Source: an optimization exercise on an open RTL-to-GDS flow (aim: small area). Production flows keep margins and buffers that such runs may drop.
Where RTL was checked, it was by simulation tests only, not by an equivalence proof against the original.
The series may have gaps, and a smaller design here may also do less where the tests do not look.
Function not checked in runs 4 and 5: the RTL went through the layout flow alone.

**Run 1: critical path on the layout**

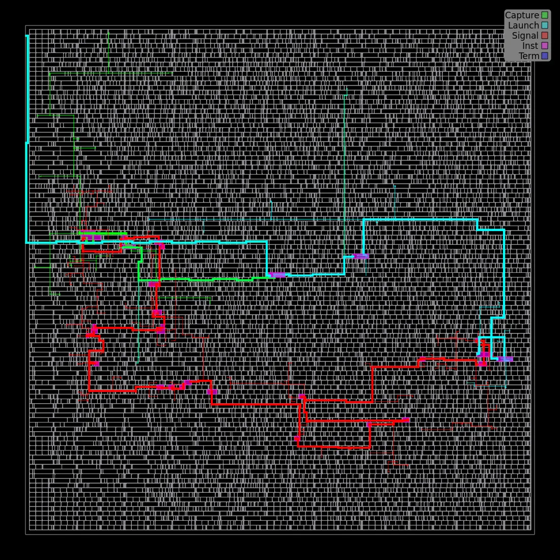
**Run 1: placed cells, one colour a class**

Drawn at 1 px/micron.
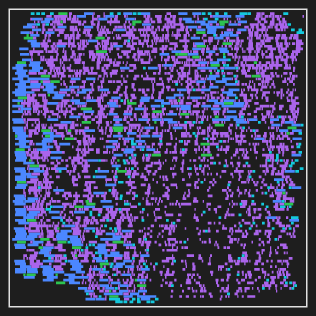
**Run 1: clock wires, drivers and flops**

Drawn at 1.5 px/micron.
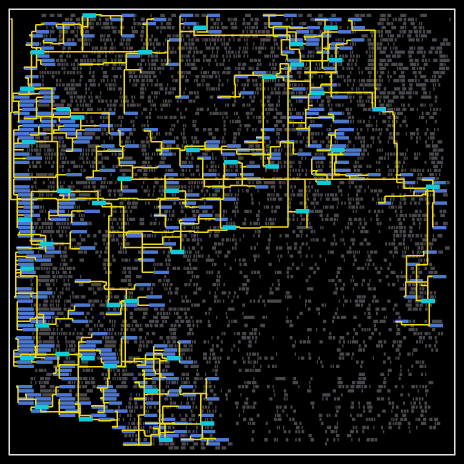
==> flow/design.v <==
module tv80_alu ( 
  Q, F_Out, 
  Arith16, Z16, ALU_Op, IR, ISet, BusA, BusB, F_In
  );
  parameter		Mode   = 0;
  parameter		Flag_C = 0;
  parameter		Flag_N = 1;
  parameter		Flag_P = 2;
  parameter		Flag_X = 3;
  parameter		Flag_H = 4;
  parameter		Flag_Y = 5;
  parameter		Flag_Z = 6;
  parameter		Flag_S = 7;
  input 		Arith16;
  input 		Z16;
  input [3:0]           ALU_Op ;
  input [5:0]           IR;
  input [1:0]           ISet;
  input [7:0]           BusA;
  input [7:0]           BusB;
  input [7:0]           F_In;
  output [7:0]          Q;
  output [7:0]          F_Out;
  reg [7:0]             Q;
  reg [7:0]             F_Out;
  function [4:0] AddSub4;
    input [3:0] A;
    input [3:0] B;
    input Sub;
    input Carry_In;
    begin
      AddSub4 = { 1'b0, A } + { 1'b0, (Sub)?~B:B } + {4'h0,Carry_In};
    end
  endfunction  
  function [3:0] AddSub3;
    input [2:0] A;
    input [2:0] B;
    input Sub;
    input Carry_In;
    begin
      AddSub3 = { 1'b0, A } + { 1'b0, (Sub)?~B:B } + {3'h0,Carry_In};
    end
  endfunction  
  function [1:0] AddSub1;
    input A;
    input B;
    input Sub;
    input Carry_In;
    begin
      AddSub1 = { 1'b0, A } + { 1'b0, (Sub)?~B:B } + {1'h0,Carry_In};
    end
  endfunction  
  reg UseCarry;
  reg Carry7_v;
  reg OverFlow_v;
  reg HalfCarry_v;
  reg Carry_v;
  reg [7:0] Q_v;
  reg [7:0] BitMask;
  always @( ALU_Op or BusA or BusB or F_In or IR)
    begin
      case (IR[5:3])
        3'b000 : BitMask = 8'b00000001;
        3'b001 : BitMask = 8'b00000010;
        3'b010 : BitMask = 8'b00000100; 
        3'b011 : BitMask = 8'b00001000; 
        3'b100 : BitMask = 8'b00010000; 
        3'b101 : BitMask = 8'b00100000; 
        3'b110 : BitMask = 8'b01000000; 
        default: BitMask = 8'b10000000; 
      endcase  
      UseCarry = ~ ALU_Op[2] && ALU_Op[0];
      { HalfCarry_v, Q_v[3:0] } = AddSub4(BusA[3:0], BusB[3:0], ALU_Op[1], ALU_Op[1] ^ (UseCarry && F_In[Flag_C]) );
      { Carry7_v, Q_v[6:4]  } = AddSub3(BusA[6:4], BusB[6:4], ALU_Op[1], HalfCarry_v);
      { Carry_v, Q_v[7] } = AddSub1(BusA[7], BusB[7], ALU_Op[1], Carry7_v);
      OverFlow_v = Carry_v ^ Carry7_v;
    end  
  reg [7:0] Q_t;
  reg [8:0] DAA_Q;
  always @ ( ALU_Op or Arith16 or BitMask or BusA or BusB
	    or Carry_v or F_In or HalfCarry_v or IR or ISet
	    or OverFlow_v or Q_v or Z16)
    begin
      Q_t = 8'hxx;
      DAA_Q = {9{1'bx}};
      F_Out = F_In;
      case (ALU_Op)
	4'b0000, 4'b0001,  4'b0010, 4'b0011, 4'b0100, 4'b0101, 4'b0110, 4'b0111 :
          begin
	    F_Out[Flag_N] = 1'b0;
	    F_Out[Flag_C] = 1'b0;
	    case (ALU_Op[2:0])
	      3'b000, 3'b001 :  
                begin
		  Q_t = Q_v;
		  F_Out[Flag_C] = Carry_v;
		  F_Out[Flag_H] = HalfCarry_v;
		  F_Out[Flag_P] = OverFlow_v;
                end
	      3'b010, 3'b011, 3'b111 :  
                begin
		  Q_t = Q_v;
		  F_Out[Flag_N] = 1'b1;
		  F_Out[Flag_C] = ~ Carry_v;
		  F_Out[Flag_H] = ~ HalfCarry_v;
		  F_Out[Flag_P] = OverFlow_v;
                end
	      3'b100 :  
                begin
		  Q_t[7:0] = BusA & BusB;
		  F_Out[Flag_H] = 1'b1;
                end
	      3'b101 :  
                begin
		  Q_t[7:0] = BusA ^ BusB;
		  F_Out[Flag_H] = 1'b0;
                end
	      default :  
                begin
		  Q_t[7:0] = BusA | BusB;
		  F_Out[Flag_H] = 1'b0;
                end
	    endcase  
	    if (ALU_Op[2:0] == 3'b111 ) 
              begin  
		F_Out[Flag_X] = BusB[3];
		F_Out[Flag_Y] = BusB[5];
	      end 
            else 
              begin
		F_Out[Flag_X] = Q_t[3];
		F_Out[Flag_Y] = Q_t[5];
	      end
	    if (Q_t[7:0] == 8'b00000000 ) 
              begin
		F_Out[Flag_Z] = 1'b1;
		if (Z16 == 1'b1 ) 
                  begin
		    F_Out[Flag_Z] = F_In[Flag_Z];	 
		  end
	      end 
            else 
              begin
		F_Out[Flag_Z] = 1'b0;
	      end  
	    F_Out[Flag_S] = Q_t[7];
	    case (ALU_Op[2:0])
	      3'b000, 3'b001, 3'b010, 3'b011, 3'b111 :  
                ;
	      default :
	        F_Out[Flag_P] = ~(^Q_t);                    
	    endcase  
	    if (Arith16 == 1'b1 ) 
              begin
		F_Out[Flag_S] = F_In[Flag_S];
		F_Out[Flag_Z] = F_In[Flag_Z];
		F_Out[Flag_P] = F_In[Flag_P];
	      end
          end  
	4'b1100 :
          begin
	    F_Out[Flag_H] = F_In[Flag_H];
	    F_Out[Flag_C] = F_In[Flag_C];
	    DAA_Q[7:0] = BusA;
	    DAA_Q[8] = 1'b0;
	    if (F_In[Flag_N] == 1'b0 ) 
              begin
		if (DAA_Q[3:0] > 9 || F_In[Flag_H] == 1'b1 ) 
                  begin
		    if ((DAA_Q[3:0] > 9) ) 
                      begin
			F_Out[Flag_H] = 1'b1;
		      end 
                    else 
                      begin
			F_Out[Flag_H] = 1'b0;
		      end
		    DAA_Q = DAA_Q + 6;
		  end  
		if (DAA_Q[8:4] > 9 || F_In[Flag_C] == 1'b1 ) 
                  begin
		    DAA_Q = DAA_Q + 96;  
		  end
	      end 
            else 
              begin
		if (DAA_Q[3:0] > 9 || F_In[Flag_H] == 1'b1 ) 
                  begin
		    if (DAA_Q[3:0] > 5 ) 
                      begin
			F_Out[Flag_H] = 1'b0;
		      end
		    DAA_Q[7:0] = DAA_Q[7:0] - 6;
		  end
		if (BusA > 153 || F_In[Flag_C] == 1'b1 ) 
                  begin
		    DAA_Q = DAA_Q - 352;  
		  end
	      end  
	    F_Out[Flag_X] = DAA_Q[3];
	    F_Out[Flag_Y] = DAA_Q[5];
	    F_Out[Flag_C] = F_In[Flag_C] || DAA_Q[8];
	    Q_t = DAA_Q[7:0];
	    if (DAA_Q[7:0] == 8'b00000000 ) 
              begin
		F_Out[Flag_Z] = 1'b1;
	      end 
            else 
              begin
		F_Out[Flag_Z] = 1'b0;
	      end
	    F_Out[Flag_S] = DAA_Q[7];
	    F_Out[Flag_P] = ~ (^DAA_Q);
          end  
	4'b1101, 4'b1110 :
          begin
	    Q_t[7:4] = BusA[7:4];
	    if (ALU_Op[0] == 1'b1 ) 
              begin
		Q_t[3:0] = BusB[7:4];
	      end 
            else 
              begin
		Q_t[3:0] = BusB[3:0];
	      end
	    F_Out[Flag_H] = 1'b0;
	    F_Out[Flag_N] = 1'b0;
	    F_Out[Flag_X] = Q_t[3];
	    F_Out[Flag_Y] = Q_t[5];
	    if (Q_t[7:0] == 8'b00000000 ) 
              begin
		F_Out[Flag_Z] = 1'b1;
	      end 
            else 
              begin
		F_Out[Flag_Z] = 1'b0;
	      end
	    F_Out[Flag_S] = Q_t[7];
            F_Out[Flag_P] = ~(^Q_t);
          end  
	4'b1001 :
          begin
	    Q_t[7:0] = BusB & BitMask;
	    F_Out[Flag_S] = Q_t[7];
	    if (Q_t[7:0] == 8'b00000000 ) 
              begin
		F_Out[Flag_Z] = 1'b1;
		F_Out[Flag_P] = 1'b1;
	      end 
            else 
              begin
		F_Out[Flag_Z] = 1'b0;
		F_Out[Flag_P] = 1'b0;
	      end
	    F_Out[Flag_H] = 1'b1;
	    F_Out[Flag_N] = 1'b0;
	    F_Out[Flag_X] = 1'b0;
	    F_Out[Flag_Y] = 1'b0;
	    if (IR[2:0] != 3'b110 ) 
              begin
		F_Out[Flag_X] = BusB[3];
		F_Out[Flag_Y] = BusB[5];
	      end
          end  
	4'b1010 :
	  Q_t[7:0] = BusB | BitMask;
	4'b1011 :
	  Q_t[7:0] = BusB & ~ BitMask;
	4'b1000 :
          begin
	    case (IR[5:3])
	      3'b000 :  
                begin
		  Q_t[7:1] = BusA[6:0];
		  Q_t[0] = BusA[7];
		  F_Out[Flag_C] = BusA[7];
                end
	      3'b010 :  
                begin
		  Q_t[7:1] = BusA[6:0];
		  Q_t[0] = F_In[Flag_C];
		  F_Out[Flag_C] = BusA[7];
                end
	      3'b001 :  
                begin
		  Q_t[6:0] = BusA[7:1];
		  Q_t[7] = BusA[0];
		  F_Out[Flag_C] = BusA[0];
                end
	      3'b011 :  
                begin                        
		  Q_t[6:0] = BusA[7:1];
		  Q_t[7] = F_In[Flag_C];
		  F_Out[Flag_C] = BusA[0];
                end
	      3'b100 :  
                begin
		  Q_t[7:1] = BusA[6:0];
		  Q_t[0] = 1'b0;
		  F_Out[Flag_C] = BusA[7];
                end
	      3'b110 :  
                begin
		  if (Mode == 3 ) 
                    begin
		      Q_t[7:4] = BusA[3:0];
		      Q_t[3:0] = BusA[7:4];
		      F_Out[Flag_C] = 1'b0;                            
		    end 
                  else 
                    begin
		      Q_t[7:1] = BusA[6:0];
		      Q_t[0] = 1'b1;
		      F_Out[Flag_C] = BusA[7];
		    end  
                end  
	      3'b101 :  
                begin
		  Q_t[6:0] = BusA[7:1];
		  Q_t[7] = BusA[7];
		  F_Out[Flag_C] = BusA[0];
                end
	      default :  
                begin
		  Q_t[6:0] = BusA[7:1];
		  Q_t[7] = 1'b0;
		  F_Out[Flag_C] = BusA[0];
                end
	    endcase  
	    F_Out[Flag_H] = 1'b0;
	    F_Out[Flag_N] = 1'b0;
	    F_Out[Flag_X] = Q_t[3];
	    F_Out[Flag_Y] = Q_t[5];
	    F_Out[Flag_S] = Q_t[7];
	    if (Q_t[7:0] == 8'b00000000 ) 
              begin
		F_Out[Flag_Z] = 1'b1;
	      end 
            else 
              begin
		F_Out[Flag_Z] = 1'b0;
	      end
            F_Out[Flag_P] = ~(^Q_t);
	    if (ISet == 2'b00 ) 
              begin
		F_Out[Flag_P] = F_In[Flag_P];
		F_Out[Flag_S] = F_In[Flag_S];
		F_Out[Flag_Z] = F_In[Flag_Z];
	      end
          end  
	default :
	  ;
      endcase  
      Q = Q_t;
    end  
endmodule  
module tv80_reg ( 
  DOBH, DOAL, DOCL, DOBL, DOCH, DOAH, 
  AddrC, AddrA, AddrB, DIH, DIL, clk, CEN, WEH, WEL
  );
    input  [2:0] AddrC;
    output [7:0] DOBH;
    input  [2:0] AddrA;
    input  [2:0] AddrB;
    input  [7:0] DIH;
    output [7:0] DOAL;
    output [7:0] DOCL;
    input  [7:0] DIL;
    output [7:0] DOBL;
    output [7:0] DOCH;
    output [7:0] DOAH;
    input  clk, CEN, WEH, WEL;
  reg [7:0] RegsH [0:7];
  reg [7:0] RegsL [0:7];
  always @(posedge clk)
    begin
      if (CEN)
        begin
          if (WEH) RegsH[AddrA] <= DIH;
          if (WEL) RegsL[AddrA] <= DIL;
        end
    end
  assign DOAH = RegsH[AddrA];
  assign DOAL = RegsL[AddrA];
  assign DOBH = RegsH[AddrB];
  assign DOBL = RegsL[AddrB];
  assign DOCH = RegsH[AddrC];
  assign DOCL = RegsL[AddrC];
  wire [7:0] B = RegsH[0];
  wire [7:0] C = RegsL[0];
  wire [7:0] D = RegsH[1];
  wire [7:0] E = RegsL[1];
  wire [7:0] H = RegsH[2];
  wire [7:0] L = RegsL[2];
  wire [15:0] IX = { RegsH[3], RegsL[3] };
  wire [15:0] IY = { RegsH[7], RegsL[7] };
endmodule
module tv80_mcode
  ( 
  MCycles, TStates, Prefix, Inc_PC, Inc_WZ, IncDec_16, Read_To_Reg,
  Read_To_Acc, Set_BusA_To, Set_BusB_To, ALU_Op, Save_ALU, PreserveC,
  Arith16, Set_Addr_To, IORQ, Jump, JumpE, JumpXY, Call, RstP, LDZ,
  LDW, LDSPHL, Special_LD, ExchangeDH, ExchangeRp, ExchangeAF,
  ExchangeRS, I_DJNZ, I_CPL, I_CCF, I_SCF, I_RETN, I_BT, I_BC, I_BTR,
  I_RLD, I_RRD, I_INRC, SetDI, SetEI, IMode, Halt, NoRead, Write,
  IR, ISet, MCycle, F, NMICycle, IntCycle
  );
  parameter             Mode   = 0;
  parameter             Flag_C = 0;
  parameter             Flag_N = 1;
  parameter             Flag_P = 2;
  parameter             Flag_X = 3;
  parameter             Flag_H = 4;
  parameter             Flag_Y = 5;
  parameter             Flag_Z = 6;
  parameter             Flag_S = 7;
  input [7:0]           IR;
  input [1:0]           ISet                    ;
  input [6:0]           MCycle                  ;
  input [7:0]           F                       ;
  input                 NMICycle                ;
  input                 IntCycle                ;
  output [2:0]          MCycles                 ;
  output [2:0]          TStates                 ;
  output [1:0]          Prefix                  ;  
  output                Inc_PC                  ;
  output                Inc_WZ                  ;
  output [3:0]          IncDec_16               ;  
  output                Read_To_Reg             ;
  output                Read_To_Acc             ;
  output [3:0]          Set_BusA_To     ;  
  output [3:0]          Set_BusB_To     ;  
  output [3:0]          ALU_Op                  ;
  output                Save_ALU                ;
  output                PreserveC               ;
  output                Arith16                 ;
  output [2:0]          Set_Addr_To             ;  
  output                IORQ                    ;
  output                Jump                    ;
  output                JumpE                   ;
  output                JumpXY                  ;
  output                Call                    ;
  output                RstP                    ;
  output                LDZ                     ;
  output                LDW                     ;
  output                LDSPHL                  ;
  output [2:0]          Special_LD              ;  
  output                ExchangeDH              ;
  output                ExchangeRp              ;
  output                ExchangeAF              ;
  output                ExchangeRS              ;
  output                I_DJNZ                  ;
  output                I_CPL                   ;
  output                I_CCF                   ;
  output                I_SCF                   ;
  output                I_RETN                  ;
  output                I_BT                    ;
  output                I_BC                    ;
  output                I_BTR                   ;
  output                I_RLD                   ;
  output                I_RRD                   ;
  output                I_INRC                  ;
  output                SetDI                   ;
  output                SetEI                   ;
  output [1:0]          IMode                   ;
  output                Halt                    ;
  output                NoRead                  ;
  output                Write   ;
  reg [2:0]             MCycles                 ;
  reg [2:0]             TStates                 ;
  reg [1:0]             Prefix                  ;  
  reg                   Inc_PC                  ;
  reg                   Inc_WZ                  ;
  reg [3:0]             IncDec_16               ;  
  reg                   Read_To_Reg             ;
  reg                   Read_To_Acc             ;
  reg [3:0]             Set_BusA_To     ;  
  reg [3:0]             Set_BusB_To     ;  
  reg [3:0]             ALU_Op                  ;
  reg                   Save_ALU                ;
  reg                   PreserveC               ;
  reg                   Arith16                 ;
  reg [2:0]             Set_Addr_To             ;  
  reg                   IORQ                    ;
  reg                   Jump                    ;
  reg                   JumpE                   ;
  reg                   JumpXY                  ;
  reg                   Call                    ;
  reg                   RstP                    ;
  reg                   LDZ                     ;
  reg                   LDW                     ;
  reg                   LDSPHL                  ;
  reg [2:0]             Special_LD              ;  
  reg                   ExchangeDH              ;
  reg                   ExchangeRp              ;
  reg                   ExchangeAF              ;
  reg                   ExchangeRS              ;
  reg                   I_DJNZ                  ;
  reg                   I_CPL                   ;
  reg                   I_CCF                   ;
  reg                   I_SCF                   ;
  reg                   I_RETN                  ;
  reg                   I_BT                    ;
  reg                   I_BC                    ;
  reg                   I_BTR                   ;
  reg                   I_RLD                   ;
  reg                   I_RRD                   ;
  reg                   I_INRC                  ;
  reg                   SetDI                   ;
  reg                   SetEI                   ;
  reg [1:0]             IMode                   ;
  reg                   Halt                    ;
  reg                   NoRead                  ;
  reg                   Write   ;
  parameter             aNone   = 3'b111;
  parameter             aBC     = 3'b000;
  parameter             aDE     = 3'b001;
  parameter             aXY     = 3'b010;
  parameter             aIOA    = 3'b100;
  parameter             aSP     = 3'b101;
  parameter             aZI     = 3'b110;
  function is_cc_true;
    input [7:0] FF;
    input [2:0] cc;
    begin
      if (Mode == 3 )
        begin
          case (cc)
            3'b000  : is_cc_true = FF[7] == 1'b0;  
            3'b001  : is_cc_true = FF[7] == 1'b1;  
            3'b010  : is_cc_true = FF[4] == 1'b0;  
            3'b011  : is_cc_true = FF[4] == 1'b1;  
            3'b100  : is_cc_true = 0;
            3'b101  : is_cc_true = 0;
            3'b110  : is_cc_true = 0;
            3'b111  : is_cc_true = 0;
          endcase
        end
      else
        begin
          case (cc)
            3'b000  : is_cc_true = FF[6] == 1'b0;  
            3'b001  : is_cc_true = FF[6] == 1'b1;  
            3'b010  : is_cc_true = FF[0] == 1'b0;  
            3'b011  : is_cc_true = FF[0] == 1'b1;  
            3'b100  : is_cc_true = FF[2] == 1'b0;  
            3'b101  : is_cc_true = FF[2] == 1'b1;  
            3'b110  : is_cc_true = FF[7] == 1'b0;  
            3'b111  : is_cc_true = FF[7] == 1'b1;  
          endcase
        end
    end
  endfunction  
  reg [2:0] DDD;
  reg [2:0] SSS;
  reg [1:0] DPAIR;
  always @ ( F or IR or ISet or IntCycle or MCycle
            or NMICycle)
    begin
      DDD = IR[5:3];
      SSS = IR[2:0];
      DPAIR = IR[5:4];
      MCycles = 3'b001;
      if (MCycle[0] )
        begin
          TStates = 3'b100;
        end
      else
        begin
          TStates = 3'b011;
        end
      Prefix = 2'b00;
      Inc_PC = 1'b0;
      Inc_WZ = 1'b0;
      IncDec_16 = 4'b0000;
      Read_To_Acc = 1'b0;
      Read_To_Reg = 1'b0;
      Set_BusB_To = 4'b0000;
      Set_BusA_To = 4'b0000;
      ALU_Op = { 1'b0, IR[5:3] };
      Save_ALU = 1'b0;
      PreserveC = 1'b0;
      Arith16 = 1'b0;
      IORQ = 1'b0;
      Set_Addr_To = aNone;
      Jump = 1'b0;
      JumpE = 1'b0;
      JumpXY = 1'b0;
      Call = 1'b0;
      RstP = 1'b0;
      LDZ = 1'b0;
      LDW = 1'b0;
      LDSPHL = 1'b0;
      Special_LD = 3'b000;
      ExchangeDH = 1'b0;
      ExchangeRp = 1'b0;
      ExchangeAF = 1'b0;
      ExchangeRS = 1'b0;
      I_DJNZ = 1'b0;
      I_CPL = 1'b0;
      I_CCF = 1'b0;
      I_SCF = 1'b0;
      I_RETN = 1'b0;
      I_BT = 1'b0;
      I_BC = 1'b0;
      I_BTR = 1'b0;
      I_RLD = 1'b0;
      I_RRD = 1'b0;
      I_INRC = 1'b0;
      SetDI = 1'b0;
      SetEI = 1'b0;
      IMode = 2'b11;
      Halt = 1'b0;
      NoRead = 1'b0;
      Write = 1'b0;
      case (ISet)
        2'b00  :
          begin
            casez (IR)
              8'b01zzzzzz :
                begin
                  if (IR[5:0] == 6'b110110)
                    Halt = 1'b1;
                  else if (IR[2:0] == 3'b110)
                    begin
                      MCycles = 3'b010;
                      if (MCycle[0])
                        Set_Addr_To = aXY;
                      if (MCycle[1])
                        begin
                          Set_BusA_To[2:0] = DDD;
                          Read_To_Reg = 1'b1;
                        end
                    end  
                  else if (IR[5:3] == 3'b110)
                    begin
                      MCycles = 3'b010;
                      if (MCycle[0])
                        begin
                          Set_Addr_To = aXY;
                          Set_BusB_To[2:0] = SSS;
                          Set_BusB_To[3] = 1'b0;
                        end
                      if (MCycle[1])
                        Write = 1'b1;
                    end  
                  else
                    begin
                      Set_BusB_To[2:0] = SSS;
                      ExchangeRp = 1'b1;
                      Set_BusA_To[2:0] = DDD;
                      Read_To_Reg = 1'b1;
                    end  
                end  
              8'b00zzz110 :
                begin
                  if (IR[5:3] == 3'b110)
                    begin
                      MCycles = 3'b011;
                      if (MCycle[1])
                        begin
                          Inc_PC = 1'b1;
                          Set_Addr_To = aXY;
                          Set_BusB_To[2:0] = SSS;
                          Set_BusB_To[3] = 1'b0;
                        end
                      if (MCycle[2])
                        Write = 1'b1;
                    end  
                  else
                    begin
                      MCycles = 3'b010;
                      if (MCycle[1])
                        begin
                          Inc_PC = 1'b1;
                          Set_BusA_To[2:0] = DDD;
                          Read_To_Reg = 1'b1;
                        end
                    end
                end
              8'b00001010  :
                begin
                  MCycles = 3'b010;
                  if (MCycle[0])
                    Set_Addr_To = aBC;
                  if (MCycle[1])
                    Read_To_Acc = 1'b1;
                end  
              8'b00011010  :
                begin
                  MCycles = 3'b010;
                  if (MCycle[0])
                    Set_Addr_To = aDE;
                  if (MCycle[1])
                    Read_To_Acc = 1'b1;
                end  
              8'b00111010  :
                begin
                  if (Mode == 3 )
                    begin
                      MCycles = 3'b010;
                      if (MCycle[0])
                        Set_Addr_To = aXY;
                      if (MCycle[1])
                        begin
                          Read_To_Acc = 1'b1;
                          IncDec_16 = 4'b1110;
                        end
                    end
                  else
                    begin
                      MCycles = 3'b100;
                      if (MCycle[1])
                        begin
                          Inc_PC = 1'b1;
                          LDZ = 1'b1;
                        end
                      if (MCycle[2])
                        begin
                          Set_Addr_To = aZI;
                          Inc_PC = 1'b1;
                        end
                      if (MCycle[3])
                        begin
                          Read_To_Acc = 1'b1;
                        end
                    end  
                end  
              8'b00000010  :
                begin
                  MCycles = 3'b010;
                  if (MCycle[0])
                    begin
                      Set_Addr_To = aBC;
                      Set_BusB_To = 4'b0111;
                    end
                  if (MCycle[1])
                    begin
                      Write = 1'b1;
                    end
                end  
              8'b00010010  :
                begin
                  MCycles = 3'b010;
                  case (1'b1)  
                    MCycle[0] :
                      begin
                        Set_Addr_To = aDE;
                        Set_BusB_To = 4'b0111;
                      end
                    MCycle[1] :
                      Write = 1'b1;
                    default :;
                  endcase  
                end  
              8'b00110010  :
                begin
                  if (Mode == 3 )
                    begin
                      MCycles = 3'b010;
                      case (1'b1)  
                        MCycle[0] :
                          begin
                            Set_Addr_To = aXY;
                            Set_BusB_To = 4'b0111;
                          end
                        MCycle[1] :
                          begin
                            Write = 1'b1;
                            IncDec_16 = 4'b1110;
                          end
                        default :;
                      endcase  
                    end
                  else
                    begin
                      MCycles = 3'b100;
                      case (1'b1)  
                        MCycle[1] :
                          begin
                            Inc_PC = 1'b1;
                            LDZ = 1'b1;
                          end
                        MCycle[2] :
                          begin
                            Set_Addr_To = aZI;
                            Inc_PC = 1'b1;
                            Set_BusB_To = 4'b0111;
                          end
                        MCycle[3] :
                          begin
                            Write = 1'b1;
                          end
                        default :;
                      endcase
                    end  
                end  
              8'b00000001,8'b00010001,8'b00100001,8'b00110001  :
                begin
                  MCycles = 3'b011;
                  case (1'b1)  
                    MCycle[1] :
                      begin
                        Inc_PC = 1'b1;
                        Read_To_Reg = 1'b1;
                        if (DPAIR == 2'b11 )
                          begin
                            Set_BusA_To[3:0] = 4'b1000;
                          end
                        else
                          begin
                            Set_BusA_To[2:1] = DPAIR;
                            Set_BusA_To[0] = 1'b1;
                          end
                      end  
                    MCycle[2] :
                      begin
                        Inc_PC = 1'b1;
                        Read_To_Reg = 1'b1;
                        if (DPAIR == 2'b11 )
                          begin
                            Set_BusA_To[3:0] = 4'b1001;
                          end
                        else
                          begin
                            Set_BusA_To[2:1] = DPAIR;
                            Set_BusA_To[0] = 1'b0;
                          end
                      end  
                    default :;
                  endcase  
                end  
              8'b00101010  :
                begin
                  if (Mode == 3 )
                    begin
                      MCycles = 3'b010;
                      case (1'b1)  
                        MCycle[0] :
                          Set_Addr_To = aXY;
                        MCycle[1] :
                          begin
                            Read_To_Acc = 1'b1;
                            IncDec_16 = 4'b0110;
                          end
                        default :;
                      endcase
                    end
                  else
                    begin
                      MCycles = 3'b101;
                      case (1'b1)  
                        MCycle[1] :
                          begin
                            Inc_PC = 1'b1;
                            LDZ = 1'b1;
                          end
                        MCycle[2] :
                          begin
                            Set_Addr_To = aZI;
                            Inc_PC = 1'b1;
                            LDW = 1'b1;
                          end
                        MCycle[3] :
                          begin
                            Set_BusA_To[2:0] = 3'b101;  
                            Read_To_Reg = 1'b1;
                            Inc_WZ = 1'b1;
                            Set_Addr_To = aZI;
                          end
                        MCycle[4] :
                          begin
                            Set_BusA_To[2:0] = 3'b100;  
                            Read_To_Reg = 1'b1;
                          end
                        default :;
                      endcase
                    end  
                end  
              8'b00100010  :
                begin
                  if (Mode == 3 )
                    begin
                      MCycles = 3'b010;
                      case (1'b1)  
                        MCycle[0] :
                          begin
                            Set_Addr_To = aXY;
                            Set_BusB_To = 4'b0111;
                          end
                        MCycle[1] :
                          begin
                            Write = 1'b1;
                            IncDec_16 = 4'b0110;
                          end
                        default :;
                      endcase
                    end
                  else
                    begin
                      MCycles = 3'b101;
                      case (1'b1)  
                        MCycle[1] :
                          begin
                            Inc_PC = 1'b1;
                            LDZ = 1'b1;
                          end
                        MCycle[2] :
                          begin
                            Set_Addr_To = aZI;
                            Inc_PC = 1'b1;
                            LDW = 1'b1;
                            Set_BusB_To = 4'b0101;  
                          end
                        MCycle[3] :
                          begin
                            Inc_WZ = 1'b1;
                            Set_Addr_To = aZI;
                            Write = 1'b1;
                            Set_BusB_To = 4'b0100;  
                          end
                        MCycle[4] :
                          Write = 1'b1;
                        default :;
                      endcase
                    end  
                end  
              8'b11111001  :
                begin
                  TStates = 3'b110;
                  LDSPHL = 1'b1;
                end
              8'b11zz0101 :
                begin
                  MCycles = 3'b011;
                  case (1'b1)  
                    MCycle[0] :
                      begin
                        TStates = 3'b101;
                        IncDec_16 = 4'b1111;
                        Set_Addr_To = aSP;
                        if (DPAIR == 2'b11 )
                          begin
                            Set_BusB_To = 4'b0111;
                          end
                        else
                          begin
                            Set_BusB_To[2:1] = DPAIR;
                            Set_BusB_To[0] = 1'b0;
                            Set_BusB_To[3] = 1'b0;
                          end
                      end  
                    MCycle[1] :
                      begin
                        IncDec_16 = 4'b1111;
                        Set_Addr_To = aSP;
                        if (DPAIR == 2'b11 )
                          begin
                            Set_BusB_To = 4'b1011;
                          end
                        else
                          begin
                            Set_BusB_To[2:1] = DPAIR;
                            Set_BusB_To[0] = 1'b1;
                            Set_BusB_To[3] = 1'b0;
                          end
                        Write = 1'b1;
                      end  
                    MCycle[2] :
                      Write = 1'b1;
                    default :;
                  endcase  
                end  
              8'b11zz0001 :
                begin
                  MCycles = 3'b011;
                  case (1'b1)  
                    MCycle[0] :
                      Set_Addr_To = aSP;
                    MCycle[1] :
                      begin
                        IncDec_16 = 4'b0111;
                        Set_Addr_To = aSP;
                        Read_To_Reg = 1'b1;
                        if (DPAIR == 2'b11 )
                          begin
                            Set_BusA_To[3:0] = 4'b1011;
                          end
                        else
                          begin
                            Set_BusA_To[2:1] = DPAIR;
                            Set_BusA_To[0] = 1'b1;
                          end
                      end  
                    MCycle[2] :
                      begin
                        IncDec_16 = 4'b0111;
                        Read_To_Reg = 1'b1;
                        if (DPAIR == 2'b11 )
                          begin
                            Set_BusA_To[3:0] = 4'b0111;
                          end
                        else
                          begin
                            Set_BusA_To[2:1] = DPAIR;
                            Set_BusA_To[0] = 1'b0;
                          end
                      end  
                    default :;
                  endcase  
                end  
              8'b11101011  :
                begin
                  if (Mode != 3 )
                    begin
                      ExchangeDH = 1'b1;
                    end
                end
              8'b00001000  :
                begin
                  if (Mode == 3 )
                    begin
                      MCycles = 3'b101;
                      case (1'b1)  
                        MCycle[1] :
                          begin
                            Inc_PC = 1'b1;
                            LDZ = 1'b1;
                          end
                        MCycle[2] :
                          begin
                            Set_Addr_To = aZI;
                            Inc_PC = 1'b1;
                            LDW = 1'b1;
                            Set_BusB_To = 4'b1000;
                          end
                        MCycle[3] :
                          begin
                            Inc_WZ = 1'b1;
                            Set_Addr_To = aZI;
                            Write = 1'b1;
                            Set_BusB_To = 4'b1001;
                          end
                        MCycle[4] :
                          Write = 1'b1;
                        default :;
                      endcase
                    end
                  else if (Mode < 2 )
                    begin
                      ExchangeAF = 1'b1;
                    end
                end  
              8'b11011001  :
                begin
                  if (Mode == 3 )
                    begin
                      MCycles = 3'b011;
                      case (1'b1)  
                        MCycle[0] :
                          Set_Addr_To = aSP;
                        MCycle[1] :
                          begin
                            IncDec_16 = 4'b0111;
                            Set_Addr_To = aSP;
                            LDZ = 1'b1;
                          end
                        MCycle[2] :
                          begin
                            Jump = 1'b1;
                            IncDec_16 = 4'b0111;
                            I_RETN = 1'b1;
                            SetEI = 1'b1;
                          end
                        default :;
                      endcase
                    end
                  else if (Mode < 2 )
                    begin
                      ExchangeRS = 1'b1;
                    end
                end  
              8'b11100011  :
                begin
                  if (Mode != 3 )
                    begin
                      MCycles = 3'b101;
                      case (1'b1)  
                        MCycle[0] :
                          Set_Addr_To = aSP;
                        MCycle[1] :
                          begin
                            Read_To_Reg = 1'b1;
                            Set_BusA_To = 4'b0101;
                            Set_BusB_To = 4'b0101;
                            Set_Addr_To = aSP;
                          end
                        MCycle[2] :
                          begin
                            IncDec_16 = 4'b0111;
                            Set_Addr_To = aSP;
                            TStates = 3'b100;
                            Write = 1'b1;
                          end
                        MCycle[3] :
                          begin
                            Read_To_Reg = 1'b1;
                            Set_BusA_To = 4'b0100;
                            Set_BusB_To = 4'b0100;
                            Set_Addr_To = aSP;
                          end
                        MCycle[4] :
                          begin
                            IncDec_16 = 4'b1111;
                            TStates = 3'b101;
                            Write = 1'b1;
                          end
                        default :;
                      endcase
                    end  
                end  
              8'b10zzzzzz :
                begin
                  if (IR[2:0] == 3'b110)
                    begin
                      MCycles = 3'b010;
                      case (1'b1)  
                        MCycle[0] :
                          Set_Addr_To = aXY;
                        MCycle[1] :
                          begin
                            Read_To_Reg = 1'b1;
                            Save_ALU = 1'b1;
                            Set_BusB_To[2:0] = SSS;
                            Set_BusA_To[2:0] = 3'b111;
                          end
                        default :;
                      endcase  
                    end  
                  else
                    begin
                      Set_BusB_To[2:0] = SSS;
                      Set_BusA_To[2:0] = 3'b111;
                      Read_To_Reg = 1'b1;
                      Save_ALU = 1'b1;
                    end  
                end  
              8'b11zzz110 :
                begin
                  MCycles = 3'b010;
                  if (MCycle[1] )
                    begin
                      Inc_PC = 1'b1;
                      Read_To_Reg = 1'b1;
                      Save_ALU = 1'b1;
                      Set_BusB_To[2:0] = SSS;
                      Set_BusA_To[2:0] = 3'b111;
                    end
                end
              8'b00zzz100 :
                begin
                  if (IR[5:3] == 3'b110)
                    begin
                      MCycles = 3'b011;
                      case (1'b1)  
                        MCycle[0] :
                          Set_Addr_To = aXY;
                        MCycle[1] :
                          begin
                            TStates = 3'b100;
                            Set_Addr_To = aXY;
                            Read_To_Reg = 1'b1;
                            Save_ALU = 1'b1;
                            PreserveC = 1'b1;
                            ALU_Op = 4'b0000;
                            Set_BusB_To = 4'b1010;
                            Set_BusA_To[2:0] = DDD;
                          end  
                        MCycle[2] :
                          Write = 1'b1;
                        default :;
                      endcase  
                    end  
                  else
                    begin
                      Set_BusB_To = 4'b1010;
                      Set_BusA_To[2:0] = DDD;
                      Read_To_Reg = 1'b1;
                      Save_ALU = 1'b1;
                      PreserveC = 1'b1;
                      ALU_Op = 4'b0000;
                    end
                end
              8'b00zzz101 :
                begin
                  if (IR[5:3] == 3'b110)
                    begin
                      MCycles = 3'b011;
                      case (1'b1)  
                        MCycle[0] :
                          Set_Addr_To = aXY;
                        MCycle[1] :
                          begin
                            TStates = 3'b100;
                            Set_Addr_To = aXY;
                            ALU_Op = 4'b0010;
                            Read_To_Reg = 1'b1;
                            Save_ALU = 1'b1;
                            PreserveC = 1'b1;
                            Set_BusB_To = 4'b1010;
                            Set_BusA_To[2:0] = DDD;
                          end  
                        MCycle[2] :
                          Write = 1'b1;
                        default :;
                      endcase  
                    end
                  else
                    begin
                      Set_BusB_To = 4'b1010;
                      Set_BusA_To[2:0] = DDD;
                      Read_To_Reg = 1'b1;
                      Save_ALU = 1'b1;
                      PreserveC = 1'b1;
                      ALU_Op = 4'b0010;
                    end
                end
              8'b00100111  :
                begin
                  Set_BusA_To[2:0] = 3'b111;
                  Read_To_Reg = 1'b1;
                  ALU_Op = 4'b1100;
                  Save_ALU = 1'b1;
                end
              8'b00101111  :
                I_CPL = 1'b1;
              8'b00111111  :
                I_CCF = 1'b1;
              8'b00110111  :
                I_SCF = 1'b1;
              8'b00000000  :
                begin
                  if (NMICycle == 1'b1 )
                    begin
                      MCycles = 3'b011;
                      case (1'b1)  
                        MCycle[0] :
                          begin
                            TStates = 3'b101;
                            IncDec_16 = 4'b1111;
                            Set_Addr_To = aSP;
                            Set_BusB_To = 4'b1101;
                          end
                        MCycle[1] :
                          begin
                            TStates = 3'b100;
                            Write = 1'b1;
                            IncDec_16 = 4'b1111;
                            Set_Addr_To = aSP;
                            Set_BusB_To = 4'b1100;
                          end
                        MCycle[2] :
                          begin
                            TStates = 3'b100;
                            Write = 1'b1;
                          end
                        default :;
                      endcase  
                    end
                  else if (IntCycle == 1'b1 )
                    begin
                      MCycles = 3'b101;
                      case (1'b1)  
                        MCycle[0] :
                          begin
                            LDZ = 1'b1;
                            TStates = 3'b101;
                            IncDec_16 = 4'b1111;
                            Set_Addr_To = aSP;
                            Set_BusB_To = 4'b1101;
                          end
                        MCycle[1] :
                          begin
                            TStates = 3'b100;
                            Write = 1'b1;
                            IncDec_16 = 4'b1111;
                            Set_Addr_To = aSP;
                            Set_BusB_To = 4'b1100;
                          end
                        MCycle[2] :
                          begin
                            TStates = 3'b100;
                            Write = 1'b1;
                          end
                        MCycle[3] :
                          begin
                            Inc_PC = 1'b1;
                            LDZ = 1'b1;
                          end
                        MCycle[4] :
                          Jump = 1'b1;
                        default :;
                      endcase
                    end
                end  
              8'b11110011  :
                SetDI = 1'b1;
              8'b11111011  :
                SetEI = 1'b1;
              8'b00zz1001  :
                begin
                  MCycles = 3'b011;
                  case (1'b1)  
                    MCycle[1] :
                      begin
                        NoRead = 1'b1;
                        ALU_Op = 4'b0000;
                        Read_To_Reg = 1'b1;
                        Save_ALU = 1'b1;
                        Set_BusA_To[2:0] = 3'b101;
                        case (IR[5:4])
                          0,1,2  :
                            begin
                              Set_BusB_To[2:1] = IR[5:4];
                              Set_BusB_To[0] = 1'b1;
                            end
                          default :
                            Set_BusB_To = 4'b1000;
                        endcase  
                        TStates = 3'b100;
                        Arith16 = 1'b1;
                      end  
                    MCycle[2] :
                      begin
                        NoRead = 1'b1;
                        Read_To_Reg = 1'b1;
                        Save_ALU = 1'b1;
                        ALU_Op = 4'b0001;
                        Set_BusA_To[2:0] = 3'b100;
                        case (IR[5:4])
                          0,1,2  :
                            Set_BusB_To[2:1] = IR[5:4];
                          default :
                            Set_BusB_To = 4'b1001;
                        endcase
                        Arith16 = 1'b1;
                      end  
                    default :;
                  endcase  
                end  
              8'b00zz0011 :
                begin
                  TStates = 3'b110;
                  IncDec_16[3:2] = 2'b01;
                  IncDec_16[1:0] = DPAIR;
                end
              8'b00zz1011 :
                begin
                  TStates = 3'b110;
                  IncDec_16[3:2] = 2'b11;
                  IncDec_16[1:0] = DPAIR;
                end
              8'b00000111,
                  8'b00010111,
                  8'b00001111,
                  8'b00011111 :
                    begin
                      Set_BusA_To[2:0] = 3'b111;
                      ALU_Op = 4'b1000;
                      Read_To_Reg = 1'b1;
                      Save_ALU = 1'b1;
                    end  
              8'b11000011  :
                begin
                  MCycles = 3'b011;
                  if (MCycle[1])
                    begin
                      Inc_PC = 1'b1;
                      LDZ = 1'b1;
                    end
                  if (MCycle[2])
                    begin
                      Inc_PC = 1'b1;
                      Jump = 1'b1;
                    end
                end  
              8'b11zzz010  :
                begin
                  if (IR[5] == 1'b1 && Mode == 3 )
                    begin
                      case (IR[4:3])
                        2'b00  :
                          begin
                            MCycles = 3'b010;
                            case (1'b1)  
                              MCycle[0] :
                                begin
                                  Set_Addr_To = aBC;
                                  Set_BusB_To   = 4'b0111;
                                end
                              MCycle[1] :
                                begin
                                  Write = 1'b1;
                                  IORQ = 1'b1;
                                end
                              default :;
                            endcase  
                          end  
                        2'b01  :
                          begin
                            MCycles = 3'b100;
                            case (1'b1)  
                              MCycle[1] :
                                begin
                                  Inc_PC = 1'b1;
                                  LDZ = 1'b1;
                                end
                              MCycle[2] :
                                begin
                                  Set_Addr_To = aZI;
                                  Inc_PC = 1'b1;
                                  Set_BusB_To = 4'b0111;
                                end
                              MCycle[3] :
                                Write = 1'b1;
                              default :;
                            endcase  
                          end  
                        2'b10  :
                          begin
                            MCycles = 3'b010;
                            case (1'b1)  
                              MCycle[0] :
                                Set_Addr_To = aBC;
                              MCycle[1] :
                                begin
                                  Read_To_Acc = 1'b1;
                                  IORQ = 1'b1;
                                end
                              default :;
                            endcase  
                          end  
                        2'b11  :
                          begin
                            MCycles = 3'b100;
                            case (1'b1)  
                              MCycle[1] :
                                begin
                                  Inc_PC = 1'b1;
                                  LDZ = 1'b1;
                                end
                              MCycle[2] :
                                begin
                                  Set_Addr_To = aZI;
                                  Inc_PC = 1'b1;
                                end
                              MCycle[3] :
                                Read_To_Acc = 1'b1;
                              default :;
                            endcase  
                          end
                      endcase
                    end
                  else
                    begin
                      MCycles = 3'b011;
                      case (1'b1)  
                        MCycle[1] :
                          begin
                            Inc_PC = 1'b1;
                            LDZ = 1'b1;
                          end
                        MCycle[2] :
                          begin
                            Inc_PC = 1'b1;
                            if (is_cc_true(F, IR[5:3]) )
                              begin
                                Jump = 1'b1;
                              end
                          end
                        default :;
                      endcase
                    end  
                end  
              8'b00011000  :
                begin
                  if (Mode != 2 )
                    begin
                      MCycles = 3'b011;
                      case (1'b1)  
                        MCycle[1] :
                          Inc_PC = 1'b1;
                        MCycle[2] :
                          begin
                            NoRead = 1'b1;
                            JumpE = 1'b1;
                            TStates = 3'b101;
                          end
                        default :;
                      endcase
                    end  
                end  
              8'b001zz000  :
                begin
                  if (Mode != 2 )
                    begin
                      MCycles = 3'd3;
                      case (1'b1)  
                        MCycle[1] :
                          begin
                            Inc_PC = 1'b1;
                            case (IR[4:3])
                              0 : MCycles = (F[Flag_Z]) ? 3'd2 : 3'd3;
                              1 : MCycles = (!F[Flag_Z]) ? 3'd2 : 3'd3;
                              2 : MCycles = (F[Flag_C]) ? 3'd2 : 3'd3;
                              3 : MCycles = (!F[Flag_C]) ? 3'd2 : 3'd3;
                            endcase
                          end
                        MCycle[2] :
                          begin
                            NoRead = 1'b1;
                            JumpE = 1'b1;
                            TStates = 3'd5;
                          end
                        default :;
                      endcase
                    end  
                end  
              8'b11101001  :
                JumpXY = 1'b1;
              8'b00010000  :
                begin
                  if (Mode == 3 )
                    begin
                      I_DJNZ = 1'b1;
                    end
                  else if (Mode < 2 )
                    begin
                      MCycles = 3'b011;
                      case (1'b1)  
                        MCycle[0] :
                          begin
                            TStates = 3'b101;
                            I_DJNZ = 1'b1;
                            Set_BusB_To = 4'b1010;
                            Set_BusA_To[2:0] = 3'b000;
                            Read_To_Reg = 1'b1;
                            Save_ALU = 1'b1;
                            ALU_Op = 4'b0010;
                          end
                        MCycle[1] :
                          begin
                            I_DJNZ = 1'b1;
                            Inc_PC = 1'b1;
                          end
                        MCycle[2] :
                          begin
                            NoRead = 1'b1;
                            JumpE = 1'b1;
                            TStates = 3'b101;
                          end
                        default :;
                      endcase
                    end  
                end  
              8'b11001101  :
                begin
                  MCycles = 3'b101;
                  case (1'b1)  
                    MCycle[1] :
                      begin
                        Inc_PC = 1'b1;
                        LDZ = 1'b1;
                      end
                    MCycle[2] :
                      begin
                        IncDec_16 = 4'b1111;
                        Inc_PC = 1'b1;
                        TStates = 3'b100;
                        Set_Addr_To = aSP;
                        LDW = 1'b1;
                        Set_BusB_To = 4'b1101;
                      end
                    MCycle[3] :
                      begin
                        Write = 1'b1;
                        IncDec_16 = 4'b1111;
                        Set_Addr_To = aSP;
                        Set_BusB_To = 4'b1100;
                      end
                    MCycle[4] :
                      begin
                        Write = 1'b1;
                        Call = 1'b1;
                      end
                    default :;
                  endcase  
                end  
              8'b11zzz100  :
                begin
                  if (IR[5] == 1'b0 || Mode != 3 )
                    begin
                      MCycles = 3'b101;
                      case (1'b1)  
                        MCycle[1] :
                          begin
                            Inc_PC = 1'b1;
                            LDZ = 1'b1;
                          end
                        MCycle[2] :
                          begin
                            Inc_PC = 1'b1;
                            LDW = 1'b1;
                            if (is_cc_true(F, IR[5:3]) )
                              begin
                                IncDec_16 = 4'b1111;
                                Set_Addr_To = aSP;
                                TStates = 3'b100;
                                Set_BusB_To = 4'b1101;
                              end
                            else
                              begin
                                MCycles = 3'b011;
                              end  
                          end  
                        MCycle[3] :
                          begin
                            Write = 1'b1;
                            IncDec_16 = 4'b1111;
                            Set_Addr_To = aSP;
                            Set_BusB_To = 4'b1100;
                          end
                        MCycle[4] :
                          begin
                            Write = 1'b1;
                            Call = 1'b1;
                          end
                        default :;
                      endcase
                    end  
                end  
              8'b11001001  :
                begin
                  MCycles = 3'b011;
                  case (1'b1)  
                    MCycle[0] :
                      begin
                        TStates = 3'b101;
                        Set_Addr_To = aSP;
                      end
                    MCycle[1] :
                      begin
                        IncDec_16 = 4'b0111;
                        Set_Addr_To = aSP;
                        LDZ = 1'b1;
                      end
                    MCycle[2] :
                      begin
                        Jump = 1'b1;
                        IncDec_16 = 4'b0111;
                      end
                    default :;
                  endcase  
                end  
              8'b11000000,8'b11001000,8'b11010000,8'b11011000,8'b11100000,8'b11101000,8'b11110000,8'b11111000  :
                begin
                  if (IR[5] == 1'b1 && Mode == 3 )
                    begin
                      case (IR[4:3])
                        2'b00  :
                          begin
                            MCycles = 3'b011;
                            case (1'b1)  
                              MCycle[1] :
                                begin
                                  Inc_PC = 1'b1;
                                  Set_Addr_To = aIOA;
                                  Set_BusB_To   = 4'b0111;
                                end
                              MCycle[2] :
                                Write = 1'b1;
                              default :;
                            endcase  
                          end  
                        2'b01  :
                          begin
                            MCycles = 3'b011;
                            case (1'b1)  
                              MCycle[1] :
                                begin
                                  ALU_Op = 4'b0000;
                                  Inc_PC = 1'b1;
                                  Read_To_Reg = 1'b1;
                                  Save_ALU = 1'b1;
                                  Set_BusA_To = 4'b1000;
                                  Set_BusB_To = 4'b0110;
                                end
                              MCycle[2] :
                                begin
                                  NoRead = 1'b1;
                                  Read_To_Reg = 1'b1;
                                  Save_ALU = 1'b1;
                                  ALU_Op = 4'b0001;
                                  Set_BusA_To = 4'b1001;
                                  Set_BusB_To = 4'b1110;         
                                end
                              default :;
                            endcase  
                          end  
                        2'b10  :
                          begin
                            MCycles = 3'b011;
                            case (1'b1)  
                              MCycle[1] :
                                begin
                                  Inc_PC = 1'b1;
                                  Set_Addr_To = aIOA;
                                end
                              MCycle[2] :
                                Read_To_Acc = 1'b1;
                              default :;
                            endcase  
                          end  
                        2'b11  :
                          begin
                            MCycles = 3'b101;
                            case (1'b1)  
                              MCycle[1] :
                                begin
                                  Inc_PC = 1'b1;
                                  LDZ = 1'b1;
                                end
                              MCycle[2] :
                                begin
                                  Set_Addr_To = aZI;
                                  Inc_PC = 1'b1;
                                  LDW = 1'b1;
                                end
                              MCycle[3] :
                                begin
                                  Set_BusA_To[2:0] = 3'b101;  
                                  Read_To_Reg = 1'b1;
                                  Inc_WZ = 1'b1;
                                  Set_Addr_To = aZI;
                                end
                              MCycle[4] :
                                begin
                                  Set_BusA_To[2:0] = 3'b100;  
                                  Read_To_Reg = 1'b1;
                                end
                              default :;
                            endcase  
                          end  
                      endcase  
                    end
                  else
                    begin
                      MCycles = 3'b011;
                      case (1'b1)  
                        MCycle[0] :
                          begin
                            if (is_cc_true(F, IR[5:3]) )
                              begin
                                Set_Addr_To = aSP;
                              end
                            else
                              begin
                                MCycles = 3'b001;
                              end
                            TStates = 3'b101;
                          end  
                        MCycle[1] :
                          begin
                            IncDec_16 = 4'b0111;
                            Set_Addr_To = aSP;
                            LDZ = 1'b1;
                          end
                        MCycle[2] :
                          begin
                            Jump = 1'b1;
                            IncDec_16 = 4'b0111;
                          end
                        default :;
                      endcase
                    end  
                end  
              8'b11000111,8'b11001111,8'b11010111,8'b11011111,8'b11100111,8'b11101111,8'b11110111,8'b11111111  :
                begin
                  MCycles = 3'b011;
                  case (1'b1)  
                    MCycle[0] :
                      begin
                        TStates = 3'b101;
                        IncDec_16 = 4'b1111;
                        Set_Addr_To = aSP;
                        Set_BusB_To = 4'b1101;
                      end
                    MCycle[1] :
                      begin
                        Write = 1'b1;
                        IncDec_16 = 4'b1111;
                        Set_Addr_To = aSP;
                        Set_BusB_To = 4'b1100;
                      end
                    MCycle[2] :
                      begin
                        Write = 1'b1;
                        RstP = 1'b1;
                      end
                    default :;
                  endcase  
                end  
              8'b11011011  :
                begin
                  if (Mode != 3 )
                    begin
                      MCycles = 3'b011;
                      case (1'b1)  
                        MCycle[1] :
                          begin
                            Inc_PC = 1'b1;
                            Set_Addr_To = aIOA;
                          end
                        MCycle[2] :
                          begin
                            Read_To_Acc = 1'b1;
                            IORQ = 1'b1;
                          end
                        default :;
                      endcase
                    end  
                end  
              8'b11010011  :
                begin
                  if (Mode != 3 )
                    begin
                      MCycles = 3'b011;
                      case (1'b1)  
                        MCycle[1] :
                          begin
                            Inc_PC = 1'b1;
                            Set_Addr_To = aIOA;
                            Set_BusB_To = 4'b0111;
                          end
                        MCycle[2] :
                          begin
                            Write = 1'b1;
                            IORQ = 1'b1;
                          end
                        default :;
                      endcase
                    end  
                end  
              8'b11001011  :
                begin
                  if (Mode != 2 )
                    begin
                      Prefix = 2'b01;
                    end
                end
              8'b11101101  :
                begin
                  if (Mode < 2 )
                    begin
                      Prefix = 2'b10;
                    end
                end
              8'b11011101,8'b11111101  :
                begin
                  if (Mode < 2 )
                    begin
                      Prefix = 2'b11;
                    end
                end
            endcase  
          end  
        2'b01  :
          begin
            Set_BusA_To[2:0] = IR[2:0];
            Set_BusB_To[2:0] = IR[2:0];
            casez (IR)
              8'b00000000,8'b00000001,8'b00000010,8'b00000011,8'b00000100,8'b00000101,8'b00000111,
              8'b00010000,8'b00010001,8'b00010010,8'b00010011,8'b00010100,8'b00010101,8'b00010111,
              8'b00001000,8'b00001001,8'b00001010,8'b00001011,8'b00001100,8'b00001101,8'b00001111,
              8'b00011000,8'b00011001,8'b00011010,8'b00011011,8'b00011100,8'b00011101,8'b00011111,
              8'b00100000,8'b00100001,8'b00100010,8'b00100011,8'b00100100,8'b00100101,8'b00100111,
              8'b00101000,8'b00101001,8'b00101010,8'b00101011,8'b00101100,8'b00101101,8'b00101111,
              8'b00110000,8'b00110001,8'b00110010,8'b00110011,8'b00110100,8'b00110101,8'b00110111,
              8'b00111000,8'b00111001,8'b00111010,8'b00111011,8'b00111100,8'b00111101,8'b00111111 :
                begin
                  if (MCycle[0] ) begin
                    ALU_Op = 4'b1000;
                    Read_To_Reg = 1'b1;
                    Save_ALU = 1'b1;
                  end
                end  
              8'b00zzz110  :
                begin
                  MCycles = 3'b011;
                  case (1'b1)  
                    MCycle[0], MCycle[6] :
                      Set_Addr_To = aXY;
                    MCycle[1] :
                      begin
                        ALU_Op = 4'b1000;
                        Read_To_Reg = 1'b1;
                        Save_ALU = 1'b1;
                        Set_Addr_To = aXY;
                        TStates = 3'b100;
                      end
                    MCycle[2] :
                      Write = 1'b1;
                    default :;
                  endcase  
                end  
              8'b01000000,8'b01000001,8'b01000010,8'b01000011,8'b01000100,8'b01000101,8'b01000111,
                  8'b01001000,8'b01001001,8'b01001010,8'b01001011,8'b01001100,8'b01001101,8'b01001111,
                  8'b01010000,8'b01010001,8'b01010010,8'b01010011,8'b01010100,8'b01010101,8'b01010111,
                  8'b01011000,8'b01011001,8'b01011010,8'b01011011,8'b01011100,8'b01011101,8'b01011111,
                  8'b01100000,8'b01100001,8'b01100010,8'b01100011,8'b01100100,8'b01100101,8'b01100111,
                  8'b01101000,8'b01101001,8'b01101010,8'b01101011,8'b01101100,8'b01101101,8'b01101111,
                  8'b01110000,8'b01110001,8'b01110010,8'b01110011,8'b01110100,8'b01110101,8'b01110111,
                  8'b01111000,8'b01111001,8'b01111010,8'b01111011,8'b01111100,8'b01111101,8'b01111111 :
                    begin
                      if (MCycle[0] )
                        begin
                          Set_BusB_To[2:0] = IR[2:0];
                          ALU_Op = 4'b1001;
                        end
                    end  
              8'b01000110,8'b01001110,8'b01010110,8'b01011110,8'b01100110,8'b01101110,8'b01110110,8'b01111110  :
                begin
                  MCycles = 3'b010;
                  case (1'b1)  
                    MCycle[0], MCycle[6] :
                      Set_Addr_To = aXY;
                    MCycle[1] :
                      begin
                        ALU_Op = 4'b1001;
                        TStates = 3'b100;
                      end
                    default :;
                  endcase  
                end  
              8'b11000000,8'b11000001,8'b11000010,8'b11000011,8'b11000100,8'b11000101,8'b11000111,
                  8'b11001000,8'b11001001,8'b11001010,8'b11001011,8'b11001100,8'b11001101,8'b11001111,
                  8'b11010000,8'b11010001,8'b11010010,8'b11010011,8'b11010100,8'b11010101,8'b11010111,
                  8'b11011000,8'b11011001,8'b11011010,8'b11011011,8'b11011100,8'b11011101,8'b11011111,
                  8'b11100000,8'b11100001,8'b11100010,8'b11100011,8'b11100100,8'b11100101,8'b11100111,
                  8'b11101000,8'b11101001,8'b11101010,8'b11101011,8'b11101100,8'b11101101,8'b11101111,
                  8'b11110000,8'b11110001,8'b11110010,8'b11110011,8'b11110100,8'b11110101,8'b11110111,
                  8'b11111000,8'b11111001,8'b11111010,8'b11111011,8'b11111100,8'b11111101,8'b11111111 :
                    begin
                      if (MCycle[0] )
                        begin
                          ALU_Op = 4'b1010;
                          Read_To_Reg = 1'b1;
                          Save_ALU = 1'b1;
                        end
                    end  
              8'b11000110,8'b11001110,8'b11010110,8'b11011110,8'b11100110,8'b11101110,8'b11110110,8'b11111110  :
                begin
                  MCycles = 3'b011;
                  case (1'b1)  
                    MCycle[0], MCycle[6] :
                      Set_Addr_To = aXY;
                    MCycle[1] :
                      begin
                        ALU_Op = 4'b1010;
                        Read_To_Reg = 1'b1;
                        Save_ALU = 1'b1;
                        Set_Addr_To = aXY;
                        TStates = 3'b100;
                      end
                    MCycle[2] :
                      Write = 1'b1;
                    default :;
                  endcase  
                end  
              8'b10000000,8'b10000001,8'b10000010,8'b10000011,8'b10000100,8'b10000101,8'b10000111,
                  8'b10001000,8'b10001001,8'b10001010,8'b10001011,8'b10001100,8'b10001101,8'b10001111,
                  8'b10010000,8'b10010001,8'b10010010,8'b10010011,8'b10010100,8'b10010101,8'b10010111,
                  8'b10011000,8'b10011001,8'b10011010,8'b10011011,8'b10011100,8'b10011101,8'b10011111,
                  8'b10100000,8'b10100001,8'b10100010,8'b10100011,8'b10100100,8'b10100101,8'b10100111,
                  8'b10101000,8'b10101001,8'b10101010,8'b10101011,8'b10101100,8'b10101101,8'b10101111,
                  8'b10110000,8'b10110001,8'b10110010,8'b10110011,8'b10110100,8'b10110101,8'b10110111,
                  8'b10111000,8'b10111001,8'b10111010,8'b10111011,8'b10111100,8'b10111101,8'b10111111 :
                    begin
                      if (MCycle[0] )
                        begin
                          ALU_Op = 4'b1011;
                          Read_To_Reg = 1'b1;
                          Save_ALU = 1'b1;
                        end
                    end  
              8'b10000110,8'b10001110,8'b10010110,8'b10011110,8'b10100110,8'b10101110,8'b10110110,8'b10111110  :
                begin
                  MCycles = 3'b011;
                  case (1'b1)  
                    MCycle[0], MCycle[6] :
                      Set_Addr_To = aXY;
                    MCycle[1] :
                      begin
                        ALU_Op = 4'b1011;
                        Read_To_Reg = 1'b1;
                        Save_ALU = 1'b1;
                        Set_Addr_To = aXY;
                        TStates = 3'b100;
                      end
                    MCycle[2] :
                      Write = 1'b1;
                    default :;
                  endcase  
                end  
            endcase  
          end  
        default :
          begin : default_ed_block
            casez (IR)
              8'b01010111  :
                begin
                  Special_LD = 3'b100;
                  TStates = 3'b101;
                end
              8'b01011111  :
                begin
                  Special_LD = 3'b101;
                  TStates = 3'b101;
                end
              8'b01000111  :
                begin
                  Special_LD = 3'b110;
                  TStates = 3'b101;
                end
              8'b01001111  :
                begin
                  Special_LD = 3'b111;
                  TStates = 3'b101;
                end
              8'b01001011,8'b01011011,8'b01101011,8'b01111011  :
                begin
                  MCycles = 3'b101;
                  case (1'b1)  
                    MCycle[1] :
                      begin
                        Inc_PC = 1'b1;
                        LDZ = 1'b1;
                      end
                    MCycle[2] :
                      begin
                        Set_Addr_To = aZI;
                        Inc_PC = 1'b1;
                        LDW = 1'b1;
                      end
                    MCycle[3] :
                      begin
                        Read_To_Reg = 1'b1;
                        if (IR[5:4] == 2'b11 )
                          begin
                            Set_BusA_To = 4'b1000;
                          end
                        else
                          begin
                            Set_BusA_To[2:1] = IR[5:4];
                            Set_BusA_To[0] = 1'b1;
                          end
                        Inc_WZ = 1'b1;
                        Set_Addr_To = aZI;
                      end  
                    MCycle[4] :
                      begin
                        Read_To_Reg = 1'b1;
                        if (IR[5:4] == 2'b11 )
                          begin
                            Set_BusA_To = 4'b1001;
                          end
                        else
                          begin
                            Set_BusA_To[2:1] = IR[5:4];
                            Set_BusA_To[0] = 1'b0;
                          end
                      end  
                    default :;
                  endcase  
                end  
              8'b01000011,8'b01010011,8'b01100011,8'b01110011  :
                begin
                  MCycles = 3'b101;
                  case (1'b1)  
                    MCycle[1] :
                      begin
                        Inc_PC = 1'b1;
                        LDZ = 1'b1;
                      end
                    MCycle[2] :
                      begin
                        Set_Addr_To = aZI;
                        Inc_PC = 1'b1;
                        LDW = 1'b1;
                        if (IR[5:4] == 2'b11 )
                          begin
                            Set_BusB_To = 4'b1000;
                          end
                        else
                          begin
                            Set_BusB_To[2:1] = IR[5:4];
                            Set_BusB_To[0] = 1'b1;
                            Set_BusB_To[3] = 1'b0;
                          end
                      end  
                    MCycle[3] :
                      begin
                        Inc_WZ = 1'b1;
                        Set_Addr_To = aZI;
                        Write = 1'b1;
                        if (IR[5:4] == 2'b11 )
                          begin
                            Set_BusB_To = 4'b1001;
                          end
                        else
                          begin
                            Set_BusB_To[2:1] = IR[5:4];
                            Set_BusB_To[0] = 1'b0;
                            Set_BusB_To[3] = 1'b0;
                          end
                      end  
                    MCycle[4] :
                      begin
                        Write = 1'b1;
                      end
                    default :;
                  endcase  
                end  
              8'b10100000 , 8'b10101000 , 8'b10110000 , 8'b10111000  :
                begin
                  MCycles = 3'b100;
                  case (1'b1)  
                    MCycle[0] :
                      begin
                        Set_Addr_To = aXY;
                        IncDec_16 = 4'b1100;  
                      end
                    MCycle[1] :
                      begin
                        Set_BusB_To = 4'b0110;
                        Set_BusA_To[2:0] = 3'b111;
                        ALU_Op = 4'b0000;
                        Set_Addr_To = aDE;
                        if (IR[3] == 1'b0 )
                          begin
                            IncDec_16 = 4'b0110;  
                          end
                        else
                          begin
                            IncDec_16 = 4'b1110;
                          end
                      end  
                    MCycle[2] :
                      begin
                        I_BT = 1'b1;
                        TStates = 3'b101;
                        Write = 1'b1;
                        if (IR[3] == 1'b0 )
                          begin
                            IncDec_16 = 4'b0101;  
                          end
                        else
                          begin
                            IncDec_16 = 4'b1101;
                          end
                      end  
                    MCycle[3] :
                      begin
                        NoRead = 1'b1;
                        TStates = 3'b101;
                      end
                    default :;
                  endcase  
                end  
              8'b10100001 , 8'b10101001 , 8'b10110001 , 8'b10111001  :
                begin
                  MCycles = 3'b100;
                  case (1'b1)  
                    MCycle[0] :
                      begin
                        Set_Addr_To = aXY;
                        IncDec_16 = 4'b1100;  
                      end
                    MCycle[1] :
                      begin
                        Set_BusB_To = 4'b0110;
                        Set_BusA_To[2:0] = 3'b111;
                        ALU_Op = 4'b0111;
                        Save_ALU = 1'b1;
                        PreserveC = 1'b1;
                        if (IR[3] == 1'b0 )
                          begin
                            IncDec_16 = 4'b0110;
                          end
                        else
                          begin
                            IncDec_16 = 4'b1110;
                          end
                      end  
                    MCycle[2] :
                      begin
                        NoRead = 1'b1;
                        I_BC = 1'b1;
                        TStates = 3'b101;
                      end
                    MCycle[3] :
                      begin
                        NoRead = 1'b1;
                        TStates = 3'b101;
                      end
                    default :;
                  endcase  
                end  
              8'b01000100,8'b01001100,8'b01010100,8'b01011100,8'b01100100,8'b01101100,8'b01110100,8'b01111100  :
                begin
                  ALU_Op = 4'b0010;
                  Set_BusB_To = 4'b0111;
                  Set_BusA_To = 4'b1010;
                  Read_To_Acc = 1'b1;
                  Save_ALU = 1'b1;
                end
              8'b01000110,8'b01001110,8'b01100110,8'b01101110  :
                begin
                  IMode = 2'b00;
                end
              8'b01010110,8'b01110110  :
                IMode = 2'b01;
              8'b01011110,8'b01110111  :
                IMode = 2'b10;
              8'b01001010,8'b01011010,8'b01101010,8'b01111010  :
                begin
                  MCycles = 3'b011;
                  case (1'b1)  
                    MCycle[1] :
                      begin
                        NoRead = 1'b1;
                        ALU_Op = 4'b0001;
                        Read_To_Reg = 1'b1;
                        Save_ALU = 1'b1;
                        Set_BusA_To[2:0] = 3'b101;
                        case (IR[5:4])
                          0,1,2  :
                            begin
                              Set_BusB_To[2:1] = IR[5:4];
                              Set_BusB_To[0] = 1'b1;
                            end
                          default :
                            Set_BusB_To = 4'b1000;
                        endcase
                        TStates = 3'b100;
                      end  
                    MCycle[2] :
                      begin
                        NoRead = 1'b1;
                        Read_To_Reg = 1'b1;
                        Save_ALU = 1'b1;
                        ALU_Op = 4'b0001;
                        Set_BusA_To[2:0] = 3'b100;
                        case (IR[5:4])
                          0,1,2  :
                            begin
                              Set_BusB_To[2:1] = IR[5:4];
                              Set_BusB_To[0] = 1'b0;
                            end
                          default :
                            Set_BusB_To = 4'b1001;
                        endcase  
                      end  
                    default :;
                  endcase  
                end  
              8'b01000010,8'b01010010,8'b01100010,8'b01110010  :
                begin
                  MCycles = 3'b011;
                  case (1'b1)  
                    MCycle[1] :
                      begin
                        NoRead = 1'b1;
                        ALU_Op = 4'b0011;
                        Read_To_Reg = 1'b1;
                        Save_ALU = 1'b1;
                        Set_BusA_To[2:0] = 3'b101;
                        case (IR[5:4])
                          0,1,2  :
                            begin
                              Set_BusB_To[2:1] = IR[5:4];
                              Set_BusB_To[0] = 1'b1;
                            end
                          default :
                            Set_BusB_To = 4'b1000;
                        endcase
                        TStates = 3'b100;
                      end  
                    MCycle[2] :
                      begin
                        NoRead = 1'b1;
                        ALU_Op = 4'b0011;
                        Read_To_Reg = 1'b1;
                        Save_ALU = 1'b1;
                        Set_BusA_To[2:0] = 3'b100;
                        case (IR[5:4])
                          0,1,2  :
                            Set_BusB_To[2:1] = IR[5:4];
                          default :
                            Set_BusB_To = 4'b1001;
                        endcase
                      end  
                    default :;
                  endcase  
                end  
              8'b01101111  :
                begin
                  MCycles = 3'b100;
                  case (1'b1)  
                    MCycle[1] :
                      begin
                        NoRead = 1'b1;
                        Set_Addr_To = aXY;
                      end
                    MCycle[2] :
                      begin
                        Read_To_Reg = 1'b1;
                        Set_BusB_To[2:0] = 3'b110;
                        Set_BusA_To[2:0] = 3'b111;
                        ALU_Op = 4'b1101;
                        TStates = 3'b100;
                        Set_Addr_To = aXY;
                        Save_ALU = 1'b1;
                      end
                    MCycle[3] :
                      begin
                        I_RLD = 1'b1;
                        Write = 1'b1;
                      end
                    default :;
                  endcase  
                end  
              8'b01100111  :
                begin
                  MCycles = 3'b100;
                  case (1'b1)  
                    MCycle[1] :
                      Set_Addr_To = aXY;
                    MCycle[2] :
                      begin
                        Read_To_Reg = 1'b1;
                        Set_BusB_To[2:0] = 3'b110;
                        Set_BusA_To[2:0] = 3'b111;
                        ALU_Op = 4'b1110;
                        TStates = 3'b100;
                        Set_Addr_To = aXY;
                        Save_ALU = 1'b1;
                      end
                    MCycle[3] :
                      begin
                        I_RRD = 1'b1;
                        Write = 1'b1;
                      end
                    default :;
                  endcase  
                end  
              8'b01000101,8'b01001101,8'b01010101,8'b01011101,8'b01100101,8'b01101101,8'b01110101,8'b01111101  :
                begin
                  MCycles = 3'b011;
                  case (1'b1)  
                    MCycle[0] :
                      Set_Addr_To = aSP;
                    MCycle[1] :
                      begin
                        IncDec_16 = 4'b0111;
                        Set_Addr_To = aSP;
                        LDZ = 1'b1;
                      end
                    MCycle[2] :
                      begin
                        Jump = 1'b1;
                        IncDec_16 = 4'b0111;
                        I_RETN = 1'b1;
                      end
                    default :;
                  endcase  
                end  
              8'b01000000,8'b01001000,8'b01010000,8'b01011000,8'b01100000,8'b01101000,8'b01110000,8'b01111000  :
                begin
                  MCycles = 3'b010;
                  case (1'b1)  
                    MCycle[0] :
                      Set_Addr_To = aBC;
                    MCycle[1] :
                      begin
                        IORQ = 1'b1;
                        if (IR[5:3] != 3'b110 )
                          begin
                            Read_To_Reg = 1'b1;
                            Set_BusA_To[2:0] = IR[5:3];
                          end
                        I_INRC = 1'b1;
                      end
                    default :;
                  endcase  
                end  
              8'b01000001,8'b01001001,8'b01010001,8'b01011001,8'b01100001,8'b01101001,8'b01110001,8'b01111001  :
                begin
                  MCycles = 3'b010;
                  case (1'b1)  
                    MCycle[0] :
                      begin
                        Set_Addr_To = aBC;
                        Set_BusB_To[2:0]        = IR[5:3];
                        if (IR[5:3] == 3'b110 )
                          begin
                            Set_BusB_To[3] = 1'b1;
                          end
                      end
                    MCycle[1] :
                      begin
                        Write = 1'b1;
                        IORQ = 1'b1;
                      end
                    default :;
                  endcase  
                end  
              8'b10100010 , 8'b10101010 , 8'b10110010 , 8'b10111010  :
                begin
                  MCycles = 3'b100;
                  case (1'b1)  
                    MCycle[0] :
                      begin
                        Set_Addr_To = aBC;
                        Set_BusB_To = 4'b1010;
                        Set_BusA_To = 4'b0000;
                        Read_To_Reg = 1'b1;
                        Save_ALU = 1'b1;
                        ALU_Op = 4'b0010;
                      end
                    MCycle[1] :
                      begin
                        IORQ = 1'b1;
                        Set_BusB_To = 4'b0110;
                        Set_Addr_To = aXY;
                      end
                    MCycle[2] :
                      begin
                        if (IR[3] == 1'b0 )
                          begin
			    IncDec_16 = 4'b0110;
                          end
                        else
                          begin
			    IncDec_16 = 4'b1110;
                          end
                        TStates = 3'b100;
                        Write = 1'b1;
                        I_BTR = 1'b1;
                      end  
                    MCycle[3] :
                      begin
                        NoRead = 1'b1;
                        TStates = 3'b101;
                      end
                    default :;
                  endcase  
                end  
              8'b10100011 , 8'b10101011 , 8'b10110011 , 8'b10111011  :
                begin
                  MCycles = 3'b100;
                  case (1'b1)  
                    MCycle[0] :
                      begin
                        TStates = 3'b101;
                        Set_Addr_To = aXY;
                        Set_BusB_To = 4'b1010;
                        Set_BusA_To = 4'b0000;
                        Read_To_Reg = 1'b1;
                        Save_ALU = 1'b1;
                        ALU_Op = 4'b0010;
                      end
                    MCycle[1] :
                      begin
                        Set_BusB_To = 4'b0110;
                        Set_Addr_To = aBC;
                        if (IR[3] == 1'b0 )
                          begin
                            IncDec_16 = 4'b0110;
                          end
                        else
                          begin
                            IncDec_16 = 4'b1110;
                          end
                      end
                    MCycle[2] :
                      begin
                        if (IR[3] == 1'b0 )
                          begin
                            IncDec_16 = 4'b0010;
                          end
                        else
                          begin
                            IncDec_16 = 4'b1010;
                          end
                        IORQ = 1'b1;
                        Write = 1'b1;
                        I_BTR = 1'b1;
                      end  
                    MCycle[3] :
                      begin
                        NoRead = 1'b1;
                        TStates = 3'b101;
                      end
                    default :;
                  endcase  
                end  
              default : ;
            endcase  
          end  
      endcase  
      if (Mode == 1 )
        begin
          if (MCycle[0] )
            begin
            end
          else
            begin
              TStates = 3'b011;
            end
        end
      if (Mode == 3 )
        begin
          if (MCycle[0] )
            begin
            end
          else
            begin
              TStates = 3'b100;
            end
        end
      if (Mode < 2 )
        begin
          if (MCycle[5] )
            begin
              Inc_PC = 1'b1;
              if (Mode == 1 )
                begin
                  Set_Addr_To = aXY;
                  TStates = 3'b100;
                  Set_BusB_To[2:0] = SSS;
                  Set_BusB_To[3] = 1'b0;
                end
              if (IR == 8'b00110110 || IR == 8'b11001011 )
                begin
                  Set_Addr_To = aNone;
                end
            end
          if (MCycle[6] )
            begin
              if (Mode == 0 )
                begin
                  TStates = 3'b101;
                end
              if (ISet != 2'b01 )
                begin
                  Set_Addr_To = aXY;
                end
              Set_BusB_To[2:0] = SSS;
              Set_BusB_To[3] = 1'b0;
              if (IR == 8'b00110110 || ISet == 2'b01 )
                begin
                  Inc_PC = 1'b1;
                end
              else
                begin
                  NoRead = 1'b1;
                end
            end
        end  
    end  
endmodule  
module tv80_core ( 
  m1_n, iorq, no_read, write, rfsh_n, halt_n, busak_n, A, dout, mc,
  ts, intcycle_n, IntE, stop,
  reset_n, clk, cen, wait_n, int_n, nmi_n, busrq_n, dinst, di
  );
  parameter Mode = 1;    
  parameter IOWait = 1;  
  parameter Flag_C = 0;
  parameter Flag_N = 1;
  parameter Flag_P = 2;
  parameter Flag_X = 3;
  parameter Flag_H = 4;
  parameter Flag_Y = 5;
  parameter Flag_Z = 6;
  parameter Flag_S = 7;
  input     reset_n;
  input     clk;
  input     cen;
  input     wait_n;
  input     int_n;
  input     nmi_n;
  input     busrq_n;
  output    m1_n;
  output    iorq;
  output    no_read;
  output    write;
  output    rfsh_n;
  output    halt_n;
  output    busak_n;
  output [15:0] A;
  input [7:0]   dinst;
  input [7:0]   di;
  output [7:0]  dout;
  output [6:0]  mc;
  output [6:0]  ts;
  output        intcycle_n;
  output        IntE;
  output        stop;
  reg    m1_n;
  reg    iorq;
  reg    halt_n;
  reg    busak_n;
  reg [15:0] A;
  reg [7:0]  dout;
  reg [6:0]  mc;
  reg [6:0]  ts;
  reg   intcycle_n;
  reg   IntE;
  reg   stop;
  parameter     aNone    = 3'b111;
  parameter     aBC      = 3'b000;
  parameter     aDE      = 3'b001;
  parameter     aXY      = 3'b010;
  parameter     aIOA     = 3'b100;
  parameter     aSP      = 3'b101;
  parameter     aZI      = 3'b110;
  reg [7:0]     ACC, F;
  reg [7:0]     Ap, Fp;
  reg [7:0]     I;
  reg [15:0]    SP, PC;
  reg [7:0]     RegDIH;
  reg [7:0]     RegDIL;
  wire [15:0]   RegBusA;
  wire [15:0]   RegBusB;
  wire [15:0]   RegBusC;
  reg [2:0]     RegAddrA_r;
  reg [2:0]     RegAddrA;
  reg [2:0]     RegAddrB_r;
  reg [2:0]     RegAddrB;
  reg [2:0]     RegAddrC;
  reg           RegWEH;
  reg           RegWEL;
  reg           Alternate;
  reg [15:0]    TmpAddr;         
  reg [7:0]     IR;              
  reg [1:0]     ISet;            
  reg [15:0]    RegBusA_r;
  reg [15:0]    ID16;
  reg [7:0]     Save_Mux;
  reg [6:0]     tstate;
  reg [6:0]     mcycle;
  reg           last_mcycle, last_tstate;
  reg           IntE_FF1;
  reg           IntE_FF2;
  reg           Halt_FF;
  reg           BusReq_s;
  reg           BusAck;
  reg           ClkEn;
  reg           NMI_s;
  reg           INT_s;
  reg [1:0]     IStatus;
  reg [7:0]     DI_Reg;
  reg           T_Res;
  reg [1:0]     XY_State;
  reg [2:0]     Pre_XY_F_M;
  reg           NextIs_XY_Fetch;
  reg           XY_Ind;
  reg           No_BTR;
  reg           BTR_r;
  reg           Auto_Wait;
  reg           Auto_Wait_t1;
  reg           Auto_Wait_t2;
  reg           IncDecZ;
  reg [7:0]     BusB;
  reg [7:0]     BusA;
  wire [7:0]    ALU_Q;
  wire [7:0]    F_Out;
  reg [4:0]     Read_To_Reg_r;
  reg           Arith16_r;
  reg           Z16_r;
  reg [3:0]     ALU_Op_r;
  reg           Save_ALU_r;
  reg           PreserveC_r;
  reg [2:0]     mcycles;
  wire [2:0]    mcycles_d;
  wire [2:0]    tstates;
  reg           IntCycle;
  reg           NMICycle;
  wire          Inc_PC;
  wire          Inc_WZ;
  wire [3:0]    IncDec_16;
  wire [1:0]    Prefix;
  wire          Read_To_Acc;
  wire          Read_To_Reg;
  wire [3:0]     Set_BusB_To;
  wire [3:0]     Set_BusA_To;
  wire [3:0]     ALU_Op;
  wire           Save_ALU;
  wire           PreserveC;
  wire           Arith16;
  wire [2:0]     Set_Addr_To;
  wire           Jump;
  wire           JumpE;
  wire           JumpXY;
  wire           Call;
  wire           RstP;
  wire           LDZ;
  wire           LDW;
  wire           LDSPHL;
  wire           iorq_i;
  wire [2:0]     Special_LD;
  wire           ExchangeDH;
  wire           ExchangeRp;
  wire           ExchangeAF;
  wire           ExchangeRS;
  wire           I_DJNZ;
  wire           I_CPL;
  wire           I_CCF;
  wire           I_SCF;
  wire           I_RETN;
  wire           I_BT;
  wire           I_BC;
  wire           I_BTR;
  wire           I_RLD;
  wire           I_RRD;
  wire           I_INRC;
  wire           SetDI;
  wire           SetEI;
  wire [1:0]     IMode;
  wire           Halt;
  reg [15:0]     PC16;
  reg [15:0]     PC16_B;
  reg [15:0]     SP16, SP16_A, SP16_B;
  reg [15:0]     ID16_B;
  reg            Oldnmi_n;
  tv80_mcode #(Mode, Flag_C, Flag_N, Flag_P, Flag_X, Flag_H, Flag_Y, Flag_Z, Flag_S) i_mcode
    (
     .IR                   (IR),
     .ISet                 (ISet),
     .MCycle               (mcycle),
     .F                    (F),
     .NMICycle             (NMICycle),
     .IntCycle             (IntCycle),
     .MCycles              (mcycles_d),
     .TStates              (tstates),
     .Prefix               (Prefix),
     .Inc_PC               (Inc_PC),
     .Inc_WZ               (Inc_WZ),
     .IncDec_16            (IncDec_16),
     .Read_To_Acc          (Read_To_Acc),
     .Read_To_Reg          (Read_To_Reg),
     .Set_BusB_To          (Set_BusB_To),
     .Set_BusA_To          (Set_BusA_To),
     .ALU_Op               (ALU_Op),
     .Save_ALU             (Save_ALU),
     .PreserveC            (PreserveC),
     .Arith16              (Arith16),
     .Set_Addr_To          (Set_Addr_To),
     .IORQ                 (iorq_i),
     .Jump                 (Jump),
     .JumpE                (JumpE),
     .JumpXY               (JumpXY),
     .Call                 (Call),
     .RstP                 (RstP),
     .LDZ                  (LDZ),
     .LDW                  (LDW),
     .LDSPHL               (LDSPHL),
     .Special_LD           (Special_LD),
     .ExchangeDH           (ExchangeDH),
     .ExchangeRp           (ExchangeRp),
     .ExchangeAF           (ExchangeAF),
     .ExchangeRS           (ExchangeRS),
     .I_DJNZ               (I_DJNZ),
     .I_CPL                (I_CPL),
     .I_CCF                (I_CCF),
     .I_SCF                (I_SCF),
     .I_RETN               (I_RETN),
     .I_BT                 (I_BT),
     .I_BC                 (I_BC),
     .I_BTR                (I_BTR),
     .I_RLD                (I_RLD),
     .I_RRD                (I_RRD),
     .I_INRC               (I_INRC),
     .SetDI                (SetDI),
     .SetEI                (SetEI),
     .IMode                (IMode),
     .Halt                 (Halt),
     .NoRead               (no_read),
     .Write                (write)
     );
  tv80_alu #(Mode, Flag_C, Flag_N, Flag_P, Flag_X, Flag_H, Flag_Y, Flag_Z, Flag_S) i_alu
    (
     .Arith16              (Arith16_r),
     .Z16                  (Z16_r),
     .ALU_Op               (ALU_Op_r),
     .IR                   (IR[5:0]),
     .ISet                 (ISet),
     .BusA                 (BusA),
     .BusB                 (BusB),
     .F_In                 (F),
     .Q                    (ALU_Q),
     .F_Out                (F_Out)
     );
  function [6:0] number_to_bitvec;
    input [2:0] num;
    begin
      case (num)
        1 : number_to_bitvec = 7'b0000001;
        2 : number_to_bitvec = 7'b0000010;
        3 : number_to_bitvec = 7'b0000100;
        4 : number_to_bitvec = 7'b0001000;
        5 : number_to_bitvec = 7'b0010000;
        6 : number_to_bitvec = 7'b0100000;
        7 : number_to_bitvec = 7'b1000000;
        default : number_to_bitvec = 7'bx;
      endcase  
    end
  endfunction  
  function [2:0] mcyc_to_number;
    input [6:0] mcyc;
    begin
      casez (mcyc)
        7'b1zzzzzz : mcyc_to_number = 3'h7;
        7'b01zzzzz : mcyc_to_number = 3'h6;
        7'b001zzzz : mcyc_to_number = 3'h5;
        7'b0001zzz : mcyc_to_number = 3'h4;
        7'b00001zz : mcyc_to_number = 3'h3;
        7'b000001z : mcyc_to_number = 3'h2;
        7'b0000001 : mcyc_to_number = 3'h1;
        default : mcyc_to_number = 3'h1;
      endcase
    end
  endfunction
  always @( mcycle or mcycles or tstate or tstates)
    begin
      case (mcycles)
        1 : last_mcycle = mcycle[0];
        2 : last_mcycle = mcycle[1];
        3 : last_mcycle = mcycle[2];
        4 : last_mcycle = mcycle[3];
        5 : last_mcycle = mcycle[4];
        6 : last_mcycle = mcycle[5];
        7 : last_mcycle = mcycle[6];
        default : last_mcycle = 1'bx;
      endcase  
      case (tstates)
        0 : last_tstate = tstate[0];
        1 : last_tstate = tstate[1];
        2 : last_tstate = tstate[2];
        3 : last_tstate = tstate[3];
        4 : last_tstate = tstate[4];
        5 : last_tstate = tstate[5];
        6 : last_tstate = tstate[6];
        default : last_tstate = 1'bx;
      endcase
    end  
  always @( ALU_Q or BusAck or BusB or DI_Reg
	   or ExchangeRp or IR or Save_ALU_r or Set_Addr_To or XY_Ind
	   or XY_State or cen or last_tstate or mcycle)
    begin
      ClkEn = cen && ~ BusAck;
      if (last_tstate)
        T_Res = 1'b1;
      else T_Res = 1'b0;
      if (XY_State != 2'b00 && XY_Ind == 1'b0 &&
          ((Set_Addr_To == aXY) ||
           (mcycle[0] && IR == 8'b11001011) ||
           (mcycle[0] && IR == 8'b00110110)))
        NextIs_XY_Fetch = 1'b1;
      else
        NextIs_XY_Fetch = 1'b0;
      if (ExchangeRp)
        Save_Mux = BusB;
      else if (!Save_ALU_r)
        Save_Mux = DI_Reg;
      else
        Save_Mux = ALU_Q;
    end  
  always @ (posedge clk or negedge reset_n)
    begin
      if (reset_n == 1'b0 )
        begin
          PC <= 0;   
          A <= 0;
          TmpAddr <= 0;
          IR <= 8'b00000000;
          ISet <= 2'b00;
          XY_State <= 2'b00;
          IStatus <= 2'b00;
          mcycles <= 3'b000;
          dout <= 8'b00000000;
          ACC <= 8'hFF;
          F <= 8'hFF;
          Ap <= 8'hFF;
          Fp <= 8'hFF;
          I <= 0;
          SP <= 16'hFFFF;
          Alternate <= 1'b0;
          Read_To_Reg_r <= 5'b00000;
          Arith16_r <= 1'b0;
          BTR_r <= 1'b0;
          Z16_r <= 1'b0;
          ALU_Op_r <= 4'b0000;
          Save_ALU_r <= 1'b0;
          PreserveC_r <= 1'b0;
          XY_Ind <= 1'b0;
        end
      else
        begin
          if (ClkEn == 1'b1 )
            begin
              ALU_Op_r <= 4'b0000;
              Save_ALU_r <= 1'b0;
              Read_To_Reg_r <= 5'b00000;
              mcycles <= mcycles_d;
              if (IMode != 2'b11 )
                begin
                  IStatus <= IMode;
                end
              Arith16_r <= Arith16;
              PreserveC_r <= PreserveC;
              if (ISet == 2'b10 && ALU_Op[2] == 1'b0 && ALU_Op[0] == 1'b1 && mcycle[2] )
                begin
                  Z16_r <= 1'b1;
                end
              else
                begin
                  Z16_r <= 1'b0;
                end
              if (mcycle[0] && (tstate[1] | tstate[2] | tstate[3] ))
                begin
                  if (tstate[2] && wait_n == 1'b1 )
                    begin
                      if (Jump == 1'b0 && Call == 1'b0 && NMICycle == 1'b0 && IntCycle == 1'b0 && ~ (Halt_FF == 1'b1 || Halt == 1'b1) )
                        begin
                          PC <= PC16;
                        end
                      if (IntCycle == 1'b1 && IStatus == 2'b01 )
                        begin
                          IR <= 8'b11111111;
                        end
                      else if (Halt_FF == 1'b1 || (IntCycle == 1'b1 && IStatus == 2'b10) || NMICycle == 1'b1 )
                        begin
                          IR <= 8'b00000000;
			  TmpAddr[7:0] <= dinst;  
                        end
                      else
                        begin
                          IR <= dinst;
                        end
                      ISet <= 2'b00;
                      if (Prefix != 2'b00 )
                        begin
                          if (Prefix == 2'b11 )
                            begin
                              if (IR[5] == 1'b1 )
                                begin
                                  XY_State <= 2'b10;
                                end
                              else
                                begin
                                  XY_State <= 2'b01;
                                end
                            end
                          else
                            begin
                              if (Prefix == 2'b10 )
                                begin
                                  XY_State <= 2'b00;
                                  XY_Ind <= 1'b0;
                                end
                              ISet <= Prefix;
                            end
                        end
                      else
                        begin
                          XY_State <= 2'b00;
                          XY_Ind <= 1'b0;
                        end
                    end  
                end
              else
                begin
                  if (mcycle[5] )
                    begin
                      XY_Ind <= 1'b1;
                      if (Prefix == 2'b01 )
                        begin
                          ISet <= 2'b01;
                        end
                    end
                  if (T_Res == 1'b1 )
                    begin
                      BTR_r <= (I_BT || I_BC || I_BTR) && ~ No_BTR;
                      if (Jump == 1'b1 )
                        begin
                          A[15:8] <= DI_Reg;
                          A[7:0] <= TmpAddr[7:0];
                          PC[15:8] <= DI_Reg;
                          PC[7:0] <= TmpAddr[7:0];
                        end
                      else if (JumpXY == 1'b1 )
                        begin
                          A <= RegBusC;
                          PC <= RegBusC;
                        end else if (Call == 1'b1 || RstP == 1'b1 )
                          begin
                            A <= TmpAddr;
                            PC <= TmpAddr;
                          end
                        else if (last_mcycle && NMICycle == 1'b1 )
                          begin
                            A <= 16'b0000000001100110;
                            PC <= 16'b0000000001100110;
                          end
                        else if (mcycle[2] && IntCycle == 1'b1 && IStatus == 2'b10 )
                          begin
                            A[15:8] <= I;
                            A[7:0] <= TmpAddr[7:0];
                            PC[15:8] <= I;
                            PC[7:0] <= TmpAddr[7:0];
                          end
                        else
                          begin
                            case (Set_Addr_To)
                              aXY :
                                begin
                                  if (XY_State == 2'b00 )
                                    begin
                                      A <= RegBusC;
                                    end
                                  else
                                    begin
                                      if (NextIs_XY_Fetch == 1'b1 )
                                        begin
                                          A <= PC;
                                        end
                                      else
                                        begin
                                          A <= TmpAddr;
                                        end
                                    end  
                                end  
                              aIOA :
                                begin
                                  if (Mode == 3 )
                                    begin
                                      A[15:8] <= 8'hFF;
                                    end
                                  else if (Mode == 2 )
                                    begin
                                      A[15:8] <= DI_Reg;
                                    end
                                  else
                                    begin
                                      A[15:8] <= ACC;
                                    end
                                  A[7:0] <= DI_Reg;
                                end  
                              aSP :
                                begin
                                  A <= SP;
                                end
                              aBC :
                                begin
                                  if (Mode == 3 && iorq_i == 1'b1 )
                                    begin
                                      A[15:8] <= 8'hFF;
                                      A[7:0] <= RegBusC[7:0];
                                    end
                                  else
                                    begin
                                      A <= RegBusC;
                                    end
                                end  
                              aDE :
                                begin
                                  A <= RegBusC;
                                end
                              aZI :
                                begin
                                  if (Inc_WZ == 1'b1 )
                                    begin
                                      A <= TmpAddr + 1;
                                    end
                                  else
                                    begin
                                      A[15:8] <= DI_Reg;
                                      A[7:0] <= TmpAddr[7:0];
                                    end
                                end  
                              default   :
                                begin
                                  A <= PC;
                                end
                            endcase  
                          end  
                      Save_ALU_r <= Save_ALU;
                      ALU_Op_r <= ALU_Op;
                      if (I_CPL == 1'b1 )
                        begin
                          ACC <= ~ ACC;
                          F[Flag_Y] <= ~ ACC[5];
                          F[Flag_H] <= 1'b1;
                          F[Flag_X] <= ~ ACC[3];
                          F[Flag_N] <= 1'b1;
                        end
                      if (I_CCF == 1'b1 )
                        begin
                          F[Flag_C] <= ~ F[Flag_C];
                          F[Flag_Y] <= ACC[5];
                          F[Flag_H] <= F[Flag_C];
                          F[Flag_X] <= ACC[3];
                          F[Flag_N] <= 1'b0;
                        end
                      if (I_SCF == 1'b1 )
                        begin
                          F[Flag_C] <= 1'b1;
                          F[Flag_Y] <= ACC[5];
                          F[Flag_H] <= 1'b0;
                          F[Flag_X] <= ACC[3];
                          F[Flag_N] <= 1'b0;
                        end
                    end  
                  if (tstate[2] && wait_n == 1'b1 )
                    begin
                      if (ISet == 2'b01 && mcycle[6] )
                        begin
                          IR <= dinst;
                        end
                      if (JumpE == 1'b1 )
                        begin
                          PC <= PC16;
                        end
                      else if (Inc_PC == 1'b1 )
                        begin
                          PC <= PC16;
                        end
                      if (BTR_r == 1'b1 )
                        begin
                          PC <= PC16;
                        end
                      if (RstP == 1'b1 )
                        begin
                          TmpAddr <= { 10'h0, IR[5:3], 3'h0 };
                        end
                    end
                  if (tstate[3] && mcycle[5] )
                    begin
                      TmpAddr <= SP16;
                    end
                  if ((tstate[2] && wait_n == 1'b1) || (tstate[4] && mcycle[0]) )
                    begin
                      if (IncDec_16[2:0] == 3'b111 )
                        begin
                          SP <= SP16;
                        end
                    end
                  if (LDSPHL == 1'b1 )
                    begin
                      SP <= RegBusC;
                    end
                  if (ExchangeAF == 1'b1 )
                    begin
                      Ap <= ACC;
                      ACC <= Ap;
                      Fp <= F;
                      F <= Fp;
                    end
                  if (ExchangeRS == 1'b1 )
                    begin
                      Alternate <= ~ Alternate;
                    end
                end  
              if (tstate[3] )
                begin
                  if (LDZ == 1'b1 )
                    begin
                      TmpAddr[7:0] <= DI_Reg;
                    end
                  if (LDW == 1'b1 )
                    begin
                      TmpAddr[15:8] <= DI_Reg;
                    end
                  if (Special_LD[2] == 1'b1 )
                    begin
                      case (Special_LD[1:0])
                        2'b00 :
                          begin
                            ACC <= I;
                            F[Flag_P] <= IntE_FF2;
			    F[Flag_Z] <= (I == 0);
			    F[Flag_S] <= I[7];
			    F[Flag_H] <= 0;
			    F[Flag_N] <= 0;
                          end
                        2'b01 :
                          begin
                            ACC <= 0;
                            F[Flag_P] <= IntE_FF2;
			    F[Flag_Z] <= (I == 0);
			    F[Flag_S] <= I[7];
			    F[Flag_H] <= 0;
			    F[Flag_N] <= 0;
                          end
                        2'b10 :
                          I <= ACC;
                        default : ;
                      endcase
                    end
                end  
              if ((I_DJNZ == 1'b0 && Save_ALU_r == 1'b1) || ALU_Op_r == 4'b1001 )
                begin
                  if (Mode == 3 )
                    begin
                      F[6] <= F_Out[6];
                      F[5] <= F_Out[5];
                      F[7] <= F_Out[7];
                      if (PreserveC_r == 1'b0 )
                        begin
                          F[4] <= F_Out[4];
                        end
                    end
                  else
                    begin
                      F[7:1] <= F_Out[7:1];
                      if (PreserveC_r == 1'b0 )
                        begin
                          F[Flag_C] <= F_Out[0];
                        end
                    end
                end  
              if (T_Res == 1'b1 && I_INRC == 1'b1 )
                begin
                  F[Flag_H] <= 1'b0;
                  F[Flag_N] <= 1'b0;
                  if (DI_Reg[7:0] == 8'b00000000 )
                    begin
                      F[Flag_Z] <= 1'b1;
                    end
                  else
                    begin
                      F[Flag_Z] <= 1'b0;
                    end
                  F[Flag_S] <= DI_Reg[7];
                  F[Flag_P] <= ~ (^DI_Reg[7:0]);
                end  
              if (tstate[1] && Auto_Wait_t1 == 1'b0 )
                begin
                  dout <= BusB;
                  if (I_RLD == 1'b1 )
                    begin
                      dout[3:0] <= BusA[3:0];
                      dout[7:4] <= BusB[3:0];
                    end
                  if (I_RRD == 1'b1 )
                    begin
                      dout[3:0] <= BusB[7:4];
                      dout[7:4] <= BusA[3:0];
                    end
                end
              if (T_Res == 1'b1 )
                begin
                  Read_To_Reg_r[3:0] <= Set_BusA_To;
                  Read_To_Reg_r[4] <= Read_To_Reg;
                  if (Read_To_Acc == 1'b1 )
                    begin
                      Read_To_Reg_r[3:0] <= 4'b0111;
                      Read_To_Reg_r[4] <= 1'b1;
                    end
                end
              if (tstate[1] && I_BT == 1'b1 )
                begin
                  F[Flag_X] <= ALU_Q[3];
                  F[Flag_Y] <= ALU_Q[1];
                  F[Flag_H] <= 1'b0;
                  F[Flag_N] <= 1'b0;
                end
              if (I_BC == 1'b1 || I_BT == 1'b1 )
                begin
                  F[Flag_P] <= IncDecZ;
                end
              if ((tstate[1] && Save_ALU_r == 1'b0 && Auto_Wait_t1 == 1'b0) ||
                  (Save_ALU_r == 1'b1 && ALU_Op_r != 4'b0111) )
                begin
                  case (Read_To_Reg_r)
                    5'b10111 :
                      ACC <= Save_Mux;
                    5'b10110 :
                      dout <= Save_Mux;
                    5'b11000 :
                      SP[7:0] <= Save_Mux;
                    5'b11001 :
                      SP[15:8] <= Save_Mux;
                    5'b11011 :
                      F <= Save_Mux;
                    default : ;
                  endcase
                end  
            end  
        end  
    end
  always @ (posedge clk)
    begin
      if (ClkEn == 1'b1 )
        begin
          RegAddrA_r <=  { Alternate, Set_BusA_To[2:1] };
          if (XY_Ind == 1'b0 && XY_State != 2'b00 && Set_BusA_To[2:1] == 2'b10 )
            begin
              RegAddrA_r <= { XY_State[1],  2'b11 };
            end
          RegAddrB_r <= { Alternate, Set_BusB_To[2:1] };
          if (XY_Ind == 1'b0 && XY_State != 2'b00 && Set_BusB_To[2:1] == 2'b10 )
            begin
              RegAddrB_r <= { XY_State[1],  2'b11 };
            end
          RegAddrC <= { Alternate,  Set_Addr_To[1:0] };
          if ((JumpXY == 1'b1 || LDSPHL == 1'b1) )
            begin
              RegAddrC <= { Alternate, 2'b10 };
            end
          if (((JumpXY == 1'b1 || LDSPHL == 1'b1) && XY_State != 2'b00) || (mcycle[5]) )
            begin
              RegAddrC <= { XY_State[1],  2'b11 };
            end
          if (I_DJNZ == 1'b1 && Save_ALU_r == 1'b1 && Mode < 2 )
            begin
              IncDecZ <= F_Out[Flag_Z];
            end
          if ((tstate[2] || (tstate[3] && mcycle[0])) && IncDec_16[2:0] == 3'b100 )
            begin
              if (ID16 == 0 )
                begin
                  IncDecZ <= 1'b0;
                end
              else
                begin
                  IncDecZ <= 1'b1;
                end
            end
          RegBusA_r <= RegBusA;
        end
    end  
  always @( Alternate or ExchangeDH or IncDec_16
	   or RegAddrA_r or RegAddrB_r or XY_State or mcycle or tstate)
    begin
      if ((tstate[2] || (tstate[3] && mcycle[0] && IncDec_16[2] == 1'b1)) && XY_State == 2'b00)
        RegAddrA = { Alternate, IncDec_16[1:0] };
      else if ((tstate[2] || (tstate[3] && mcycle[0] && IncDec_16[2] == 1'b1)) && IncDec_16[1:0] == 2'b10)
        RegAddrA = { XY_State[1], 2'b11 };
      else if (ExchangeDH == 1'b1 && tstate[3])
        RegAddrA = { Alternate, 2'b10 };
      else if (ExchangeDH == 1'b1 && tstate[4])
        RegAddrA = { Alternate, 2'b01 };
      else
        RegAddrA = RegAddrA_r;
      if (ExchangeDH == 1'b1 && tstate[3])
        RegAddrB = { Alternate, 2'b01 };
      else
        RegAddrB = RegAddrB_r;
    end  
  always @( ALU_Op_r or Auto_Wait_t1 or ExchangeDH
	   or IncDec_16 or Read_To_Reg_r or Save_ALU_r or mcycle
	   or tstate or wait_n)
    begin
      RegWEH = 1'b0;
      RegWEL = 1'b0;
      if ((tstate[1] && ~Save_ALU_r && ~Auto_Wait_t1) ||
          (Save_ALU_r && (ALU_Op_r != 4'b0111)) )
        begin
          case (Read_To_Reg_r)
            5'b10000 , 5'b10001 , 5'b10010 , 5'b10011 , 5'b10100 , 5'b10101 :
              begin
                RegWEH = ~ Read_To_Reg_r[0];
                RegWEL = Read_To_Reg_r[0];
              end  
            default : ;
          endcase  
        end  
      if (ExchangeDH && (tstate[3] || tstate[4]) )
        begin
          RegWEH = 1'b1;
          RegWEL = 1'b1;
        end
      if (IncDec_16[2] && ((tstate[2] && wait_n && ~mcycle[0]) || (tstate[3] && mcycle[0])) )
        begin
          case (IncDec_16[1:0])
            2'b00 , 2'b01 , 2'b10 :
              begin
                RegWEH = 1'b1;
                RegWEL = 1'b1;
              end  
            default : ;
          endcase
        end
    end  
  always @( ExchangeDH or ID16 or IncDec_16 or RegBusA_r
	   or RegBusB or Save_Mux or mcycle or tstate)
    begin
      RegDIH = Save_Mux;
      RegDIL = Save_Mux;
      if (ExchangeDH == 1'b1 && tstate[3] )
        begin
          RegDIH = RegBusB[15:8];
          RegDIL = RegBusB[7:0];
        end
      else if (ExchangeDH == 1'b1 && tstate[4] )
        begin
          RegDIH = RegBusA_r[15:8];
          RegDIL = RegBusA_r[7:0];
        end
      else if (IncDec_16[2] == 1'b1 && ((tstate[2] && ~mcycle[0]) || (tstate[3] && mcycle[0])) )
        begin
          RegDIH = ID16[15:8];
          RegDIL = ID16[7:0];
        end
    end
  tv80_reg i_reg
    (
     .clk                  (clk),
     .CEN                  (ClkEn),
     .WEH                  (RegWEH),
     .WEL                  (RegWEL),
     .AddrA                (RegAddrA),
     .AddrB                (RegAddrB),
     .AddrC                (RegAddrC),
     .DIH                  (RegDIH),
     .DIL                  (RegDIL),
     .DOAH                 (RegBusA[15:8]),
     .DOAL                 (RegBusA[7:0]),
     .DOBH                 (RegBusB[15:8]),
     .DOBL                 (RegBusB[7:0]),
     .DOCH                 (RegBusC[15:8]),
     .DOCL                 (RegBusC[7:0])
     );
  always @ (posedge clk)
    begin
      if (ClkEn == 1'b1 )
        begin
          case (Set_BusB_To)
            4'b0111 :
              BusB <= ACC;
            4'b0000 , 4'b0001 , 4'b0010 , 4'b0011 , 4'b0100 , 4'b0101 :
              begin
                if (Set_BusB_To[0] == 1'b1 )
                  begin
                    BusB <= RegBusB[7:0];
                  end
                else
                  begin
                    BusB <= RegBusB[15:8];
                  end
              end
            4'b0110 :
              BusB <= DI_Reg;
            4'b1000 :
              BusB <= SP[7:0];
            4'b1001 :
              BusB <= SP[15:8];
            4'b1010 :
              BusB <= 8'b00000001;
            4'b1011 :
              BusB <= F;
            4'b1100 :
              BusB <= PC[7:0];
            4'b1101 :
              BusB <= PC[15:8];
            4'b1110 :
              BusB <= 8'b00000000;
            default :
              BusB <= 8'h0;
          endcase
          case (Set_BusA_To)
            4'b0111 :
              BusA <= ACC;
            4'b0000 , 4'b0001 , 4'b0010 , 4'b0011 , 4'b0100 , 4'b0101 :
              begin
                if (Set_BusA_To[0] == 1'b1 )
                  begin
                    BusA <= RegBusA[7:0];
                  end
                else
                  begin
                    BusA <= RegBusA[15:8];
                  end
              end
            4'b0110 :
              BusA <= DI_Reg;
            4'b1000 :
              BusA <= SP[7:0];
            4'b1001 :
              BusA <= SP[15:8];
            4'b1010 :
              BusA <= 8'b00000000;
            default :
              BusA <=  8'h0;
          endcase
        end
    end
  assign rfsh_n = 1'b1;
  always @( BusAck or Halt_FF or I_DJNZ or IntCycle
	   or IntE_FF1 or di or iorq_i or mcycle or tstate)
    begin
      mc = mcycle;
      ts = tstate;
      DI_Reg = di;
      halt_n = ~ Halt_FF;
      busak_n = ~ BusAck;
      intcycle_n = ~ IntCycle;
      IntE = IntE_FF1;
      iorq = iorq_i;
      stop = I_DJNZ;
    end
  always @ (posedge clk or negedge reset_n)
    begin : sync_inputs
      if (~reset_n)
        begin
          BusReq_s <= 1'b0;
          INT_s <= 1'b0;
          NMI_s <= 1'b0;
          Oldnmi_n <= 1'b0;
        end
      else
        begin
          if (cen == 1'b1 )
            begin
              BusReq_s <= ~ busrq_n;
              INT_s <= ~ int_n;
              if (NMICycle == 1'b1 )
                begin
                  NMI_s <= 1'b0;
                end
              else if (nmi_n == 1'b0 && Oldnmi_n == 1'b1 )
                begin
                  NMI_s <= 1'b1;
                end
              Oldnmi_n <= nmi_n;
            end
        end
    end
  always @ (posedge clk or negedge reset_n)
    begin
      if (reset_n == 1'b0 )
        begin
          mcycle <= 7'b0000001;
          tstate <= 7'b0000001;
          Pre_XY_F_M <= 3'b000;
          Halt_FF <= 1'b0;
          BusAck <= 1'b0;
          NMICycle <= 1'b0;
          IntCycle <= 1'b0;
          IntE_FF1 <= 1'b0;
          IntE_FF2 <= 1'b0;
          No_BTR <= 1'b0;
          Auto_Wait_t1 <= 1'b0;
          Auto_Wait_t2 <= 1'b0;
          m1_n <= 1'b1;
        end
      else
        begin
          if (cen == 1'b1 )
            begin
              if (T_Res == 1'b1 )
                begin
                  Auto_Wait_t1 <= 1'b0;
                end
              else
                begin
		  Auto_Wait_t1 <= Auto_Wait || (iorq_i & ~Auto_Wait_t2);
                end
              Auto_Wait_t2 <= Auto_Wait_t1 & !T_Res;
              No_BTR <= (I_BT && (~ IR[4] || ~ F[Flag_P])) ||
                        (I_BC && (~ IR[4] || F[Flag_Z] || ~ F[Flag_P])) ||
                        (I_BTR && (~ IR[4] || F[Flag_Z]));
              if (tstate[2] )
                begin
                  if (SetEI == 1'b1 )
                    begin
                      if (!NMICycle)
                        IntE_FF1 <= 1'b1;
                      IntE_FF2 <= 1'b1;
                    end
                  if (I_RETN == 1'b1 )
                    begin
                      IntE_FF1 <= IntE_FF2;
                    end
                end
              if (tstate[3] )
                begin
                  if (SetDI == 1'b1 )
                    begin
                      IntE_FF1 <= 1'b0;
                      IntE_FF2 <= 1'b0;
                    end
                end
              if (IntCycle == 1'b1 || NMICycle == 1'b1 )
                begin
                  Halt_FF <= 1'b0;
                end
              if (mcycle[0] && tstate[2] && wait_n == 1'b1 )
                begin
                  m1_n <= 1'b1;
                end
              if (BusReq_s == 1'b1 && BusAck == 1'b1 )
                begin
                end
              else
                begin
                  BusAck <= 1'b0;
                  if (tstate[2] && wait_n == 1'b0 )
                    begin
                    end
                  else if (T_Res == 1'b1 )
                    begin
                      if (Halt == 1'b1 )
                        begin
                          Halt_FF <= 1'b1;
                        end
                      if (BusReq_s == 1'b1 )
                        begin
                          BusAck <= 1'b1;
                        end
                      else
                        begin
                          tstate <= 7'b0000010;
                          if (NextIs_XY_Fetch == 1'b1 )
                            begin
                              mcycle <= 7'b0100000;
                              Pre_XY_F_M <= mcyc_to_number(mcycle);
                              if (IR == 8'b00110110 && Mode == 0 )
                                begin
                                  Pre_XY_F_M <= 3'b010;
                                end
                            end
                          else if ((mcycle[6]) || (mcycle[5] && Mode == 1 && ISet != 2'b01) )
                            begin
                              mcycle <= number_to_bitvec(Pre_XY_F_M + 1);
                            end
                          else if ((last_mcycle) ||
                                   No_BTR == 1'b1 ||
                                   (mcycle[1] && I_DJNZ == 1'b1 && IncDecZ == 1'b1) )
                            begin
                              m1_n <= 1'b0;
                              mcycle <= 7'b0000001;
                              IntCycle <= 1'b0;
                              NMICycle <= 1'b0;
                              if (NMI_s == 1'b1 && Prefix == 2'b00 )
                                begin
                                  NMICycle <= 1'b1;
                                  IntE_FF1 <= 1'b0;
                                end
                              else if ((IntE_FF1 == 1'b1 && INT_s == 1'b1) && Prefix == 2'b00 && SetEI == 1'b0 )
                                begin
                                  IntCycle <= 1'b1;
                                  IntE_FF1 <= 1'b0;
                                  IntE_FF2 <= 1'b0;
                                end
                            end
                          else
                            begin
                              mcycle <= { mcycle[5:0], mcycle[6] };
                            end
                        end
                    end
                  else
                    begin    
                      if ( ~(Auto_Wait == 1'b1 && Auto_Wait_t2 == 1'b0) &&
                           ~(IOWait == 1 && iorq_i == 1'b1 && Auto_Wait_t1 == 1'b0) )
                        begin
                          tstate <= { tstate[5:0], tstate[6] };
                        end
                    end
                end
              if (tstate[0])
                begin
                  m1_n <= 1'b0;
                end
            end
        end
    end
  always @( BTR_r or DI_Reg or IncDec_16 or JumpE or PC
	   or RegBusA or RegBusC or SP or tstate)
    begin
      if (JumpE == 1'b1 )
        begin
          PC16_B = { {8{DI_Reg[7]}}, DI_Reg };
        end
      else if (BTR_r == 1'b1 )
        begin
          PC16_B = -2;
        end
      else
        begin
          PC16_B = 1;
        end
      if (tstate[3])
        begin
          SP16_A = RegBusC;
          SP16_B = { {8{DI_Reg[7]}}, DI_Reg };
        end
      else
        begin
          SP16_A = SP;
          if (IncDec_16[3] == 1'b1)
            SP16_B = -1;
          else
            SP16_B = 1;
        end
      if (IncDec_16[3])
        ID16_B = -1;
      else
        ID16_B = 1;
      ID16 = RegBusA + ID16_B;
      PC16 = PC + PC16_B;
      SP16 = SP16_A + SP16_B;
    end  
  always @( IntCycle or NMICycle or mcycle)
    begin
      Auto_Wait = 1'b0;
      if (IntCycle == 1'b1 || NMICycle == 1'b1 )
        begin
          if (mcycle[0] )
            begin
              Auto_Wait = 1'b1;
            end
        end
    end  
endmodule  
module tv80s ( 
  m1_n, mreq_n, iorq_n, rd_n, wr_n, rfsh_n, halt_n, busak_n, A, dout,
  reset_n, clk, cen, wait_n, int_n, nmi_n, busrq_n, di
  );
  parameter Mode = 0;     
  parameter T2Write = 0;  
  parameter IOWait  = 1;  
  input         reset_n;
  input         clk;
  input         cen;
  input         wait_n;
  input         int_n;
  input         nmi_n;
  input         busrq_n;
  output        m1_n;
  output        mreq_n;
  output        iorq_n;
  output        rd_n;
  output        wr_n;
  output        rfsh_n;
  output        halt_n;
  output        busak_n;
  output [15:0] A;
  input [7:0]   di;
  output [7:0]  dout;
  reg           mreq_n;
  reg           iorq_n;
  reg           rd_n;
  reg           wr_n;
  wire          intcycle_n;
  wire          no_read;
  wire          write;
  wire          iorq;
  reg [7:0]     di_reg;
  wire [6:0]    mcycle;
  wire [6:0]    tstate;
  tv80_core #(Mode, IOWait) i_tv80_core
    (
     .cen (cen),
     .m1_n (m1_n),
     .iorq (iorq),
     .no_read (no_read),
     .write (write),
     .rfsh_n (rfsh_n),
     .halt_n (halt_n),
     .wait_n (wait_n),
     .int_n (int_n),
     .nmi_n (nmi_n),
     .reset_n (reset_n),
     .busrq_n (busrq_n),
     .busak_n (busak_n),
     .clk (clk),
     .IntE (),
     .stop (),
     .A (A),
     .dinst (di),
     .di (di_reg),
     .dout (dout),
     .mc (mcycle),
     .ts (tstate),
     .intcycle_n (intcycle_n)
     );
  always @(posedge clk or negedge reset_n)
    begin
      if (!reset_n)
        begin
          rd_n   <= 1'b1;
          wr_n   <= 1'b1;
          iorq_n <= 1'b1;
          mreq_n <= 1'b1;
          di_reg <= 0;
        end
      else
        begin
          rd_n <= 1'b1;
          wr_n <= 1'b1;
          iorq_n <= 1'b1;
          mreq_n <= 1'b1;
          if (mcycle[0])
            begin
              if (tstate[1] || (tstate[2] && wait_n == 1'b0))
                begin
                  rd_n <= ~ intcycle_n;
                  mreq_n <= ~ intcycle_n;
                  iorq_n <= intcycle_n;
                end
            end  
          else
            begin
              if ((tstate[1] || (tstate[2] && wait_n == 1'b0)) && no_read == 1'b0 && write == 1'b0)
                begin
                  rd_n <= 1'b0;
                  iorq_n <= ~ iorq;
                  mreq_n <= iorq;
                end
              if (T2Write == 0)
                begin
                  if (tstate[2] && write == 1'b1)
                    begin
                      wr_n <= 1'b0;
                      iorq_n <= ~ iorq;
                      mreq_n <= iorq;
                    end
                end
              else
                begin
                  if ((tstate[1] || (tstate[2] && wait_n == 1'b0)) && write == 1'b1)
                    begin
                      wr_n <= 1'b0;
                      iorq_n <= ~ iorq;
                      mreq_n <= iorq;
                  end
                end  
            end  
          if (tstate[2] && wait_n == 1'b1)
            di_reg <= di;
        end  
    end  
endmodule  
==> flow/run.sh <==
#!/bin/bash
# synth_recipe.tcl (not shown) runs the flow's synth.tcl, then flattens the netlist and writes it again
# the make line also repeats each setting of config.mk as NAME=value (left out here)
make -C /OpenROAD-flow-scripts/flow DESIGN_CONFIG=/design/flow/config.mk WORK_HOME=/design/flow/orfs CLKGATE_MAP_FILE= SYNTH_SCRIPT=/design/flow/synth_recipe.tcl finish
==> flow/config.mk <==
export PLATFORM = sky130hd
export DESIGN_NAME = tv80s
export DESIGN_NICKNAME = tv80s
export VERILOG_FILES = /design/flow/design.v
export SDC_FILE = /design/flow/constraint.sdc
export NUM_CORES = 4
export LEC_CHECK = 0
export CAP_MARGIN = 20
export CORE_MARGIN = 2
export CORE_UTILIZATION = 40
export SLEW_MARGIN = 20
==> flow/constraint.sdc <==
create_clock -name core_clock -period 12.0 [get_ports {clk}]
set_input_delay 2.4000 -clock core_clock [delete_from_list [all_inputs] [get_ports {clk}]]
set_output_delay 2.4000 -clock core_clock [all_outputs]
set_load 0.01 [all_outputs]
==> impl_metrics.env, run 1 <==
export IMPL_status="finished clean"
export IMPL_hold_slack_ns=0.479
export IMPL_drive_above_1_share=0.109
export IMPL_final_common_cell="nand2_1"
export IMPL_reg2reg_slack_ns=2.05
export IMPL_netlist_area_sq_um=34100
export IMPL_crit_type="flop to flop"
export IMPL_core_sq_um=84900
export IMPL_synth_top_area_frac=0.150
export IMPL_grt_max_degree=75
export IMPL_drc=0
export IMPL_nNetsFinal=4459
export IMPL_post_cts_resized=0
export IMPL_synth_fp_nets=4560
export IMPL_grtUsageMet3=0.111
export IMPL_worstSetupEndpointType="flop"
export IMPL_worst_setup_path_start_kind="flop"
export IMPL_yosys_area_top_type="edfxtp_1"
export IMPL_htreeDepth=2
export IMPL_crit_path_frequent_cell="o311ai_1"
export IMPL_worstHoldStart="i_tv80_core.Read_To_Reg_r[4]"
export IMPL_synthCells=4436
export IMPL_ys_seq_area_frac=0.290
export IMPL_timing_rr_start="i_tv80_core.IR[6]"
export IMPL_final_cell_mix="nand2_1 (584), nor2_1 (458), a21oi_1 (426)"
export IMPL_async_reset_ff_frac=0.525
export IMPL_vias=39100
export IMPL_grtUsageMet1=0.586
export IMPL_wl_per_cell_microns=35.7
export IMPL_fin_crit_sh=0.829
export IMPL_hold_end="i_tv80_core.Read_To_Reg_r[4]"
export IMPL_grt_busiest_layer="met2"
export IMPL_slew_viol_final=0
export IMPL_first_pass_iters=9
export IMPL_numCtsBuffers=45
export IMPL_ff2ff_path_depth=25
export IMPL_die_area_sq_um=87600
export IMPL_grt_use_met2=0.636
export IMPL_cts_setup_buffers=0
export IMPL_ant_nets=0
export IMPL_grt_usage=0.439
export IMPL_drt_iter0_markers=5891
export IMPL_ys_types=113
export IMPL_cts_tree="done"
export IMPL_stdcell_count=5517
export IMPL_multiInputGateArea_sq_um=22600
export IMPL_place_detailed_instances=5432
export IMPL_die_w_microns=296
export IMPL_clock_fmax_ghz=0.101
export IMPL_rows=107
export IMPL_grt_pass1_wl_mm=276
export IMPL_cts_max_path_buffers=3
export IMPL_rsz0062_at_grt="no"
export IMPL_min_path_cells=2
export IMPL_initial_core_util=0.402
export IMPL_cp_required_ns=12.30
export IMPL_synth_area_per_cell_sq_um=7.69
export IMPL_path_clk_slew_ns=0.07
export IMPL_synthFlopType="edfxtp_1"
export IMPL_die_y_microns=296
export IMPL_placed_cell_area_sq_um=36100
export IMPL_top_regs="i_tv80_core.i_reg.RegsH x64, i_tv80_core.i_reg.RegsL x64"
export IMPL_fillCellCount=8759
export IMPL_maxSlewHeadroom=0.130
export IMPL_skew_ns=0.0282
export IMPL_setup_viol=0
export IMPL_grt_pass1_vias=35800
export IMPL_final_area_sq_um=37500
export IMPL_register_area_sq_um=9890
export IMPL_hp_class="flop to flop"
export IMPL_cts_hold_buf=0
export IMPL_critPathMaxStageDelay_ns=1.06
export IMPL_area_growth_pct=10.1
export IMPL_clockRootBuffer="clkbuf_16"
export IMPL_routed_wirelength_mm=197
export IMPL_tightest_slew_ns=1.30
export IMPL_fin_util=0.442
export IMPL_numPortBuffers=45
export IMPL_hpwlAfterDp_mm=148
export IMPL_hold_viol=0
export IMPL_clock_sinks=358
export IMPL_antenna_found_initial=7
export IMPL_r2r_end="i_tv80_core.i_reg.RegsH[6][7]"
export IMPL_gp_congestion=1.09
export IMPL_clk_latency_ns=0.63
export IMPL_arrival_ns=10.24
export IMPL_max_cap_violations=0
export IMPL_synth_edff_count=170
export IMPL_netlist_top_cells_area="edfxtp_1 (15%), dfrtp_1 (9.8%), nand2_1 (6.4%), a21oi_1 (6.3%), nor2_1 (5.1%)"
export IMPL_io_pins=47
export IMPL_vias_per_cell=7.09
export IMPL_ys_ff_latch=358
export IMPL_slowest_stage="a2111oi_2"
About 'critical path on the layout':
setup TNS: 0 ns
minimum clock period: 9.95 ns

About 'placed cells, one colour a class':
[purple] all other logic | cells: 3718
[cyan] other buffers and delay cells | cells: 212
[blue] flops | cells: 358
[green] clock drivers and dummy loads | cells: 82

About 'clock wires, drivers and flops':
[cyan] cells driving clock nets | count: 45
[yellow] clock wires | length: 6010 microns
[blue] flip-flops | count: 358
routed clock nets: 46

-- run 1: logic make-up after synthesis --
group	count (synthesis)	synth area share
flip-flops	358	0.290
multiplexers	180	0.0676
other	1	0.000110
XOR/XNOR	104	0.0273
adder cells (fa/ha/maj)	114	0.0432
AND/OR/NAND/NOR	1631	0.220
AO/OA/AOI/OAI	1562	0.296
buffers and inverters	486	0.0559
-- run 1: stage by stage --
stage	worst slack, ns
finish	2.05
global route	1.60
CTS	2.39
detailed placement	2.44
global placement	2.66
floorplan	4.71
-- run 1: layer usage --
metal / vias up / part of all wire
li1: 16400 / -
met1: 19100 / 0.39
met2: 2929 / 0.41
met3: 663 / 0.12
met4: 6 / 0.076
met5: - / 0.00021
-- run 1: final cells by class --
class / count / area share
Clock inverter: 28 / 0.00763
Antenna cell: 3 / 0.000200
Clock buffer: 54 / 0.0314
Sequential cell: 358 / 0.263
Timing Repair Buffer: 212 / 0.0457
Tap cell: 1144 / 0.0381
Multi-Input combinational cell: 3592 / 0.601
Inverter: 126 / 0.0126
-- run 1: worst max-delay path, delay by kind of cell, from the launching register on --
family	cells	cell delay, ns
multiplexers	1	0.46
AND/OR/NAND/NOR	7	2.12
adder cells (fa/ha/maj)	2	0.85
AO/OA/AOI/OAI	11	4.36
XOR/XNOR	1	0.12
buffers and inverters	3	1.00
flip-flops	1	0.66
-- run 1: Yosys cell counts, types with 36 or more instances --
cell type    n
a221oi_1    56
xnor2_1     68
inv_1      121
a31oi_1     72
nand2_1    586
edfxtp_1   170
clkbuf_1   297
o21ai_0    345
a21oi_1    427
dfstp_2     55
dfrtp_1    133
a211oi_1    74
buf_1       37
mux2i_1    102
mux2_2      40
nor2_1     467
ha_1       101
nand3_1    140
and3_1      42
o22ai_1     86
nor3_1      91
nand2b_1    44
mux4_2      36
o211ai_1    55
a22oi_1     58
-- run 1: worst max-delay path by stage --
| stage | from | end | slack, ns | depth (start not counted) |
|---|---|---|---|---|
| after floorplan | i_tv80_core.IR[6] | i_tv80_core.i_reg.RegsH[0][7] | 4.71 | 26 |
| after global placement | i_tv80_core.IR[6] | i_tv80_core.i_reg.RegsH[5][7] | 2.66 | 25 |
| after detailed placement | i_tv80_core.IR[6] | i_tv80_core.i_reg.RegsH[2][4] | 2.44 | 26 |
| after CTS | i_tv80_core.IR[6] | i_tv80_core.i_reg.RegsH[0][4] | 2.39 | 26 |
| after global routing | i_tv80_core.IR[7] | i_tv80_core.i_reg.RegsH[6][7] | 1.60 | 26 |
| final | i_tv80_core.IR[6] | i_tv80_core.i_reg.RegsH[6][7] | 2.05 | 25 |
## Run 2: what changed since run 1
--- a/flow/config.mk
+++ b/flow/config.mk
@@ -7,5 +7,6 @@
 export LEC_CHECK = 0
-export CAP_MARGIN = 20
+export CAP_MARGIN = 0
 export CORE_MARGIN = 2
 export CORE_UTILIZATION = 40
-export SLEW_MARGIN = 20
+export CTS_BUF_LIST = sky130_fd_sc_hd__clkbuf_4
+export SLEW_MARGIN = 0
**Run 2: power grid**

Drawn at 1.5 px/micron. Pins as bars on the die edge.
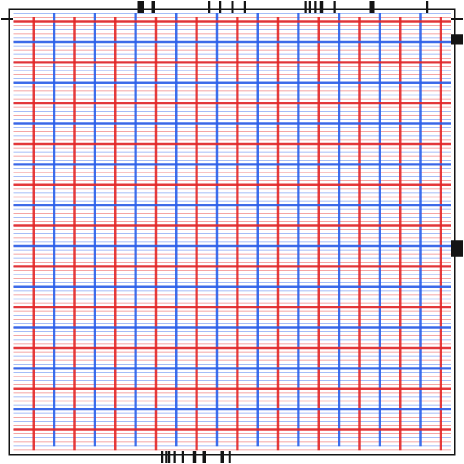
[blue] VDD
[red] VSS
rows: 107
signal pins: 47
met4 straps: 21
met5 straps: 21
Core ar.: 84900 sq um
Die X: 296 microns

**Run 2: placed cells, one colour a class**

Drawn at 1 px/micron.
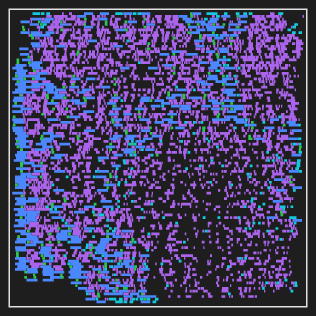
[cyan] other buffers and delay cells | cells: 211
[purple] all other logic | cells: 3718
[green] clock drivers and dummy loads | cells: 191
[blue] flops | cells: 358
fraction of area in registers: 0.265
Core Util, Final: 0.440

==> run 2 against run 1 <==
Still clean. Non-clock buffer count is 1 lower. Final area decreased by 0.47%. Global-route usage is 0.11 points higher. Clock skew grew 0.13 ns. Register-to-register slack better by 0.07 ns. Setup slack better by 0.070 ns. Worst hold slack gained 0.0038 ns. Critical path type unchanged. Critical endpoint is now i_tv80_core.i_reg.RegsH[0][7]. Highest routed layer unchanged.
==> impl_metrics.env, run 2 <==
export IMPL_status="finished clean"
export IMPL_slew_viol_final=0
export IMPL_io_pins=47
export IMPL_initial_core_util=0.402
export IMPL_synthAdderAreaFrac=0.0432
export IMPL_worst_setup_path_start_kind="flop"
export IMPL_cts_hold_buf=0
export IMPL_gp_congestion=1.09
export IMPL_ys_warn_count=5
export IMPL_tns_ns=0
export IMPL_synth_common_cells="nand2_1 (586), nor2_1 (467), a21oi_1 (427)"
export IMPL_drt_iter0_markers=6093
export IMPL_top_regs="i_tv80_core.i_reg.RegsH x64, i_tv80_core.i_reg.RegsL x64"
export IMPL_synth_edff_count=170
export IMPL_yosys_cell_count_top_type="nand2_1"
export IMPL_final_cell_mix="nand2_1 (584), nor2_1 (462), a21oi_1 (426)"
export IMPL_tightest_slew_ns=1.35
export IMPL_rows=107
export IMPL_async_reset_ff_frac=0.525
export IMPL_wl_per_cell_microns=35.0
export IMPL_grt_usage=0.440
export IMPL_numCtsBuffers=103
export IMPL_vias=39300
export IMPL_worstSetupEndpointType="flop"
export IMPL_synth_fp_nets=4560
export IMPL_netlist_area_sq_um=34100
export IMPL_skew_ns=0.156
export IMPL_clock_sinks=358
export IMPL_fin_crit_sh=0.823
export IMPL_hold_viol=0
export IMPL_vias_per_cell=6.99
export IMPL_netlist_top_cells_area="edfxtp_1 (15%), dfrtp_1 (9.8%), nand2_1 (6.4%), a21oi_1 (6.3%), nor2_1 (5.1%)"
export IMPL_synth_xor_area_frac=0.0273
export IMPL_ys_seq_area_frac=0.290
export IMPL_grt_max_degree=75
export IMPL_ff2ff_path_depth=25
export IMPL_numPortBuffers=45
export IMPL_final_common_cell="nand2_1"
export IMPL_hpwlAfterDp_mm=147
export IMPL_synth_area_mux_share=0.0676
export IMPL_post_cts_resized=0
export IMPL_max_cap_violations=0
export IMPL_cp_required_ns=12.66
export IMPL_drc=0
export IMPL_hp_class="flop to flop"
export IMPL_die_area_sq_um=87600
export IMPL_crit_type="flop to flop"
export IMPL_ys_ff_latch=358
export IMPL_clock_fmax_ghz=0.101
export IMPL_routed_wirelength_mm=197
export IMPL_path_clk_slew_ns=0.07
export IMPL_nNetsFinal=4516
export IMPL_cts_tree="done"
export IMPL_area_growth_pct=9.57
export IMPL_setup_viol=0
export IMPL_first_pass_iters=10
export IMPL_critPathMaxFanout=39
export IMPL_synth_compound_area_frac=0.296
export IMPL_synthCells=4436
export IMPL_drive_above_1_share=0.126
export IMPL_synthFlopType="edfxtp_1"
export IMPL_rsz0062_at_grt="no"
export IMPL_clockRootBuffer="clkbuf_4"
export IMPL_yosys_area_share_simple=0.220
export IMPL_fillCellCount=8871
export IMPL_cts_max_path_buffers=3
export IMPL_arrival_ns=10.54
export IMPL_cts_setup_buffers=0
export IMPL_synth_top_area_frac=0.150
export IMPL_htreeDepth=3
export IMPL_maxSlewHeadroom=0.0913
export IMPL_grt_ovfl_total=0
export IMPL_synth_top_family_by_area="compound AO/OA/AOI/OAI gates"
export IMPL_min_path_cells=2
export IMPL_clk_latency_ns=1.03
export IMPL_grt_pass1_wl_mm=276
export IMPL_synth_area_per_cell_sq_um=7.69
export IMPL_antenna_found_initial=10
export IMPL_ant_nets=0
export IMPL_ys_types=113
export IMPL_yosys_area_top_type="edfxtp_1"
export IMPL_grt_pass1_vias=36100
**Run 2: clock wires, drivers and flops**

Drawn at 1.5 px/micron.
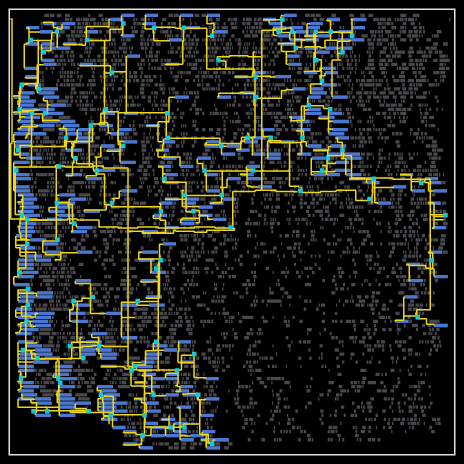
[cyan] cells driving clock nets | count: 103
[yellow] clock wires | length: 6360 microns
[blue] flip-flops | count: 358
flops lie: widely spread

**Run 2: critical path on the layout**

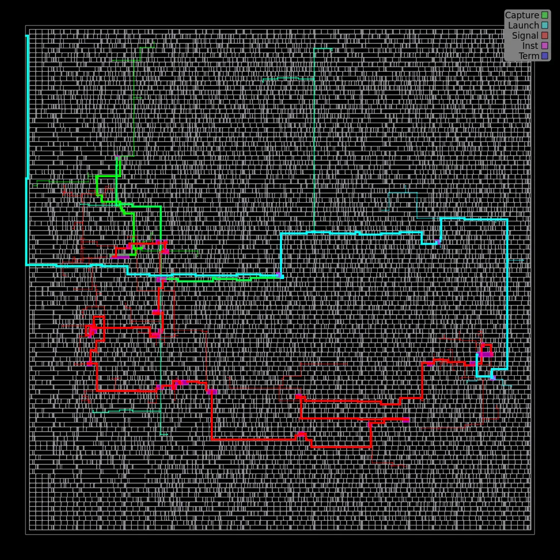
post-route setup slack: 2.12 ns
minimum clock period: 9.88 ns
post-route insts no fill: 5628

run 2: final timing paths:
kind	from	to	slack, ns
max	i_tv80_core.IR[6]	i_tv80_core.i_reg.RegsH[0][7]	2.12
min	i_tv80_core.Read_To_Reg_r[4]	i_tv80_core.Read_To_Reg_r[4]	0.48
max in group asynchronous	reset_n	i_tv80_core.tstate[3]	8.36
max reg2reg	i_tv80_core.IR[6]	i_tv80_core.i_reg.RegsH[0][7]	2.12
min in group asynchronous	reset_n	i_tv80_core.TmpAddr[3]	1.42
min reg2reg	i_tv80_core.Read_To_Reg_r[4]	i_tv80_core.Read_To_Reg_r[4]	0.48
run 2: cell families after synthesis:
| family | count (synthesis) |
|---|---|
| multiplexers | 180 |
| XOR/XNOR | 104 |
| AO/OA/AOI/OAI | 1562 |
| flip-flops | 358 |
| adder cells (fa/ha/maj) | 114 |
| AND/OR/NAND/NOR | 1631 |
| other | 1 |
| buffers and inverters | 486 |
run 2: layer usage:
metal,vias to the layer above,GRT usage,part of all wire
li1,16600,-,-
met1,19000,0.575,0.38
met2,2990,0.637,0.41
met3,709,0.129,0.13
met4,8,0.274,0.075
met5,-,0,0.00027
run 2: cell type report:
cell class              instances  area [sq um]  share of cell area
diodes                          6          15.0            0.000402
clock buffers                 147          1100              0.0295
clock inverters                44           211             0.00566
inverters                     126           474              0.0127
multi-input cells            3592         22500               0.603
flip-flops and latches        358          9890               0.265
well taps                    1144          1430              0.0383
repair buffers                211          1710              0.0458
run 2: stage by stage:
| stage | hold slack [ns] | cell area, sq um | std cells | setup WS, ns |
|---|---|---|---|---|
| global placement | 0.461 | 36000 | 5431 | 2.66 |
| finish | 0.483 | 37400 | 5628 | 2.12 |
| floorplan | 0.449 | 34100 | 4436 | 4.71 |
| detailed placement | 0.467 | 36000 | 5431 | 2.49 |
| CTS | 0.482 | 37400 | 5622 | 2.47 |
| global route | 0.502 | 37400 | 5625 | 1.67 |
run 2: critical path, stage by stage, from the launching register on:
cell,delay (ns)
dfrtp_1,0.66
inv_1,0.22
ha_1,0.47
buf_4,0.30
nand4b_1,0.36
o211a_1,0.36
nand4_1,0.33
nand4b_1,0.53
a2111oi_2,1.06
mux2_2,0.46
o311ai_1,0.13
o311ai_1,0.27
nor2_4,0.35
buf_4,0.48
nand2_1,0.10
a311o_1,0.33
a21oi_1,0.44
ha_1,0.39
and3_1,0.29
nand3_1,0.12
o2111ai_1,0.19
a2111oi_2,0.47
o311ai_1,0.18
a21oi_1,0.20
xnor2_1,0.12
o31ai_1,0.73
## Run 3: what changed since run 2
--- a/flow/design.v
+++ b/flow/design.v
@@ -382,16 +382,23 @@
     end
-  assign DOAH = RegsH[AddrA];
-  assign DOAL = RegsL[AddrA];
-  assign DOBH = RegsH[AddrB];
-  assign DOBL = RegsL[AddrB];
-  assign DOCH = RegsH[AddrC];
-  assign DOCL = RegsL[AddrC];
-  wire [7:0] B = RegsH[0];
-  wire [7:0] C = RegsL[0];
-  wire [7:0] D = RegsH[1];
-  wire [7:0] E = RegsL[1];
-  wire [7:0] H = RegsH[2];
-  wire [7:0] L = RegsL[2];
-  wire [15:0] IX = { RegsH[3], RegsL[3] };
-  wire [15:0] IY = { RegsH[7], RegsL[7] };
+  wire [7:0] selA = 8'b1 << AddrA;
+  wire [7:0] selB = 8'b1 << AddrB;
+  wire [7:0] selC = 8'b1 << AddrC;
+  function [7:0] rd;
+    input [7:0] sel;
+    input [63:0] r;
+    integer k;
+    begin
+      rd = 8'h00;
+      for (k = 0; k < 8; k = k + 1)
+        rd = rd | (r[k*8 +: 8] & {8{sel[k]}});
+    end
+  endfunction
+  wire [63:0] allH = { RegsH[7], RegsH[6], RegsH[5], RegsH[4], RegsH[3], RegsH[2], RegsH[1], RegsH[0] };
+  wire [63:0] allL = { RegsL[7], RegsL[6], RegsL[5], RegsL[4], RegsL[3], RegsL[2], RegsL[1], RegsL[0] };
+  assign DOAH = rd(selA, allH);
+  assign DOAL = rd(selA, allL);
+  assign DOBH = rd(selB, allH);
+  assign DOBL = rd(selB, allL);
+  assign DOCH = rd(selC, allH);
+  assign DOCL = rd(selC, allL);
 endmodule
@@ -2661,4 +2668,6 @@
   reg [7:0]     Save_Mux;
-  reg [6:0]     tstate;
-  reg [6:0]     mcycle;
+  reg [2:0]     tst;    
+  reg [2:0]     mcyc;   
+  wire [6:0]    tstate = 7'b1 << tst;
+  wire [6:0]    mcycle = 7'b1 << (mcyc - 3'd1);
   reg           last_mcycle, last_tstate;
@@ -2845,25 +2854,7 @@
   endfunction
-  always @( mcycle or mcycles or tstate or tstates)
+  always @( mcyc or mcycles or tst or tstates)
     begin
-      case (mcycles)
-        1 : last_mcycle = mcycle[0];
-        2 : last_mcycle = mcycle[1];
-        3 : last_mcycle = mcycle[2];
-        4 : last_mcycle = mcycle[3];
-        5 : last_mcycle = mcycle[4];
-        6 : last_mcycle = mcycle[5];
-        7 : last_mcycle = mcycle[6];
-        default : last_mcycle = 1'bx;
-      endcase  
-      case (tstates)
-        0 : last_tstate = tstate[0];
-        1 : last_tstate = tstate[1];
-        2 : last_tstate = tstate[2];
-        3 : last_tstate = tstate[3];
-        4 : last_tstate = tstate[4];
-        5 : last_tstate = tstate[5];
-        6 : last_tstate = tstate[6];
-        default : last_tstate = 1'bx;
-      endcase
-    end  
+      last_mcycle = (mcyc == mcycles);
+      last_tstate = (tst == tstates);
+    end
   always @( ALU_Q or BusAck or BusB or DI_Reg
@@ -2896,3 +2887,3 @@
           A <= 0;
-          TmpAddr <= 0;
+          ;
           IR <= 8'b00000000;
@@ -2902,17 +2893,17 @@
           mcycles <= 3'b000;
-          dout <= 8'b00000000;
-          ACC <= 8'hFF;
-          F <= 8'hFF;
-          Ap <= 8'hFF;
-          Fp <= 8'hFF;
+          ;
+          ;
+          ;
+          ;
+          ;
           I <= 0;
-          SP <= 16'hFFFF;
+          ;
           Alternate <= 1'b0;
           Read_To_Reg_r <= 5'b00000;
-          Arith16_r <= 1'b0;
+          ;
           BTR_r <= 1'b0;
-          Z16_r <= 1'b0;
-          ALU_Op_r <= 4'b0000;
+          ;
+          ;
           Save_ALU_r <= 1'b0;
-          PreserveC_r <= 1'b0;
+          ;
           XY_Ind <= 1'b0;
@@ -2923,3 +2914,3 @@
             begin
-              ALU_Op_r <= 4'b0000;
+              ;
               Save_ALU_r <= 1'b0;
@@ -2931,7 +2922,7 @@
                 end
-              Arith16_r <= Arith16;
-              PreserveC_r <= PreserveC;
+              ;
+              ;
               if (ISet == 2'b10 && ALU_Op[2] == 1'b0 && ALU_Op[0] == 1'b1 && mcycle[2] )
                 begin
-                  Z16_r <= 1'b1;
+                  ;
                 end
@@ -2939,3 +2930,3 @@
                 begin
-                  Z16_r <= 1'b0;
+                  ;
                 end
@@ -2956,3 +2947,3 @@
                           IR <= 8'b00000000;
-			  TmpAddr[7:0] <= dinst;  
+			  ;
                         end
@@ -3110,2 +3101,426 @@
                       Save_ALU_r <= Save_ALU;
+                      ;
+                      if (I_CPL == 1'b1 )
+                        begin
+                          ;
+                          ;
+                          ;
+                          ;
+                          ;
+                        end
+                      if (I_CCF == 1'b1 )
+                        begin
+                          ;
+                          ;
+                          ;
+                          ;
+                          ;
+                        end
+                      if (I_SCF == 1'b1 )
+                        begin
+                          ;
+                          ;
+                          ;
+                          ;
+                          ;
+                        end
+                    end  
+                  if (tstate[2] && wait_n == 1'b1 )
+                    begin
+                      if (ISet == 2'b01 && mcycle[6] )
+                        begin
+                          IR <= dinst;
+                        end
+                      if (JumpE == 1'b1 )
+                        begin
+                          PC <= PC16;
+                        end
+                      else if (Inc_PC == 1'b1 )
+                        begin
+                          PC <= PC16;
+                        end
+                      if (BTR_r == 1'b1 )
+                        begin
+                          PC <= PC16;
+                        end
+                      if (RstP == 1'b1 )
+                        begin
+                          ;
+                        end
+                    end
+                  if (tstate[3] && mcycle[5] )
+                    begin
+                      ;
+                    end
+                  if ((tstate[2] && wait_n == 1'b1) || (tstate[4] && mcycle[0]) )
+                    begin
+                      if (IncDec_16[2:0] == 3'b111 )
+                        begin
+                          ;
+                        end
+                    end
+                  if (LDSPHL == 1'b1 )
+                    begin
+                      ;
+                    end
+                  if (ExchangeAF == 1'b1 )
+                    begin
+                      ;
+                      ;
+                      ;
+                      ;
+                    end
+                  if (ExchangeRS == 1'b1 )
+                    begin
+                      Alternate <= ~ Alternate;
+                    end
+                end  
+              if (tstate[3] )
+                begin
+                  if (LDZ == 1'b1 )
+                    begin
+                      ;
+                    end
+                  if (LDW == 1'b1 )
+                    begin
+                      ;
+                    end
+                  if (Special_LD[2] == 1'b1 )
+                    begin
+                      case (Special_LD[1:0])
+                        2'b00 :
+                          begin
+                            ;
+                            ;
+			    ;
+			    ;
+			    ;
+			    ;
+                          end
+                        2'b01 :
+                          begin
+                            ;
+                            ;
+			    ;
+			    ;
+			    ;
+			    ;
+                          end
+                        2'b10 :
+                          I <= ACC;
+                        default : ;
+                      endcase
+                    end
+                end  
+              if ((I_DJNZ == 1'b0 && Save_ALU_r == 1'b1) || ALU_Op_r == 4'b1001 )
+                begin
+                  if (Mode == 3 )
+                    begin
+                      ;
+                      ;
+                      ;
+                      if (PreserveC_r == 1'b0 )
+                        begin
+                          ;
+                        end
+                    end
+                  else
+                    begin
+                      ;
+                      if (PreserveC_r == 1'b0 )
+                        begin
+                          ;
+                        end
+                    end
+                end  
+              if (T_Res == 1'b1 && I_INRC == 1'b1 )
+                begin
+                  ;
+                  ;
+                  if (DI_Reg[7:0] == 8'b00000000 )
+                    begin
+                      ;
+                    end
+                  else
+                    begin
+                      ;
+                    end
+                  ;
+                  ;
+                end  
+              if (tstate[1] && Auto_Wait_t1 == 1'b0 )
+                begin
+                  ;
+                  if (I_RLD == 1'b1 )
+                    begin
+                      ;
+                      ;
+                    end
+                  if (I_RRD == 1'b1 )
+                    begin
+                      ;
+                      ;
+                    end
+                end
+              if (T_Res == 1'b1 )
+                begin
+                  Read_To_Reg_r[3:0] <= Set_BusA_To;
+                  Read_To_Reg_r[4] <= Read_To_Reg;
+                  if (Read_To_Acc == 1'b1 )
+                    begin
+                      Read_To_Reg_r[3:0] <= 4'b0111;
+                      Read_To_Reg_r[4] <= 1'b1;
+                    end
+                end
+              if (tstate[1] && I_BT == 1'b1 )
+                begin
+                  ;
+                  ;
+                  ;
+                  ;
+                end
+              if (I_BC == 1'b1 || I_BT == 1'b1 )
+                begin
+                  ;
+                end
+              if ((tstate[1] && Save_ALU_r == 1'b0 && Auto_Wait_t1 == 1'b0) ||
+                  (Save_ALU_r == 1'b1 && ALU_Op_r != 4'b0111) )
+                begin
+                  case (Read_To_Reg_r)
+                    5'b10111 :
+                      ;
+                    5'b10110 :
+                      ;
+                    5'b11000 :
+                      ;
+                    5'b11001 :
+                      ;
+                    5'b11011 :
+                      ;
+                    default : ;
+                  endcase
+                end  
+            end  
+        end  
+    end
+  always @(posedge clk)
+    begin
+      if (1'b0)
+        begin
+          ;
+          ;
+          TmpAddr <= 0;
+          ;
+          ;
+          ;
+          ;
+          ;
+          dout <= 8'b00000000;
+          ACC <= 8'hFF;
+          F <= 8'hFF;
+          Ap <= 8'hFF;
+          Fp <= 8'hFF;
+          ;
+          SP <= 16'hFFFF;
+          ;
+          ;
+          Arith16_r <= 1'b0;
+          ;
+          Z16_r <= 1'b0;
+          ALU_Op_r <= 4'b0000;
+          ;
+          PreserveC_r <= 1'b0;
+          ;
+        end
+      else
+        begin
+          if (ClkEn == 1'b1 )
+            begin
+              ALU_Op_r <= 4'b0000;
+              ;
+              ;
+              ;
+              if (IMode != 2'b11 )
+                begin
+                  ;
+                end
+              Arith16_r <= Arith16;
+              PreserveC_r <= PreserveC;
+              if (ISet == 2'b10 && ALU_Op[2] == 1'b0 && ALU_Op[0] == 1'b1 && mcycle[2] )
+                begin
+                  Z16_r <= 1'b1;
+                end
+              else
+                begin
+                  Z16_r <= 1'b0;
+                end
+              if (mcycle[0] && (tstate[1] | tstate[2] | tstate[3] ))
+                begin
+                  if (tstate[2] && wait_n == 1'b1 )
+                    begin
+                      if (Jump == 1'b0 && Call == 1'b0 && NMICycle == 1'b0 && IntCycle == 1'b0 && ~ (Halt_FF == 1'b1 || Halt == 1'b1) )
+                        begin
+                          ;
+                        end
+                      if (IntCycle == 1'b1 && IStatus == 2'b01 )
+                        begin
+                          ;
+                        end
+                      else if (Halt_FF == 1'b1 || (IntCycle == 1'b1 && IStatus == 2'b10) || NMICycle == 1'b1 )
+                        begin
+                          ;
+			  TmpAddr[7:0] <= dinst;  
+                        end
+                      else
+                        begin
+                          ;
+                        end
+                      ;
+                      if (Prefix != 2'b00 )
+                        begin
+                          if (Prefix == 2'b11 )
+                            begin
+                              if (IR[5] == 1'b1 )
+                                begin
+                                  ;
+                                end
+                              else
+                                begin
+                                  ;
+                                end
+                            end
+                          else
+                            begin
+                              if (Prefix == 2'b10 )
+                                begin
+                                  ;
+                                  ;
+                                end
+                              ;
+                            end
+                        end
+                      else
+                        begin
+                          ;
+                          ;
+                        end
+                    end  
+                end
+              else
+                begin
+                  if (mcycle[5] )
+                    begin
+                      ;
+                      if (Prefix == 2'b01 )
+                        begin
+                          ;
+                        end
+                    end
+                  if (T_Res == 1'b1 )
+                    begin
+                      ;
+                      if (Jump == 1'b1 )
+                        begin
+                          ;
+                          ;
+                          ;
+                          ;
+                        end
+                      else if (JumpXY == 1'b1 )
+                        begin
+                          ;
+                          ;
+                        end else if (Call == 1'b1 || RstP == 1'b1 )
+                          begin
+                            ;
+                            ;
+                          end
+                        else if (last_mcycle && NMICycle == 1'b1 )
+                          begin
+                            ;
+                            ;
+                          end
+                        else if (mcycle[2] && IntCycle == 1'b1 && IStatus == 2'b10 )
+                          begin
+                            ;
+                            ;
+                            ;
+                            ;
+                          end
+                        else
+                          begin
+                            case (Set_Addr_To)
+                              aXY :
+                                begin
+                                  if (XY_State == 2'b00 )
+                                    begin
+                                      ;
+                                    end
+                                  else
+                                    begin
+                                      if (NextIs_XY_Fetch == 1'b1 )
+                                        begin
+                                          ;
+                                        end
+                                      else
+                                        begin
+                                          ;
+                                        end
+                                    end  
+                                end  
+                              aIOA :
+                                begin
+                                  if (Mode == 3 )
+                                    begin
+                                      ;
+                                    end
+                                  else if (Mode == 2 )
+                                    begin
+                                      ;
+                                    end
+                                  else
+                                    begin
+                                      ;
+                                    end
+                                  ;
+                                end  
+                              aSP :
+                                begin
+                                  ;
+                                end
+                              aBC :
+                                begin
+                                  if (Mode == 3 && iorq_i == 1'b1 )
+                                    begin
+                                      ;
+                                      ;
+                                    end
+                                  else
+                                    begin
+                                      ;
+                                    end
+                                end  
+                              aDE :
+                                begin
+                                  ;
+                                end
+                              aZI :
+                                begin
+                                  if (Inc_WZ == 1'b1 )
+                                    begin
+                                      ;
+                                    end
+                                  else
+                                    begin
+                                      ;
+                                      ;
+                                    end
+                                end  
+                              default   :
+                                begin
+                                  ;
+                                end
+                            endcase  
+                          end  
+                      ;
                       ALU_Op_r <= ALU_Op;
@@ -3140,3 +3555,3 @@
                         begin
-                          IR <= dinst;
+                          ;
                         end
@@ -3144,3 +3559,3 @@
                         begin
-                          PC <= PC16;
+                          ;
                         end
@@ -3148,3 +3563,3 @@
                         begin
-                          PC <= PC16;
+                          ;
                         end
@@ -3152,3 +3567,3 @@
                         begin
-                          PC <= PC16;
+                          ;
                         end
@@ -3183,3 +3598,3 @@
                     begin
-                      Alternate <= ~ Alternate;
+                      ;
                     end
@@ -3218,3 +3633,3 @@
                         2'b10 :
-                          I <= ACC;
+                          ;
                         default : ;
@@ -3275,8 +3690,8 @@
                 begin
-                  Read_To_Reg_r[3:0] <= Set_BusA_To;
-                  Read_To_Reg_r[4] <= Read_To_Reg;
+                  ;
+                  ;
                   if (Read_To_Acc == 1'b1 )
                     begin
-                      Read_To_Reg_r[3:0] <= 4'b0111;
-                      Read_To_Reg_r[4] <= 1'b1;
+                      ;
+                      ;
                     end
@@ -3556,4 +3971,4 @@
         begin
-          mcycle <= 7'b0000001;
-          tstate <= 7'b0000001;
+          mcyc <= 3'd1;
+          tst <= 3'd0;
           Pre_XY_F_M <= 3'b000;
@@ -3636,7 +4051,7 @@
                         begin
-                          tstate <= 7'b0000010;
+                          tst <= 3'd1;
                           if (NextIs_XY_Fetch == 1'b1 )
                             begin
-                              mcycle <= 7'b0100000;
-                              Pre_XY_F_M <= mcyc_to_number(mcycle);
+                              mcyc <= 3'd6;
+                              Pre_XY_F_M <= mcyc;
                               if (IR == 8'b00110110 && Mode == 0 )
@@ -3648,3 +4063,3 @@
                             begin
-                              mcycle <= number_to_bitvec(Pre_XY_F_M + 1);
+                              mcyc <= Pre_XY_F_M + 3'd1;
                             end
@@ -3655,3 +4070,3 @@
                               m1_n <= 1'b0;
-                              mcycle <= 7'b0000001;
+                              mcyc <= 3'd1;
                               IntCycle <= 1'b0;
@@ -3672,3 +4087,3 @@
                             begin
-                              mcycle <= { mcycle[5:0], mcycle[6] };
+                              mcyc <= mcyc + 3'd1;
                             end
@@ -3681,3 +4096,3 @@
                         begin
-                          tstate <= { tstate[5:0], tstate[6] };
+                          tst <= (tst == 3'd6) ? 3'd0 : tst + 3'd1;
                         end
@@ -3810,3 +4225,2 @@
           mreq_n <= 1'b1;
-          di_reg <= 0;
         end
@@ -3854,6 +4268,7 @@
             end  
-          if (tstate[2] && wait_n == 1'b1)
-            di_reg <= di;
         end  
     end  
+  always @(posedge clk)
+    if (tstate[2] && wait_n == 1'b1)
+      di_reg <= di;
 endmodule  
--- a/flow/config.mk
+++ b/flow/config.mk
@@ -7,6 +7,5 @@
 export LEC_CHECK = 0
-export CAP_MARGIN = 0
+export CAP_MARGIN = 20
 export CORE_MARGIN = 2
 export CORE_UTILIZATION = 40
-export CTS_BUF_LIST = sky130_fd_sc_hd__clkbuf_4
-export SLEW_MARGIN = 0
+export SLEW_MARGIN = 20
**Run 3: placed cells, one colour a class**

Drawn at 1 px/micron.
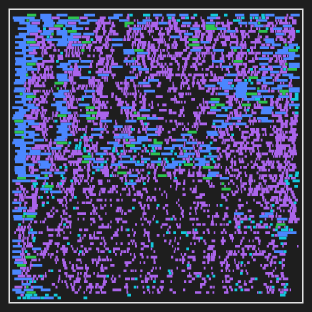
[green] clock drivers and dummy loads | cells: 80
[blue] flops | cells: 350
[cyan] other buffers and delay cells | cells: 218
[purple] all other logic | cells: 3508
fraction of area in registers: 0.274
Placement Rows: 105

**Run 3: signal wires by layer**

Drawn at 1 px/micron. Only two layers are drawn.
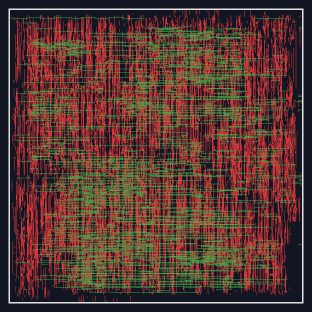
[red] met2 | wire length: 78.9 mm
[green] met3 | wire length: 27.0 mm

==> run 3 against run 2 <==
Area after synthesis is 2.7% lower. Critical path type unchanged. Critical endpoint is now i_tv80_core.i_reg.RegsH[5][6]. Still clean. Sequential share of layout area is 0.93 points higher. Core utilization is 0.71 points higher. Worst hold slack worse by 0.00092 ns.
==> impl_metrics.env, run 3 <==
export IMPL_status="finished clean"
export IMPL_netlist_area_sq_um=33200
export IMPL_critPathMaxFanout=29
export IMPL_netlist_top_cells_area="edfxtp_1 (23%), dfrtp_1 (6.6%), a21oi_1 (6.0%), nand2_1 (5.5%), nor2_1 (4.5%)"
export IMPL_path_clk_slew_ns=0.06
export IMPL_synth_edff_count=257
export IMPL_arrival_ns=10.24
export IMPL_drive_above_1_share=0.0977
export IMPL_async_reset_ff_frac=0.266
export IMPL_cts_tree="done"
export IMPL_final_common_cell="nand2_1"
export IMPL_final_cell_mix="nand2_1 (485), nor2_1 (397), a21oi_1 (396)"
export IMPL_nNetsFinal=4253
export IMPL_final_area_sq_um=36700
export IMPL_first_pass_iters=9
export IMPL_routed_wirelength_mm=198
export IMPL_area_growth_pct=10.7
export IMPL_grtUsageMet1=0.629
export IMPL_synthAdderAreaFrac=0.0455
export IMPL_io_pins=47
export IMPL_synth_top_family_by_area="compound AO/OA/AOI/OAI gates"
export IMPL_clock_fmax_ghz=0.101
export IMPL_hold_viol=0
export IMPL_synth_top_area_frac=0.233
export IMPL_cp_required_ns=12.30
export IMPL_cts_hold_buf=0
export IMPL_cts_setup_buffers=0
export IMPL_vias_per_cell=7.26
export IMPL_synth_fp_nets=4318
export IMPL_grt_busiest_layer="met1"
export IMPL_worstSetupEndpointType="flop"
export IMPL_placed_cell_area_sq_um=35200
export IMPL_hpwlAfterDp_mm=150
export IMPL_drt_iter0_markers=6624
export IMPL_synth_common_cells="nand2_1 (486), nor2_1 (401), a21oi_1 (396)"
export IMPL_clock_sinks=350
export IMPL_max_cap_violations=0
export IMPL_drc=0
export IMPL_synthCells=4187
export IMPL_grt_use_met2=0.627
export IMPL_wl_per_cell_microns=37.8
export IMPL_setup_viol=0
export IMPL_top_regs="i_tv80_core.i_reg.RegsH x64, i_tv80_core.i_reg.RegsL x64"
export IMPL_ys_ff_latch=350
export IMPL_fillCellCount=8233
export IMPL_yosys_area_top_type="edfxtp_1"
export IMPL_maxSlewHeadroom=0.154
export IMPL_grtUsageMet3=0.145
export IMPL_ys_warn_count=5
export IMPL_synth_compound_area_frac=0.289
export IMPL_grt_usage=0.450
export IMPL_post_cts_resized=0
export IMPL_initial_core_util=0.404
export IMPL_multiInputGateArea_sq_um=21500
export IMPL_grt_max_degree=79
export IMPL_tns_ns=0
export IMPL_ant_nets=0
export IMPL_antenna_found_initial=15
export IMPL_grt_ovfl_total=0
export IMPL_numPortBuffers=45
export IMPL_rsz0062_at_grt="no"
export IMPL_synth_area_mux_share=0.0674
export IMPL_synth_area_per_cell_sq_um=7.93
export IMPL_cts_max_path_buffers=3
export IMPL_fin_crit_sh=0.828
export IMPL_htreeDepth=2
export IMPL_die_y_microns=292
export IMPL_yosys_area_share_simple=0.211
export IMPL_grt_pass1_vias=34900
export IMPL_clk_latency_ns=0.62
export IMPL_ys_types=103
export IMPL_synth_xor_area_frac=0.0304
export IMPL_worst_setup_path_start_kind="flop"
export IMPL_ys_seq_area_frac=0.303
export IMPL_tightest_slew_ns=1.26
export IMPL_hp_class="flop to flop"
export IMPL_die_area_sq_um=85300
export IMPL_numCtsBuffers=44
export IMPL_gp_congestion=1.09
export IMPL_skew_ns=0.0459
export IMPL_crit_type="flop to flop"
export IMPL_register_area_sq_um=10100
export IMPL_vias=38000
export IMPL_slew_viol_final=0
export IMPL_core_sq_um=82100
export IMPL_clockRootBuffer="clkbuf_16"
export IMPL_grt_pass1_wl_mm=275
export IMPL_die_w_microns=292
export IMPL_synthFlopType="edfxtp_1"
export IMPL_yosys_cell_count_top_type="nand2_1"
**Run 3: critical path on the layout**

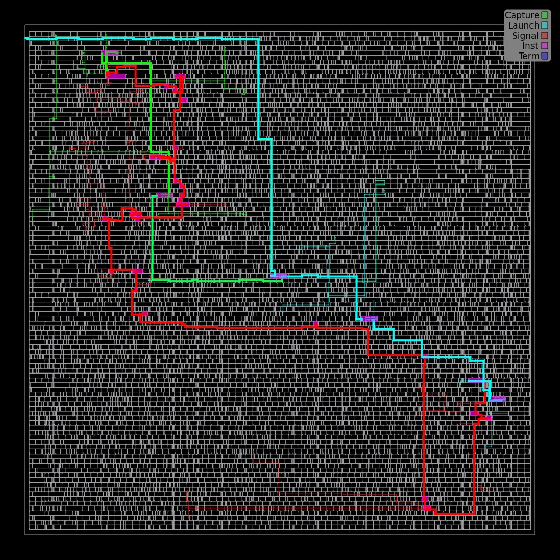
Core Util, Final: 0.447
post-route setup slack: 2.06 ns
post-route insts no fill: 5234
minimum clock period: 9.94 ns

**Run 3: power grid**

Drawn at 1.5 px/micron. Pins as bars on the die edge.
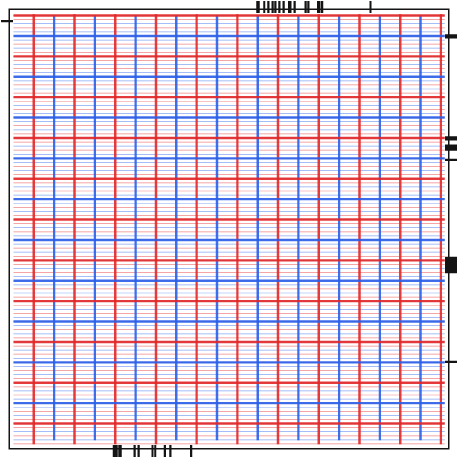
[blue] VDD
[red] VSS
signal pins: 47
met5 straps: 21
rows: 105
met1 rails: 106

[run 3: changes by cell type in the layout (fill, tap and decap cells not counted), sizes merged, moves of 28 or more]
cell	before	now
a22oi	59	87
mux2i	102	138
dfrtp	133	87
nand2	586	487
edfxtp	170	257
a21oi	430	399
nor2	468	401
a221oi	56	28
dfstp	55	6
clkbuf	148	50
o21ai	365	309
[run 3: worst max-delay path: stages, from the launching register on]
cell       delay (ns)
dfrtp_1          0.53
ha_1             0.29
or3b_1           0.59
nor3_2           0.27
nor4b_1          0.74
nand4_1          0.41
or3_1            0.64
a311oi_1         0.52
nor2_1           0.23
a221oi_2         0.48
nand2_2          0.43
buf_4            0.39
mux2i_1          0.19
o22ai_1          0.10
a31oi_1          0.46
fa_1             0.32
nor2b_1          0.05
o21ai_0          0.16
nand2b_1         0.11
a21oi_1          0.35
a2111oi_0        0.12
or3_1            0.41
o21a_1           0.16
a31o_2           0.28
a2111oi_0        0.36
nand3b_1         0.20
a211oi_1         0.09
a211oi_1         0.73
[run 3: per-layer routing]
layer	share of wire	wire (microns)
met3	0.14	27000
met2	0.40	78900
met1	0.41	81300
met5	0.00055	108
met4	0.053	10500
[run 3: kinds of logic after synthesis]
family / Yosys count
buffers and inverters: 456
other: 1
xor gates and xnor gates: 115
AOI/OAI and AO/OA: 1465
muxes: 196
and+or+nand+nor: 1488
DFF: 350
adders and majority gates: 116
[run 3: layout make-up]
type | count | share of cell area
multi-input cells | 3381 | 0.586
flip-flops and latches | 350 | 0.274
repair buffers | 218 | 0.0484
well taps | 1070 | 0.0364
clock buffers | 50 | 0.0306
inverters | 127 | 0.0130
clock inverters | 30 | 0.0111
diodes | 8 | 0.000545
[run 3: final timing paths]
| kind | startpoint | end | slack, ns | cells past startpoint |
|---|---|---|---|---|
| max in group asynchronous | reset_n | i_tv80_core.IR[3] | 8.76 | 2 |
| min in group asynchronous | reset_n | i_tv80_core.PC[1] | 1.78 | 1 |
| max | i_tv80_core.IR[6] | i_tv80_core.i_reg.RegsH[5][6] | 2.06 | 27 |
| min | i_tv80_core.A[15] | i_tv80_core.A[15] | 0.48 | 2 |
| min reg2reg | i_tv80_core.A[15] | i_tv80_core.A[15] | 0.48 | 2 |
| max reg2reg | i_tv80_core.IR[6] | i_tv80_core.i_reg.RegsH[5][6] | 2.06 | 27 |
[run 3: metrics by stage]
step / setup slack (ns) / util / instances / hold WS, ns
CTS: 2.35 / 0.447 / 5226 / 0.484
detailed placement: 2.35 / 0.428 / 5146 / 0.471
global placement: 2.38 / 0.428 / 5144 / 0.465
floorplan: 4.22 / - / 4187 / 0.424
finish: 2.06 / 0.447 / 5234 / 0.482
global route: 1.47 / 0.447 / 5226 / 0.516
## Run 4: what changed since run 3
--- a/flow/design.v
+++ b/flow/design.v
@@ -1,3 +1,3 @@
 module tv80_alu ( 
-  Q, F_Out, 
+  Q, F_Out,
   Arith16, Z16, ALU_Op, IR, ISet, BusA, BusB, F_In
@@ -25,332 +25,133 @@
   reg [7:0]             F_Out;
-  function [4:0] AddSub4;
-    input [3:0] A;
-    input [3:0] B;
-    input Sub;
-    input Carry_In;
+  wire op_arith = ~ALU_Op[3] & ~(ALU_Op[2] & ~(ALU_Op[1] & ALU_Op[0]));  
+  wire op_logic = ~ALU_Op[3] & ALU_Op[2] & ~(ALU_Op[1] & ALU_Op[0]);     
+  wire op_daa   = ALU_Op == 4'b1100;
+  wire op_rot   = ALU_Op == 4'b1000;
+  wire op_bit   = ALU_Op == 4'b1001;
+  wire op_set   = ALU_Op == 4'b1010;
+  wire op_res   = ALU_Op == 4'b1011;
+  wire op_rxd   = ALU_Op == 4'b1101 || ALU_Op == 4'b1110;
+  wire op_cp    = ALU_Op[2:0] == 3'b111;
+  wire fc = F_In[Flag_C];
+  wire fh = F_In[Flag_H];
+  wire fn = F_In[Flag_N];
+  wire       lo_gt9  = BusA[3] & (BusA[2] | BusA[1]);
+  wire       hi_gt9  = BusA[7] & (BusA[6] | BusA[5]);
+  wire       hi_eq9  = BusA[7] & ~BusA[6] & ~BusA[5] & BusA[4];
+  wire       lowc    = lo_gt9 | fh;
+  wire       highc   = fc | (fn ? (BusA > 8'd153) : (hi_gt9 | (hi_eq9 & lo_gt9)));
+  wire       sub     = op_daa ? fn : ALU_Op[1];
+  wire       cin     = op_daa ? fn : (ALU_Op[1] ^ (~ALU_Op[2] & ALU_Op[0] & fc));
+  wire [7:0] addb    = op_daa ? {1'b0, highc, highc, 2'b00, lowc, lowc, 1'b0} : BusB;
+  wire [7:0] bx      = addb ^ {8{sub}};
+  wire [4:0] s_lo    = {1'b0, BusA[3:0]} + {1'b0, bx[3:0]} + {4'b0, cin};
+  wire [3:0] s_mid   = {1'b0, BusA[6:4]} + {1'b0, bx[6:4]} + {3'b0, s_lo[4]};
+  wire [1:0] s_hi    = {1'b0, BusA[7]} + {1'b0, bx[7]} + {1'b0, s_mid[3]};
+  wire [7:0] sum     = {s_hi[0], s_mid[2:0], s_lo[3:0]};
+  wire       hc      = s_lo[4];
+  wire       c7      = s_mid[3];
+  wire       cy      = s_hi[1];
+  wire [7:0] mask    = 8'b1 << IR[5:3];
+  wire       bitop   = ALU_Op[3];
+  wire [7:0] lx      = bitop ? (op_res ? ~mask : mask) : BusA;
+  wire       l_and   = bitop ? ~op_set : (ALU_Op[1:0] == 2'b00);
+  wire       l_xor   = ~bitop & (ALU_Op[1:0] == 2'b01);
+  wire [7:0] lq      = l_and ? (lx & BusB) : l_xor ? (lx ^ BusB) : (lx | BusB);
+  reg        inL, inR;
+  always @*
     begin
-      AddSub4 = { 1'b0, A } + { 1'b0, (Sub)?~B:B } + {4'h0,Carry_In};
-    end
-  endfunction  
-  function [3:0] AddSub3;
-    input [2:0] A;
-    input [2:0] B;
-    input Sub;
-    input Carry_In;
-    begin
-      AddSub3 = { 1'b0, A } + { 1'b0, (Sub)?~B:B } + {3'h0,Carry_In};
+      case (IR[5:4])
+        2'b00 : inL = BusA[7];
+        2'b01 : inL = fc;
+        2'b10 : inL = 1'b0;
+        default : inL = 1'b1;
+      endcase
+      case (IR[5:4])
+        2'b00 : inR = BusA[0];
+        2'b01 : inR = fc;
+        2'b10 : inR = BusA[7];
+        default : inR = 1'b0;
+      endcase
     end
-  endfunction  
-  function [1:0] AddSub1;
-    input A;
-    input B;
-    input Sub;
-    input Carry_In;
+  wire       left    = ~IR[3];
+  wire [7:0] rq      = left ? {BusA[6:0], inL} : {inR, BusA[7:1]};
+  wire [7:0] xq      = {BusA[7:4], ALU_Op[0] ? BusB[7:4] : BusB[3:0]};
+  reg [7:0]  Q_t;
+  always @*
     begin
-      AddSub1 = { 1'b0, A } + { 1'b0, (Sub)?~B:B } + {1'h0,Carry_In};
+      if (op_arith | op_daa)
+        Q_t = sum;
+      else if (op_rot)
+        Q_t = rq;
+      else if (op_rxd)
+        Q_t = xq;
+      else
+        Q_t = lq;
     end
-  endfunction  
-  reg UseCarry;
-  reg Carry7_v;
-  reg OverFlow_v;
-  reg HalfCarry_v;
-  reg Carry_v;
-  reg [7:0] Q_v;
-  reg [7:0] BitMask;
-  always @( ALU_Op or BusA or BusB or F_In or IR)
-    begin
-      case (IR[5:3])
-        3'b000 : BitMask = 8'b00000001;
-        3'b001 : BitMask = 8'b00000010;
-        3'b010 : BitMask = 8'b00000100; 
-        3'b011 : BitMask = 8'b00001000; 
-        3'b100 : BitMask = 8'b00010000; 
-        3'b101 : BitMask = 8'b00100000; 
-        3'b110 : BitMask = 8'b01000000; 
-        default: BitMask = 8'b10000000; 
-      endcase  
-      UseCarry = ~ ALU_Op[2] && ALU_Op[0];
-      { HalfCarry_v, Q_v[3:0] } = AddSub4(BusA[3:0], BusB[3:0], ALU_Op[1], ALU_Op[1] ^ (UseCarry && F_In[Flag_C]) );
-      { Carry7_v, Q_v[6:4]  } = AddSub3(BusA[6:4], BusB[6:4], ALU_Op[1], HalfCarry_v);
-      { Carry_v, Q_v[7] } = AddSub1(BusA[7], BusB[7], ALU_Op[1], Carry7_v);
-      OverFlow_v = Carry_v ^ Carry7_v;
-    end  
-  reg [7:0] Q_t;
-  reg [8:0] DAA_Q;
-  always @ ( ALU_Op or Arith16 or BitMask or BusA or BusB
-	    or Carry_v or F_In or HalfCarry_v or IR or ISet
-	    or OverFlow_v or Q_v or Z16)
+  wire       zero    = (Q_t == 8'h00);
+  wire       par     = ~(^Q_t);
+  wire       x_ge60  = lowc ? ((BusA >= 8'h66) | (BusA < 8'h06)) : (BusA >= 8'h60);
+  wire       daa8    = fn ? (highc & x_ge60) : cy;
+  always @*
     begin
-      Q_t = 8'hxx;
-      DAA_Q = {9{1'bx}};
-      F_Out = F_In;
-      case (ALU_Op)
-	4'b0000, 4'b0001,  4'b0010, 4'b0011, 4'b0100, 4'b0101, 4'b0110, 4'b0111 :
-          begin
-	    F_Out[Flag_N] = 1'b0;
-	    F_Out[Flag_C] = 1'b0;
-	    case (ALU_Op[2:0])
-	      3'b000, 3'b001 :  
-                begin
-		  Q_t = Q_v;
-		  F_Out[Flag_C] = Carry_v;
-		  F_Out[Flag_H] = HalfCarry_v;
-		  F_Out[Flag_P] = OverFlow_v;
-                end
-	      3'b010, 3'b011, 3'b111 :  
-                begin
-		  Q_t = Q_v;
-		  F_Out[Flag_N] = 1'b1;
-		  F_Out[Flag_C] = ~ Carry_v;
-		  F_Out[Flag_H] = ~ HalfCarry_v;
-		  F_Out[Flag_P] = OverFlow_v;
-                end
-	      3'b100 :  
-                begin
-		  Q_t[7:0] = BusA & BusB;
-		  F_Out[Flag_H] = 1'b1;
-                end
-	      3'b101 :  
-                begin
-		  Q_t[7:0] = BusA ^ BusB;
-		  F_Out[Flag_H] = 1'b0;
-                end
-	      default :  
-                begin
-		  Q_t[7:0] = BusA | BusB;
-		  F_Out[Flag_H] = 1'b0;
-                end
-	    endcase  
-	    if (ALU_Op[2:0] == 3'b111 ) 
-              begin  
-		F_Out[Flag_X] = BusB[3];
-		F_Out[Flag_Y] = BusB[5];
-	      end 
-            else 
-              begin
-		F_Out[Flag_X] = Q_t[3];
-		F_Out[Flag_Y] = Q_t[5];
-	      end
-	    if (Q_t[7:0] == 8'b00000000 ) 
-              begin
-		F_Out[Flag_Z] = 1'b1;
-		if (Z16 == 1'b1 ) 
-                  begin
-		    F_Out[Flag_Z] = F_In[Flag_Z];	 
-		  end
-	      end 
-            else 
-              begin
-		F_Out[Flag_Z] = 1'b0;
-	      end  
-	    F_Out[Flag_S] = Q_t[7];
-	    case (ALU_Op[2:0])
-	      3'b000, 3'b001, 3'b010, 3'b011, 3'b111 :  
-                ;
-	      default :
-	        F_Out[Flag_P] = ~(^Q_t);                    
-	    endcase  
-	    if (Arith16 == 1'b1 ) 
-              begin
-		F_Out[Flag_S] = F_In[Flag_S];
-		F_Out[Flag_Z] = F_In[Flag_Z];
-		F_Out[Flag_P] = F_In[Flag_P];
-	      end
-          end  
-	4'b1100 :
-          begin
-	    F_Out[Flag_H] = F_In[Flag_H];
-	    F_Out[Flag_C] = F_In[Flag_C];
-	    DAA_Q[7:0] = BusA;
-	    DAA_Q[8] = 1'b0;
-	    if (F_In[Flag_N] == 1'b0 ) 
-              begin
-		if (DAA_Q[3:0] > 9 || F_In[Flag_H] == 1'b1 ) 
-                  begin
-		    if ((DAA_Q[3:0] > 9) ) 
-                      begin
-			F_Out[Flag_H] = 1'b1;
-		      end 
-                    else 
-                      begin
-			F_Out[Flag_H] = 1'b0;
-		      end
-		    DAA_Q = DAA_Q + 6;
-		  end  
-		if (DAA_Q[8:4] > 9 || F_In[Flag_C] == 1'b1 ) 
-                  begin
-		    DAA_Q = DAA_Q + 96;  
-		  end
-	      end 
-            else 
-              begin
-		if (DAA_Q[3:0] > 9 || F_In[Flag_H] == 1'b1 ) 
-                  begin
-		    if (DAA_Q[3:0] > 5 ) 
-                      begin
-			F_Out[Flag_H] = 1'b0;
-		      end
-		    DAA_Q[7:0] = DAA_Q[7:0] - 6;
-		  end
-		if (BusA > 153 || F_In[Flag_C] == 1'b1 ) 
-                  begin
-		    DAA_Q = DAA_Q - 352;  
-		  end
-	      end  
-	    F_Out[Flag_X] = DAA_Q[3];
-	    F_Out[Flag_Y] = DAA_Q[5];
-	    F_Out[Flag_C] = F_In[Flag_C] || DAA_Q[8];
-	    Q_t = DAA_Q[7:0];
-	    if (DAA_Q[7:0] == 8'b00000000 ) 
-              begin
-		F_Out[Flag_Z] = 1'b1;
-	      end 
-            else 
-              begin
-		F_Out[Flag_Z] = 1'b0;
-	      end
-	    F_Out[Flag_S] = DAA_Q[7];
-	    F_Out[Flag_P] = ~ (^DAA_Q);
-          end  
-	4'b1101, 4'b1110 :
-          begin
-	    Q_t[7:4] = BusA[7:4];
-	    if (ALU_Op[0] == 1'b1 ) 
-              begin
-		Q_t[3:0] = BusB[7:4];
-	      end 
-            else 
-              begin
-		Q_t[3:0] = BusB[3:0];
-	      end
-	    F_Out[Flag_H] = 1'b0;
-	    F_Out[Flag_N] = 1'b0;
-	    F_Out[Flag_X] = Q_t[3];
-	    F_Out[Flag_Y] = Q_t[5];
-	    if (Q_t[7:0] == 8'b00000000 ) 
-              begin
-		F_Out[Flag_Z] = 1'b1;
-	      end 
-            else 
-              begin
-		F_Out[Flag_Z] = 1'b0;
-	      end
-	    F_Out[Flag_S] = Q_t[7];
-            F_Out[Flag_P] = ~(^Q_t);
-          end  
-	4'b1001 :
-          begin
-	    Q_t[7:0] = BusB & BitMask;
-	    F_Out[Flag_S] = Q_t[7];
-	    if (Q_t[7:0] == 8'b00000000 ) 
-              begin
-		F_Out[Flag_Z] = 1'b1;
-		F_Out[Flag_P] = 1'b1;
-	      end 
-            else 
-              begin
-		F_Out[Flag_Z] = 1'b0;
-		F_Out[Flag_P] = 1'b0;
-	      end
-	    F_Out[Flag_H] = 1'b1;
-	    F_Out[Flag_N] = 1'b0;
-	    F_Out[Flag_X] = 1'b0;
-	    F_Out[Flag_Y] = 1'b0;
-	    if (IR[2:0] != 3'b110 ) 
-              begin
-		F_Out[Flag_X] = BusB[3];
-		F_Out[Flag_Y] = BusB[5];
-	      end
-          end  
-	4'b1010 :
-	  Q_t[7:0] = BusB | BitMask;
-	4'b1011 :
-	  Q_t[7:0] = BusB & ~ BitMask;
-	4'b1000 :
-          begin
-	    case (IR[5:3])
-	      3'b000 :  
-                begin
-		  Q_t[7:1] = BusA[6:0];
-		  Q_t[0] = BusA[7];
-		  F_Out[Flag_C] = BusA[7];
-                end
-	      3'b010 :  
-                begin
-		  Q_t[7:1] = BusA[6:0];
-		  Q_t[0] = F_In[Flag_C];
-		  F_Out[Flag_C] = BusA[7];
-                end
-	      3'b001 :  
-                begin
-		  Q_t[6:0] = BusA[7:1];
-		  Q_t[7] = BusA[0];
-		  F_Out[Flag_C] = BusA[0];
-                end
-	      3'b011 :  
-                begin                        
-		  Q_t[6:0] = BusA[7:1];
-		  Q_t[7] = F_In[Flag_C];
-		  F_Out[Flag_C] = BusA[0];
-                end
-	      3'b100 :  
-                begin
-		  Q_t[7:1] = BusA[6:0];
-		  Q_t[0] = 1'b0;
-		  F_Out[Flag_C] = BusA[7];
-                end
-	      3'b110 :  
-                begin
-		  if (Mode == 3 ) 
-                    begin
-		      Q_t[7:4] = BusA[3:0];
-		      Q_t[3:0] = BusA[7:4];
-		      F_Out[Flag_C] = 1'b0;                            
-		    end 
-                  else 
-                    begin
-		      Q_t[7:1] = BusA[6:0];
-		      Q_t[0] = 1'b1;
-		      F_Out[Flag_C] = BusA[7];
-		    end  
-                end  
-	      3'b101 :  
-                begin
-		  Q_t[6:0] = BusA[7:1];
-		  Q_t[7] = BusA[7];
-		  F_Out[Flag_C] = BusA[0];
-                end
-	      default :  
-                begin
-		  Q_t[6:0] = BusA[7:1];
-		  Q_t[7] = 1'b0;
-		  F_Out[Flag_C] = BusA[0];
-                end
-	    endcase  
-	    F_Out[Flag_H] = 1'b0;
-	    F_Out[Flag_N] = 1'b0;
-	    F_Out[Flag_X] = Q_t[3];
-	    F_Out[Flag_Y] = Q_t[5];
-	    F_Out[Flag_S] = Q_t[7];
-	    if (Q_t[7:0] == 8'b00000000 ) 
-              begin
-		F_Out[Flag_Z] = 1'b1;
-	      end 
-            else 
-              begin
-		F_Out[Flag_Z] = 1'b0;
-	      end
-            F_Out[Flag_P] = ~(^Q_t);
-	    if (ISet == 2'b00 ) 
-              begin
-		F_Out[Flag_P] = F_In[Flag_P];
-		F_Out[Flag_S] = F_In[Flag_S];
-		F_Out[Flag_Z] = F_In[Flag_Z];
-	      end
-          end  
-	default :
-	  ;
-      endcase  
       Q = Q_t;
-    end  
+      F_Out = F_In;
+      if (~ALU_Op[3])
+        begin
+          F_Out[Flag_N] = op_arith & ALU_Op[1];
+          F_Out[Flag_C] = op_arith & (cy ^ ALU_Op[1]);
+          F_Out[Flag_H] = op_arith ? (hc ^ ALU_Op[1]) : (ALU_Op[1:0] == 2'b00);
+          F_Out[Flag_X] = op_cp ? BusB[3] : Q_t[3];
+          F_Out[Flag_Y] = op_cp ? BusB[5] : Q_t[5];
+          if (Arith16)
+            begin
+              F_Out[Flag_S] = F_In[Flag_S];
+              F_Out[Flag_Z] = F_In[Flag_Z];
+              F_Out[Flag_P] = F_In[Flag_P];
+            end
+          else
+            begin
+              F_Out[Flag_S] = Q_t[7];
+              F_Out[Flag_Z] = zero & ~(Z16 & ~F_In[Flag_Z]);
+              F_Out[Flag_P] = op_arith ? (cy ^ c7) : par;
+            end
+        end
+      else if (op_daa)
+        begin
+          F_Out[Flag_H] = fn ? (fh & ~(BusA[3:0] > 4'd5)) : lo_gt9;
+          F_Out[Flag_C] = fc | daa8;
+          F_Out[Flag_X] = Q_t[3];
+          F_Out[Flag_Y] = Q_t[5];
+          F_Out[Flag_Z] = zero;
+          F_Out[Flag_S] = Q_t[7];
+          F_Out[Flag_P] = par ^ daa8;
+        end
+      else if (op_rot | op_rxd)
+        begin
+          if (op_rot)
+            F_Out[Flag_C] = left ? BusA[7] : BusA[0];
+          F_Out[Flag_H] = 1'b0;
+          F_Out[Flag_N] = 1'b0;
+          F_Out[Flag_X] = Q_t[3];
+          F_Out[Flag_Y] = Q_t[5];
+          if (op_rot && ISet == 2'b00)
+            ;
+          else
+            begin
+              F_Out[Flag_S] = Q_t[7];
+              F_Out[Flag_Z] = zero;
+              F_Out[Flag_P] = par;
+            end
+        end
+      else if (op_bit)
+        begin
+          F_Out[Flag_S] = Q_t[7];
+          F_Out[Flag_Z] = zero;
+          F_Out[Flag_P] = zero;
+          F_Out[Flag_H] = 1'b1;
+          F_Out[Flag_N] = 1'b0;
+          F_Out[Flag_X] = (IR[2:0] != 3'b110) & BusB[3];
+          F_Out[Flag_Y] = (IR[2:0] != 3'b110) & BusB[5];
+        end
+    end
 endmodule  
@@ -2665,3 +2466,2 @@
   reg [1:0]     ISet;            
-  reg [15:0]    RegBusA_r;
   reg [15:0]    ID16;
@@ -3767,3 +3567,2 @@
             end
-          RegBusA_r <= RegBusA;
         end
@@ -3823,3 +3622,3 @@
     end  
-  always @( ExchangeDH or ID16 or IncDec_16 or RegBusA_r
+  always @( ExchangeDH or ID16 or IncDec_16 or BusA or BusB
 	   or RegBusB or Save_Mux or mcycle or tstate)
@@ -3835,4 +3634,4 @@
         begin
-          RegDIH = RegBusA_r[15:8];
-          RegDIL = RegBusA_r[7:0];
+          RegDIH = BusA;
+          RegDIL = BusB;
         end
@@ -3924,2 +3723,7 @@
           endcase
+          if (ExchangeDH == 1'b1 && tstate[3])
+            begin
+              BusA <= RegBusA[15:8];
+              BusB <= RegBusA[7:0];
+            end
         end
--- a/flow/config.mk
+++ b/flow/config.mk
@@ -10,2 +10,3 @@
 export CORE_UTILIZATION = 40
+export GPL_TIMING_DRIVEN = 0
 export SLEW_MARGIN = 20
**Run 4: critical path on the layout**

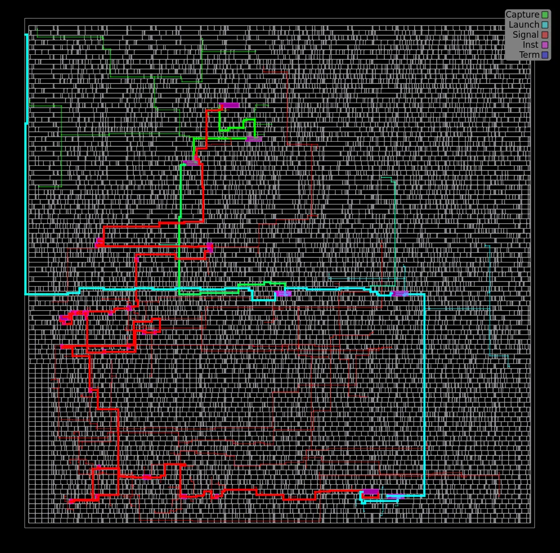
setup TNS: -0.962 ns
minimum clock period: 12.12 ns

**Run 4: placed cells, one colour a class**

Drawn at 1 px/micron.
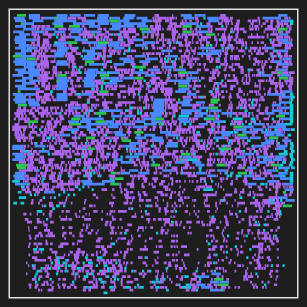
[purple] all other logic | cells: 3448
[cyan] other buffers and delay cells | cells: 391
[blue] flops | cells: 334
[green] clock drivers and dummy loads | cells: 76

==> run 4 against run 3 <==
The layout now fails its checks (negative setup slack). Non-clock buffer count rose by 173. Sequential share of layout area fell by 0.85 points. Synthesized cell count fell by 2.4%. Area after synthesis fell by 3.5%. Final area fell by 1.8%. Critical path depth did not move. Setup slack got worse by 2.2 ns. Register-to-register slack got worse by 2.2 ns. Worst hold slack got worse by 0.023 ns.
==> impl_metrics.env, run 4 <==
export IMPL_cp_required_ns=12.21
export IMPL_async_reset_ff_frac=0.278
export IMPL_drive_above_1_share=0.0751
export IMPL_die_w_microns=287
export IMPL_cts_tree="done"
export IMPL_fin_crit_sh=1.01
export IMPL_setup_viol=8
export IMPL_gp_congestion=1.14
export IMPL_hpwlAfterDp_mm=162
export IMPL_critPathMaxFanout=10
export IMPL_min_path_cells=0
export IMPL_die_y_microns=287
export IMPL_register_area_sq_um=9570
export IMPL_synthFlopType="edfxtp_1"
export IMPL_grt_ovfl_total=0
export IMPL_ys_warn_count=5
export IMPL_crit_buf_inv=13
export IMPL_netlist_area_sq_um=32000
export IMPL_final_cell_mix="nand2_1 (440), a21oi_1 (421), nor2_1 (396)"
export IMPL_multiInputGateArea_sq_um=21000
export IMPL_worstSetupEndpointType="flop"
export IMPL_rows=103
export IMPL_netlist_top_cells_area="edfxtp_1 (23%), dfrtp_1 (6.8%), a21oi_1 (6.7%), nand2_1 (5.2%), o21ai_0 (4.9%)"
export IMPL_yosys_area_top_type="edfxtp_1"
export IMPL_clockRootBuffer="clkbuf_16"
export IMPL_numCtsBuffers=42
export IMPL_clock_sinks=334
export IMPL_place_detailed_instances=5221
export IMPL_ff2ff_path_depth=27
export IMPL_cp_top_family="buffers and inverters"
export IMPL_grt_pass1_wl_mm=284
export IMPL_area_growth_pct=12.6
export IMPL_status="failed layout checks"
export IMPL_numPortBuffers=45
export IMPL_slowest_stage="o311ai_0"
export IMPL_hold_viol=0
export IMPL_crit_start="i_tv80_core.IR[3]"
export IMPL_violatedChecks="negative setup slack"
export IMPL_synth_fp_nets=4197
export IMPL_slew_viol_final=0
export IMPL_setup_ws_ns=-0.122
export IMPL_synth_common_cells="nand2_1 (440), a21oi_1 (428), nor2_1 (403)"
export IMPL_synthCells=4087
export IMPL_drc=0
export IMPL_max_cap_violations=0
export IMPL_grt_max_degree=77
export IMPL_yosys_cell_count_top_type="nand2_1"
export IMPL_htreeDepth=2
export IMPL_ys_types=103
export IMPL_clock_fmax_ghz=0.0825
export IMPL_die_area_sq_um=82400
export IMPL_hp_class="flop to flop"
export IMPL_vias_per_cell=7.42
export IMPL_initial_core_util=0.405
export IMPL_ys_seq_area_frac=0.299
export IMPL_hold_slack_ns=0.459
export IMPL_cts_hold_buf=0
export IMPL_core_sq_um=79100
export IMPL_cts_setup_buffers=0
export IMPL_post_cts_resized=0
export IMPL_worstHoldStart="i_tv80_core.F[1]"
export IMPL_top_regs="i_tv80_core.i_reg.RegsH x64, i_tv80_core.i_reg.RegsL x64"
export IMPL_stdcell_count=5308
export IMPL_synth_edff_count=241
export IMPL_fillCellCount=8082
export IMPL_ant_nets=0
export IMPL_timing_rr_start="i_tv80_core.IR[3]"
export IMPL_rsz0062_at_grt="no"
export IMPL_io_pins=47
export IMPL_synth_top_area_frac=0.226
export IMPL_critPathMaxStageDelay_ns=0.98
export IMPL_antenna_found_initial=17
export IMPL_first_pass_iters=11
export IMPL_maxSlewHeadroom=0.0260
export IMPL_worst_setup_path_start_kind="flop"
export IMPL_cp_num_cells=27
export IMPL_arrival_ns=12.33
export IMPL_ys_ff_latch=334
export IMPL_drt_iter0_markers=7620
export IMPL_nNetsFinal=4327
export IMPL_cts_max_path_buffers=3
export IMPL_path_clk_slew_ns=0.06
export IMPL_crit_type="flop to flop"
export IMPL_crit_path_frequent_cell="clkbuf_1"
export IMPL_tightest_slew_ns=1.44
export IMPL_synth_area_per_cell_sq_um=7.84
export IMPL_final_common_cell="nand2_1"
export IMPL_grt_pass1_vias=35300
**Run 4: signal wires by layer**

Drawn at 1 px/micron. Only two layers are drawn.
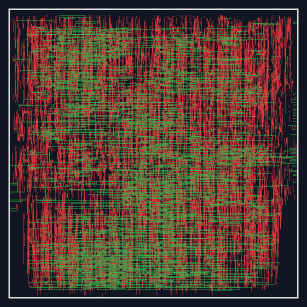
[green] met3 | wire length: 35.7 mm
[red] met2 | wire length: 77.9 mm
drt wl/cell: 39.2 microns
routed via count: 39400
GRT Total Usage: 0.488
drt total wl: 208 mm

**Run 4: clock wires, drivers and flops**

Drawn at 1.5 px/micron.
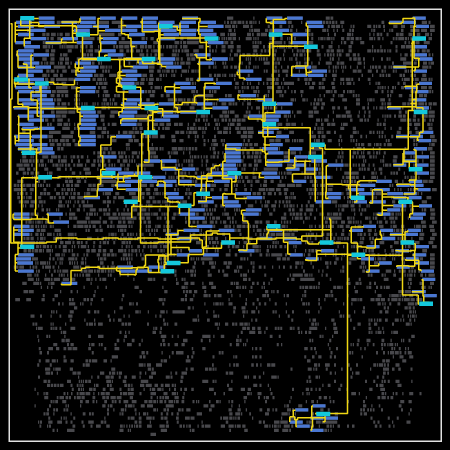
[blue] flip-flops | count: 334
[yellow] clock wires | length: 5210 microns
[cyan] cells driving clock nets | count: 42
routed clock nets: 43
Worst-Skew Late Latency: 0.64 ns
Post-Route Skew: 0.0582 ns

-- run 4: cell types whose count changed after synthesis, moves of 18 or more --
| cell | previous run | this run |
|---|---|---|
| nand4_1 | 49 | 29 |
| a22o_1 | 17 | 39 |
| a31oi_1 | 64 | 42 |
| ha_1 | 108 | 87 |
| clkbuf_1 | 261 | 238 |
| a21oi_1 | 396 | 428 |
| o22ai_1 | 76 | 94 |
| nand2_1 | 486 | 440 |
-- run 4: logic make-up after synthesis --
| group | count (synthesis) | share of synthesized area |
|---|---|---|
| compound gates | 1504 | 0.303 |
| xor+xnor | 101 | 0.0276 |
| fa+ha+maj | 95 | 0.0390 |
| buf+inv | 441 | 0.0554 |
| flops | 334 | 0.299 |
| mux | 188 | 0.0668 |
| other cells | 1 | 0.000117 |
| simple gates | 1423 | 0.209 |
-- run 4: area by class of cell --
class                   count  share of cell area
multi-input cells        3312               0.583
flip-flops and latches    334               0.265
well taps                1050              0.0364
plain buffers             305              0.0352
clock buffers              50              0.0320
repair buffers             86              0.0236
inverters                 136              0.0142
clock inverters            26             0.00971
diodes                      9            0.000625
-- run 4: per-stage QoR --
step	setup slack (ns)	utilization	cell area (sq um)
after floorplan	4.51	-	32000
after global placement	-0.0701	0.427	33800
after detailed placement	0.602	0.436	34500
after CTS	0.594	0.455	36000
after global routing	0.0743	0.455	36000
final	-0.122	0.456	36100
-- run 4: per-layer routing --
metal	track usage	wire (microns)	up-vias	share of wire
li1	-	-	15800	-
met1	0.659	81600	18900	0.39
met2	0.647	77900	3825	0.37
met3	0.236	35700	828	0.17
met4	0.224	12600	16	0.061
met5	0	105	-	0.00050
-- run 4: worst paths after layout --
path / to / slack (ns)
min reg2reg: i_tv80_core.Fp[1] / 0.46
min in group asynchronous: i_tv80_core.mcycles[1] / 1.68
max reg2reg: i_tv80_core.i_reg.RegsL[1][3] / -0.12
max: i_tv80_core.i_reg.RegsL[1][3] / -0.12
min: i_tv80_core.Fp[1] / 0.46
max in group asynchronous: i_tv80_core.mcyc[0] / 9.59
## Run 5: large edit since run 4, in outline
flow/design.v: 4078 -> 22058 lines; modules unchanged: 0
  tv80s: edited, 119 -> 22058 lines
  removed: tv80_alu, tv80_reg, tv80_mcode, tv80_core
==> flow/flow/run.sh (new file) <==
#!/bin/bash
# Own layout flow: the standard flow, with one extra step after synthesis
# that re-maps the combinational logic of the synthesized netlist for small
# area (flow/remap.tcl). The standard synthesis's registers (instances, names
# and cell types) are left untouched. Each tool's output goes to a log here.
set -euo pipefail
W=$(pwd)
R=$W/orfs/results/${FLOW_PLATFORM}/tv80s/base
LIBF=$FLOW_HOME/platforms/${FLOW_PLATFORM}/lib/sky130_fd_sc_hd__tt_025C_1v80.lib

# 1. standard synthesis (unchanged)
bash standard.sh synth > $W/1_synth.log 2>&1

# 2. area re-mapping of the combinational logic
cp $R/1_2_yosys.v $W/1_2_yosys.std.v
DONT_USE=$(sed -n '/^export DONT_USE_CELLS/,/^#/p' $FLOW_HOME/platforms/${FLOW_PLATFORM}/config.mk | grep -o 'sky130_fd_sc_hd__[a-z0-9_]*' | tr '\n' ' ')
REMAP_LIB=$LIBF REMAP_TOP=$FLOW_TOP REMAP_IN=$W/1_2_yosys.std.v REMAP_OUT=$W/1_2_yosys.remap.v \
REMAP_DONT_USE="$DONT_USE" REMAP_ABC_ARGS="-script $W/flow/remap.abc" \
  yosys -c $W/flow/remap.tcl > $W/2_remap.log 2>&1
cp $W/1_2_yosys.remap.v $R/1_2_yosys.v
rm -f $R/1_synth.odb $R/1_synth.sdc

# 3. the rest of the standard flow on the re-mapped netlist
CTS_ARGS="-sink_clustering_enable -repair_clock_nets -dont_use_dummy_load -sink_clustering_size 25 -sink_clustering_max_diameter 60 -buf_list sky130_fd_sc_hd__clkbuf_16"
bash standard.sh finish "CTS_ARGS=$CTS_ARGS" "BUFFER_PORTS_ARGS=-buffer_cell sky130_fd_sc_hd__buf_2" > $W/3_layout.log 2>&1
==> flow/flow/remap.abc (new file) <==
strash
dc2
&get -n
&dch -f
&nf -R 1000
&put
strash
dc2
&get -n
&dch -f
&nf -R 1000
&put
strash
dc2
&get -n
&dch -f
&nf -R 1000
&put
==> flow/flow/remap.tcl (new file) <==
# Re-map the combinational logic of a synthesized netlist for small area.
# Registers (flip-flop instances, names and cell types) are kept as they are.
set lib $::env(REMAP_LIB)
set top $::env(REMAP_TOP)
yosys read_liberty -ignore_miss_func $lib
yosys read_verilog $::env(REMAP_IN)
yosys hierarchy -top $top
# keep sequential cells and tie cells as instances, inline every other cell
yosys setattr -mod -set keep_hierarchy 1 sky130_fd_sc_hd__df* sky130_fd_sc_hd__edf* sky130_fd_sc_hd__sdf* sky130_fd_sc_hd__sedf* sky130_fd_sc_hd__dl* sky130_fd_sc_hd__conb_1
yosys flatten
yosys opt_clean -purge
set dont_use {}
foreach c $::env(REMAP_DONT_USE) { lappend dont_use -dont_use $c }
yosys abc -liberty $lib {*}$dont_use {*}$::env(REMAP_ABC_ARGS)
yosys opt_clean -purge
yosys hilomap -singleton -hicell sky130_fd_sc_hd__conb_1 HI -locell sky130_fd_sc_hd__conb_1 LO
yosys splitnets
yosys opt_clean -purge
yosys insbuf -buf sky130_fd_sc_hd__buf_1 A X
yosys blackbox =A:keep_hierarchy
yosys select -module $top
yosys stat -liberty $lib
yosys select -clear
yosys write_verilog -noexpr -nohex -nodec -noattr -selected $::env(REMAP_OUT)
==> flow/standard.sh (new file) <==
#!/bin/bash
# synth_recipe.tcl (not shown) runs the flow's synth.tcl, then flattens the netlist and writes it again
# the make line also repeats each setting of config.mk as NAME=value (left out here)
make -C /OpenROAD-flow-scripts/flow DESIGN_CONFIG=/design/flow/config.mk WORK_HOME=/design/flow/orfs CLKGATE_MAP_FILE= SYNTH_SCRIPT=/design/flow/synth_recipe.tcl "${@:-finish}"
--- a/flow/config.mk
+++ b/flow/config.mk
@@ -8,5 +8,6 @@
 export CAP_MARGIN = 20
 export CORE_MARGIN = 2
-export CORE_UTILIZATION = 40
+export CORE_UTILIZATION = 50
 export GPL_TIMING_DRIVEN = 0
+export SETUP_SLACK_MARGIN = 0.6
 export SLEW_MARGIN = 20
removed: flow/run.sh
**Run 5: clock wires, drivers and flops**

Drawn at 2 px/micron.
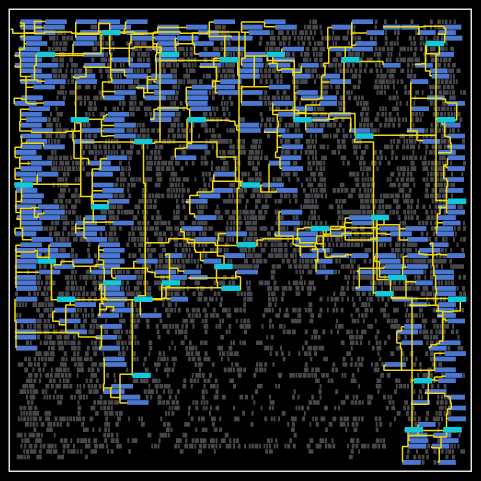
[cyan] cells driving clock nets | count: 34
[blue] flip-flops | count: 334
[yellow] clock wires | length: 4490 microns
flops lie: widely spread
routed clock nets: 35
Post-Route Skew: 0.0988 ns

**Run 5: power grid**

Drawn at 2 px/micron. Pins as bars on the die edge.
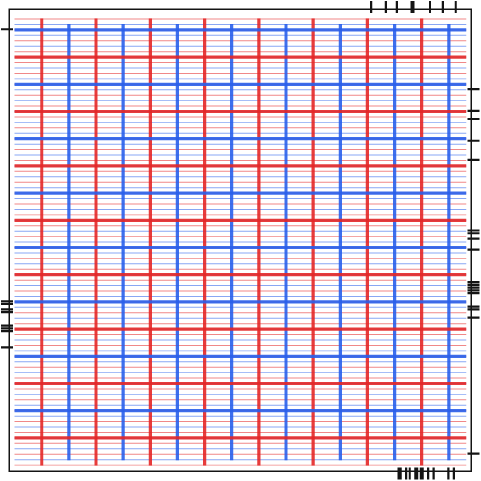
[blue] VDD
[red] VSS
met1 rails: 83
signal pins: 47
met5 straps: 16
Core ar.: 50400 sq um
Die X: 230 microns
die height: 230 microns

==> run 5 against run 4 <==
The run now finishes clean. Worst hold slack improved by 0.015 ns. Via count decreased by 20%. Global-route usage hardly changed. Maximum frequency is 7.5% higher. Flip-flop and latch count did not move. Final area down 21%.
==> impl_metrics.env, run 5 <==
export IMPL_maxSlewHeadroom=0.129
export IMPL_synthCells=3203
export IMPL_routed_wirelength_mm=134
export IMPL_cts_hold_buf=0
export IMPL_area_growth_pct=11.3
export IMPL_worst_setup_path_start_kind="flop"
export IMPL_grt_max_degree=70
export IMPL_numPortBuffers=45
export IMPL_critPathMaxStageDelay_ns=0.69
export IMPL_clockRootBuffer="clkbuf_16"
export IMPL_hold_viol=0
export IMPL_min_path_cells=1
export IMPL_setup_viol=0
export IMPL_worstSetupEndpointType="flop"
export IMPL_critPathMaxFanout=16
export IMPL_wl_per_cell_microns=33.3
export IMPL_r2r_end="i_tv80_core.i_reg.RegsH[1][7]"
export IMPL_hpwlAfterDp_mm=97.8
export IMPL_ff2ff_path_depth=39
export IMPL_status="finished clean"
export IMPL_clock_fmax_ghz=0.0887
export IMPL_initial_core_util=0.508
export IMPL_drive_above_1_share=0.0644
export IMPL_worstHoldStart="i_tv80_core.No_BTR"
export IMPL_vias=31400
export IMPL_hp_class="flop to flop"
export IMPL_vias_per_cell=7.81
export IMPL_grt_ovfl_total=0
export IMPL_first_pass_iters=10
export IMPL_timing_rr_start="i_tv80_core.IR[5]"
export IMPL_io_pins=47
export IMPL_die_area_sq_um=53000
export IMPL_drt_iter0_markers=6768
export IMPL_grt_pass1_vias=28800
export IMPL_netlist_area_sq_um=25600
export IMPL_grt_usage=0.489
export IMPL_clk_latency_ns=0.61
export IMPL_fillCellCount=4730
export IMPL_gp_congestion=1.14
export IMPL_grt_pass1_wl_mm=193
export IMPL_rsz0062_at_grt="no"
export IMPL_antenna_found_initial=5
export IMPL_placed_cell_area_sq_um=27500
export IMPL_synth_area_per_cell_sq_um=7.99
export IMPL_ys_warn_count=1
export IMPL_slowest_stage="dfrtp_2"
export IMPL_synth_fp_nets=3218
export IMPL_drc=0
export IMPL_path_clk_slew_ns=0.07
export IMPL_slew_viol_final=0
export IMPL_cts_max_path_buffers=3
export IMPL_htreeDepth=2
export IMPL_crit_type="flop to flop"
export IMPL_reg2reg_slack_ns=0.72
export IMPL_top_regs="i_tv80_core.i_reg.RegsH x64, i_tv80_core.i_reg.RegsL x64"
export IMPL_cts_tree="done"
export IMPL_ant_nets=0
export IMPL_max_cap_violations=0
export IMPL_arrival_ns=11.50
export IMPL_final_common_cell="nand2_1"
export IMPL_crit_path_frequent_cell="a21oi_1"
export IMPL_hold_end="i_tv80_core.BTR_r"
export IMPL_final_cell_mix="nand2_1 (457), nor2_1 (408), a21oi_1 (382)"
**Run 5: signal wires by layer**

Drawn at 1.5 px/micron. Only two layers are drawn.
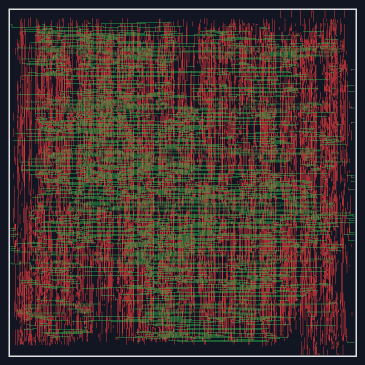
[red] met2 | wire length: 52.8 mm
[green] met3 | wire length: 23.7 mm

**Run 5: critical path on the layout**

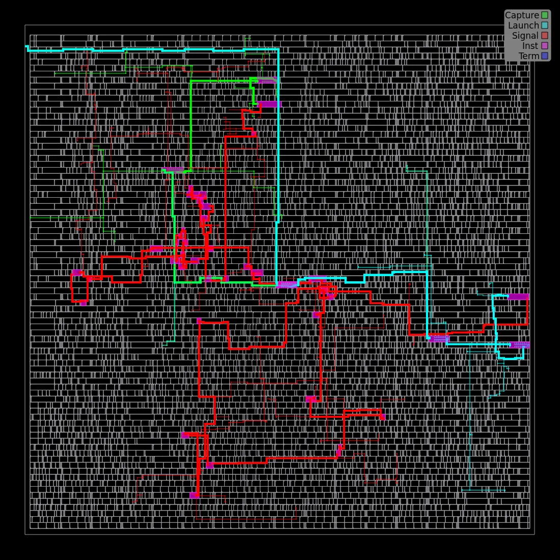
Core Util, Final: 0.565
post-route insts no fill: 4013
minimum clock period: 11.28 ns
post-route setup slack: 0.721 ns
setup TNS: 0 ns

## run 5: timing repair
action	CTS	global route
resized for setup	4	12
pin swaps	0	2
buffers inserted	0	7
setup endpoints to repair	16	25
gates cloned	0	2
## run 5: worst max-delay path, delay by kind of cell (launching register included)
kind | cells | cell delay (ns)
DFF | 1 | 0.69
buffers and inverters | 4 | 1.21
and+or+nand+nor | 13 | 3.16
adders and majority gates | 1 | 0.25
xor gates and xnor gates | 2 | 1.05
AOI/OAI and AO/OA | 19 | 4.54
## run 5: per-layer routing
layer | global-route usage | vias to the layer above | part of all wire
met5 | 0 | - | 0.00020
met4 | 0.270 | 4 | 0.072
li1 | - | 12800 | -
met1 | 0.637 | 14600 | 0.36
met2 | 0.682 | 3175 | 0.40
met3 | 0.203 | 741 | 0.18
## run 5: layout make-up
| type | count | area [sq um] | area share |
|---|---|---|---|
| well taps | 672 | 841 | 0.0295 |
| inverters | 52 | 214 | 0.00751 |
| multi-input cells | 2794 | 16000 | 0.560 |
| plain buffers | 24 | 90.1 | 0.00316 |
| flip-flops and latches | 334 | 9630 | 0.338 |
| clock buffers | 34 | 851 | 0.0299 |
| repair buffers | 100 | 892 | 0.0313 |
| diodes | 2 | 5.00 | 0.000176 |
| repair inverters | 1 | 5.00 | 0.000176 |
## run 5: stage by stage
step / std cells / setup WS (ns)
6_report: 4013 / 0.721
5_1_grt: 4011 / 0.553
4_1_cts: 3997 / 0.630
3_5_place_dp: 3963 / 0.277
3_3_place_gp: 3920 / -3.09
2_1_floorplan: 3203 / 2.66
## run 5: worst max-delay path by stage
| stage | start | depth (start not counted) | slack, ns | end |
|---|---|---|---|---|
| after global routing | i_tv80_core.IR[4] | 38 | 0.55 | i_tv80_core.i_reg.RegsH[1][7] |
| after CTS | i_tv80_core.IR[3] | 37 | 0.63 | i_tv80_core.i_reg.RegsH[1][7] |
| after floorplan | i_tv80_core.IR[3] | 34 | 2.66 | i_tv80_core.i_reg.RegsH[0][6] |
| final | i_tv80_core.IR[5] | 39 | 0.72 | i_tv80_core.i_reg.RegsH[1][7] |
| after detailed placement | i_tv80_core.IR[5] | 36 | 0.28 | i_tv80_core.i_reg.RegsH[5][6] |
| after global placement | i_tv80_core.IR[3] | 36 | -3.09 | i_tv80_core.i_reg.RegsH[3][7] |
==> run 6: too many edits to list; what changed since run 5 <==
flow/design.v: 22058 -> 22467 lines; modules unchanged: 0
  tv80s: edited, 22058 -> 22467 lines
--- a/flow/flow/run.sh
+++ b/flow/flow/run.sh
@@ -16,5 +16,5 @@
 DONT_USE=$(sed -n '/^export DONT_USE_CELLS/,/^#/p' $FLOW_HOME/platforms/${FLOW_PLATFORM}/config.mk | grep -o 'sky130_fd_sc_hd__[a-z0-9_]*' | tr '\n' ' ')
 REMAP_LIB=$LIBF REMAP_TOP=$FLOW_TOP REMAP_IN=$W/1_2_yosys.std.v REMAP_OUT=$W/1_2_yosys.remap.v \
-REMAP_DONT_USE="$DONT_USE" REMAP_ABC_ARGS="-script $W/flow/remap.abc" \
+REMAP_DONT_USE="$DONT_USE" REMAP_ABC_ARGS="" \
   yosys -c $W/flow/remap.tcl > $W/2_remap.log 2>&1
 cp $W/1_2_yosys.remap.v $R/1_2_yosys.v
@@ -22,4 +22,3 @@
 
 # 3. the rest of the standard flow on the re-mapped netlist
-CTS_ARGS="-sink_clustering_enable -repair_clock_nets -dont_use_dummy_load -sink_clustering_size 25 -sink_clustering_max_diameter 60 -buf_list sky130_fd_sc_hd__clkbuf_16"
-bash standard.sh finish "CTS_ARGS=$CTS_ARGS" "BUFFER_PORTS_ARGS=-buffer_cell sky130_fd_sc_hd__buf_2" > $W/3_layout.log 2>&1
+bash standard.sh finish > $W/3_layout.log 2>&1
--- a/flow/flow/remap.tcl
+++ b/flow/flow/remap.tcl
@@ -17,5 +17,5 @@
 yosys splitnets
 yosys opt_clean -purge
-yosys insbuf -buf sky130_fd_sc_hd__buf_1 A X
+yosys insbuf -buf sky130_fd_sc_hd__buf_4 A X
 yosys blackbox =A:keep_hierarchy
 yosys select -module $top
--- a/flow/config.mk
+++ b/flow/config.mk
@@ -8,6 +8,4 @@
 export CAP_MARGIN = 20
 export CORE_MARGIN = 2
-export CORE_UTILIZATION = 50
-export GPL_TIMING_DRIVEN = 0
-export SETUP_SLACK_MARGIN = 0.6
+export CORE_UTILIZATION = 40
 export SLEW_MARGIN = 20
removed: flow/flow/remap.abc
**Run 6: clock wires, drivers and flops**

Drawn at 2 px/micron.
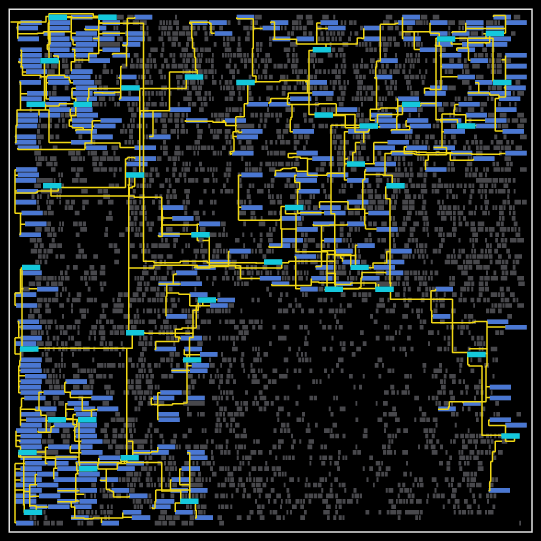
[cyan] cells driving clock nets | count: 40
[blue] flip-flops | count: 334
[yellow] clock wires | length: 5350 microns
routed clock nets: 41

**Run 6: placed cells, one colour a class**

Drawn at 1.5 px/micron.
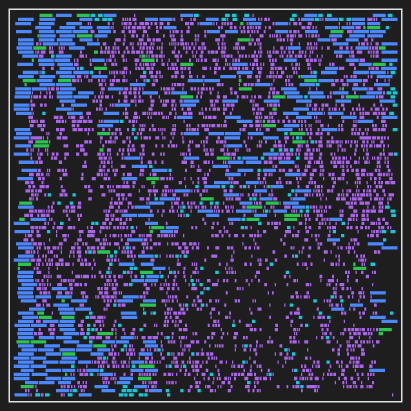
[green] clock drivers and dummy loads | cells: 74
[purple] all other logic | cells: 2917
[cyan] other buffers and delay cells | cells: 191
[blue] flops | cells: 334

==> run 6 against run 5 <==
Die area is 28% higher. Clock skew is 0.066 ns lower. Worst hold slack worse by 0.0058 ns. Final cell count is 9.3% higher. Clock-buffer cell count is 14 higher. Global-route usage is 1.5 points lower. Core utilization is 10 points lower. First-iteration DRC count is 6.9% lower. Synthesized cell count is 2.2% higher.
==> impl_metrics.env, run 6 <==
export IMPL_status="finished clean"
export IMPL_synthCells=3275
export IMPL_cts_tree="done"
export IMPL_final_cell_mix="nand2_1 (437), nor2_1 (415), a21oi_1 (336)"
export IMPL_area_growth_pct=15.5
export IMPL_numCtsBuffers=40
export IMPL_gp_congestion=1.07
export IMPL_grt_pass1_wl_mm=229
export IMPL_first_pass_iters=10
export IMPL_antenna_found_initial=11
export IMPL_crit_type="flop to flop"
export IMPL_clock_fmax_ghz=0.103
export IMPL_numPortBuffers=45
export IMPL_rows=94
export IMPL_hold_viol=0
export IMPL_nNetsFinal=3499
export IMPL_die_area_sq_um=67900
export IMPL_reg2reg_slack_ns=2.31
export IMPL_vias=32500
export IMPL_initial_core_util=0.402
export IMPL_drive_above_1_share=0.0720
export IMPL_final_area_sq_um=30400
export IMPL_cts_max_path_buffers=3
export IMPL_io_pins=47
export IMPL_grt_max_degree=57
export IMPL_clk_latency_ns=0.61
export IMPL_maxSlewHeadroom=0.202
export IMPL_placed_cell_area_sq_um=28900
export IMPL_cp_required_ns=12.26
export IMPL_ff2ff_path_depth=23
export IMPL_crit_start="i_tv80_core.IR[3]"
export IMPL_multiInputGateArea_sq_um=16500
export IMPL_die_w_microns=261
export IMPL_crit_path_frequent_cell="a21oi_1"
export IMPL_core_sq_um=65500
export IMPL_top_regs="i_tv80_core.i_reg.RegsH x64, i_tv80_core.i_reg.RegsL x64"
export IMPL_skew_ns=0.0331
export IMPL_cts_hold_buf=0
export IMPL_clockRootBuffer="clkbuf_16"
export IMPL_fillCellCount=6634
export IMPL_cp_top_family="compound AO/OA/AOI/OAI gates"
export IMPL_hpwlAfterDp_mm=125
export IMPL_worst_setup_path_start_kind="flop"
export IMPL_tightest_slew_ns=1.19
export IMPL_cts_setup_buffers=0
export IMPL_register_area_sq_um=9570
export IMPL_grt_pass1_vias=29800
export IMPL_setup_viol=0
export IMPL_vias_per_cell=7.41
export IMPL_grt_ovfl_total=0
export IMPL_critPathMaxStageDelay_ns=0.94
export IMPL_netlist_area_sq_um=26300
export IMPL_ant_nets=0
export IMPL_slowest_stage="a211oi_1"
export IMPL_tns_ns=0
export IMPL_fin_crit_sh=0.807
export IMPL_grt_usage=0.474
export IMPL_post_cts_resized=0
export IMPL_cp_cell_sequence="buf_4 > clkinv_1 > nor3_1 > o31a_1 > o31ai_1 > nor4b_1 > a221oi_1 > a211oi_1 > and3_1 > o211a_1 > nand3_1 > o221a_1 > a21oi_1 > a21oi_1 > o2111ai_1 > a211oi_1 > o311ai_0 > a21oi_1 > o21bai_1 > nor4_1 > a311o_1 > nor2b_1 > o32ai_1"
export IMPL_routed_wirelength_mm=165
export IMPL_path_clk_slew_ns=0.06
export IMPL_critPathMaxFanout=39
export IMPL_crit_buf_inv=2
export IMPL_max_cap_violations=0
export IMPL_arrival_ns=9.94
export IMPL_drc=0
export IMPL_timing_rr_start="i_tv80_core.IR[3]"
export IMPL_rsz0062_at_grt="no"
export IMPL_slew_viol_final=0
export IMPL_worstHoldStart="A[4]"
export IMPL_wl_per_cell_microns=37.5
export IMPL_final_common_cell="nand2_1"
export IMPL_worstSetupEndpointType="flop"
export IMPL_cp_num_cells=23
export IMPL_hp_class="flop to flop"
export IMPL_drt_iter0_markers=6299
export IMPL_die_y_microns=261
export IMPL_worstSetupEndpoint="i_tv80_core.i_reg.RegsH[2][6]"
export IMPL_synth_area_per_cell_sq_um=8.04
export IMPL_r2r_end="i_tv80_core.i_reg.RegsH[2][6]"
export IMPL_ys_warn_count=1
export IMPL_synth_fp_nets=3290
export IMPL_place_ws_ns=2.74
**Run 6: clock tree after CTS**

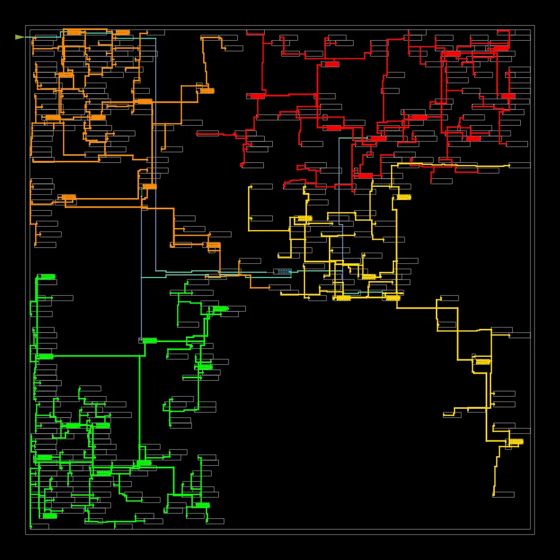
H-tree depth: 2
# clock sinks: 334

**Run 6: critical path on the layout**

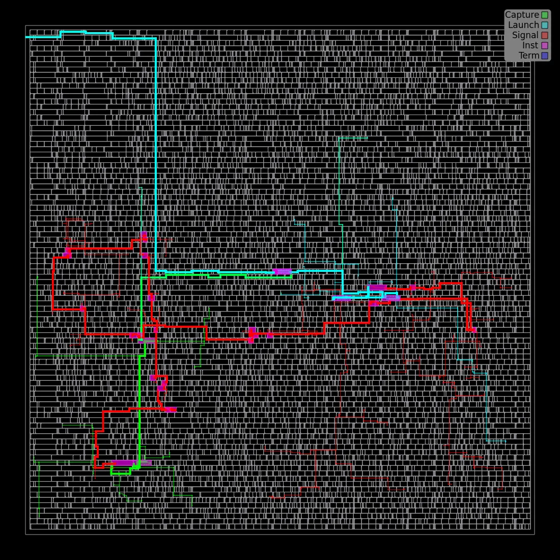
Core Util, Final: 0.464
minimum clock period: 9.69 ns
post-route setup slack: 2.31 ns
post-route insts no fill: 4385

run 6: how the worst min path moves through the flow:
stage	depth (start not counted)	slack (ns)	end
after detailed placement	2	0.46	A[4]
final	2	0.47	A[4]
after global placement	2	0.45	A[4]
after floorplan	2	0.44	A[4]
after CTS	2	0.47	A[4]
after global routing	2	0.49	A[4]
run 6: worst min-delay path, delay by kind of cell (launching register included):
kind | cells | cell delay [ns]
flops | 1 | 0.34
simple gates | 2 | 0.10
run 6: cell type report:
| class | count | share of cell area |
|---|---|---|
| Timing Repair Buffer | 191 | 0.0507 |
| Tap cell | 864 | 0.0355 |
| Clock inverter | 26 | 0.0128 |
| Multi-Input combinational cell | 2862 | 0.544 |
| Antenna cell | 5 | 0.000411 |
| Clock buffer | 48 | 0.0352 |
| Inverter | 55 | 0.00687 |
| Sequential cell | 334 | 0.315 |
run 6: routing by layer:
metal  wire [microns]  part of all wire  GRT usage
met4            13500             0.082      0.309
met2            67700              0.41      0.690
met5               52           0.00032          0
met1            60800              0.37      0.606
met3            22500              0.14      0.146
run 6: metrics by stage:
step	instances	hold slack [ns]
after floorplan	3275	0.440
after global placement	4306	0.452
after detailed placement	4306	0.461
after CTS	4380	0.473
after global routing	4380	0.495
final	4385	0.468
## Run 7: what changed since run 6
--- a/flow/flow/run.sh
+++ b/flow/flow/run.sh
@@ -17,3 +17,3 @@
 REMAP_LIB=$LIBF REMAP_TOP=$FLOW_TOP REMAP_IN=$W/1_2_yosys.std.v REMAP_OUT=$W/1_2_yosys.remap.v \
-REMAP_DONT_USE="$DONT_USE" REMAP_ABC_ARGS="" \
+REMAP_DONT_USE="$DONT_USE" REMAP_ABC_ARGS="-script $W/flow/remap.abc" \
   yosys -c $W/flow/remap.tcl > $W/2_remap.log 2>&1
@@ -23,2 +23,3 @@
 # 3. the rest of the standard flow on the re-mapped netlist
-bash standard.sh finish > $W/3_layout.log 2>&1
+CTS_ARGS="-sink_clustering_enable -repair_clock_nets -dont_use_dummy_load -sink_clustering_size 25 -sink_clustering_max_diameter 60 -buf_list sky130_fd_sc_hd__clkbuf_16"
+bash standard.sh finish "CTS_ARGS=$CTS_ARGS" > $W/3_layout.log 2>&1
==> flow/flow/remap.abc (new file) <==
strash
dc2
&get -n
&dch -f
&nf -R 1000
&put
strash
dc2
&get -n
&dch -f
&nf -R 1000
&put
strash
dc2
&get -n
&dch -f
&nf -R 1000
&put
--- a/flow/config.mk
+++ b/flow/config.mk
@@ -10,2 +10,4 @@
 export CORE_UTILIZATION = 40
+export GPL_TIMING_DRIVEN = 0
+export SETUP_SLACK_MARGIN = 0.5
 export SLEW_MARGIN = 20
**Run 7: critical path on the layout**

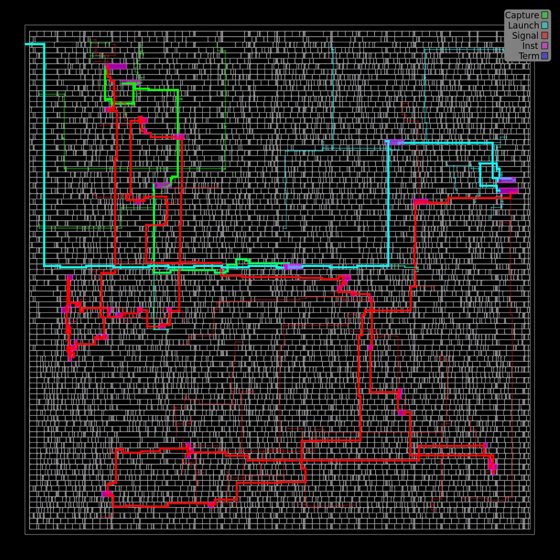
post-route setup slack: 0.977 ns
Core Util, Final: 0.461
minimum clock period: 11.02 ns
post-route insts no fill: 4148

**Run 7: placed cells, one colour a class**

Drawn at 1.5 px/micron.
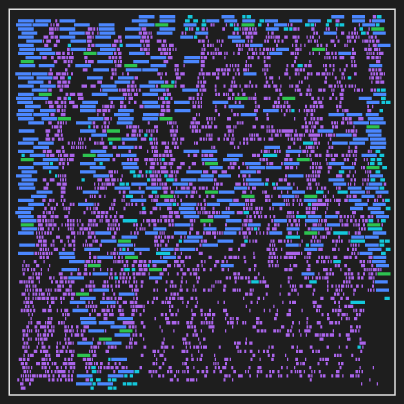
[green] cells driving clock nets | cells: 38
[blue] flops | cells: 334
[cyan] other buffers and delay cells | cells: 134
[purple] all other logic | cells: 2793

==> run 7 against run 6 <==
First-iteration DRC count down 13%. Core utilization fell by 0.33 points. Synthesized cell count fell by 3.8%. Clock-buffer cell count shrank 10. Die area fell by 3.4%. Critical endpoint is now i_tv80_core.i_reg.RegsH[3][6]. Largest cell class unchanged.
==> impl_metrics.env, run 7 <==
export IMPL_ys_warn_count=1
export IMPL_critPathMaxFanout=35
export IMPL_die_area_sq_um=65600
export IMPL_tightest_slew_ns=1.26
export IMPL_grt_pass1_wl_mm=202
export IMPL_hold_slack_ns=0.485
export IMPL_place_ws_ns=-0.682
export IMPL_ff2ff_path_depth=44
export IMPL_drc=0
export IMPL_clock_sinks=334
export IMPL_nNetsFinal=3316
export IMPL_numCtsBuffers=38
export IMPL_setup_viol=0
export IMPL_final_common_cell="nand2_1"
export IMPL_rsz0062_at_grt="no"
export IMPL_io_pins=47
export IMPL_drive_above_1_share=0.0691
export IMPL_reg2reg_slack_ns=0.98
export IMPL_crit_path_frequent_cell="a21oi_1"
export IMPL_grt_ovfl_total=0
export IMPL_vias_per_cell=7.34
export IMPL_grt_usage=0.418
export IMPL_rows=92
export IMPL_grt_max_degree=72
export IMPL_vias=30500
export IMPL_grt_pass1_vias=27600
export IMPL_final_area_sq_um=29000
export IMPL_core_sq_um=63000
export IMPL_maxSlewHeadroom=0.161
export IMPL_critPathMaxStageDelay_ns=0.58
export IMPL_numPortBuffers=45
export IMPL_routed_wirelength_mm=142
export IMPL_synth_area_per_cell_sq_um=8.07
export IMPL_area_growth_pct=14.2
export IMPL_first_pass_iters=10
export IMPL_worstSetupEndpoint="i_tv80_core.i_reg.RegsH[3][6]"
export IMPL_cp_required_ns=12.25
export IMPL_clockRootBuffer="clkbuf_16"
export IMPL_clock_fmax_ghz=0.0907
export IMPL_path_clk_slew_ns=0.08
export IMPL_htreeDepth=2
export IMPL_crit_start="i_tv80_core.IR[4]"
export IMPL_arrival_ns=11.27
export IMPL_placed_cell_area_sq_um=27900
export IMPL_fillCellCount=6331
export IMPL_wl_per_cell_microns=34.3
export IMPL_initial_core_util=0.404
export IMPL_status="finished clean"
export IMPL_gp_congestion=1.04
export IMPL_cts_hold_buf=0
export IMPL_antenna_found_initial=1
export IMPL_cts_tree="done"
export IMPL_hp_class="flop to flop"
export IMPL_slowest_stage="dfrtp_2"
export IMPL_crit_type="flop to flop"
export IMPL_slew_viol_final=0
export IMPL_hold_viol=0
export IMPL_cts_max_path_buffers=3
export IMPL_ant_nets=0
export IMPL_top_regs="i_tv80_core.i_reg.RegsH x64, i_tv80_core.i_reg.RegsL x64"
export IMPL_tns_ns=0
export IMPL_timing_rr_start="i_tv80_core.IR[4]"
export IMPL_worstSetupEndpointType="flop"
export IMPL_netlist_area_sq_um=25400
export IMPL_synthCells=3151
export IMPL_r2r_end="i_tv80_core.i_reg.RegsH[3][6]"
export IMPL_fin_crit_sh=0.919
export IMPL_max_cap_violations=0
export IMPL_hpwlAfterDp_mm=106
export IMPL_worst_setup_path_start_kind="flop"
export IMPL_synth_fp_nets=3166
**Run 7: clock wires, drivers and flops**

Drawn at 2 px/micron.
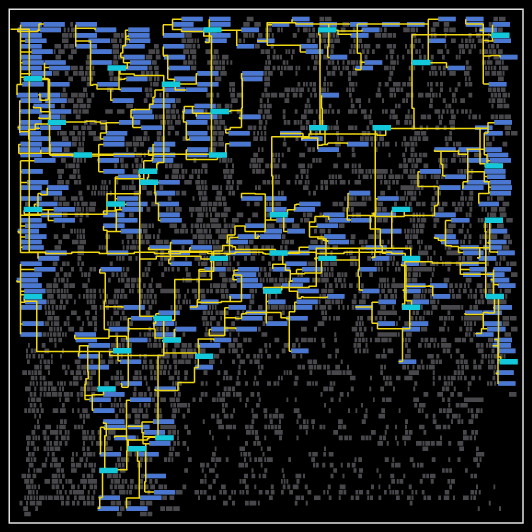
[blue] flip-flops | count: 334
[cyan] cells driving clock nets | count: 38
[yellow] clock wires | length: 4990 microns
routed clock nets: 39
Post-Route Skew: 0.0812 ns
Worst-Skew Late Latency: 0.61 ns

**Run 7: power grid**

Drawn at 2 px/micron. Pins as bars on the die edge.
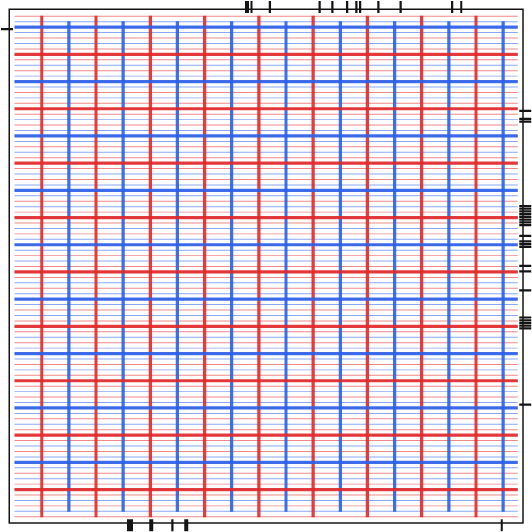
[red] VSS
[blue] VDD
met1 rails: 93
signal pins: 47
rows: 92
die height: 256 microns
Die X: 256 microns

[run 7: changes by cell type in the layout (fill, tap and decap cells not counted), moves of 12 or more]
cell / delta
buf_4: -88
nor3_1: -30
nor2_1: -27
mux2i_1: -17
nor2b_1: -16
o211ai_1: -15
o21ai_0: +15
nor2_2: +13
a21oi_1: -12
[run 7: repair_timing]
item                       in CTS  in global routing
setup buffers                   0                  6
setup endpoints to repair      41                 41
resized for setup              21                 19
pin swaps                       0                  2
[run 7: worst min path at each step]
stage                      from  endpoint  slack, ns  depth (start not counted)
after floorplan           A[14]     A[14]       0.45                          2
after global placement     A[8]      A[8]       0.47                          2
after detailed placement  A[14]     A[14]       0.47                          2
after CTS                 A[12]     A[12]       0.49                          2
after global routing       A[0]      A[0]       0.52                          2
final                     A[12]     A[12]       0.48                          2
[run 7: critical path, delay by kind of cell, from the launching register on]
| family | cells | cell delay (ns) |
|---|---|---|
| AOI/OAI and AO/OA | 22 | 4.80 |
| adders and majority gates | 1 | 0.47 |
| buffers and inverters | 1 | 0.25 |
| DFF | 1 | 0.58 |
| and+or+nand+nor | 20 | 4.51 |
[run 7: per-layer routing]
metal  routed length, microns  share of wire  up-vias  global-route usage
met1                    56000           0.39    14900               0.575
met4                     7850          0.055        0               0.198
li1                         -              -    12700                   -
met3                    18400           0.13      446              0.0993
met2                    60300           0.42     2451               0.616
met5                        0              0        -                   0
[run 7: stage by stage]
step	std cells
2_1_floorplan	3151
3_3_place_gp	4042
3_5_place_dp	4099
4_1_cts	4137
5_1_grt	4145
6_report	4148
[run 7: cell type report]
cell class / count / area (sq um) / share of cell area
Clock buffer: 38 / 951 / 0.0327
Timing Repair Buffer: 110 / 1190 / 0.0411
Inverter: 55 / 215 / 0.00741
Multi-Input combinational cell: 2738 / 15800 / 0.546
Antenna cell: 3 / 7.51 / 0.000259
Sequential cell: 334 / 9590 / 0.330
Buffer: 24 / 180 / 0.00620
Tap cell: 846 / 1060 / 0.0364
## Run 8: what changed since run 7
--- a/flow/flow/run.sh
+++ b/flow/flow/run.sh
@@ -24,2 +24,2 @@
 CTS_ARGS="-sink_clustering_enable -repair_clock_nets -dont_use_dummy_load -sink_clustering_size 25 -sink_clustering_max_diameter 60 -buf_list sky130_fd_sc_hd__clkbuf_16"
-bash standard.sh finish "CTS_ARGS=$CTS_ARGS" > $W/3_layout.log 2>&1
+bash standard.sh finish "CTS_ARGS=$CTS_ARGS" "BUFFER_PORTS_ARGS=-buffer_cell sky130_fd_sc_hd__buf_2" > $W/3_layout.log 2>&1
--- a/flow/config.mk
+++ b/flow/config.mk
@@ -9,3 +9,3 @@
 export CORE_MARGIN = 2
-export CORE_UTILIZATION = 40
+export CORE_UTILIZATION = 50
 export GPL_TIMING_DRIVEN = 0
**Run 8: power grid**

Drawn at 2 px/micron. Pins as bars on the die edge.
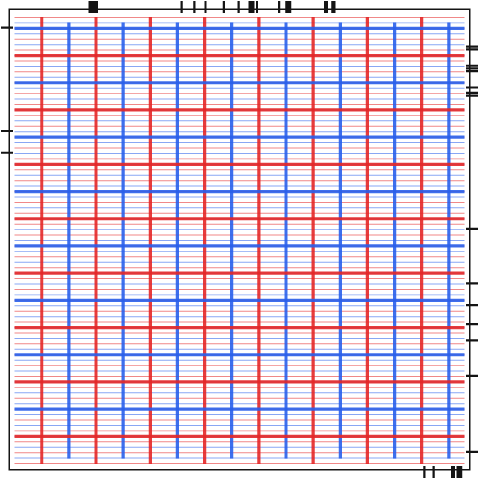
[blue] VDD
[red] VSS
met5 straps: 16
met1 rails: 83
met4 straps: 16
signal pins: 47
rows: 82

**Run 8: signal wires by layer**

Drawn at 1.5 px/micron. Only two layers are drawn.
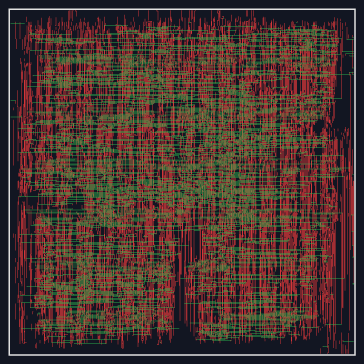
[green] met3 | wire length: 24.2 mm
[red] met2 | wire length: 55.6 mm

==> run 8 against run 7 <==
Still clean on timing, DRC and antenna. Global-route usage is 9.5 points higher. Flip-flop and latch count stayed put. Core utilization grew 10 points. Synthesized cell count did not move. Critical endpoint is now i_tv80_core.i_reg.RegsH[1][6].
==> impl_metrics.env, run 8 <==
export IMPL_wl_per_cell_microns=35.4
export IMPL_die_area_sq_um=52700
export IMPL_area_growth_pct=11.0
export IMPL_cts_hold_buf=0
export IMPL_synth_fp_nets=3166
export IMPL_cts_max_path_buffers=3
export IMPL_grt_pass1_wl_mm=199
export IMPL_first_pass_iters=14
export IMPL_grtUsageMet1=0.624
export IMPL_cp_required_ns=12.25
export IMPL_top_regs="i_tv80_core.i_reg.RegsH x64, i_tv80_core.i_reg.RegsL x64"
export IMPL_gp_congestion=1.11
export IMPL_htreeDepth=1
export IMPL_io_pins=47
export IMPL_drt_iter0_markers=7716
export IMPL_worstSetupEndpointType="flop"
export IMPL_stdcell_count=3954
export IMPL_clock_fmax_ghz=0.0877
export IMPL_final_cell_mix="nand2_1 (437), nor2_1 (386), o21ai_0 (322), a21oi_1 (322), edfxtp_1 (241)"
export IMPL_grt_max_degree=70
export IMPL_path_clk_slew_ns=0.10
export IMPL_final_common_cell="nand2_1"
export IMPL_grtUsageMet3=0.213
export IMPL_drive_above_1_share=0.0760
export IMPL_antenna_found_initial=7
export IMPL_arrival_ns=11.66
export IMPL_netlist_area_sq_um=25400
export IMPL_nNetsFinal=3293
export IMPL_numPortBuffers=45
export IMPL_vias_per_cell=7.96
export IMPL_grt_usage=0.513
export IMPL_drc=0
export IMPL_placed_cell_area_sq_um=27300
export IMPL_numCtsBuffers=31
export IMPL_critPathMaxStageDelay_ns=0.85
export IMPL_hold_slack_ns=0.493
export IMPL_die_w_microns=229
export IMPL_ys_warn_count=1
export IMPL_fillCellCount=4600
export IMPL_hold_viol=0
export IMPL_synthCells=3151
export IMPL_crit_type="flop to flop"
export IMPL_grt_busiest_layer="met2"
export IMPL_post_cts_resized=9
export IMPL_slowest_stage="dfrtp_1"
export IMPL_tightest_slew_ns=1.27
export IMPL_slew_viol_final=0
export IMPL_clockRootBuffer="clkbuf_16"
export IMPL_fin_crit_sh=0.951
export IMPL_hpwlAfterDp_mm=102
export IMPL_initial_core_util=0.507
export IMPL_clock_sinks=334
export IMPL_grt_pass1_vias=29100
export IMPL_max_cap_violations=0
export IMPL_cts_tree="done"
export IMPL_cts_setup_buffers=0
export IMPL_status="finished clean"
export IMPL_setup_viol=0
export IMPL_grt_use_met2=0.721
export IMPL_ant_nets=0
export IMPL_period_needed_ns=11.41
export IMPL_vias=31500
export IMPL_hp_class="flop to flop"
export IMPL_synth_area_per_cell_sq_um=8.07
export IMPL_place_detailed_instances=3917
export IMPL_worst_setup_path_start_kind="flop"
export IMPL_routed_wirelength_mm=140
export IMPL_rsz0062_at_grt="no"
export IMPL_die_y_microns=229
export IMPL_critPathMaxFanout=15
export IMPL_grt_ovfl_total=0
export IMPL_maxSlewHeadroom=0.145
**Run 8: placed cells, one colour a class**

Drawn at 1.5 px/micron.
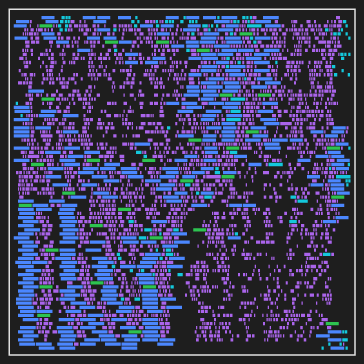
[blue] flops | cells: 334
[cyan] other buffers and delay cells | cells: 118
[purple] all other logic | cells: 2793
[green] cells driving clock nets | cells: 31
final instance area: 28200 sq um
Placement Rows: 82
Core Util, Final: 0.563
fraction of area in registers: 0.340
Core ar.: 50200 sq um

**Run 8: clock wires, drivers and flops**

Drawn at 2 px/micron.
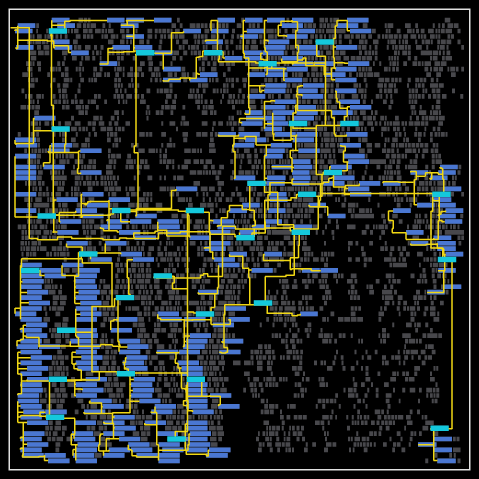
[cyan] cells driving clock nets | count: 31
[yellow] clock wires | length: 4420 microns
[blue] flip-flops | count: 334
flops lie: widely spread
routed clock nets: 32
Worst-Skew Late Latency: 0.66 ns
Post-Route Skew: 0.100 ns

run 8: cell count changes in the layout (fill, tap and decap cells not counted), moves of 4 or more:
cell | before | now
buf_2 | 5 | 50
clkdlybuf4s50_1 | 44 | 0
buf_4 | 59 | 43
clkbuf_16 | 38 | 31
nor2_2 | 18 | 24
nor2_4 | 11 | 7
run 8: stage by stage:
| stage | utilization | TNS, ns | setup slack (ns) |
|---|---|---|---|
| final | 0.563 | 0 | 0.593 |
| after global routing | 0.562 | 0 | 0.483 |
| after CTS | 0.560 | 0 | 0.502 |
| after detailed placement | 0.544 | -1.58 | -0.129 |
| after global placement | 0.528 | -52.48 | -1.64 |
| after floorplan | - | 0 | 2.97 |
run 8: routing by layer:
metal | part of all wire | up-vias | wire length (microns)
met5 | 0.00093 | - | 130
met4 | 0.098 | 14 | 13700
met3 | 0.17 | 965 | 24200
met2 | 0.40 | 3347 | 55600
met1 | 0.33 | 14500 | 46300
li1 | - | 12600 | -
run 8: critical path: cells and delay by family (launching register included):
family	cells	cell delay (ns)
flip-flops	1	0.85
AO/OA/AOI/OAI	18	4.29
adder cells (fa/ha/maj)	1	0.48
AND/OR/NAND/NOR	21	5.41
run 8: path summary, 6_finish.rpt:
| check | startpoint | end | slack [ns] | cells after the start |
|---|---|---|---|---|
| max | i_tv80_core.IR[6] | i_tv80_core.i_reg.RegsH[1][6] | 0.59 | 40 |
| min | A[15] | A[15] | 0.49 | 2 |
| max reg2reg | i_tv80_core.IR[6] | i_tv80_core.i_reg.RegsH[1][6] | 0.59 | 40 |
| min reg2reg | A[15] | A[15] | 0.49 | 2 |
| max in group asynchronous | reset_n | i_tv80_core.PC[12] | 9.63 | 2 |
| min in group asynchronous | reset_n | i_tv80_core.mcyc[1] | 1.67 | 1 |
run 8: cell type report:
cell class / count / area (sq um) / share of cell area
multi-input cells: 2738 / 15800 / 0.560
inverters: 55 / 215 / 0.00762
clock buffers: 31 / 776 / 0.0275
plain buffers: 24 / 180 / 0.00638
diodes: 6 / 15.0 / 0.000532
repair buffers: 94 / 800 / 0.0283
well taps: 672 / 841 / 0.0298
flip-flops and latches: 334 / 9580 / 0.340
--- run 9: outline of the changes from run 8 ---
flow/design.v: 22467 -> 22072 lines; modules unchanged: 0
  tv80_mcode: new, 3906 lines
  tv80s: edited, 22467 -> 18166 lines
--- a/flow/flow/remap.tcl
+++ b/flow/flow/remap.tcl
@@ -17,5 +17,5 @@
 yosys splitnets
 yosys opt_clean -purge
-yosys insbuf -buf sky130_fd_sc_hd__buf_4 A X
+yosys insbuf -buf sky130_fd_sc_hd__buf_1 A X
 yosys blackbox =A:keep_hierarchy
 yosys select -module $top
--- a/flow/config.mk
+++ b/flow/config.mk
@@ -6,8 +6,10 @@
 export NUM_CORES = 4
 export LEC_CHECK = 0
+export ABC_AREA = 1
 export CAP_MARGIN = 20
 export CORE_MARGIN = 2
 export CORE_UTILIZATION = 50
 export GPL_TIMING_DRIVEN = 0
-export SETUP_SLACK_MARGIN = 0.5
+export SETUP_SLACK_MARGIN = 0.6
 export SLEW_MARGIN = 20
+export SYNTH_HIERARCHICAL = 1
**Run 9: clock wires, drivers and flops**

Drawn at 2 px/micron.
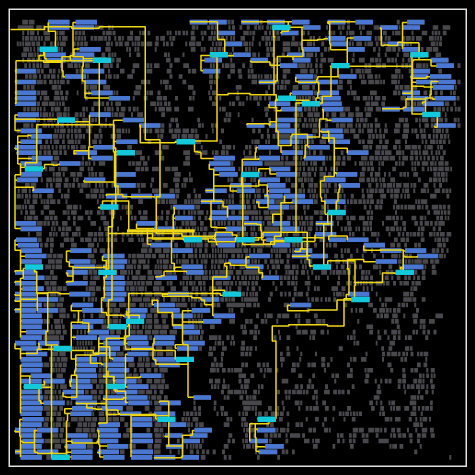
[blue] flip-flops | count: 334
[cyan] cells driving clock nets | count: 34
[yellow] clock wires | length: 4650 microns
flops lie: widely spread

**Run 9: signal wires by layer**

Drawn at 1.5 px/micron. Only two layers are drawn.
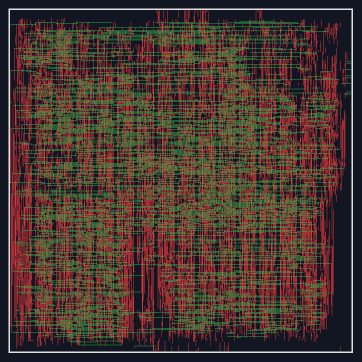
[green] met3 | wire length: 26.3 mm
[red] met2 | wire length: 54.0 mm
routed via count: 31300
GRT Total Usage: 0.525

==> run 9 against run 8 <==
Still clean. Worst hold slack better by 0.015 ns. Area after synthesis is 1.5% lower. Via count is 0.60% lower. Die area is 1.5% lower. First-iteration DRC count hardly changed. Final area is 0.39% lower. Global-route usage is 1.2 points higher. Critical path type unchanged. Largest cell class unchanged.
==> impl_metrics.env, run 9 <==
export IMPL_grt_pass1_wl_mm=201
export IMPL_final_common_cell="nor2_1"
export IMPL_setup_viol=0
export IMPL_slew_viol_final=0
export IMPL_maxSlewHeadroom=0.155
export IMPL_placed_cell_area_sq_um=27100
export IMPL_die_y_microns=228
export IMPL_fin_crit_sh=0.917
export IMPL_status="finished clean"
export IMPL_crit_path_frequent_cell="o21ai_0"
export IMPL_final_cell_mix="nor2_1 (425), nand2_1 (382), a21oi_1 (301)"
export IMPL_grt_max_degree=61
export IMPL_synthCells=3074
export IMPL_gp_congestion=1.08
export IMPL_routed_wirelength_mm=141
export IMPL_crit_buf_inv=5
export IMPL_netlist_area_sq_um=25000
export IMPL_cts_tree="done"
export IMPL_tightest_slew_ns=1.25
export IMPL_drive_above_1_share=0.0758
export IMPL_worst_setup_path_start_kind="flop"
export IMPL_clock_sinks=334
export IMPL_crit_type="flop to flop"
export IMPL_clk_latency_ns=0.61
export IMPL_ys_warn_count=7
export IMPL_antenna_found_initial=10
export IMPL_ant_nets=0
export IMPL_skew_ns=0.0889
export IMPL_hp_class="flop to flop"
export IMPL_arrival_ns=11.31
export IMPL_hold_viol=0
export IMPL_nNetsFinal=3235
export IMPL_slowest_stage="nor2_1"
export IMPL_drt_iter0_markers=7711
export IMPL_core_sq_um=49200
export IMPL_critPathMaxStageDelay_ns=0.86
export IMPL_rsz0062_at_grt="no"
export IMPL_worstSetupEndpointType="flop"
export IMPL_synth_fp_nets=3089
export IMPL_hold_slack_ns=0.508
export IMPL_grt_pass1_vias=28900
export IMPL_initial_core_util=0.509
export IMPL_die_w_microns=228
export IMPL_max_cap_violations=0
export IMPL_cts_hold_buf=0
export IMPL_wl_per_cell_microns=36.3
export IMPL_io_pins=47
export IMPL_cp_required_ns=12.30
export IMPL_grt_ovfl_total=0
export IMPL_path_clk_slew_ns=0.10
export IMPL_htreeDepth=2
export IMPL_clock_fmax_ghz=0.0908
export IMPL_area_growth_pct=12.3
export IMPL_cts_max_path_buffers=3
export IMPL_rows=81
export IMPL_numPortBuffers=45
export IMPL_synth_area_per_cell_sq_um=8.14
export IMPL_cp_top_family="simple AND/OR/NAND/NOR gates"
export IMPL_critPathMaxFanout=28
export IMPL_top_regs="i_tv80_core.i_reg.RegsH x64, i_tv80_core.i_reg.RegsL x64"
export IMPL_final_area_sq_um=28100
export IMPL_vias_per_cell=8.05
export IMPL_hpwlAfterDp_mm=101
export IMPL_first_pass_iters=22
export IMPL_drc=0
export IMPL_die_area_sq_um=51900
**Run 9: clock tree after CTS**

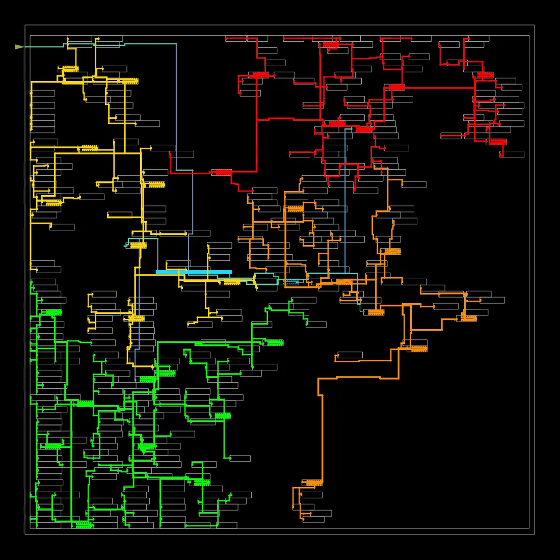
root cell of the clock tree: clkbuf_16
Num CTS Buffers: 34
seq_cells: 334

**Run 9: critical path on the layout**

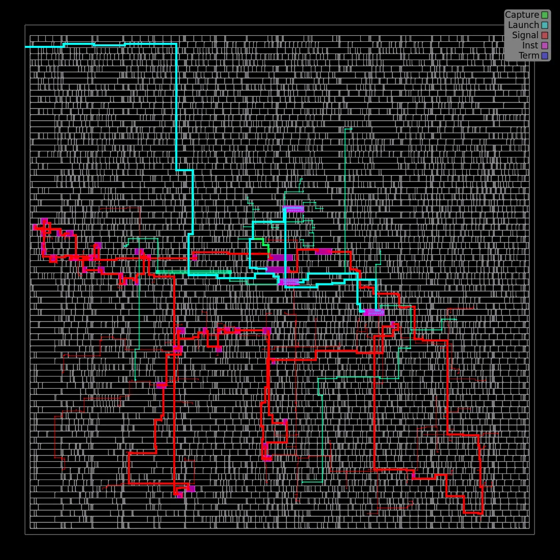
Core Util, Final: 0.572
post-route insts no fill: 3887
post-route setup slack: 0.992 ns
minimum clock period: 11.01 ns

==> run 9: final cells by class <==
class | count | area, sq um
fillers | 4426 | 21000
plain buffers | 24 | 90.1
clock buffers | 34 | 851
multi-input cells | 2656 | 15500
repair buffers | 110 | 1010
diodes | 5 | 12.5
well taps | 664 | 831
flip-flops and latches | 334 | 9630
inverters | 60 | 234
==> run 9: worst paths after layout <==
kind                                    from                  end  slack, ns  cells after the start
hold / removal                          A[8]                 A[8]       0.51                      2
setup reg to reg           i_tv80_core.IR[1]  i_tv80_core.IncDecZ       0.99                     40
hold reg to reg                         A[8]                 A[8]       0.51                      2
max in group asynchronous            reset_n    i_tv80_core.PC[1]       9.45                      2
setup / recovery           i_tv80_core.IR[1]  i_tv80_core.IncDecZ       0.99                     40
min in group asynchronous            reset_n    i_tv80_core.INT_s       1.77                      1
==> run 9: what timing repair did <==
item | 4_1_cts | 5_1_grt
setup buffers | 0 | 5
endpoints found under the setup margin | 22 | 41
resized for setup | 1 | 11
cloned | 0 | 0
pin swaps | 0 | 0
==> run 9: stage by stage <==
step	setup slack [ns]	cells	utilization	TNS, ns
after global routing	0.599	3882	0.572	0
after global placement	-1.60	3783	0.531	-69.88
after floorplan	3.29	3074	-	0
after detailed placement	0.406	3840	0.552	0
after CTS	0.696	3874	0.569	0
final	0.992	3887	0.572	0
==> run 9: worst min-delay path: cells and delay by family, from the launching register on <==
kind | cells | cell delay [ns]
DFF | 1 | 0.35
AOI/OAI and AO/OA | 1 | 0.07
and+or+nand+nor | 1 | 0.05
==> run 9: routing by layer <==
| layer | global-route usage | vias up | part of all wire |
|---|---|---|---|
| li1 | - | 12400 | - |
| met1 | 0.639 | 14400 | 0.33 |
| met2 | 0.709 | 3486 | 0.38 |
| met3 | 0.260 | 1039 | 0.19 |
| met4 | 0.384 | 10 | 0.098 |
| met5 | 0.0101 | - | 0.0011 |
## Run 10: what changed since run 9
--- a/flow/flow/run.sh
+++ b/flow/flow/run.sh
@@ -23,3 +23,3 @@
 # 3. the rest of the standard flow on the re-mapped netlist
-CTS_ARGS="-sink_clustering_enable -repair_clock_nets -dont_use_dummy_load -sink_clustering_size 25 -sink_clustering_max_diameter 60 -buf_list sky130_fd_sc_hd__clkbuf_16"
+CTS_ARGS="-sink_clustering_enable -repair_clock_nets -dont_use_dummy_load -sink_clustering_size 25 -sink_clustering_max_diameter 100 -buf_list sky130_fd_sc_hd__clkbuf_16"
 bash standard.sh finish "CTS_ARGS=$CTS_ARGS" "BUFFER_PORTS_ARGS=-buffer_cell sky130_fd_sc_hd__buf_2" > $W/3_layout.log 2>&1
**Run 10: critical path on the layout**

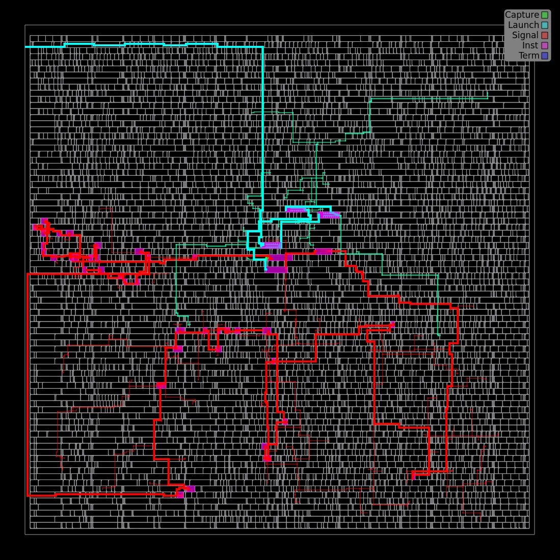
post-route setup slack: 1.02 ns
minimum clock period: 10.98 ns

**Run 10: clock wires, drivers and flops**

Drawn at 2 px/micron.
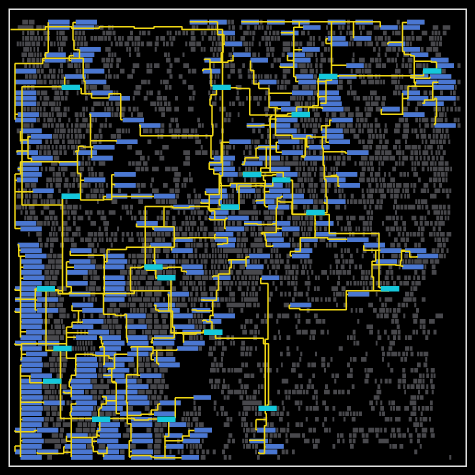
[cyan] cells driving clock nets | count: 20
[blue] flip-flops | count: 334
[yellow] clock wires | length: 4160 microns
routed clock nets: 21
flops lie: widely spread
Worst-Skew Late Latency: 0.62 ns

==> run 10 against run 9 <==
Largest cell class unchanged. Highest routed layer unchanged. Area after synthesis is the same. Critical endpoint unchanged. Die area stayed put. Sequential share of layout area grew 0.44 points. Register-to-register slack improved by 0.03 ns. Synthesized cell count did not move.
==> impl_metrics.env, run 10 <==
export IMPL_hp_class="flop to flop"
export IMPL_grt_pass1_wl_mm=200
export IMPL_die_area_sq_um=51900
export IMPL_drive_above_1_share=0.0709
export IMPL_netlist_area_sq_um=25000
export IMPL_gp_congestion=1.08
export IMPL_drt_iter0_markers=7568
export IMPL_fin_crit_sh=0.915
export IMPL_slowest_stage="nor2_1"
export IMPL_io_pins=47
export IMPL_maxSlewHeadroom=0.160
export IMPL_drc=0
export IMPL_rsz0062_at_grt="no"
export IMPL_routed_wirelength_mm=140
export IMPL_clockRootBuffer="clkbuf_16"
export IMPL_grt_ovfl_total=0
export IMPL_clock_fmax_ghz=0.0911
export IMPL_worst_setup_path_start_kind="flop"
export IMPL_arrival_ns=11.25
export IMPL_cts_hold_buf=0
export IMPL_final_cell_mix="nor2_1 (426), nand2_1 (382), a21oi_1 (301)"
export IMPL_critPathMaxFanout=28
export IMPL_area_growth_pct=10.9
export IMPL_clock_sinks=334
export IMPL_antenna_found_initial=12
export IMPL_skew_ns=0.110
export IMPL_numPortBuffers=45
export IMPL_worstSetupEndpointType="flop"
export IMPL_tns_ns=0
export IMPL_initial_core_util=0.509
export IMPL_slew_viol_final=0
export IMPL_crit_path_frequent_cell="o21ai_0"
export IMPL_cp_required_ns=12.27
export IMPL_fillCellCount=4470
export IMPL_rows=81
export IMPL_ys_warn_count=7
export IMPL_hpwlAfterDp_mm=101
export IMPL_numCtsBuffers=20
export IMPL_final_common_cell="nor2_1"
export IMPL_cp_top_family="simple AND/OR/NAND/NOR gates"
export IMPL_wl_per_cell_microns=36.2
export IMPL_top_regs="i_tv80_core.i_reg.RegsH x64, i_tv80_core.i_reg.RegsL x64"
export IMPL_nNetsFinal=3218
export IMPL_synth_fp_nets=3089
export IMPL_vias_per_cell=8.02
export IMPL_first_pass_iters=13
export IMPL_critPathMaxStageDelay_ns=0.86
export IMPL_status="finished clean"
export IMPL_crit_type="flop to flop"
export IMPL_grt_pass1_vias=28800
export IMPL_cts_tree="done"
export IMPL_synthCells=3074
export IMPL_grt_max_degree=61
export IMPL_crit_buf_inv=5
export IMPL_hold_slack_ns=0.510
export IMPL_path_clk_slew_ns=0.10
export IMPL_htreeDepth=1
export IMPL_cts_max_path_buffers=3
export IMPL_synth_area_per_cell_sq_um=8.14
export IMPL_setup_viol=0
export IMPL_vias=31100
export IMPL_grt_usage=0.522
export IMPL_tightest_slew_ns=1.25
export IMPL_hold_viol=0
export IMPL_ant_nets=0
export IMPL_max_cap_violations=0
**Run 10: signal wires by layer**

Drawn at 1.5 px/micron. Only two layers are drawn.
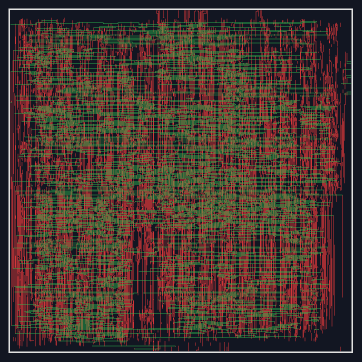
[red] met2 | wire length: 53.5 mm
[green] met3 | wire length: 26.6 mm

**Run 10: power grid**

Drawn at 2 px/micron. Pins as bars on the die edge.
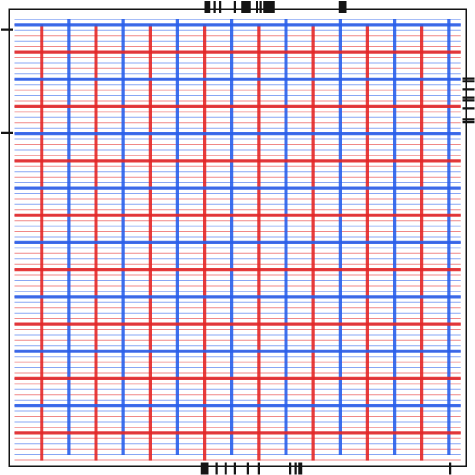
[red] VSS
[blue] VDD
met4 straps: 16
met5 straps: 16
met1 rails: 82
rows: 81
die height: 228 microns
Core ar.: 49200 sq um
Die X: 228 microns

[run 10: worst register-to-register path: cells and delay by family, from the launching register on]
kind,cells,cell delay [ns]
and+or+nand+nor,16,4.51
DFF,1,0.77
adders and majority gates,1,0.42
AOI/OAI and AO/OA,17,3.42
buffers and inverters,5,1.35
xor gates and xnor gates,1,0.23
[run 10: area by class of cell]
class                   instances  area, sq um  area share
well taps                     664          831      0.0299
diodes                         10         25.0    0.000902
plain buffers                  24         90.1     0.00325
repair buffers                107          986      0.0355
multi-input cells            2656        15500       0.557
flip-flops and latches        334         9630       0.347
clock buffers                  20          500      0.0180
inverters                      60          234     0.00843
[run 10: repair_timing]
action,4_1_cts,5_1_grt
buffers inserted,0,5
gates resized for setup,1,12
setup endpoints to repair,17,41
[run 10: worst paths after layout]
check                                  startpoint             endpoint  slack (ns)  cells past startpoint
worst max-delay path            i_tv80_core.IR[1]  i_tv80_core.IncDecZ        1.02                     40
worst min-delay path                         A[8]                 A[8]        0.51                      2
worst max register to register  i_tv80_core.IR[1]  i_tv80_core.IncDecZ        1.02                     40
worst min register to register               A[8]                 A[8]        0.51                      2
max in group asynchronous                 reset_n    i_tv80_core.PC[3]        9.47                      2
min in group asynchronous                 reset_n    i_tv80_core.INT_s        1.75                      1
[run 10: metrics by stage]
stage | instances | cell area [sq um] | util | setup slack (ns)
finish | 3875 | 27800 | 0.565 | 1.02
global route | 3865 | 27700 | 0.564 | 0.682
CTS | 3860 | 27600 | 0.562 | 0.693
detailed placement | 3840 | 27100 | 0.552 | 0.406
global placement | 3783 | 26100 | 0.531 | -1.60
floorplan | 3074 | 25000 | - | 3.29
[run 10: metal layers]
layer | wire [microns] | global-route usage | part of all wire
met5 | 103 | 0.0165 | 0.00073
met4 | 13400 | 0.361 | 0.096
met3 | 26600 | 0.260 | 0.19
met2 | 53500 | 0.707 | 0.38
met1 | 46800 | 0.640 | 0.33
## Run 11: what changed since run 10
--- a/flow/flow/run.sh
+++ b/flow/flow/run.sh
@@ -23,3 +23,3 @@
 # 3. the rest of the standard flow on the re-mapped netlist
-CTS_ARGS="-sink_clustering_enable -repair_clock_nets -dont_use_dummy_load -sink_clustering_size 25 -sink_clustering_max_diameter 100 -buf_list sky130_fd_sc_hd__clkbuf_16"
-bash standard.sh finish "CTS_ARGS=$CTS_ARGS" "BUFFER_PORTS_ARGS=-buffer_cell sky130_fd_sc_hd__buf_2" > $W/3_layout.log 2>&1
+CTS_ARGS="-sink_clustering_enable -repair_clock_nets -dont_use_dummy_load -sink_clustering_size 30 -sink_clustering_max_diameter 80 -buf_list sky130_fd_sc_hd__clkbuf_16"
+bash standard.sh finish "CTS_ARGS=$CTS_ARGS" "BUFFER_PORTS_ARGS=-buffer_cell sky130_fd_sc_hd__buf_1" > $W/3_layout.log 2>&1
--- a/flow/flow/remap.abc
+++ b/flow/flow/remap.abc
@@ -18 +18,19 @@
 &put
+strash
+dc2
+&get -n
+&dch -f
+&nf -R 1000
+&put
+strash
+dc2
+&get -n
+&dch -f
+&nf -R 1000
+&put
+strash
+dc2
+&get -n
+&dch -f
+&nf -R 1000
+&put
--- a/flow/config.mk
+++ b/flow/config.mk
@@ -8,3 +8,3 @@
 export ABC_AREA = 1
-export CAP_MARGIN = 20
+export CAP_MARGIN = 10
 export CORE_MARGIN = 2
@@ -13,3 +13,3 @@
 export SETUP_SLACK_MARGIN = 0.6
-export SLEW_MARGIN = 20
+export SLEW_MARGIN = 10
 export SYNTH_HIERARCHICAL = 1
**Run 11: clock tree after CTS**

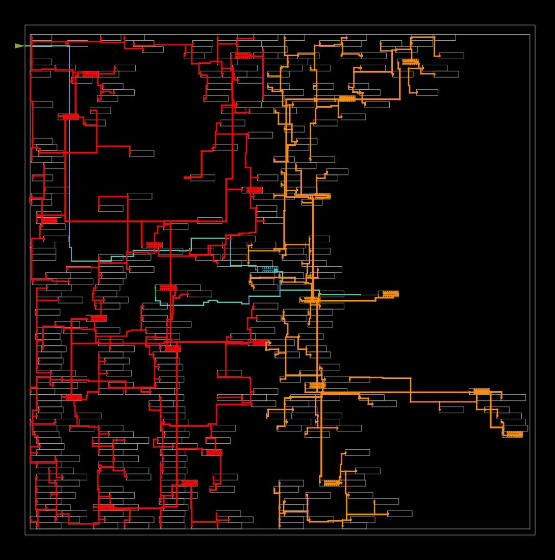
H-tree depth: 1
Num CTS Buffers: 24

**Run 11: placed cells, one colour a class**

Drawn at 1.5 px/micron.
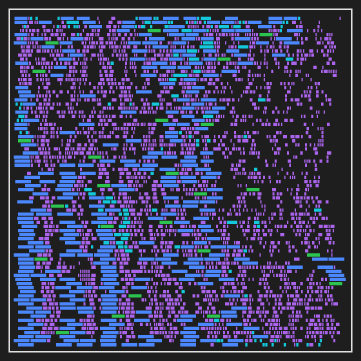
[blue] flops | cells: 334
[cyan] other buffers and delay cells | cells: 133
[purple] all other logic | cells: 2684
[green] cells driving clock nets | cells: 24
Core ar.: 49100 sq um
Core Util, Final: 0.562
fraction of area in registers: 0.349
Placement Rows: 81
final instance area: 27600 sq um

==> run 11 against run 10 <==
Synthesized cell count down 1.0%. Non-clock buffer count increased by 2. Still clean. Worst hold slack better by 0.0092 ns. First-iteration DRC count decreased by 9.1%. Flip-flop and latch count is the same. Core utilization decreased by 0.22 points. Register-to-register slack got worse by 0.21 ns. Final cell count shrank 0.88%. Clock-buffer cell count rose by 4.
==> impl_metrics.env, run 11 <==
export IMPL_final_common_cell="nand2_1"
export IMPL_clockRootBuffer="clkbuf_16"
export IMPL_hp_class="flop to flop"
export IMPL_path_clk_slew_ns=0.11
export IMPL_final_cell_mix="nand2_1 (408), nor2_1 (407), a21oi_1 (286)"
export IMPL_first_pass_iters=11
export IMPL_crit_path_frequent_cell="a21oi_1"
export IMPL_ys_warn_count=7
export IMPL_ant_nets=0
export IMPL_vias=30200
export IMPL_grt_pass1_vias=28200
export IMPL_hold_viol=0
export IMPL_cts_max_path_buffers=3
export IMPL_critPathMaxFanout=30
export IMPL_setup_viol=0
export IMPL_top_regs="i_tv80_core.i_reg.RegsH x64, i_tv80_core.i_reg.RegsL x64"
export IMPL_hold_slack_ns=0.519
export IMPL_fillCellCount=4606
export IMPL_grt_usage=0.505
export IMPL_skew_ns=0.151
export IMPL_slew_viol_final=0
export IMPL_drt_iter0_markers=6883
export IMPL_drc=0
export IMPL_area_growth_pct=10.7
export IMPL_drive_above_1_share=0.0526
export IMPL_wl_per_cell_microns=34.6
export IMPL_hpwlAfterDp_mm=96.0
export IMPL_fin_crit_sh=0.932
export IMPL_maxSlewHeadroom=0.0573
export IMPL_vias_per_cell=7.87
export IMPL_cp_required_ns=12.34
export IMPL_slowest_stage="dfrtp_2"
export IMPL_place_detailed_instances=3808
export IMPL_clk_latency_ns=0.66
export IMPL_max_cap_violations=0
export IMPL_tightest_slew_ns=1.41
export IMPL_worstSetupEndpointType="flop"
export IMPL_cts_hold_buf=0
export IMPL_synth_fp_nets=3057
export IMPL_synth_area_per_cell_sq_um=8.19
export IMPL_grt_ovfl_total=0
export IMPL_initial_core_util=0.508
export IMPL_grt_max_degree=61
export IMPL_placed_cell_area_sq_um=26900
export IMPL_antenna_found_initial=5
export IMPL_place_ws_ns=-0.230
export IMPL_clock_fmax_ghz=0.0894
export IMPL_status="finished clean"
export IMPL_worst_setup_path_start_kind="flop"
export IMPL_cts_tree="done"
export IMPL_io_pins=47
export IMPL_die_area_sq_um=51600
export IMPL_rsz0062_at_grt="no"
export IMPL_netlist_area_sq_um=24900
export IMPL_nNetsFinal=3192
export IMPL_clock_sinks=334
**Run 11: critical path on the layout**

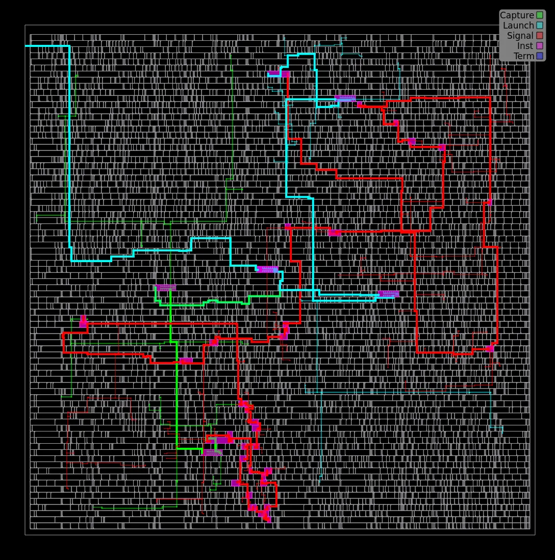
post-route insts no fill: 3841
post-route setup slack: 0.817 ns
minimum clock period: 11.18 ns

**Run 11: power grid**

Drawn at 2 px/micron. Pins as bars on the die edge.
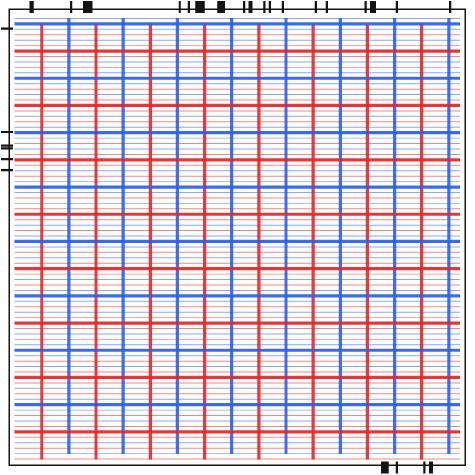
[red] VSS
[blue] VDD
signal pins: 47
met5 straps: 16
rows: 81
die height: 227 microns
Die X: 227 microns

## run 11: worst paths after layout
| path | to | slack (ns) | from | depth (start not counted) |
|---|---|---|---|---|
| worst max-delay path | i_tv80_core.i_reg.RegsH[2][6] | 0.82 | i_tv80_core.IR[7] | 38 |
| worst min-delay path | A[10] | 0.52 | A[10] | 1 |
| worst max register to register | i_tv80_core.i_reg.RegsH[2][6] | 0.82 | i_tv80_core.IR[7] | 38 |
| worst min register to register | A[10] | 0.52 | A[10] | 1 |
| max in group asynchronous | i_tv80_core.Save_ALU_r | 9.63 | reset_n | 2 |
| min in group asynchronous | i_tv80_core.NMI_s | 1.76 | reset_n | 1 |
## run 11: critical path, delay by kind of cell, from the launching register on
family          cells  cell delay, ns
compound gates     16            4.07
flops               1            0.88
fa+ha+maj           3            1.22
buf+inv             2            0.32
xor+xnor            1            0.13
simple gates       16            4.23
## run 11: timing repair
| action | in CTS | in global routing |
|---|---|---|
| resized for setup | 7 | 10 |
| gates cloned | 0 | 0 |
| buffers inserted | 0 | 3 |
| endpoints found under the setup margin | 41 | 33 |
## run 11: cell type report
cell class                      count  area [sq um]  share of cell area
Multi-Input combinational cell   2622         15200               0.551
Sequential cell                   334          9630               0.349
Timing Repair Buffer              109           977              0.0354
Tap cell                          664           831              0.0301
Clock buffer                       24           601              0.0218
Inverter                           62           240             0.00871
Buffer                             24          90.1             0.00327
Antenna cell                        2          5.00            0.000181
## run 11: routing by layer
metal	up-vias	part of all wire	global-route usage
met5	-	0.00020	0.00474
met4	4	0.11	0.389
met3	919	0.16	0.174
met2	3149	0.40	0.724
met1	13900	0.33	0.624
li1	12200	-	-
## run 11: metrics by stage
stage	setup TNS, ns
6_report	0
5_1_grt	0
4_1_cts	0
3_5_place_dp	-3.46
3_3_place_gp	-184.58
2_1_floorplan	0
## Run 12: what changed since run 11
--- a/flow/flow/run.sh
+++ b/flow/flow/run.sh
@@ -23,3 +23,3 @@
 # 3. the rest of the standard flow on the re-mapped netlist
-CTS_ARGS="-sink_clustering_enable -repair_clock_nets -dont_use_dummy_load -sink_clustering_size 30 -sink_clustering_max_diameter 80 -buf_list sky130_fd_sc_hd__clkbuf_16"
+CTS_ARGS="-sink_clustering_enable -repair_clock_nets -dont_use_dummy_load -sink_clustering_size 25 -sink_clustering_max_diameter 80 -buf_list sky130_fd_sc_hd__clkbuf_16"
 bash standard.sh finish "CTS_ARGS=$CTS_ARGS" "BUFFER_PORTS_ARGS=-buffer_cell sky130_fd_sc_hd__buf_1" > $W/3_layout.log 2>&1
--- a/flow/config.mk
+++ b/flow/config.mk
@@ -8,8 +8,8 @@
 export ABC_AREA = 1
-export CAP_MARGIN = 10
+export CAP_MARGIN = 20
 export CORE_MARGIN = 2
-export CORE_UTILIZATION = 50
+export CORE_UTILIZATION = 57
 export GPL_TIMING_DRIVEN = 0
 export SETUP_SLACK_MARGIN = 0.6
-export SLEW_MARGIN = 10
+export SLEW_MARGIN = 20
 export SYNTH_HIERARCHICAL = 1
**Run 12: critical path on the layout**

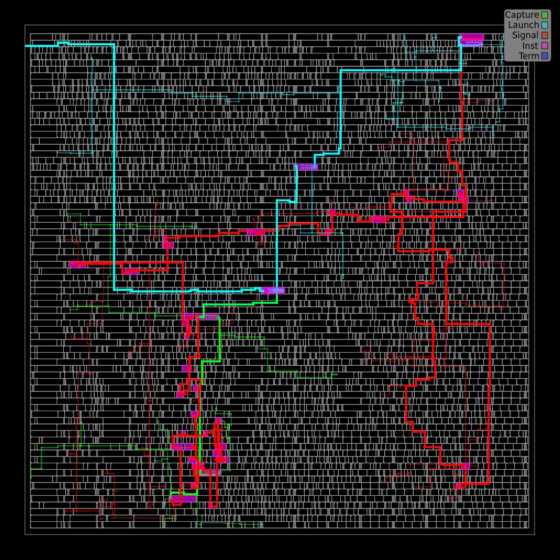
post-route setup slack: 0.596 ns
minimum clock period: 11.40 ns

**Run 12: signal wires by layer**

Drawn at 2 px/micron. Only two layers are drawn.
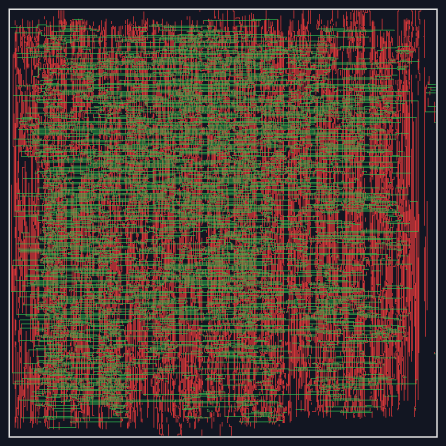
[green] met3 | wire length: 25.5 mm
[red] met2 | wire length: 52.1 mm

==> run 12 against run 11 <==
Routed wire length grew 1.1%. Worst hold slack gained 0.011 ns. Critical endpoint is now i_tv80_core.i_reg.RegsH[2][7]. Sequential share of layout area grew 0.21 points. Critical path type unchanged. Clock-buffer cell count shrank 2.
==> impl_metrics.env, run 12 <==
export IMPL_vias=31400
export IMPL_grt_ovfl_total=0
export IMPL_synth_fp_nets=3057
export IMPL_synthCells=3042
export IMPL_top_regs="i_tv80_core.i_reg.RegsH x64, i_tv80_core.i_reg.RegsL x64"
export IMPL_critPathMaxStageDelay_ns=0.93
export IMPL_clockRootBuffer="clkbuf_16"
export IMPL_area_growth_pct=10.1
export IMPL_skew_ns=0.0537
export IMPL_final_cell_mix="nand2_1 (407), nor2_1 (403), a21oi_1 (281)"
export IMPL_io_pins=47
export IMPL_netlist_area_sq_um=24900
export IMPL_antenna_found_initial=16
export IMPL_final_common_cell="nand2_1"
export IMPL_htreeDepth=1
export IMPL_rows=76
export IMPL_die_area_sq_um=45400
export IMPL_critPathMaxFanout=30
export IMPL_tightest_slew_ns=1.35
export IMPL_drc=0
export IMPL_routed_wirelength_mm=134
export IMPL_core_sq_um=43100
export IMPL_nNetsFinal=3187
export IMPL_ff2ff_path_depth=39
export IMPL_tns_ns=0
export IMPL_ys_warn_count=7
export IMPL_cp_required_ns=12.33
export IMPL_hold_viol=0
export IMPL_ant_nets=0
export IMPL_grt_pass1_vias=29100
export IMPL_worstSetupEndpointType="flop"
export IMPL_drt_iter0_markers=8037
export IMPL_vias_per_cell=8.35
export IMPL_status="finished clean"
export IMPL_first_pass_iters=22
export IMPL_max_cap_violations=0
export IMPL_clock_fmax_ghz=0.0877
export IMPL_reg2reg_slack_ns=0.60
export IMPL_hpwlAfterDp_mm=93.7
export IMPL_arrival_ns=11.74
export IMPL_slew_viol_final=0
export IMPL_fin_crit_sh=0.950
export IMPL_path_clk_slew_ns=0.10
export IMPL_cts_max_path_buffers=3
export IMPL_hold_slack_ns=0.530
export IMPL_grt_usage=0.588
export IMPL_worst_setup_path_start_kind="flop"
export IMPL_maxSlewHeadroom=0.0945
export IMPL_rsz0062_at_grt="no"
export IMPL_synth_area_per_cell_sq_um=8.19
export IMPL_clk_latency_ns=0.59
export IMPL_min_path_cells=2
export IMPL_grt_max_degree=87
export IMPL_numPortBuffers=45
export IMPL_clock_sinks=334
export IMPL_hp_class="flop to flop"
export IMPL_grt_pass1_wl_mm=194
export IMPL_wl_per_cell_microns=35.7
export IMPL_gp_congestion=1.12
export IMPL_crit_type="flop to flop"
export IMPL_drive_above_1_share=0.0558
export IMPL_cts_tree="done"
export IMPL_setup_viol=0
export IMPL_slowest_stage="dfrtp_2"
export IMPL_initial_core_util=0.579
**Run 12: clock tree after CTS**

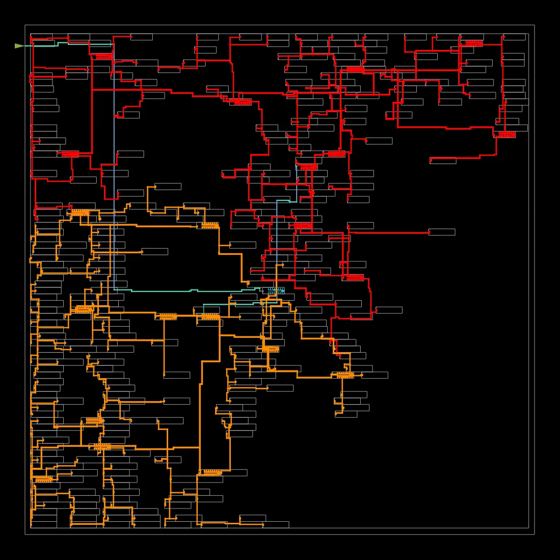
Num CTS Buffers: 22

**Run 12: power grid**

Drawn at 2 px/micron. Pins as bars on the die edge.
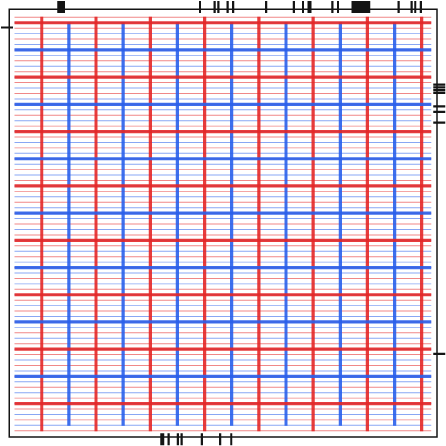
[blue] VDD
[red] VSS
met4 straps: 15
signal pins: 47
Die X: 213 microns

run 12: area by class of cell:
cell class	instances	area, sq um
fill	3595	15600
antenna	8	20.0
multi-input combinational	2622	15300
tap	585	732
clock buffer	22	551
timing repair buffer	106	868
buffer	24	90.1
sequential	334	9630
inverter	62	240
run 12: metrics by stage:
| step | instances | area, sq um | setup WS (ns) | util |
|---|---|---|---|---|
| 3_5_place_dp | 3720 | 26600 | -0.280 | 0.618 |
| 3_3_place_gp | 3672 | 25800 | -2.89 | 0.599 |
| 2_1_floorplan | 3042 | 24900 | 2.26 | - |
| 6_report | 3763 | 27400 | 0.596 | 0.637 |
| 4_1_cts | 3742 | 27200 | 0.749 | 0.631 |
| 5_1_grt | 3755 | 27400 | 0.594 | 0.636 |
run 12: critical path, delay by kind of cell (launching register included):
kind	cells	cell delay, ns
AOI/OAI and AO/OA	16	4.09
DFF	1	0.93
buffers and inverters	2	0.30
adders and majority gates	3	1.25
and+or+nand+nor	17	4.31
xor gates and xnor gates	1	0.18
run 12: layer usage:
layer,global-route usage,up-vias,wire length (microns)
met5,0.0111,-,145
met4,0.502,10,15800
met3,0.325,1335,25500
met2,0.802,3668,52100
met1,0.661,14200,40700
li1,-,12200,-
run 12: final timing paths:
check / start / end
worst max-delay path: i_tv80_core.IR[7] / i_tv80_core.i_reg.RegsH[2][7]
worst min-delay path: i_tv80_core.BusAck / i_tv80_core.BusAck
worst max register to register: i_tv80_core.IR[7] / i_tv80_core.i_reg.RegsH[2][7]
worst min register to register: i_tv80_core.BusAck / i_tv80_core.BusAck
max in group asynchronous: reset_n / i_tv80_core.PC[13]
min in group asynchronous: reset_n / i_tv80_core.XY_State[0]
run 12: what timing repair did:
item	in CTS	in global routing
hold buffers	0	0
buffers inserted	0	5
hold endpoints to repair	0	0
endpoints found under the setup margin	37	41
resized for setup	8	17
gates cloned	0	0
## Run 13: what changed since run 12
--- a/flow/config.mk
+++ b/flow/config.mk
@@ -10,3 +10,3 @@
 export CORE_MARGIN = 2
-export CORE_UTILIZATION = 57
+export CORE_UTILIZATION = 50
 export GPL_TIMING_DRIVEN = 0
**Run 13: clock tree after CTS**

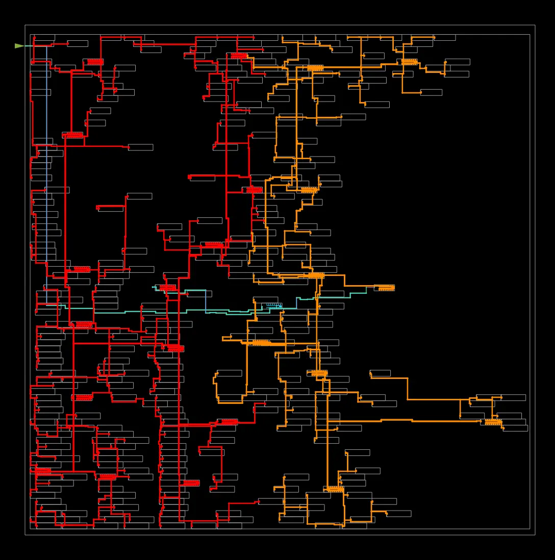
Num CTS Buffers: 24

**Run 13: signal wires by layer**

Drawn at 1.5 px/micron. Only two layers are drawn.
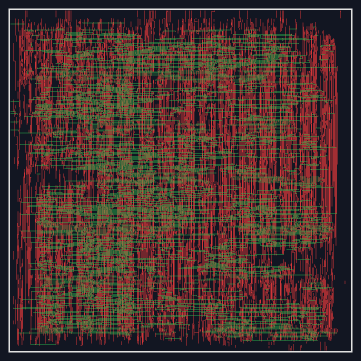
[red] met2 | wire length: 53.5 mm
[green] met3 | wire length: 21.2 mm
GRT Total Usage: 0.509
routed via count: 30600
drt wl/cell: 34.8 microns

==> run 13 against run 12 <==
Non-clock buffer count grew 1. Area after synthesis unchanged. Flip-flop and latch count unchanged. Final cell count increased by 2.1%. Critical path depth unchanged. Global-route usage fell by 7.9 points. Largest cell class unchanged. Core utilization fell by 7.4 points. Critical path type unchanged. Via count down 2.7%. Routed wire length is 0.35% lower. Critical endpoint is now i_tv80_core.i_reg.RegsH[0][6]. Final area up 0.62%.
==> impl_metrics.env, run 13 <==
export IMPL_status="finished clean"
export IMPL_netlist_area_sq_um=24900
export IMPL_hold_slack_ns=0.520
export IMPL_vias_per_cell=7.96
export IMPL_tns_ns=0
export IMPL_die_w_microns=227
export IMPL_cp_top_family="compound AO/OA/AOI/OAI gates"
export IMPL_reg2reg_slack_ns=0.87
export IMPL_final_cell_mix="nand2_1 (408), nor2_1 (405), a21oi_1 (285)"
export IMPL_core_sq_um=49100
export IMPL_cts_tree="done"
export IMPL_final_common_cell="nand2_1"
export IMPL_arrival_ns=11.45
export IMPL_cts_max_path_buffers=3
export IMPL_die_area_sq_um=51600
export IMPL_critPathMaxStageDelay_ns=0.73
export IMPL_numPortBuffers=45
export IMPL_min_path_cells=1
export IMPL_max_cap_violations=0
export IMPL_path_clk_slew_ns=0.09
export IMPL_maxSlewHeadroom=0.112
export IMPL_synth_fp_nets=3057
export IMPL_crit_type="flop to flop"
export IMPL_synth_area_per_cell_sq_um=8.19
export IMPL_grt_ovfl_total=0
export IMPL_slew_viol_final=0
export IMPL_r2r_end="i_tv80_core.i_reg.RegsH[0][6]"
export IMPL_rows=81
export IMPL_hp_class="flop to flop"
export IMPL_routed_wirelength_mm=134
export IMPL_clock_sinks=334
export IMPL_ant_nets=0
export IMPL_cp_required_ns=12.32
export IMPL_nNetsFinal=3190
export IMPL_clock_fmax_ghz=0.0899
export IMPL_gp_congestion=1.06
export IMPL_crit_buf_inv=3
export IMPL_critPathMaxFanout=30
export IMPL_worst_setup_path_start_kind="flop"
export IMPL_antenna_found_initial=14
export IMPL_worstHoldStart="A[10]"
export IMPL_initial_core_util=0.508
export IMPL_grt_max_degree=61
export IMPL_crit_start="i_tv80_core.IR[7]"
export IMPL_rsz0062_at_grt="no"
export IMPL_fin_crit_sh=0.927
export IMPL_worstSetupEndpointType="flop"
export IMPL_hold_viol=0
export IMPL_grt_pass1_wl_mm=192
export IMPL_drc=0
export IMPL_ys_warn_count=7
export IMPL_hold_end="A[10]"
export IMPL_slowest_stage="dfrtp_4"
export IMPL_drt_iter0_markers=7027
export IMPL_tightest_slew_ns=1.33
export IMPL_cts_hold_buf=0
export IMPL_io_pins=47
**Run 13: critical path on the layout**

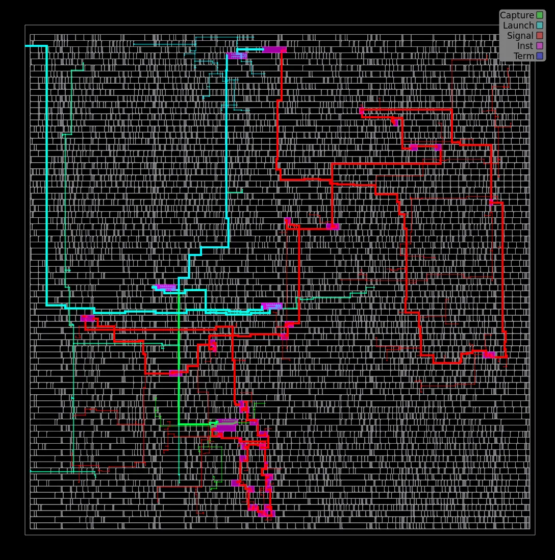
post-route setup slack: 0.872 ns
minimum clock period: 11.13 ns

**Run 13: clock wires, drivers and flops**

Drawn at 2 px/micron.
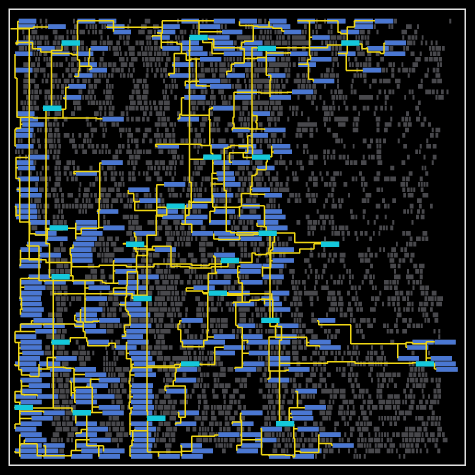
[cyan] cells driving clock nets | count: 24
[yellow] clock wires | length: 4340 microns
[blue] flip-flops | count: 334
routed clock nets: 25
Post-Route Skew: 0.0984 ns

[run 13: final cells by class]
type	count	area, sq um
diodes	5	12.5
plain buffers	24	90.1
clock buffers	24	601
fillers	4587	21500
inverters	62	244
multi-input cells	2622	15200
flip-flops and latches	334	9640
well taps	664	831
repair buffers	107	947
[run 13: per-layer routing]
layer,GRT usage,share of wire,vias up
met5,0,0.00088,-
met4,0.416,0.11,16
met3,0.190,0.16,1027
met2,0.721,0.40,3192
met1,0.617,0.33,14100
li1,-,-,12200
[run 13: worst reg2reg max path: cells and delay by family, from the launching register on]
kind,cells,cell delay (ns)
buf+inv,3,0.57
compound gates,16,4.10
flops,1,0.73
fa+ha+maj,3,1.22
simple gates,16,4.07
xor+xnor,1,0.13
[run 13: what timing repair did]
action / 4_1_cts / 5_1_grt
endpoints found under the setup margin: 33 / 41
gates resized for setup: 4 / 13
pin swaps: 0 / 0
setup buffers: 0 / 3
[run 13: worst max path at each step]
stage | slack [ns] | cells after the start | end
5_1_grt | 0.71 | 40 | i_tv80_core.i_reg.RegsH[5][6]
4_1_cts | 0.73 | 40 | i_tv80_core.i_reg.RegsH[0][7]
3_3_place_gp | -2.93 | 40 | i_tv80_core.i_reg.RegsH[3][7]
2_1_floorplan | 2.26 | 40 | i_tv80_core.i_reg.RegsH[0][7]
3_5_place_dp | 0.05 | 41 | i_tv80_core.i_reg.RegsH[3][7]
6_report | 0.87 | 39 | i_tv80_core.i_reg.RegsH[0][6]
[run 13: through the flow]
step | cell area [sq um] | util | setup WS [ns] | cells
finish | 27600 | 0.563 | 0.872 | 3842
global route | 27600 | 0.563 | 0.714 | 3839
CTS | 27500 | 0.561 | 0.725 | 3833
detailed placement | 26900 | 0.548 | 0.0514 | 3809
global placement | 25900 | 0.528 | -2.93 | 3751
floorplan | 24900 | - | 2.26 | 3042

static timing again, ports no longer ideal:
In the flow no input, the clock included, has a driving cell. The finished layouts below were timed again as built, in two steps. Step 1, drivers: a clkbuf_16 drives clk and a buf_2 each remaining input, both assumed. Step 2 moves the port delays by t, midway between the first and last clock arrival at a register: inputs arrive t later, outputs are due t later. That takes back most of the time a late clock gives input paths. Three values: no drivers, after step 1, after step 2; two values: the first two.
| run | shift t [ns] | slack for setup (ns) | hold slack, ns | clock arrival spread, ns | worst register clock-pin slew, ns |
|---|---|---|---|---|---|
| run 1 | 0.688 | 2.054 / 2.054 / 2.054 | 0.479 / 0.479 / 0.479 | 0.028 / 0.028 | 0.07 / 0.07 |
| run 2 | 1.012 | 2.124 / 2.124 / 2.124 | 0.483 / 0.483 / 0.483 | 0.156 / 0.156 | 0.08 / 0.08 |
| run 3 | 0.673 | 2.059 / 2.059 / 2.059 | 0.482 / 0.482 / 0.482 | 0.046 / 0.046 | 0.07 / 0.07 |
| run 4 | 0.677 | -0.122 / -0.122 / -0.122 | 0.459 / 0.459 / 0.459 | 0.059 / 0.059 | 0.07 / 0.07 |
| run 5 | 0.621 | 0.721 / 0.721 / 0.721 | 0.474 / 0.474 / 0.474 | 0.104 / 0.104 | 0.08 / 0.08 |
| run 6 | 0.658 | 2.313 / 2.313 / 2.313 | 0.468 / 0.468 / 0.468 | 0.034 / 0.034 | 0.07 / 0.07 |
| run 7 | 0.637 | 0.977 / 0.977 / 0.977 | 0.485 / 0.485 / 0.485 | 0.082 / 0.081 | 0.08 / 0.08 |
| run 8 | 0.679 | 0.593 / 0.593 / 0.593 | 0.493 / 0.493 / 0.493 | 0.100 / 0.100 | 0.10 / 0.10 |
| run 9 | 0.637 | 0.992 / 0.992 / 0.992 | 0.508 / 0.508 / 0.508 | 0.089 / 0.089 | 0.10 / 0.10 |
| run 10 | 0.619 | 1.023 / 1.023 / 1.023 | 0.510 / 0.510 / 0.510 | 0.111 / 0.111 | 0.12 / 0.12 |
| run 11 | 0.649 | 0.817 / 0.817 / 0.817 | 0.519 / 0.519 / 0.519 | 0.150 / 0.151 | 0.11 / 0.11 |
| run 12 | 0.630 | 0.596 / 0.596 / 0.596 | 0.530 / 0.530 / 0.530 | 0.060 / 0.060 | 0.11 / 0.11 |
| run 13 | 0.655 | 0.872 / 0.872 / 0.872 | 0.520 / 0.520 / 0.520 | 0.098 / 0.098 | 0.10 / 0.10 |
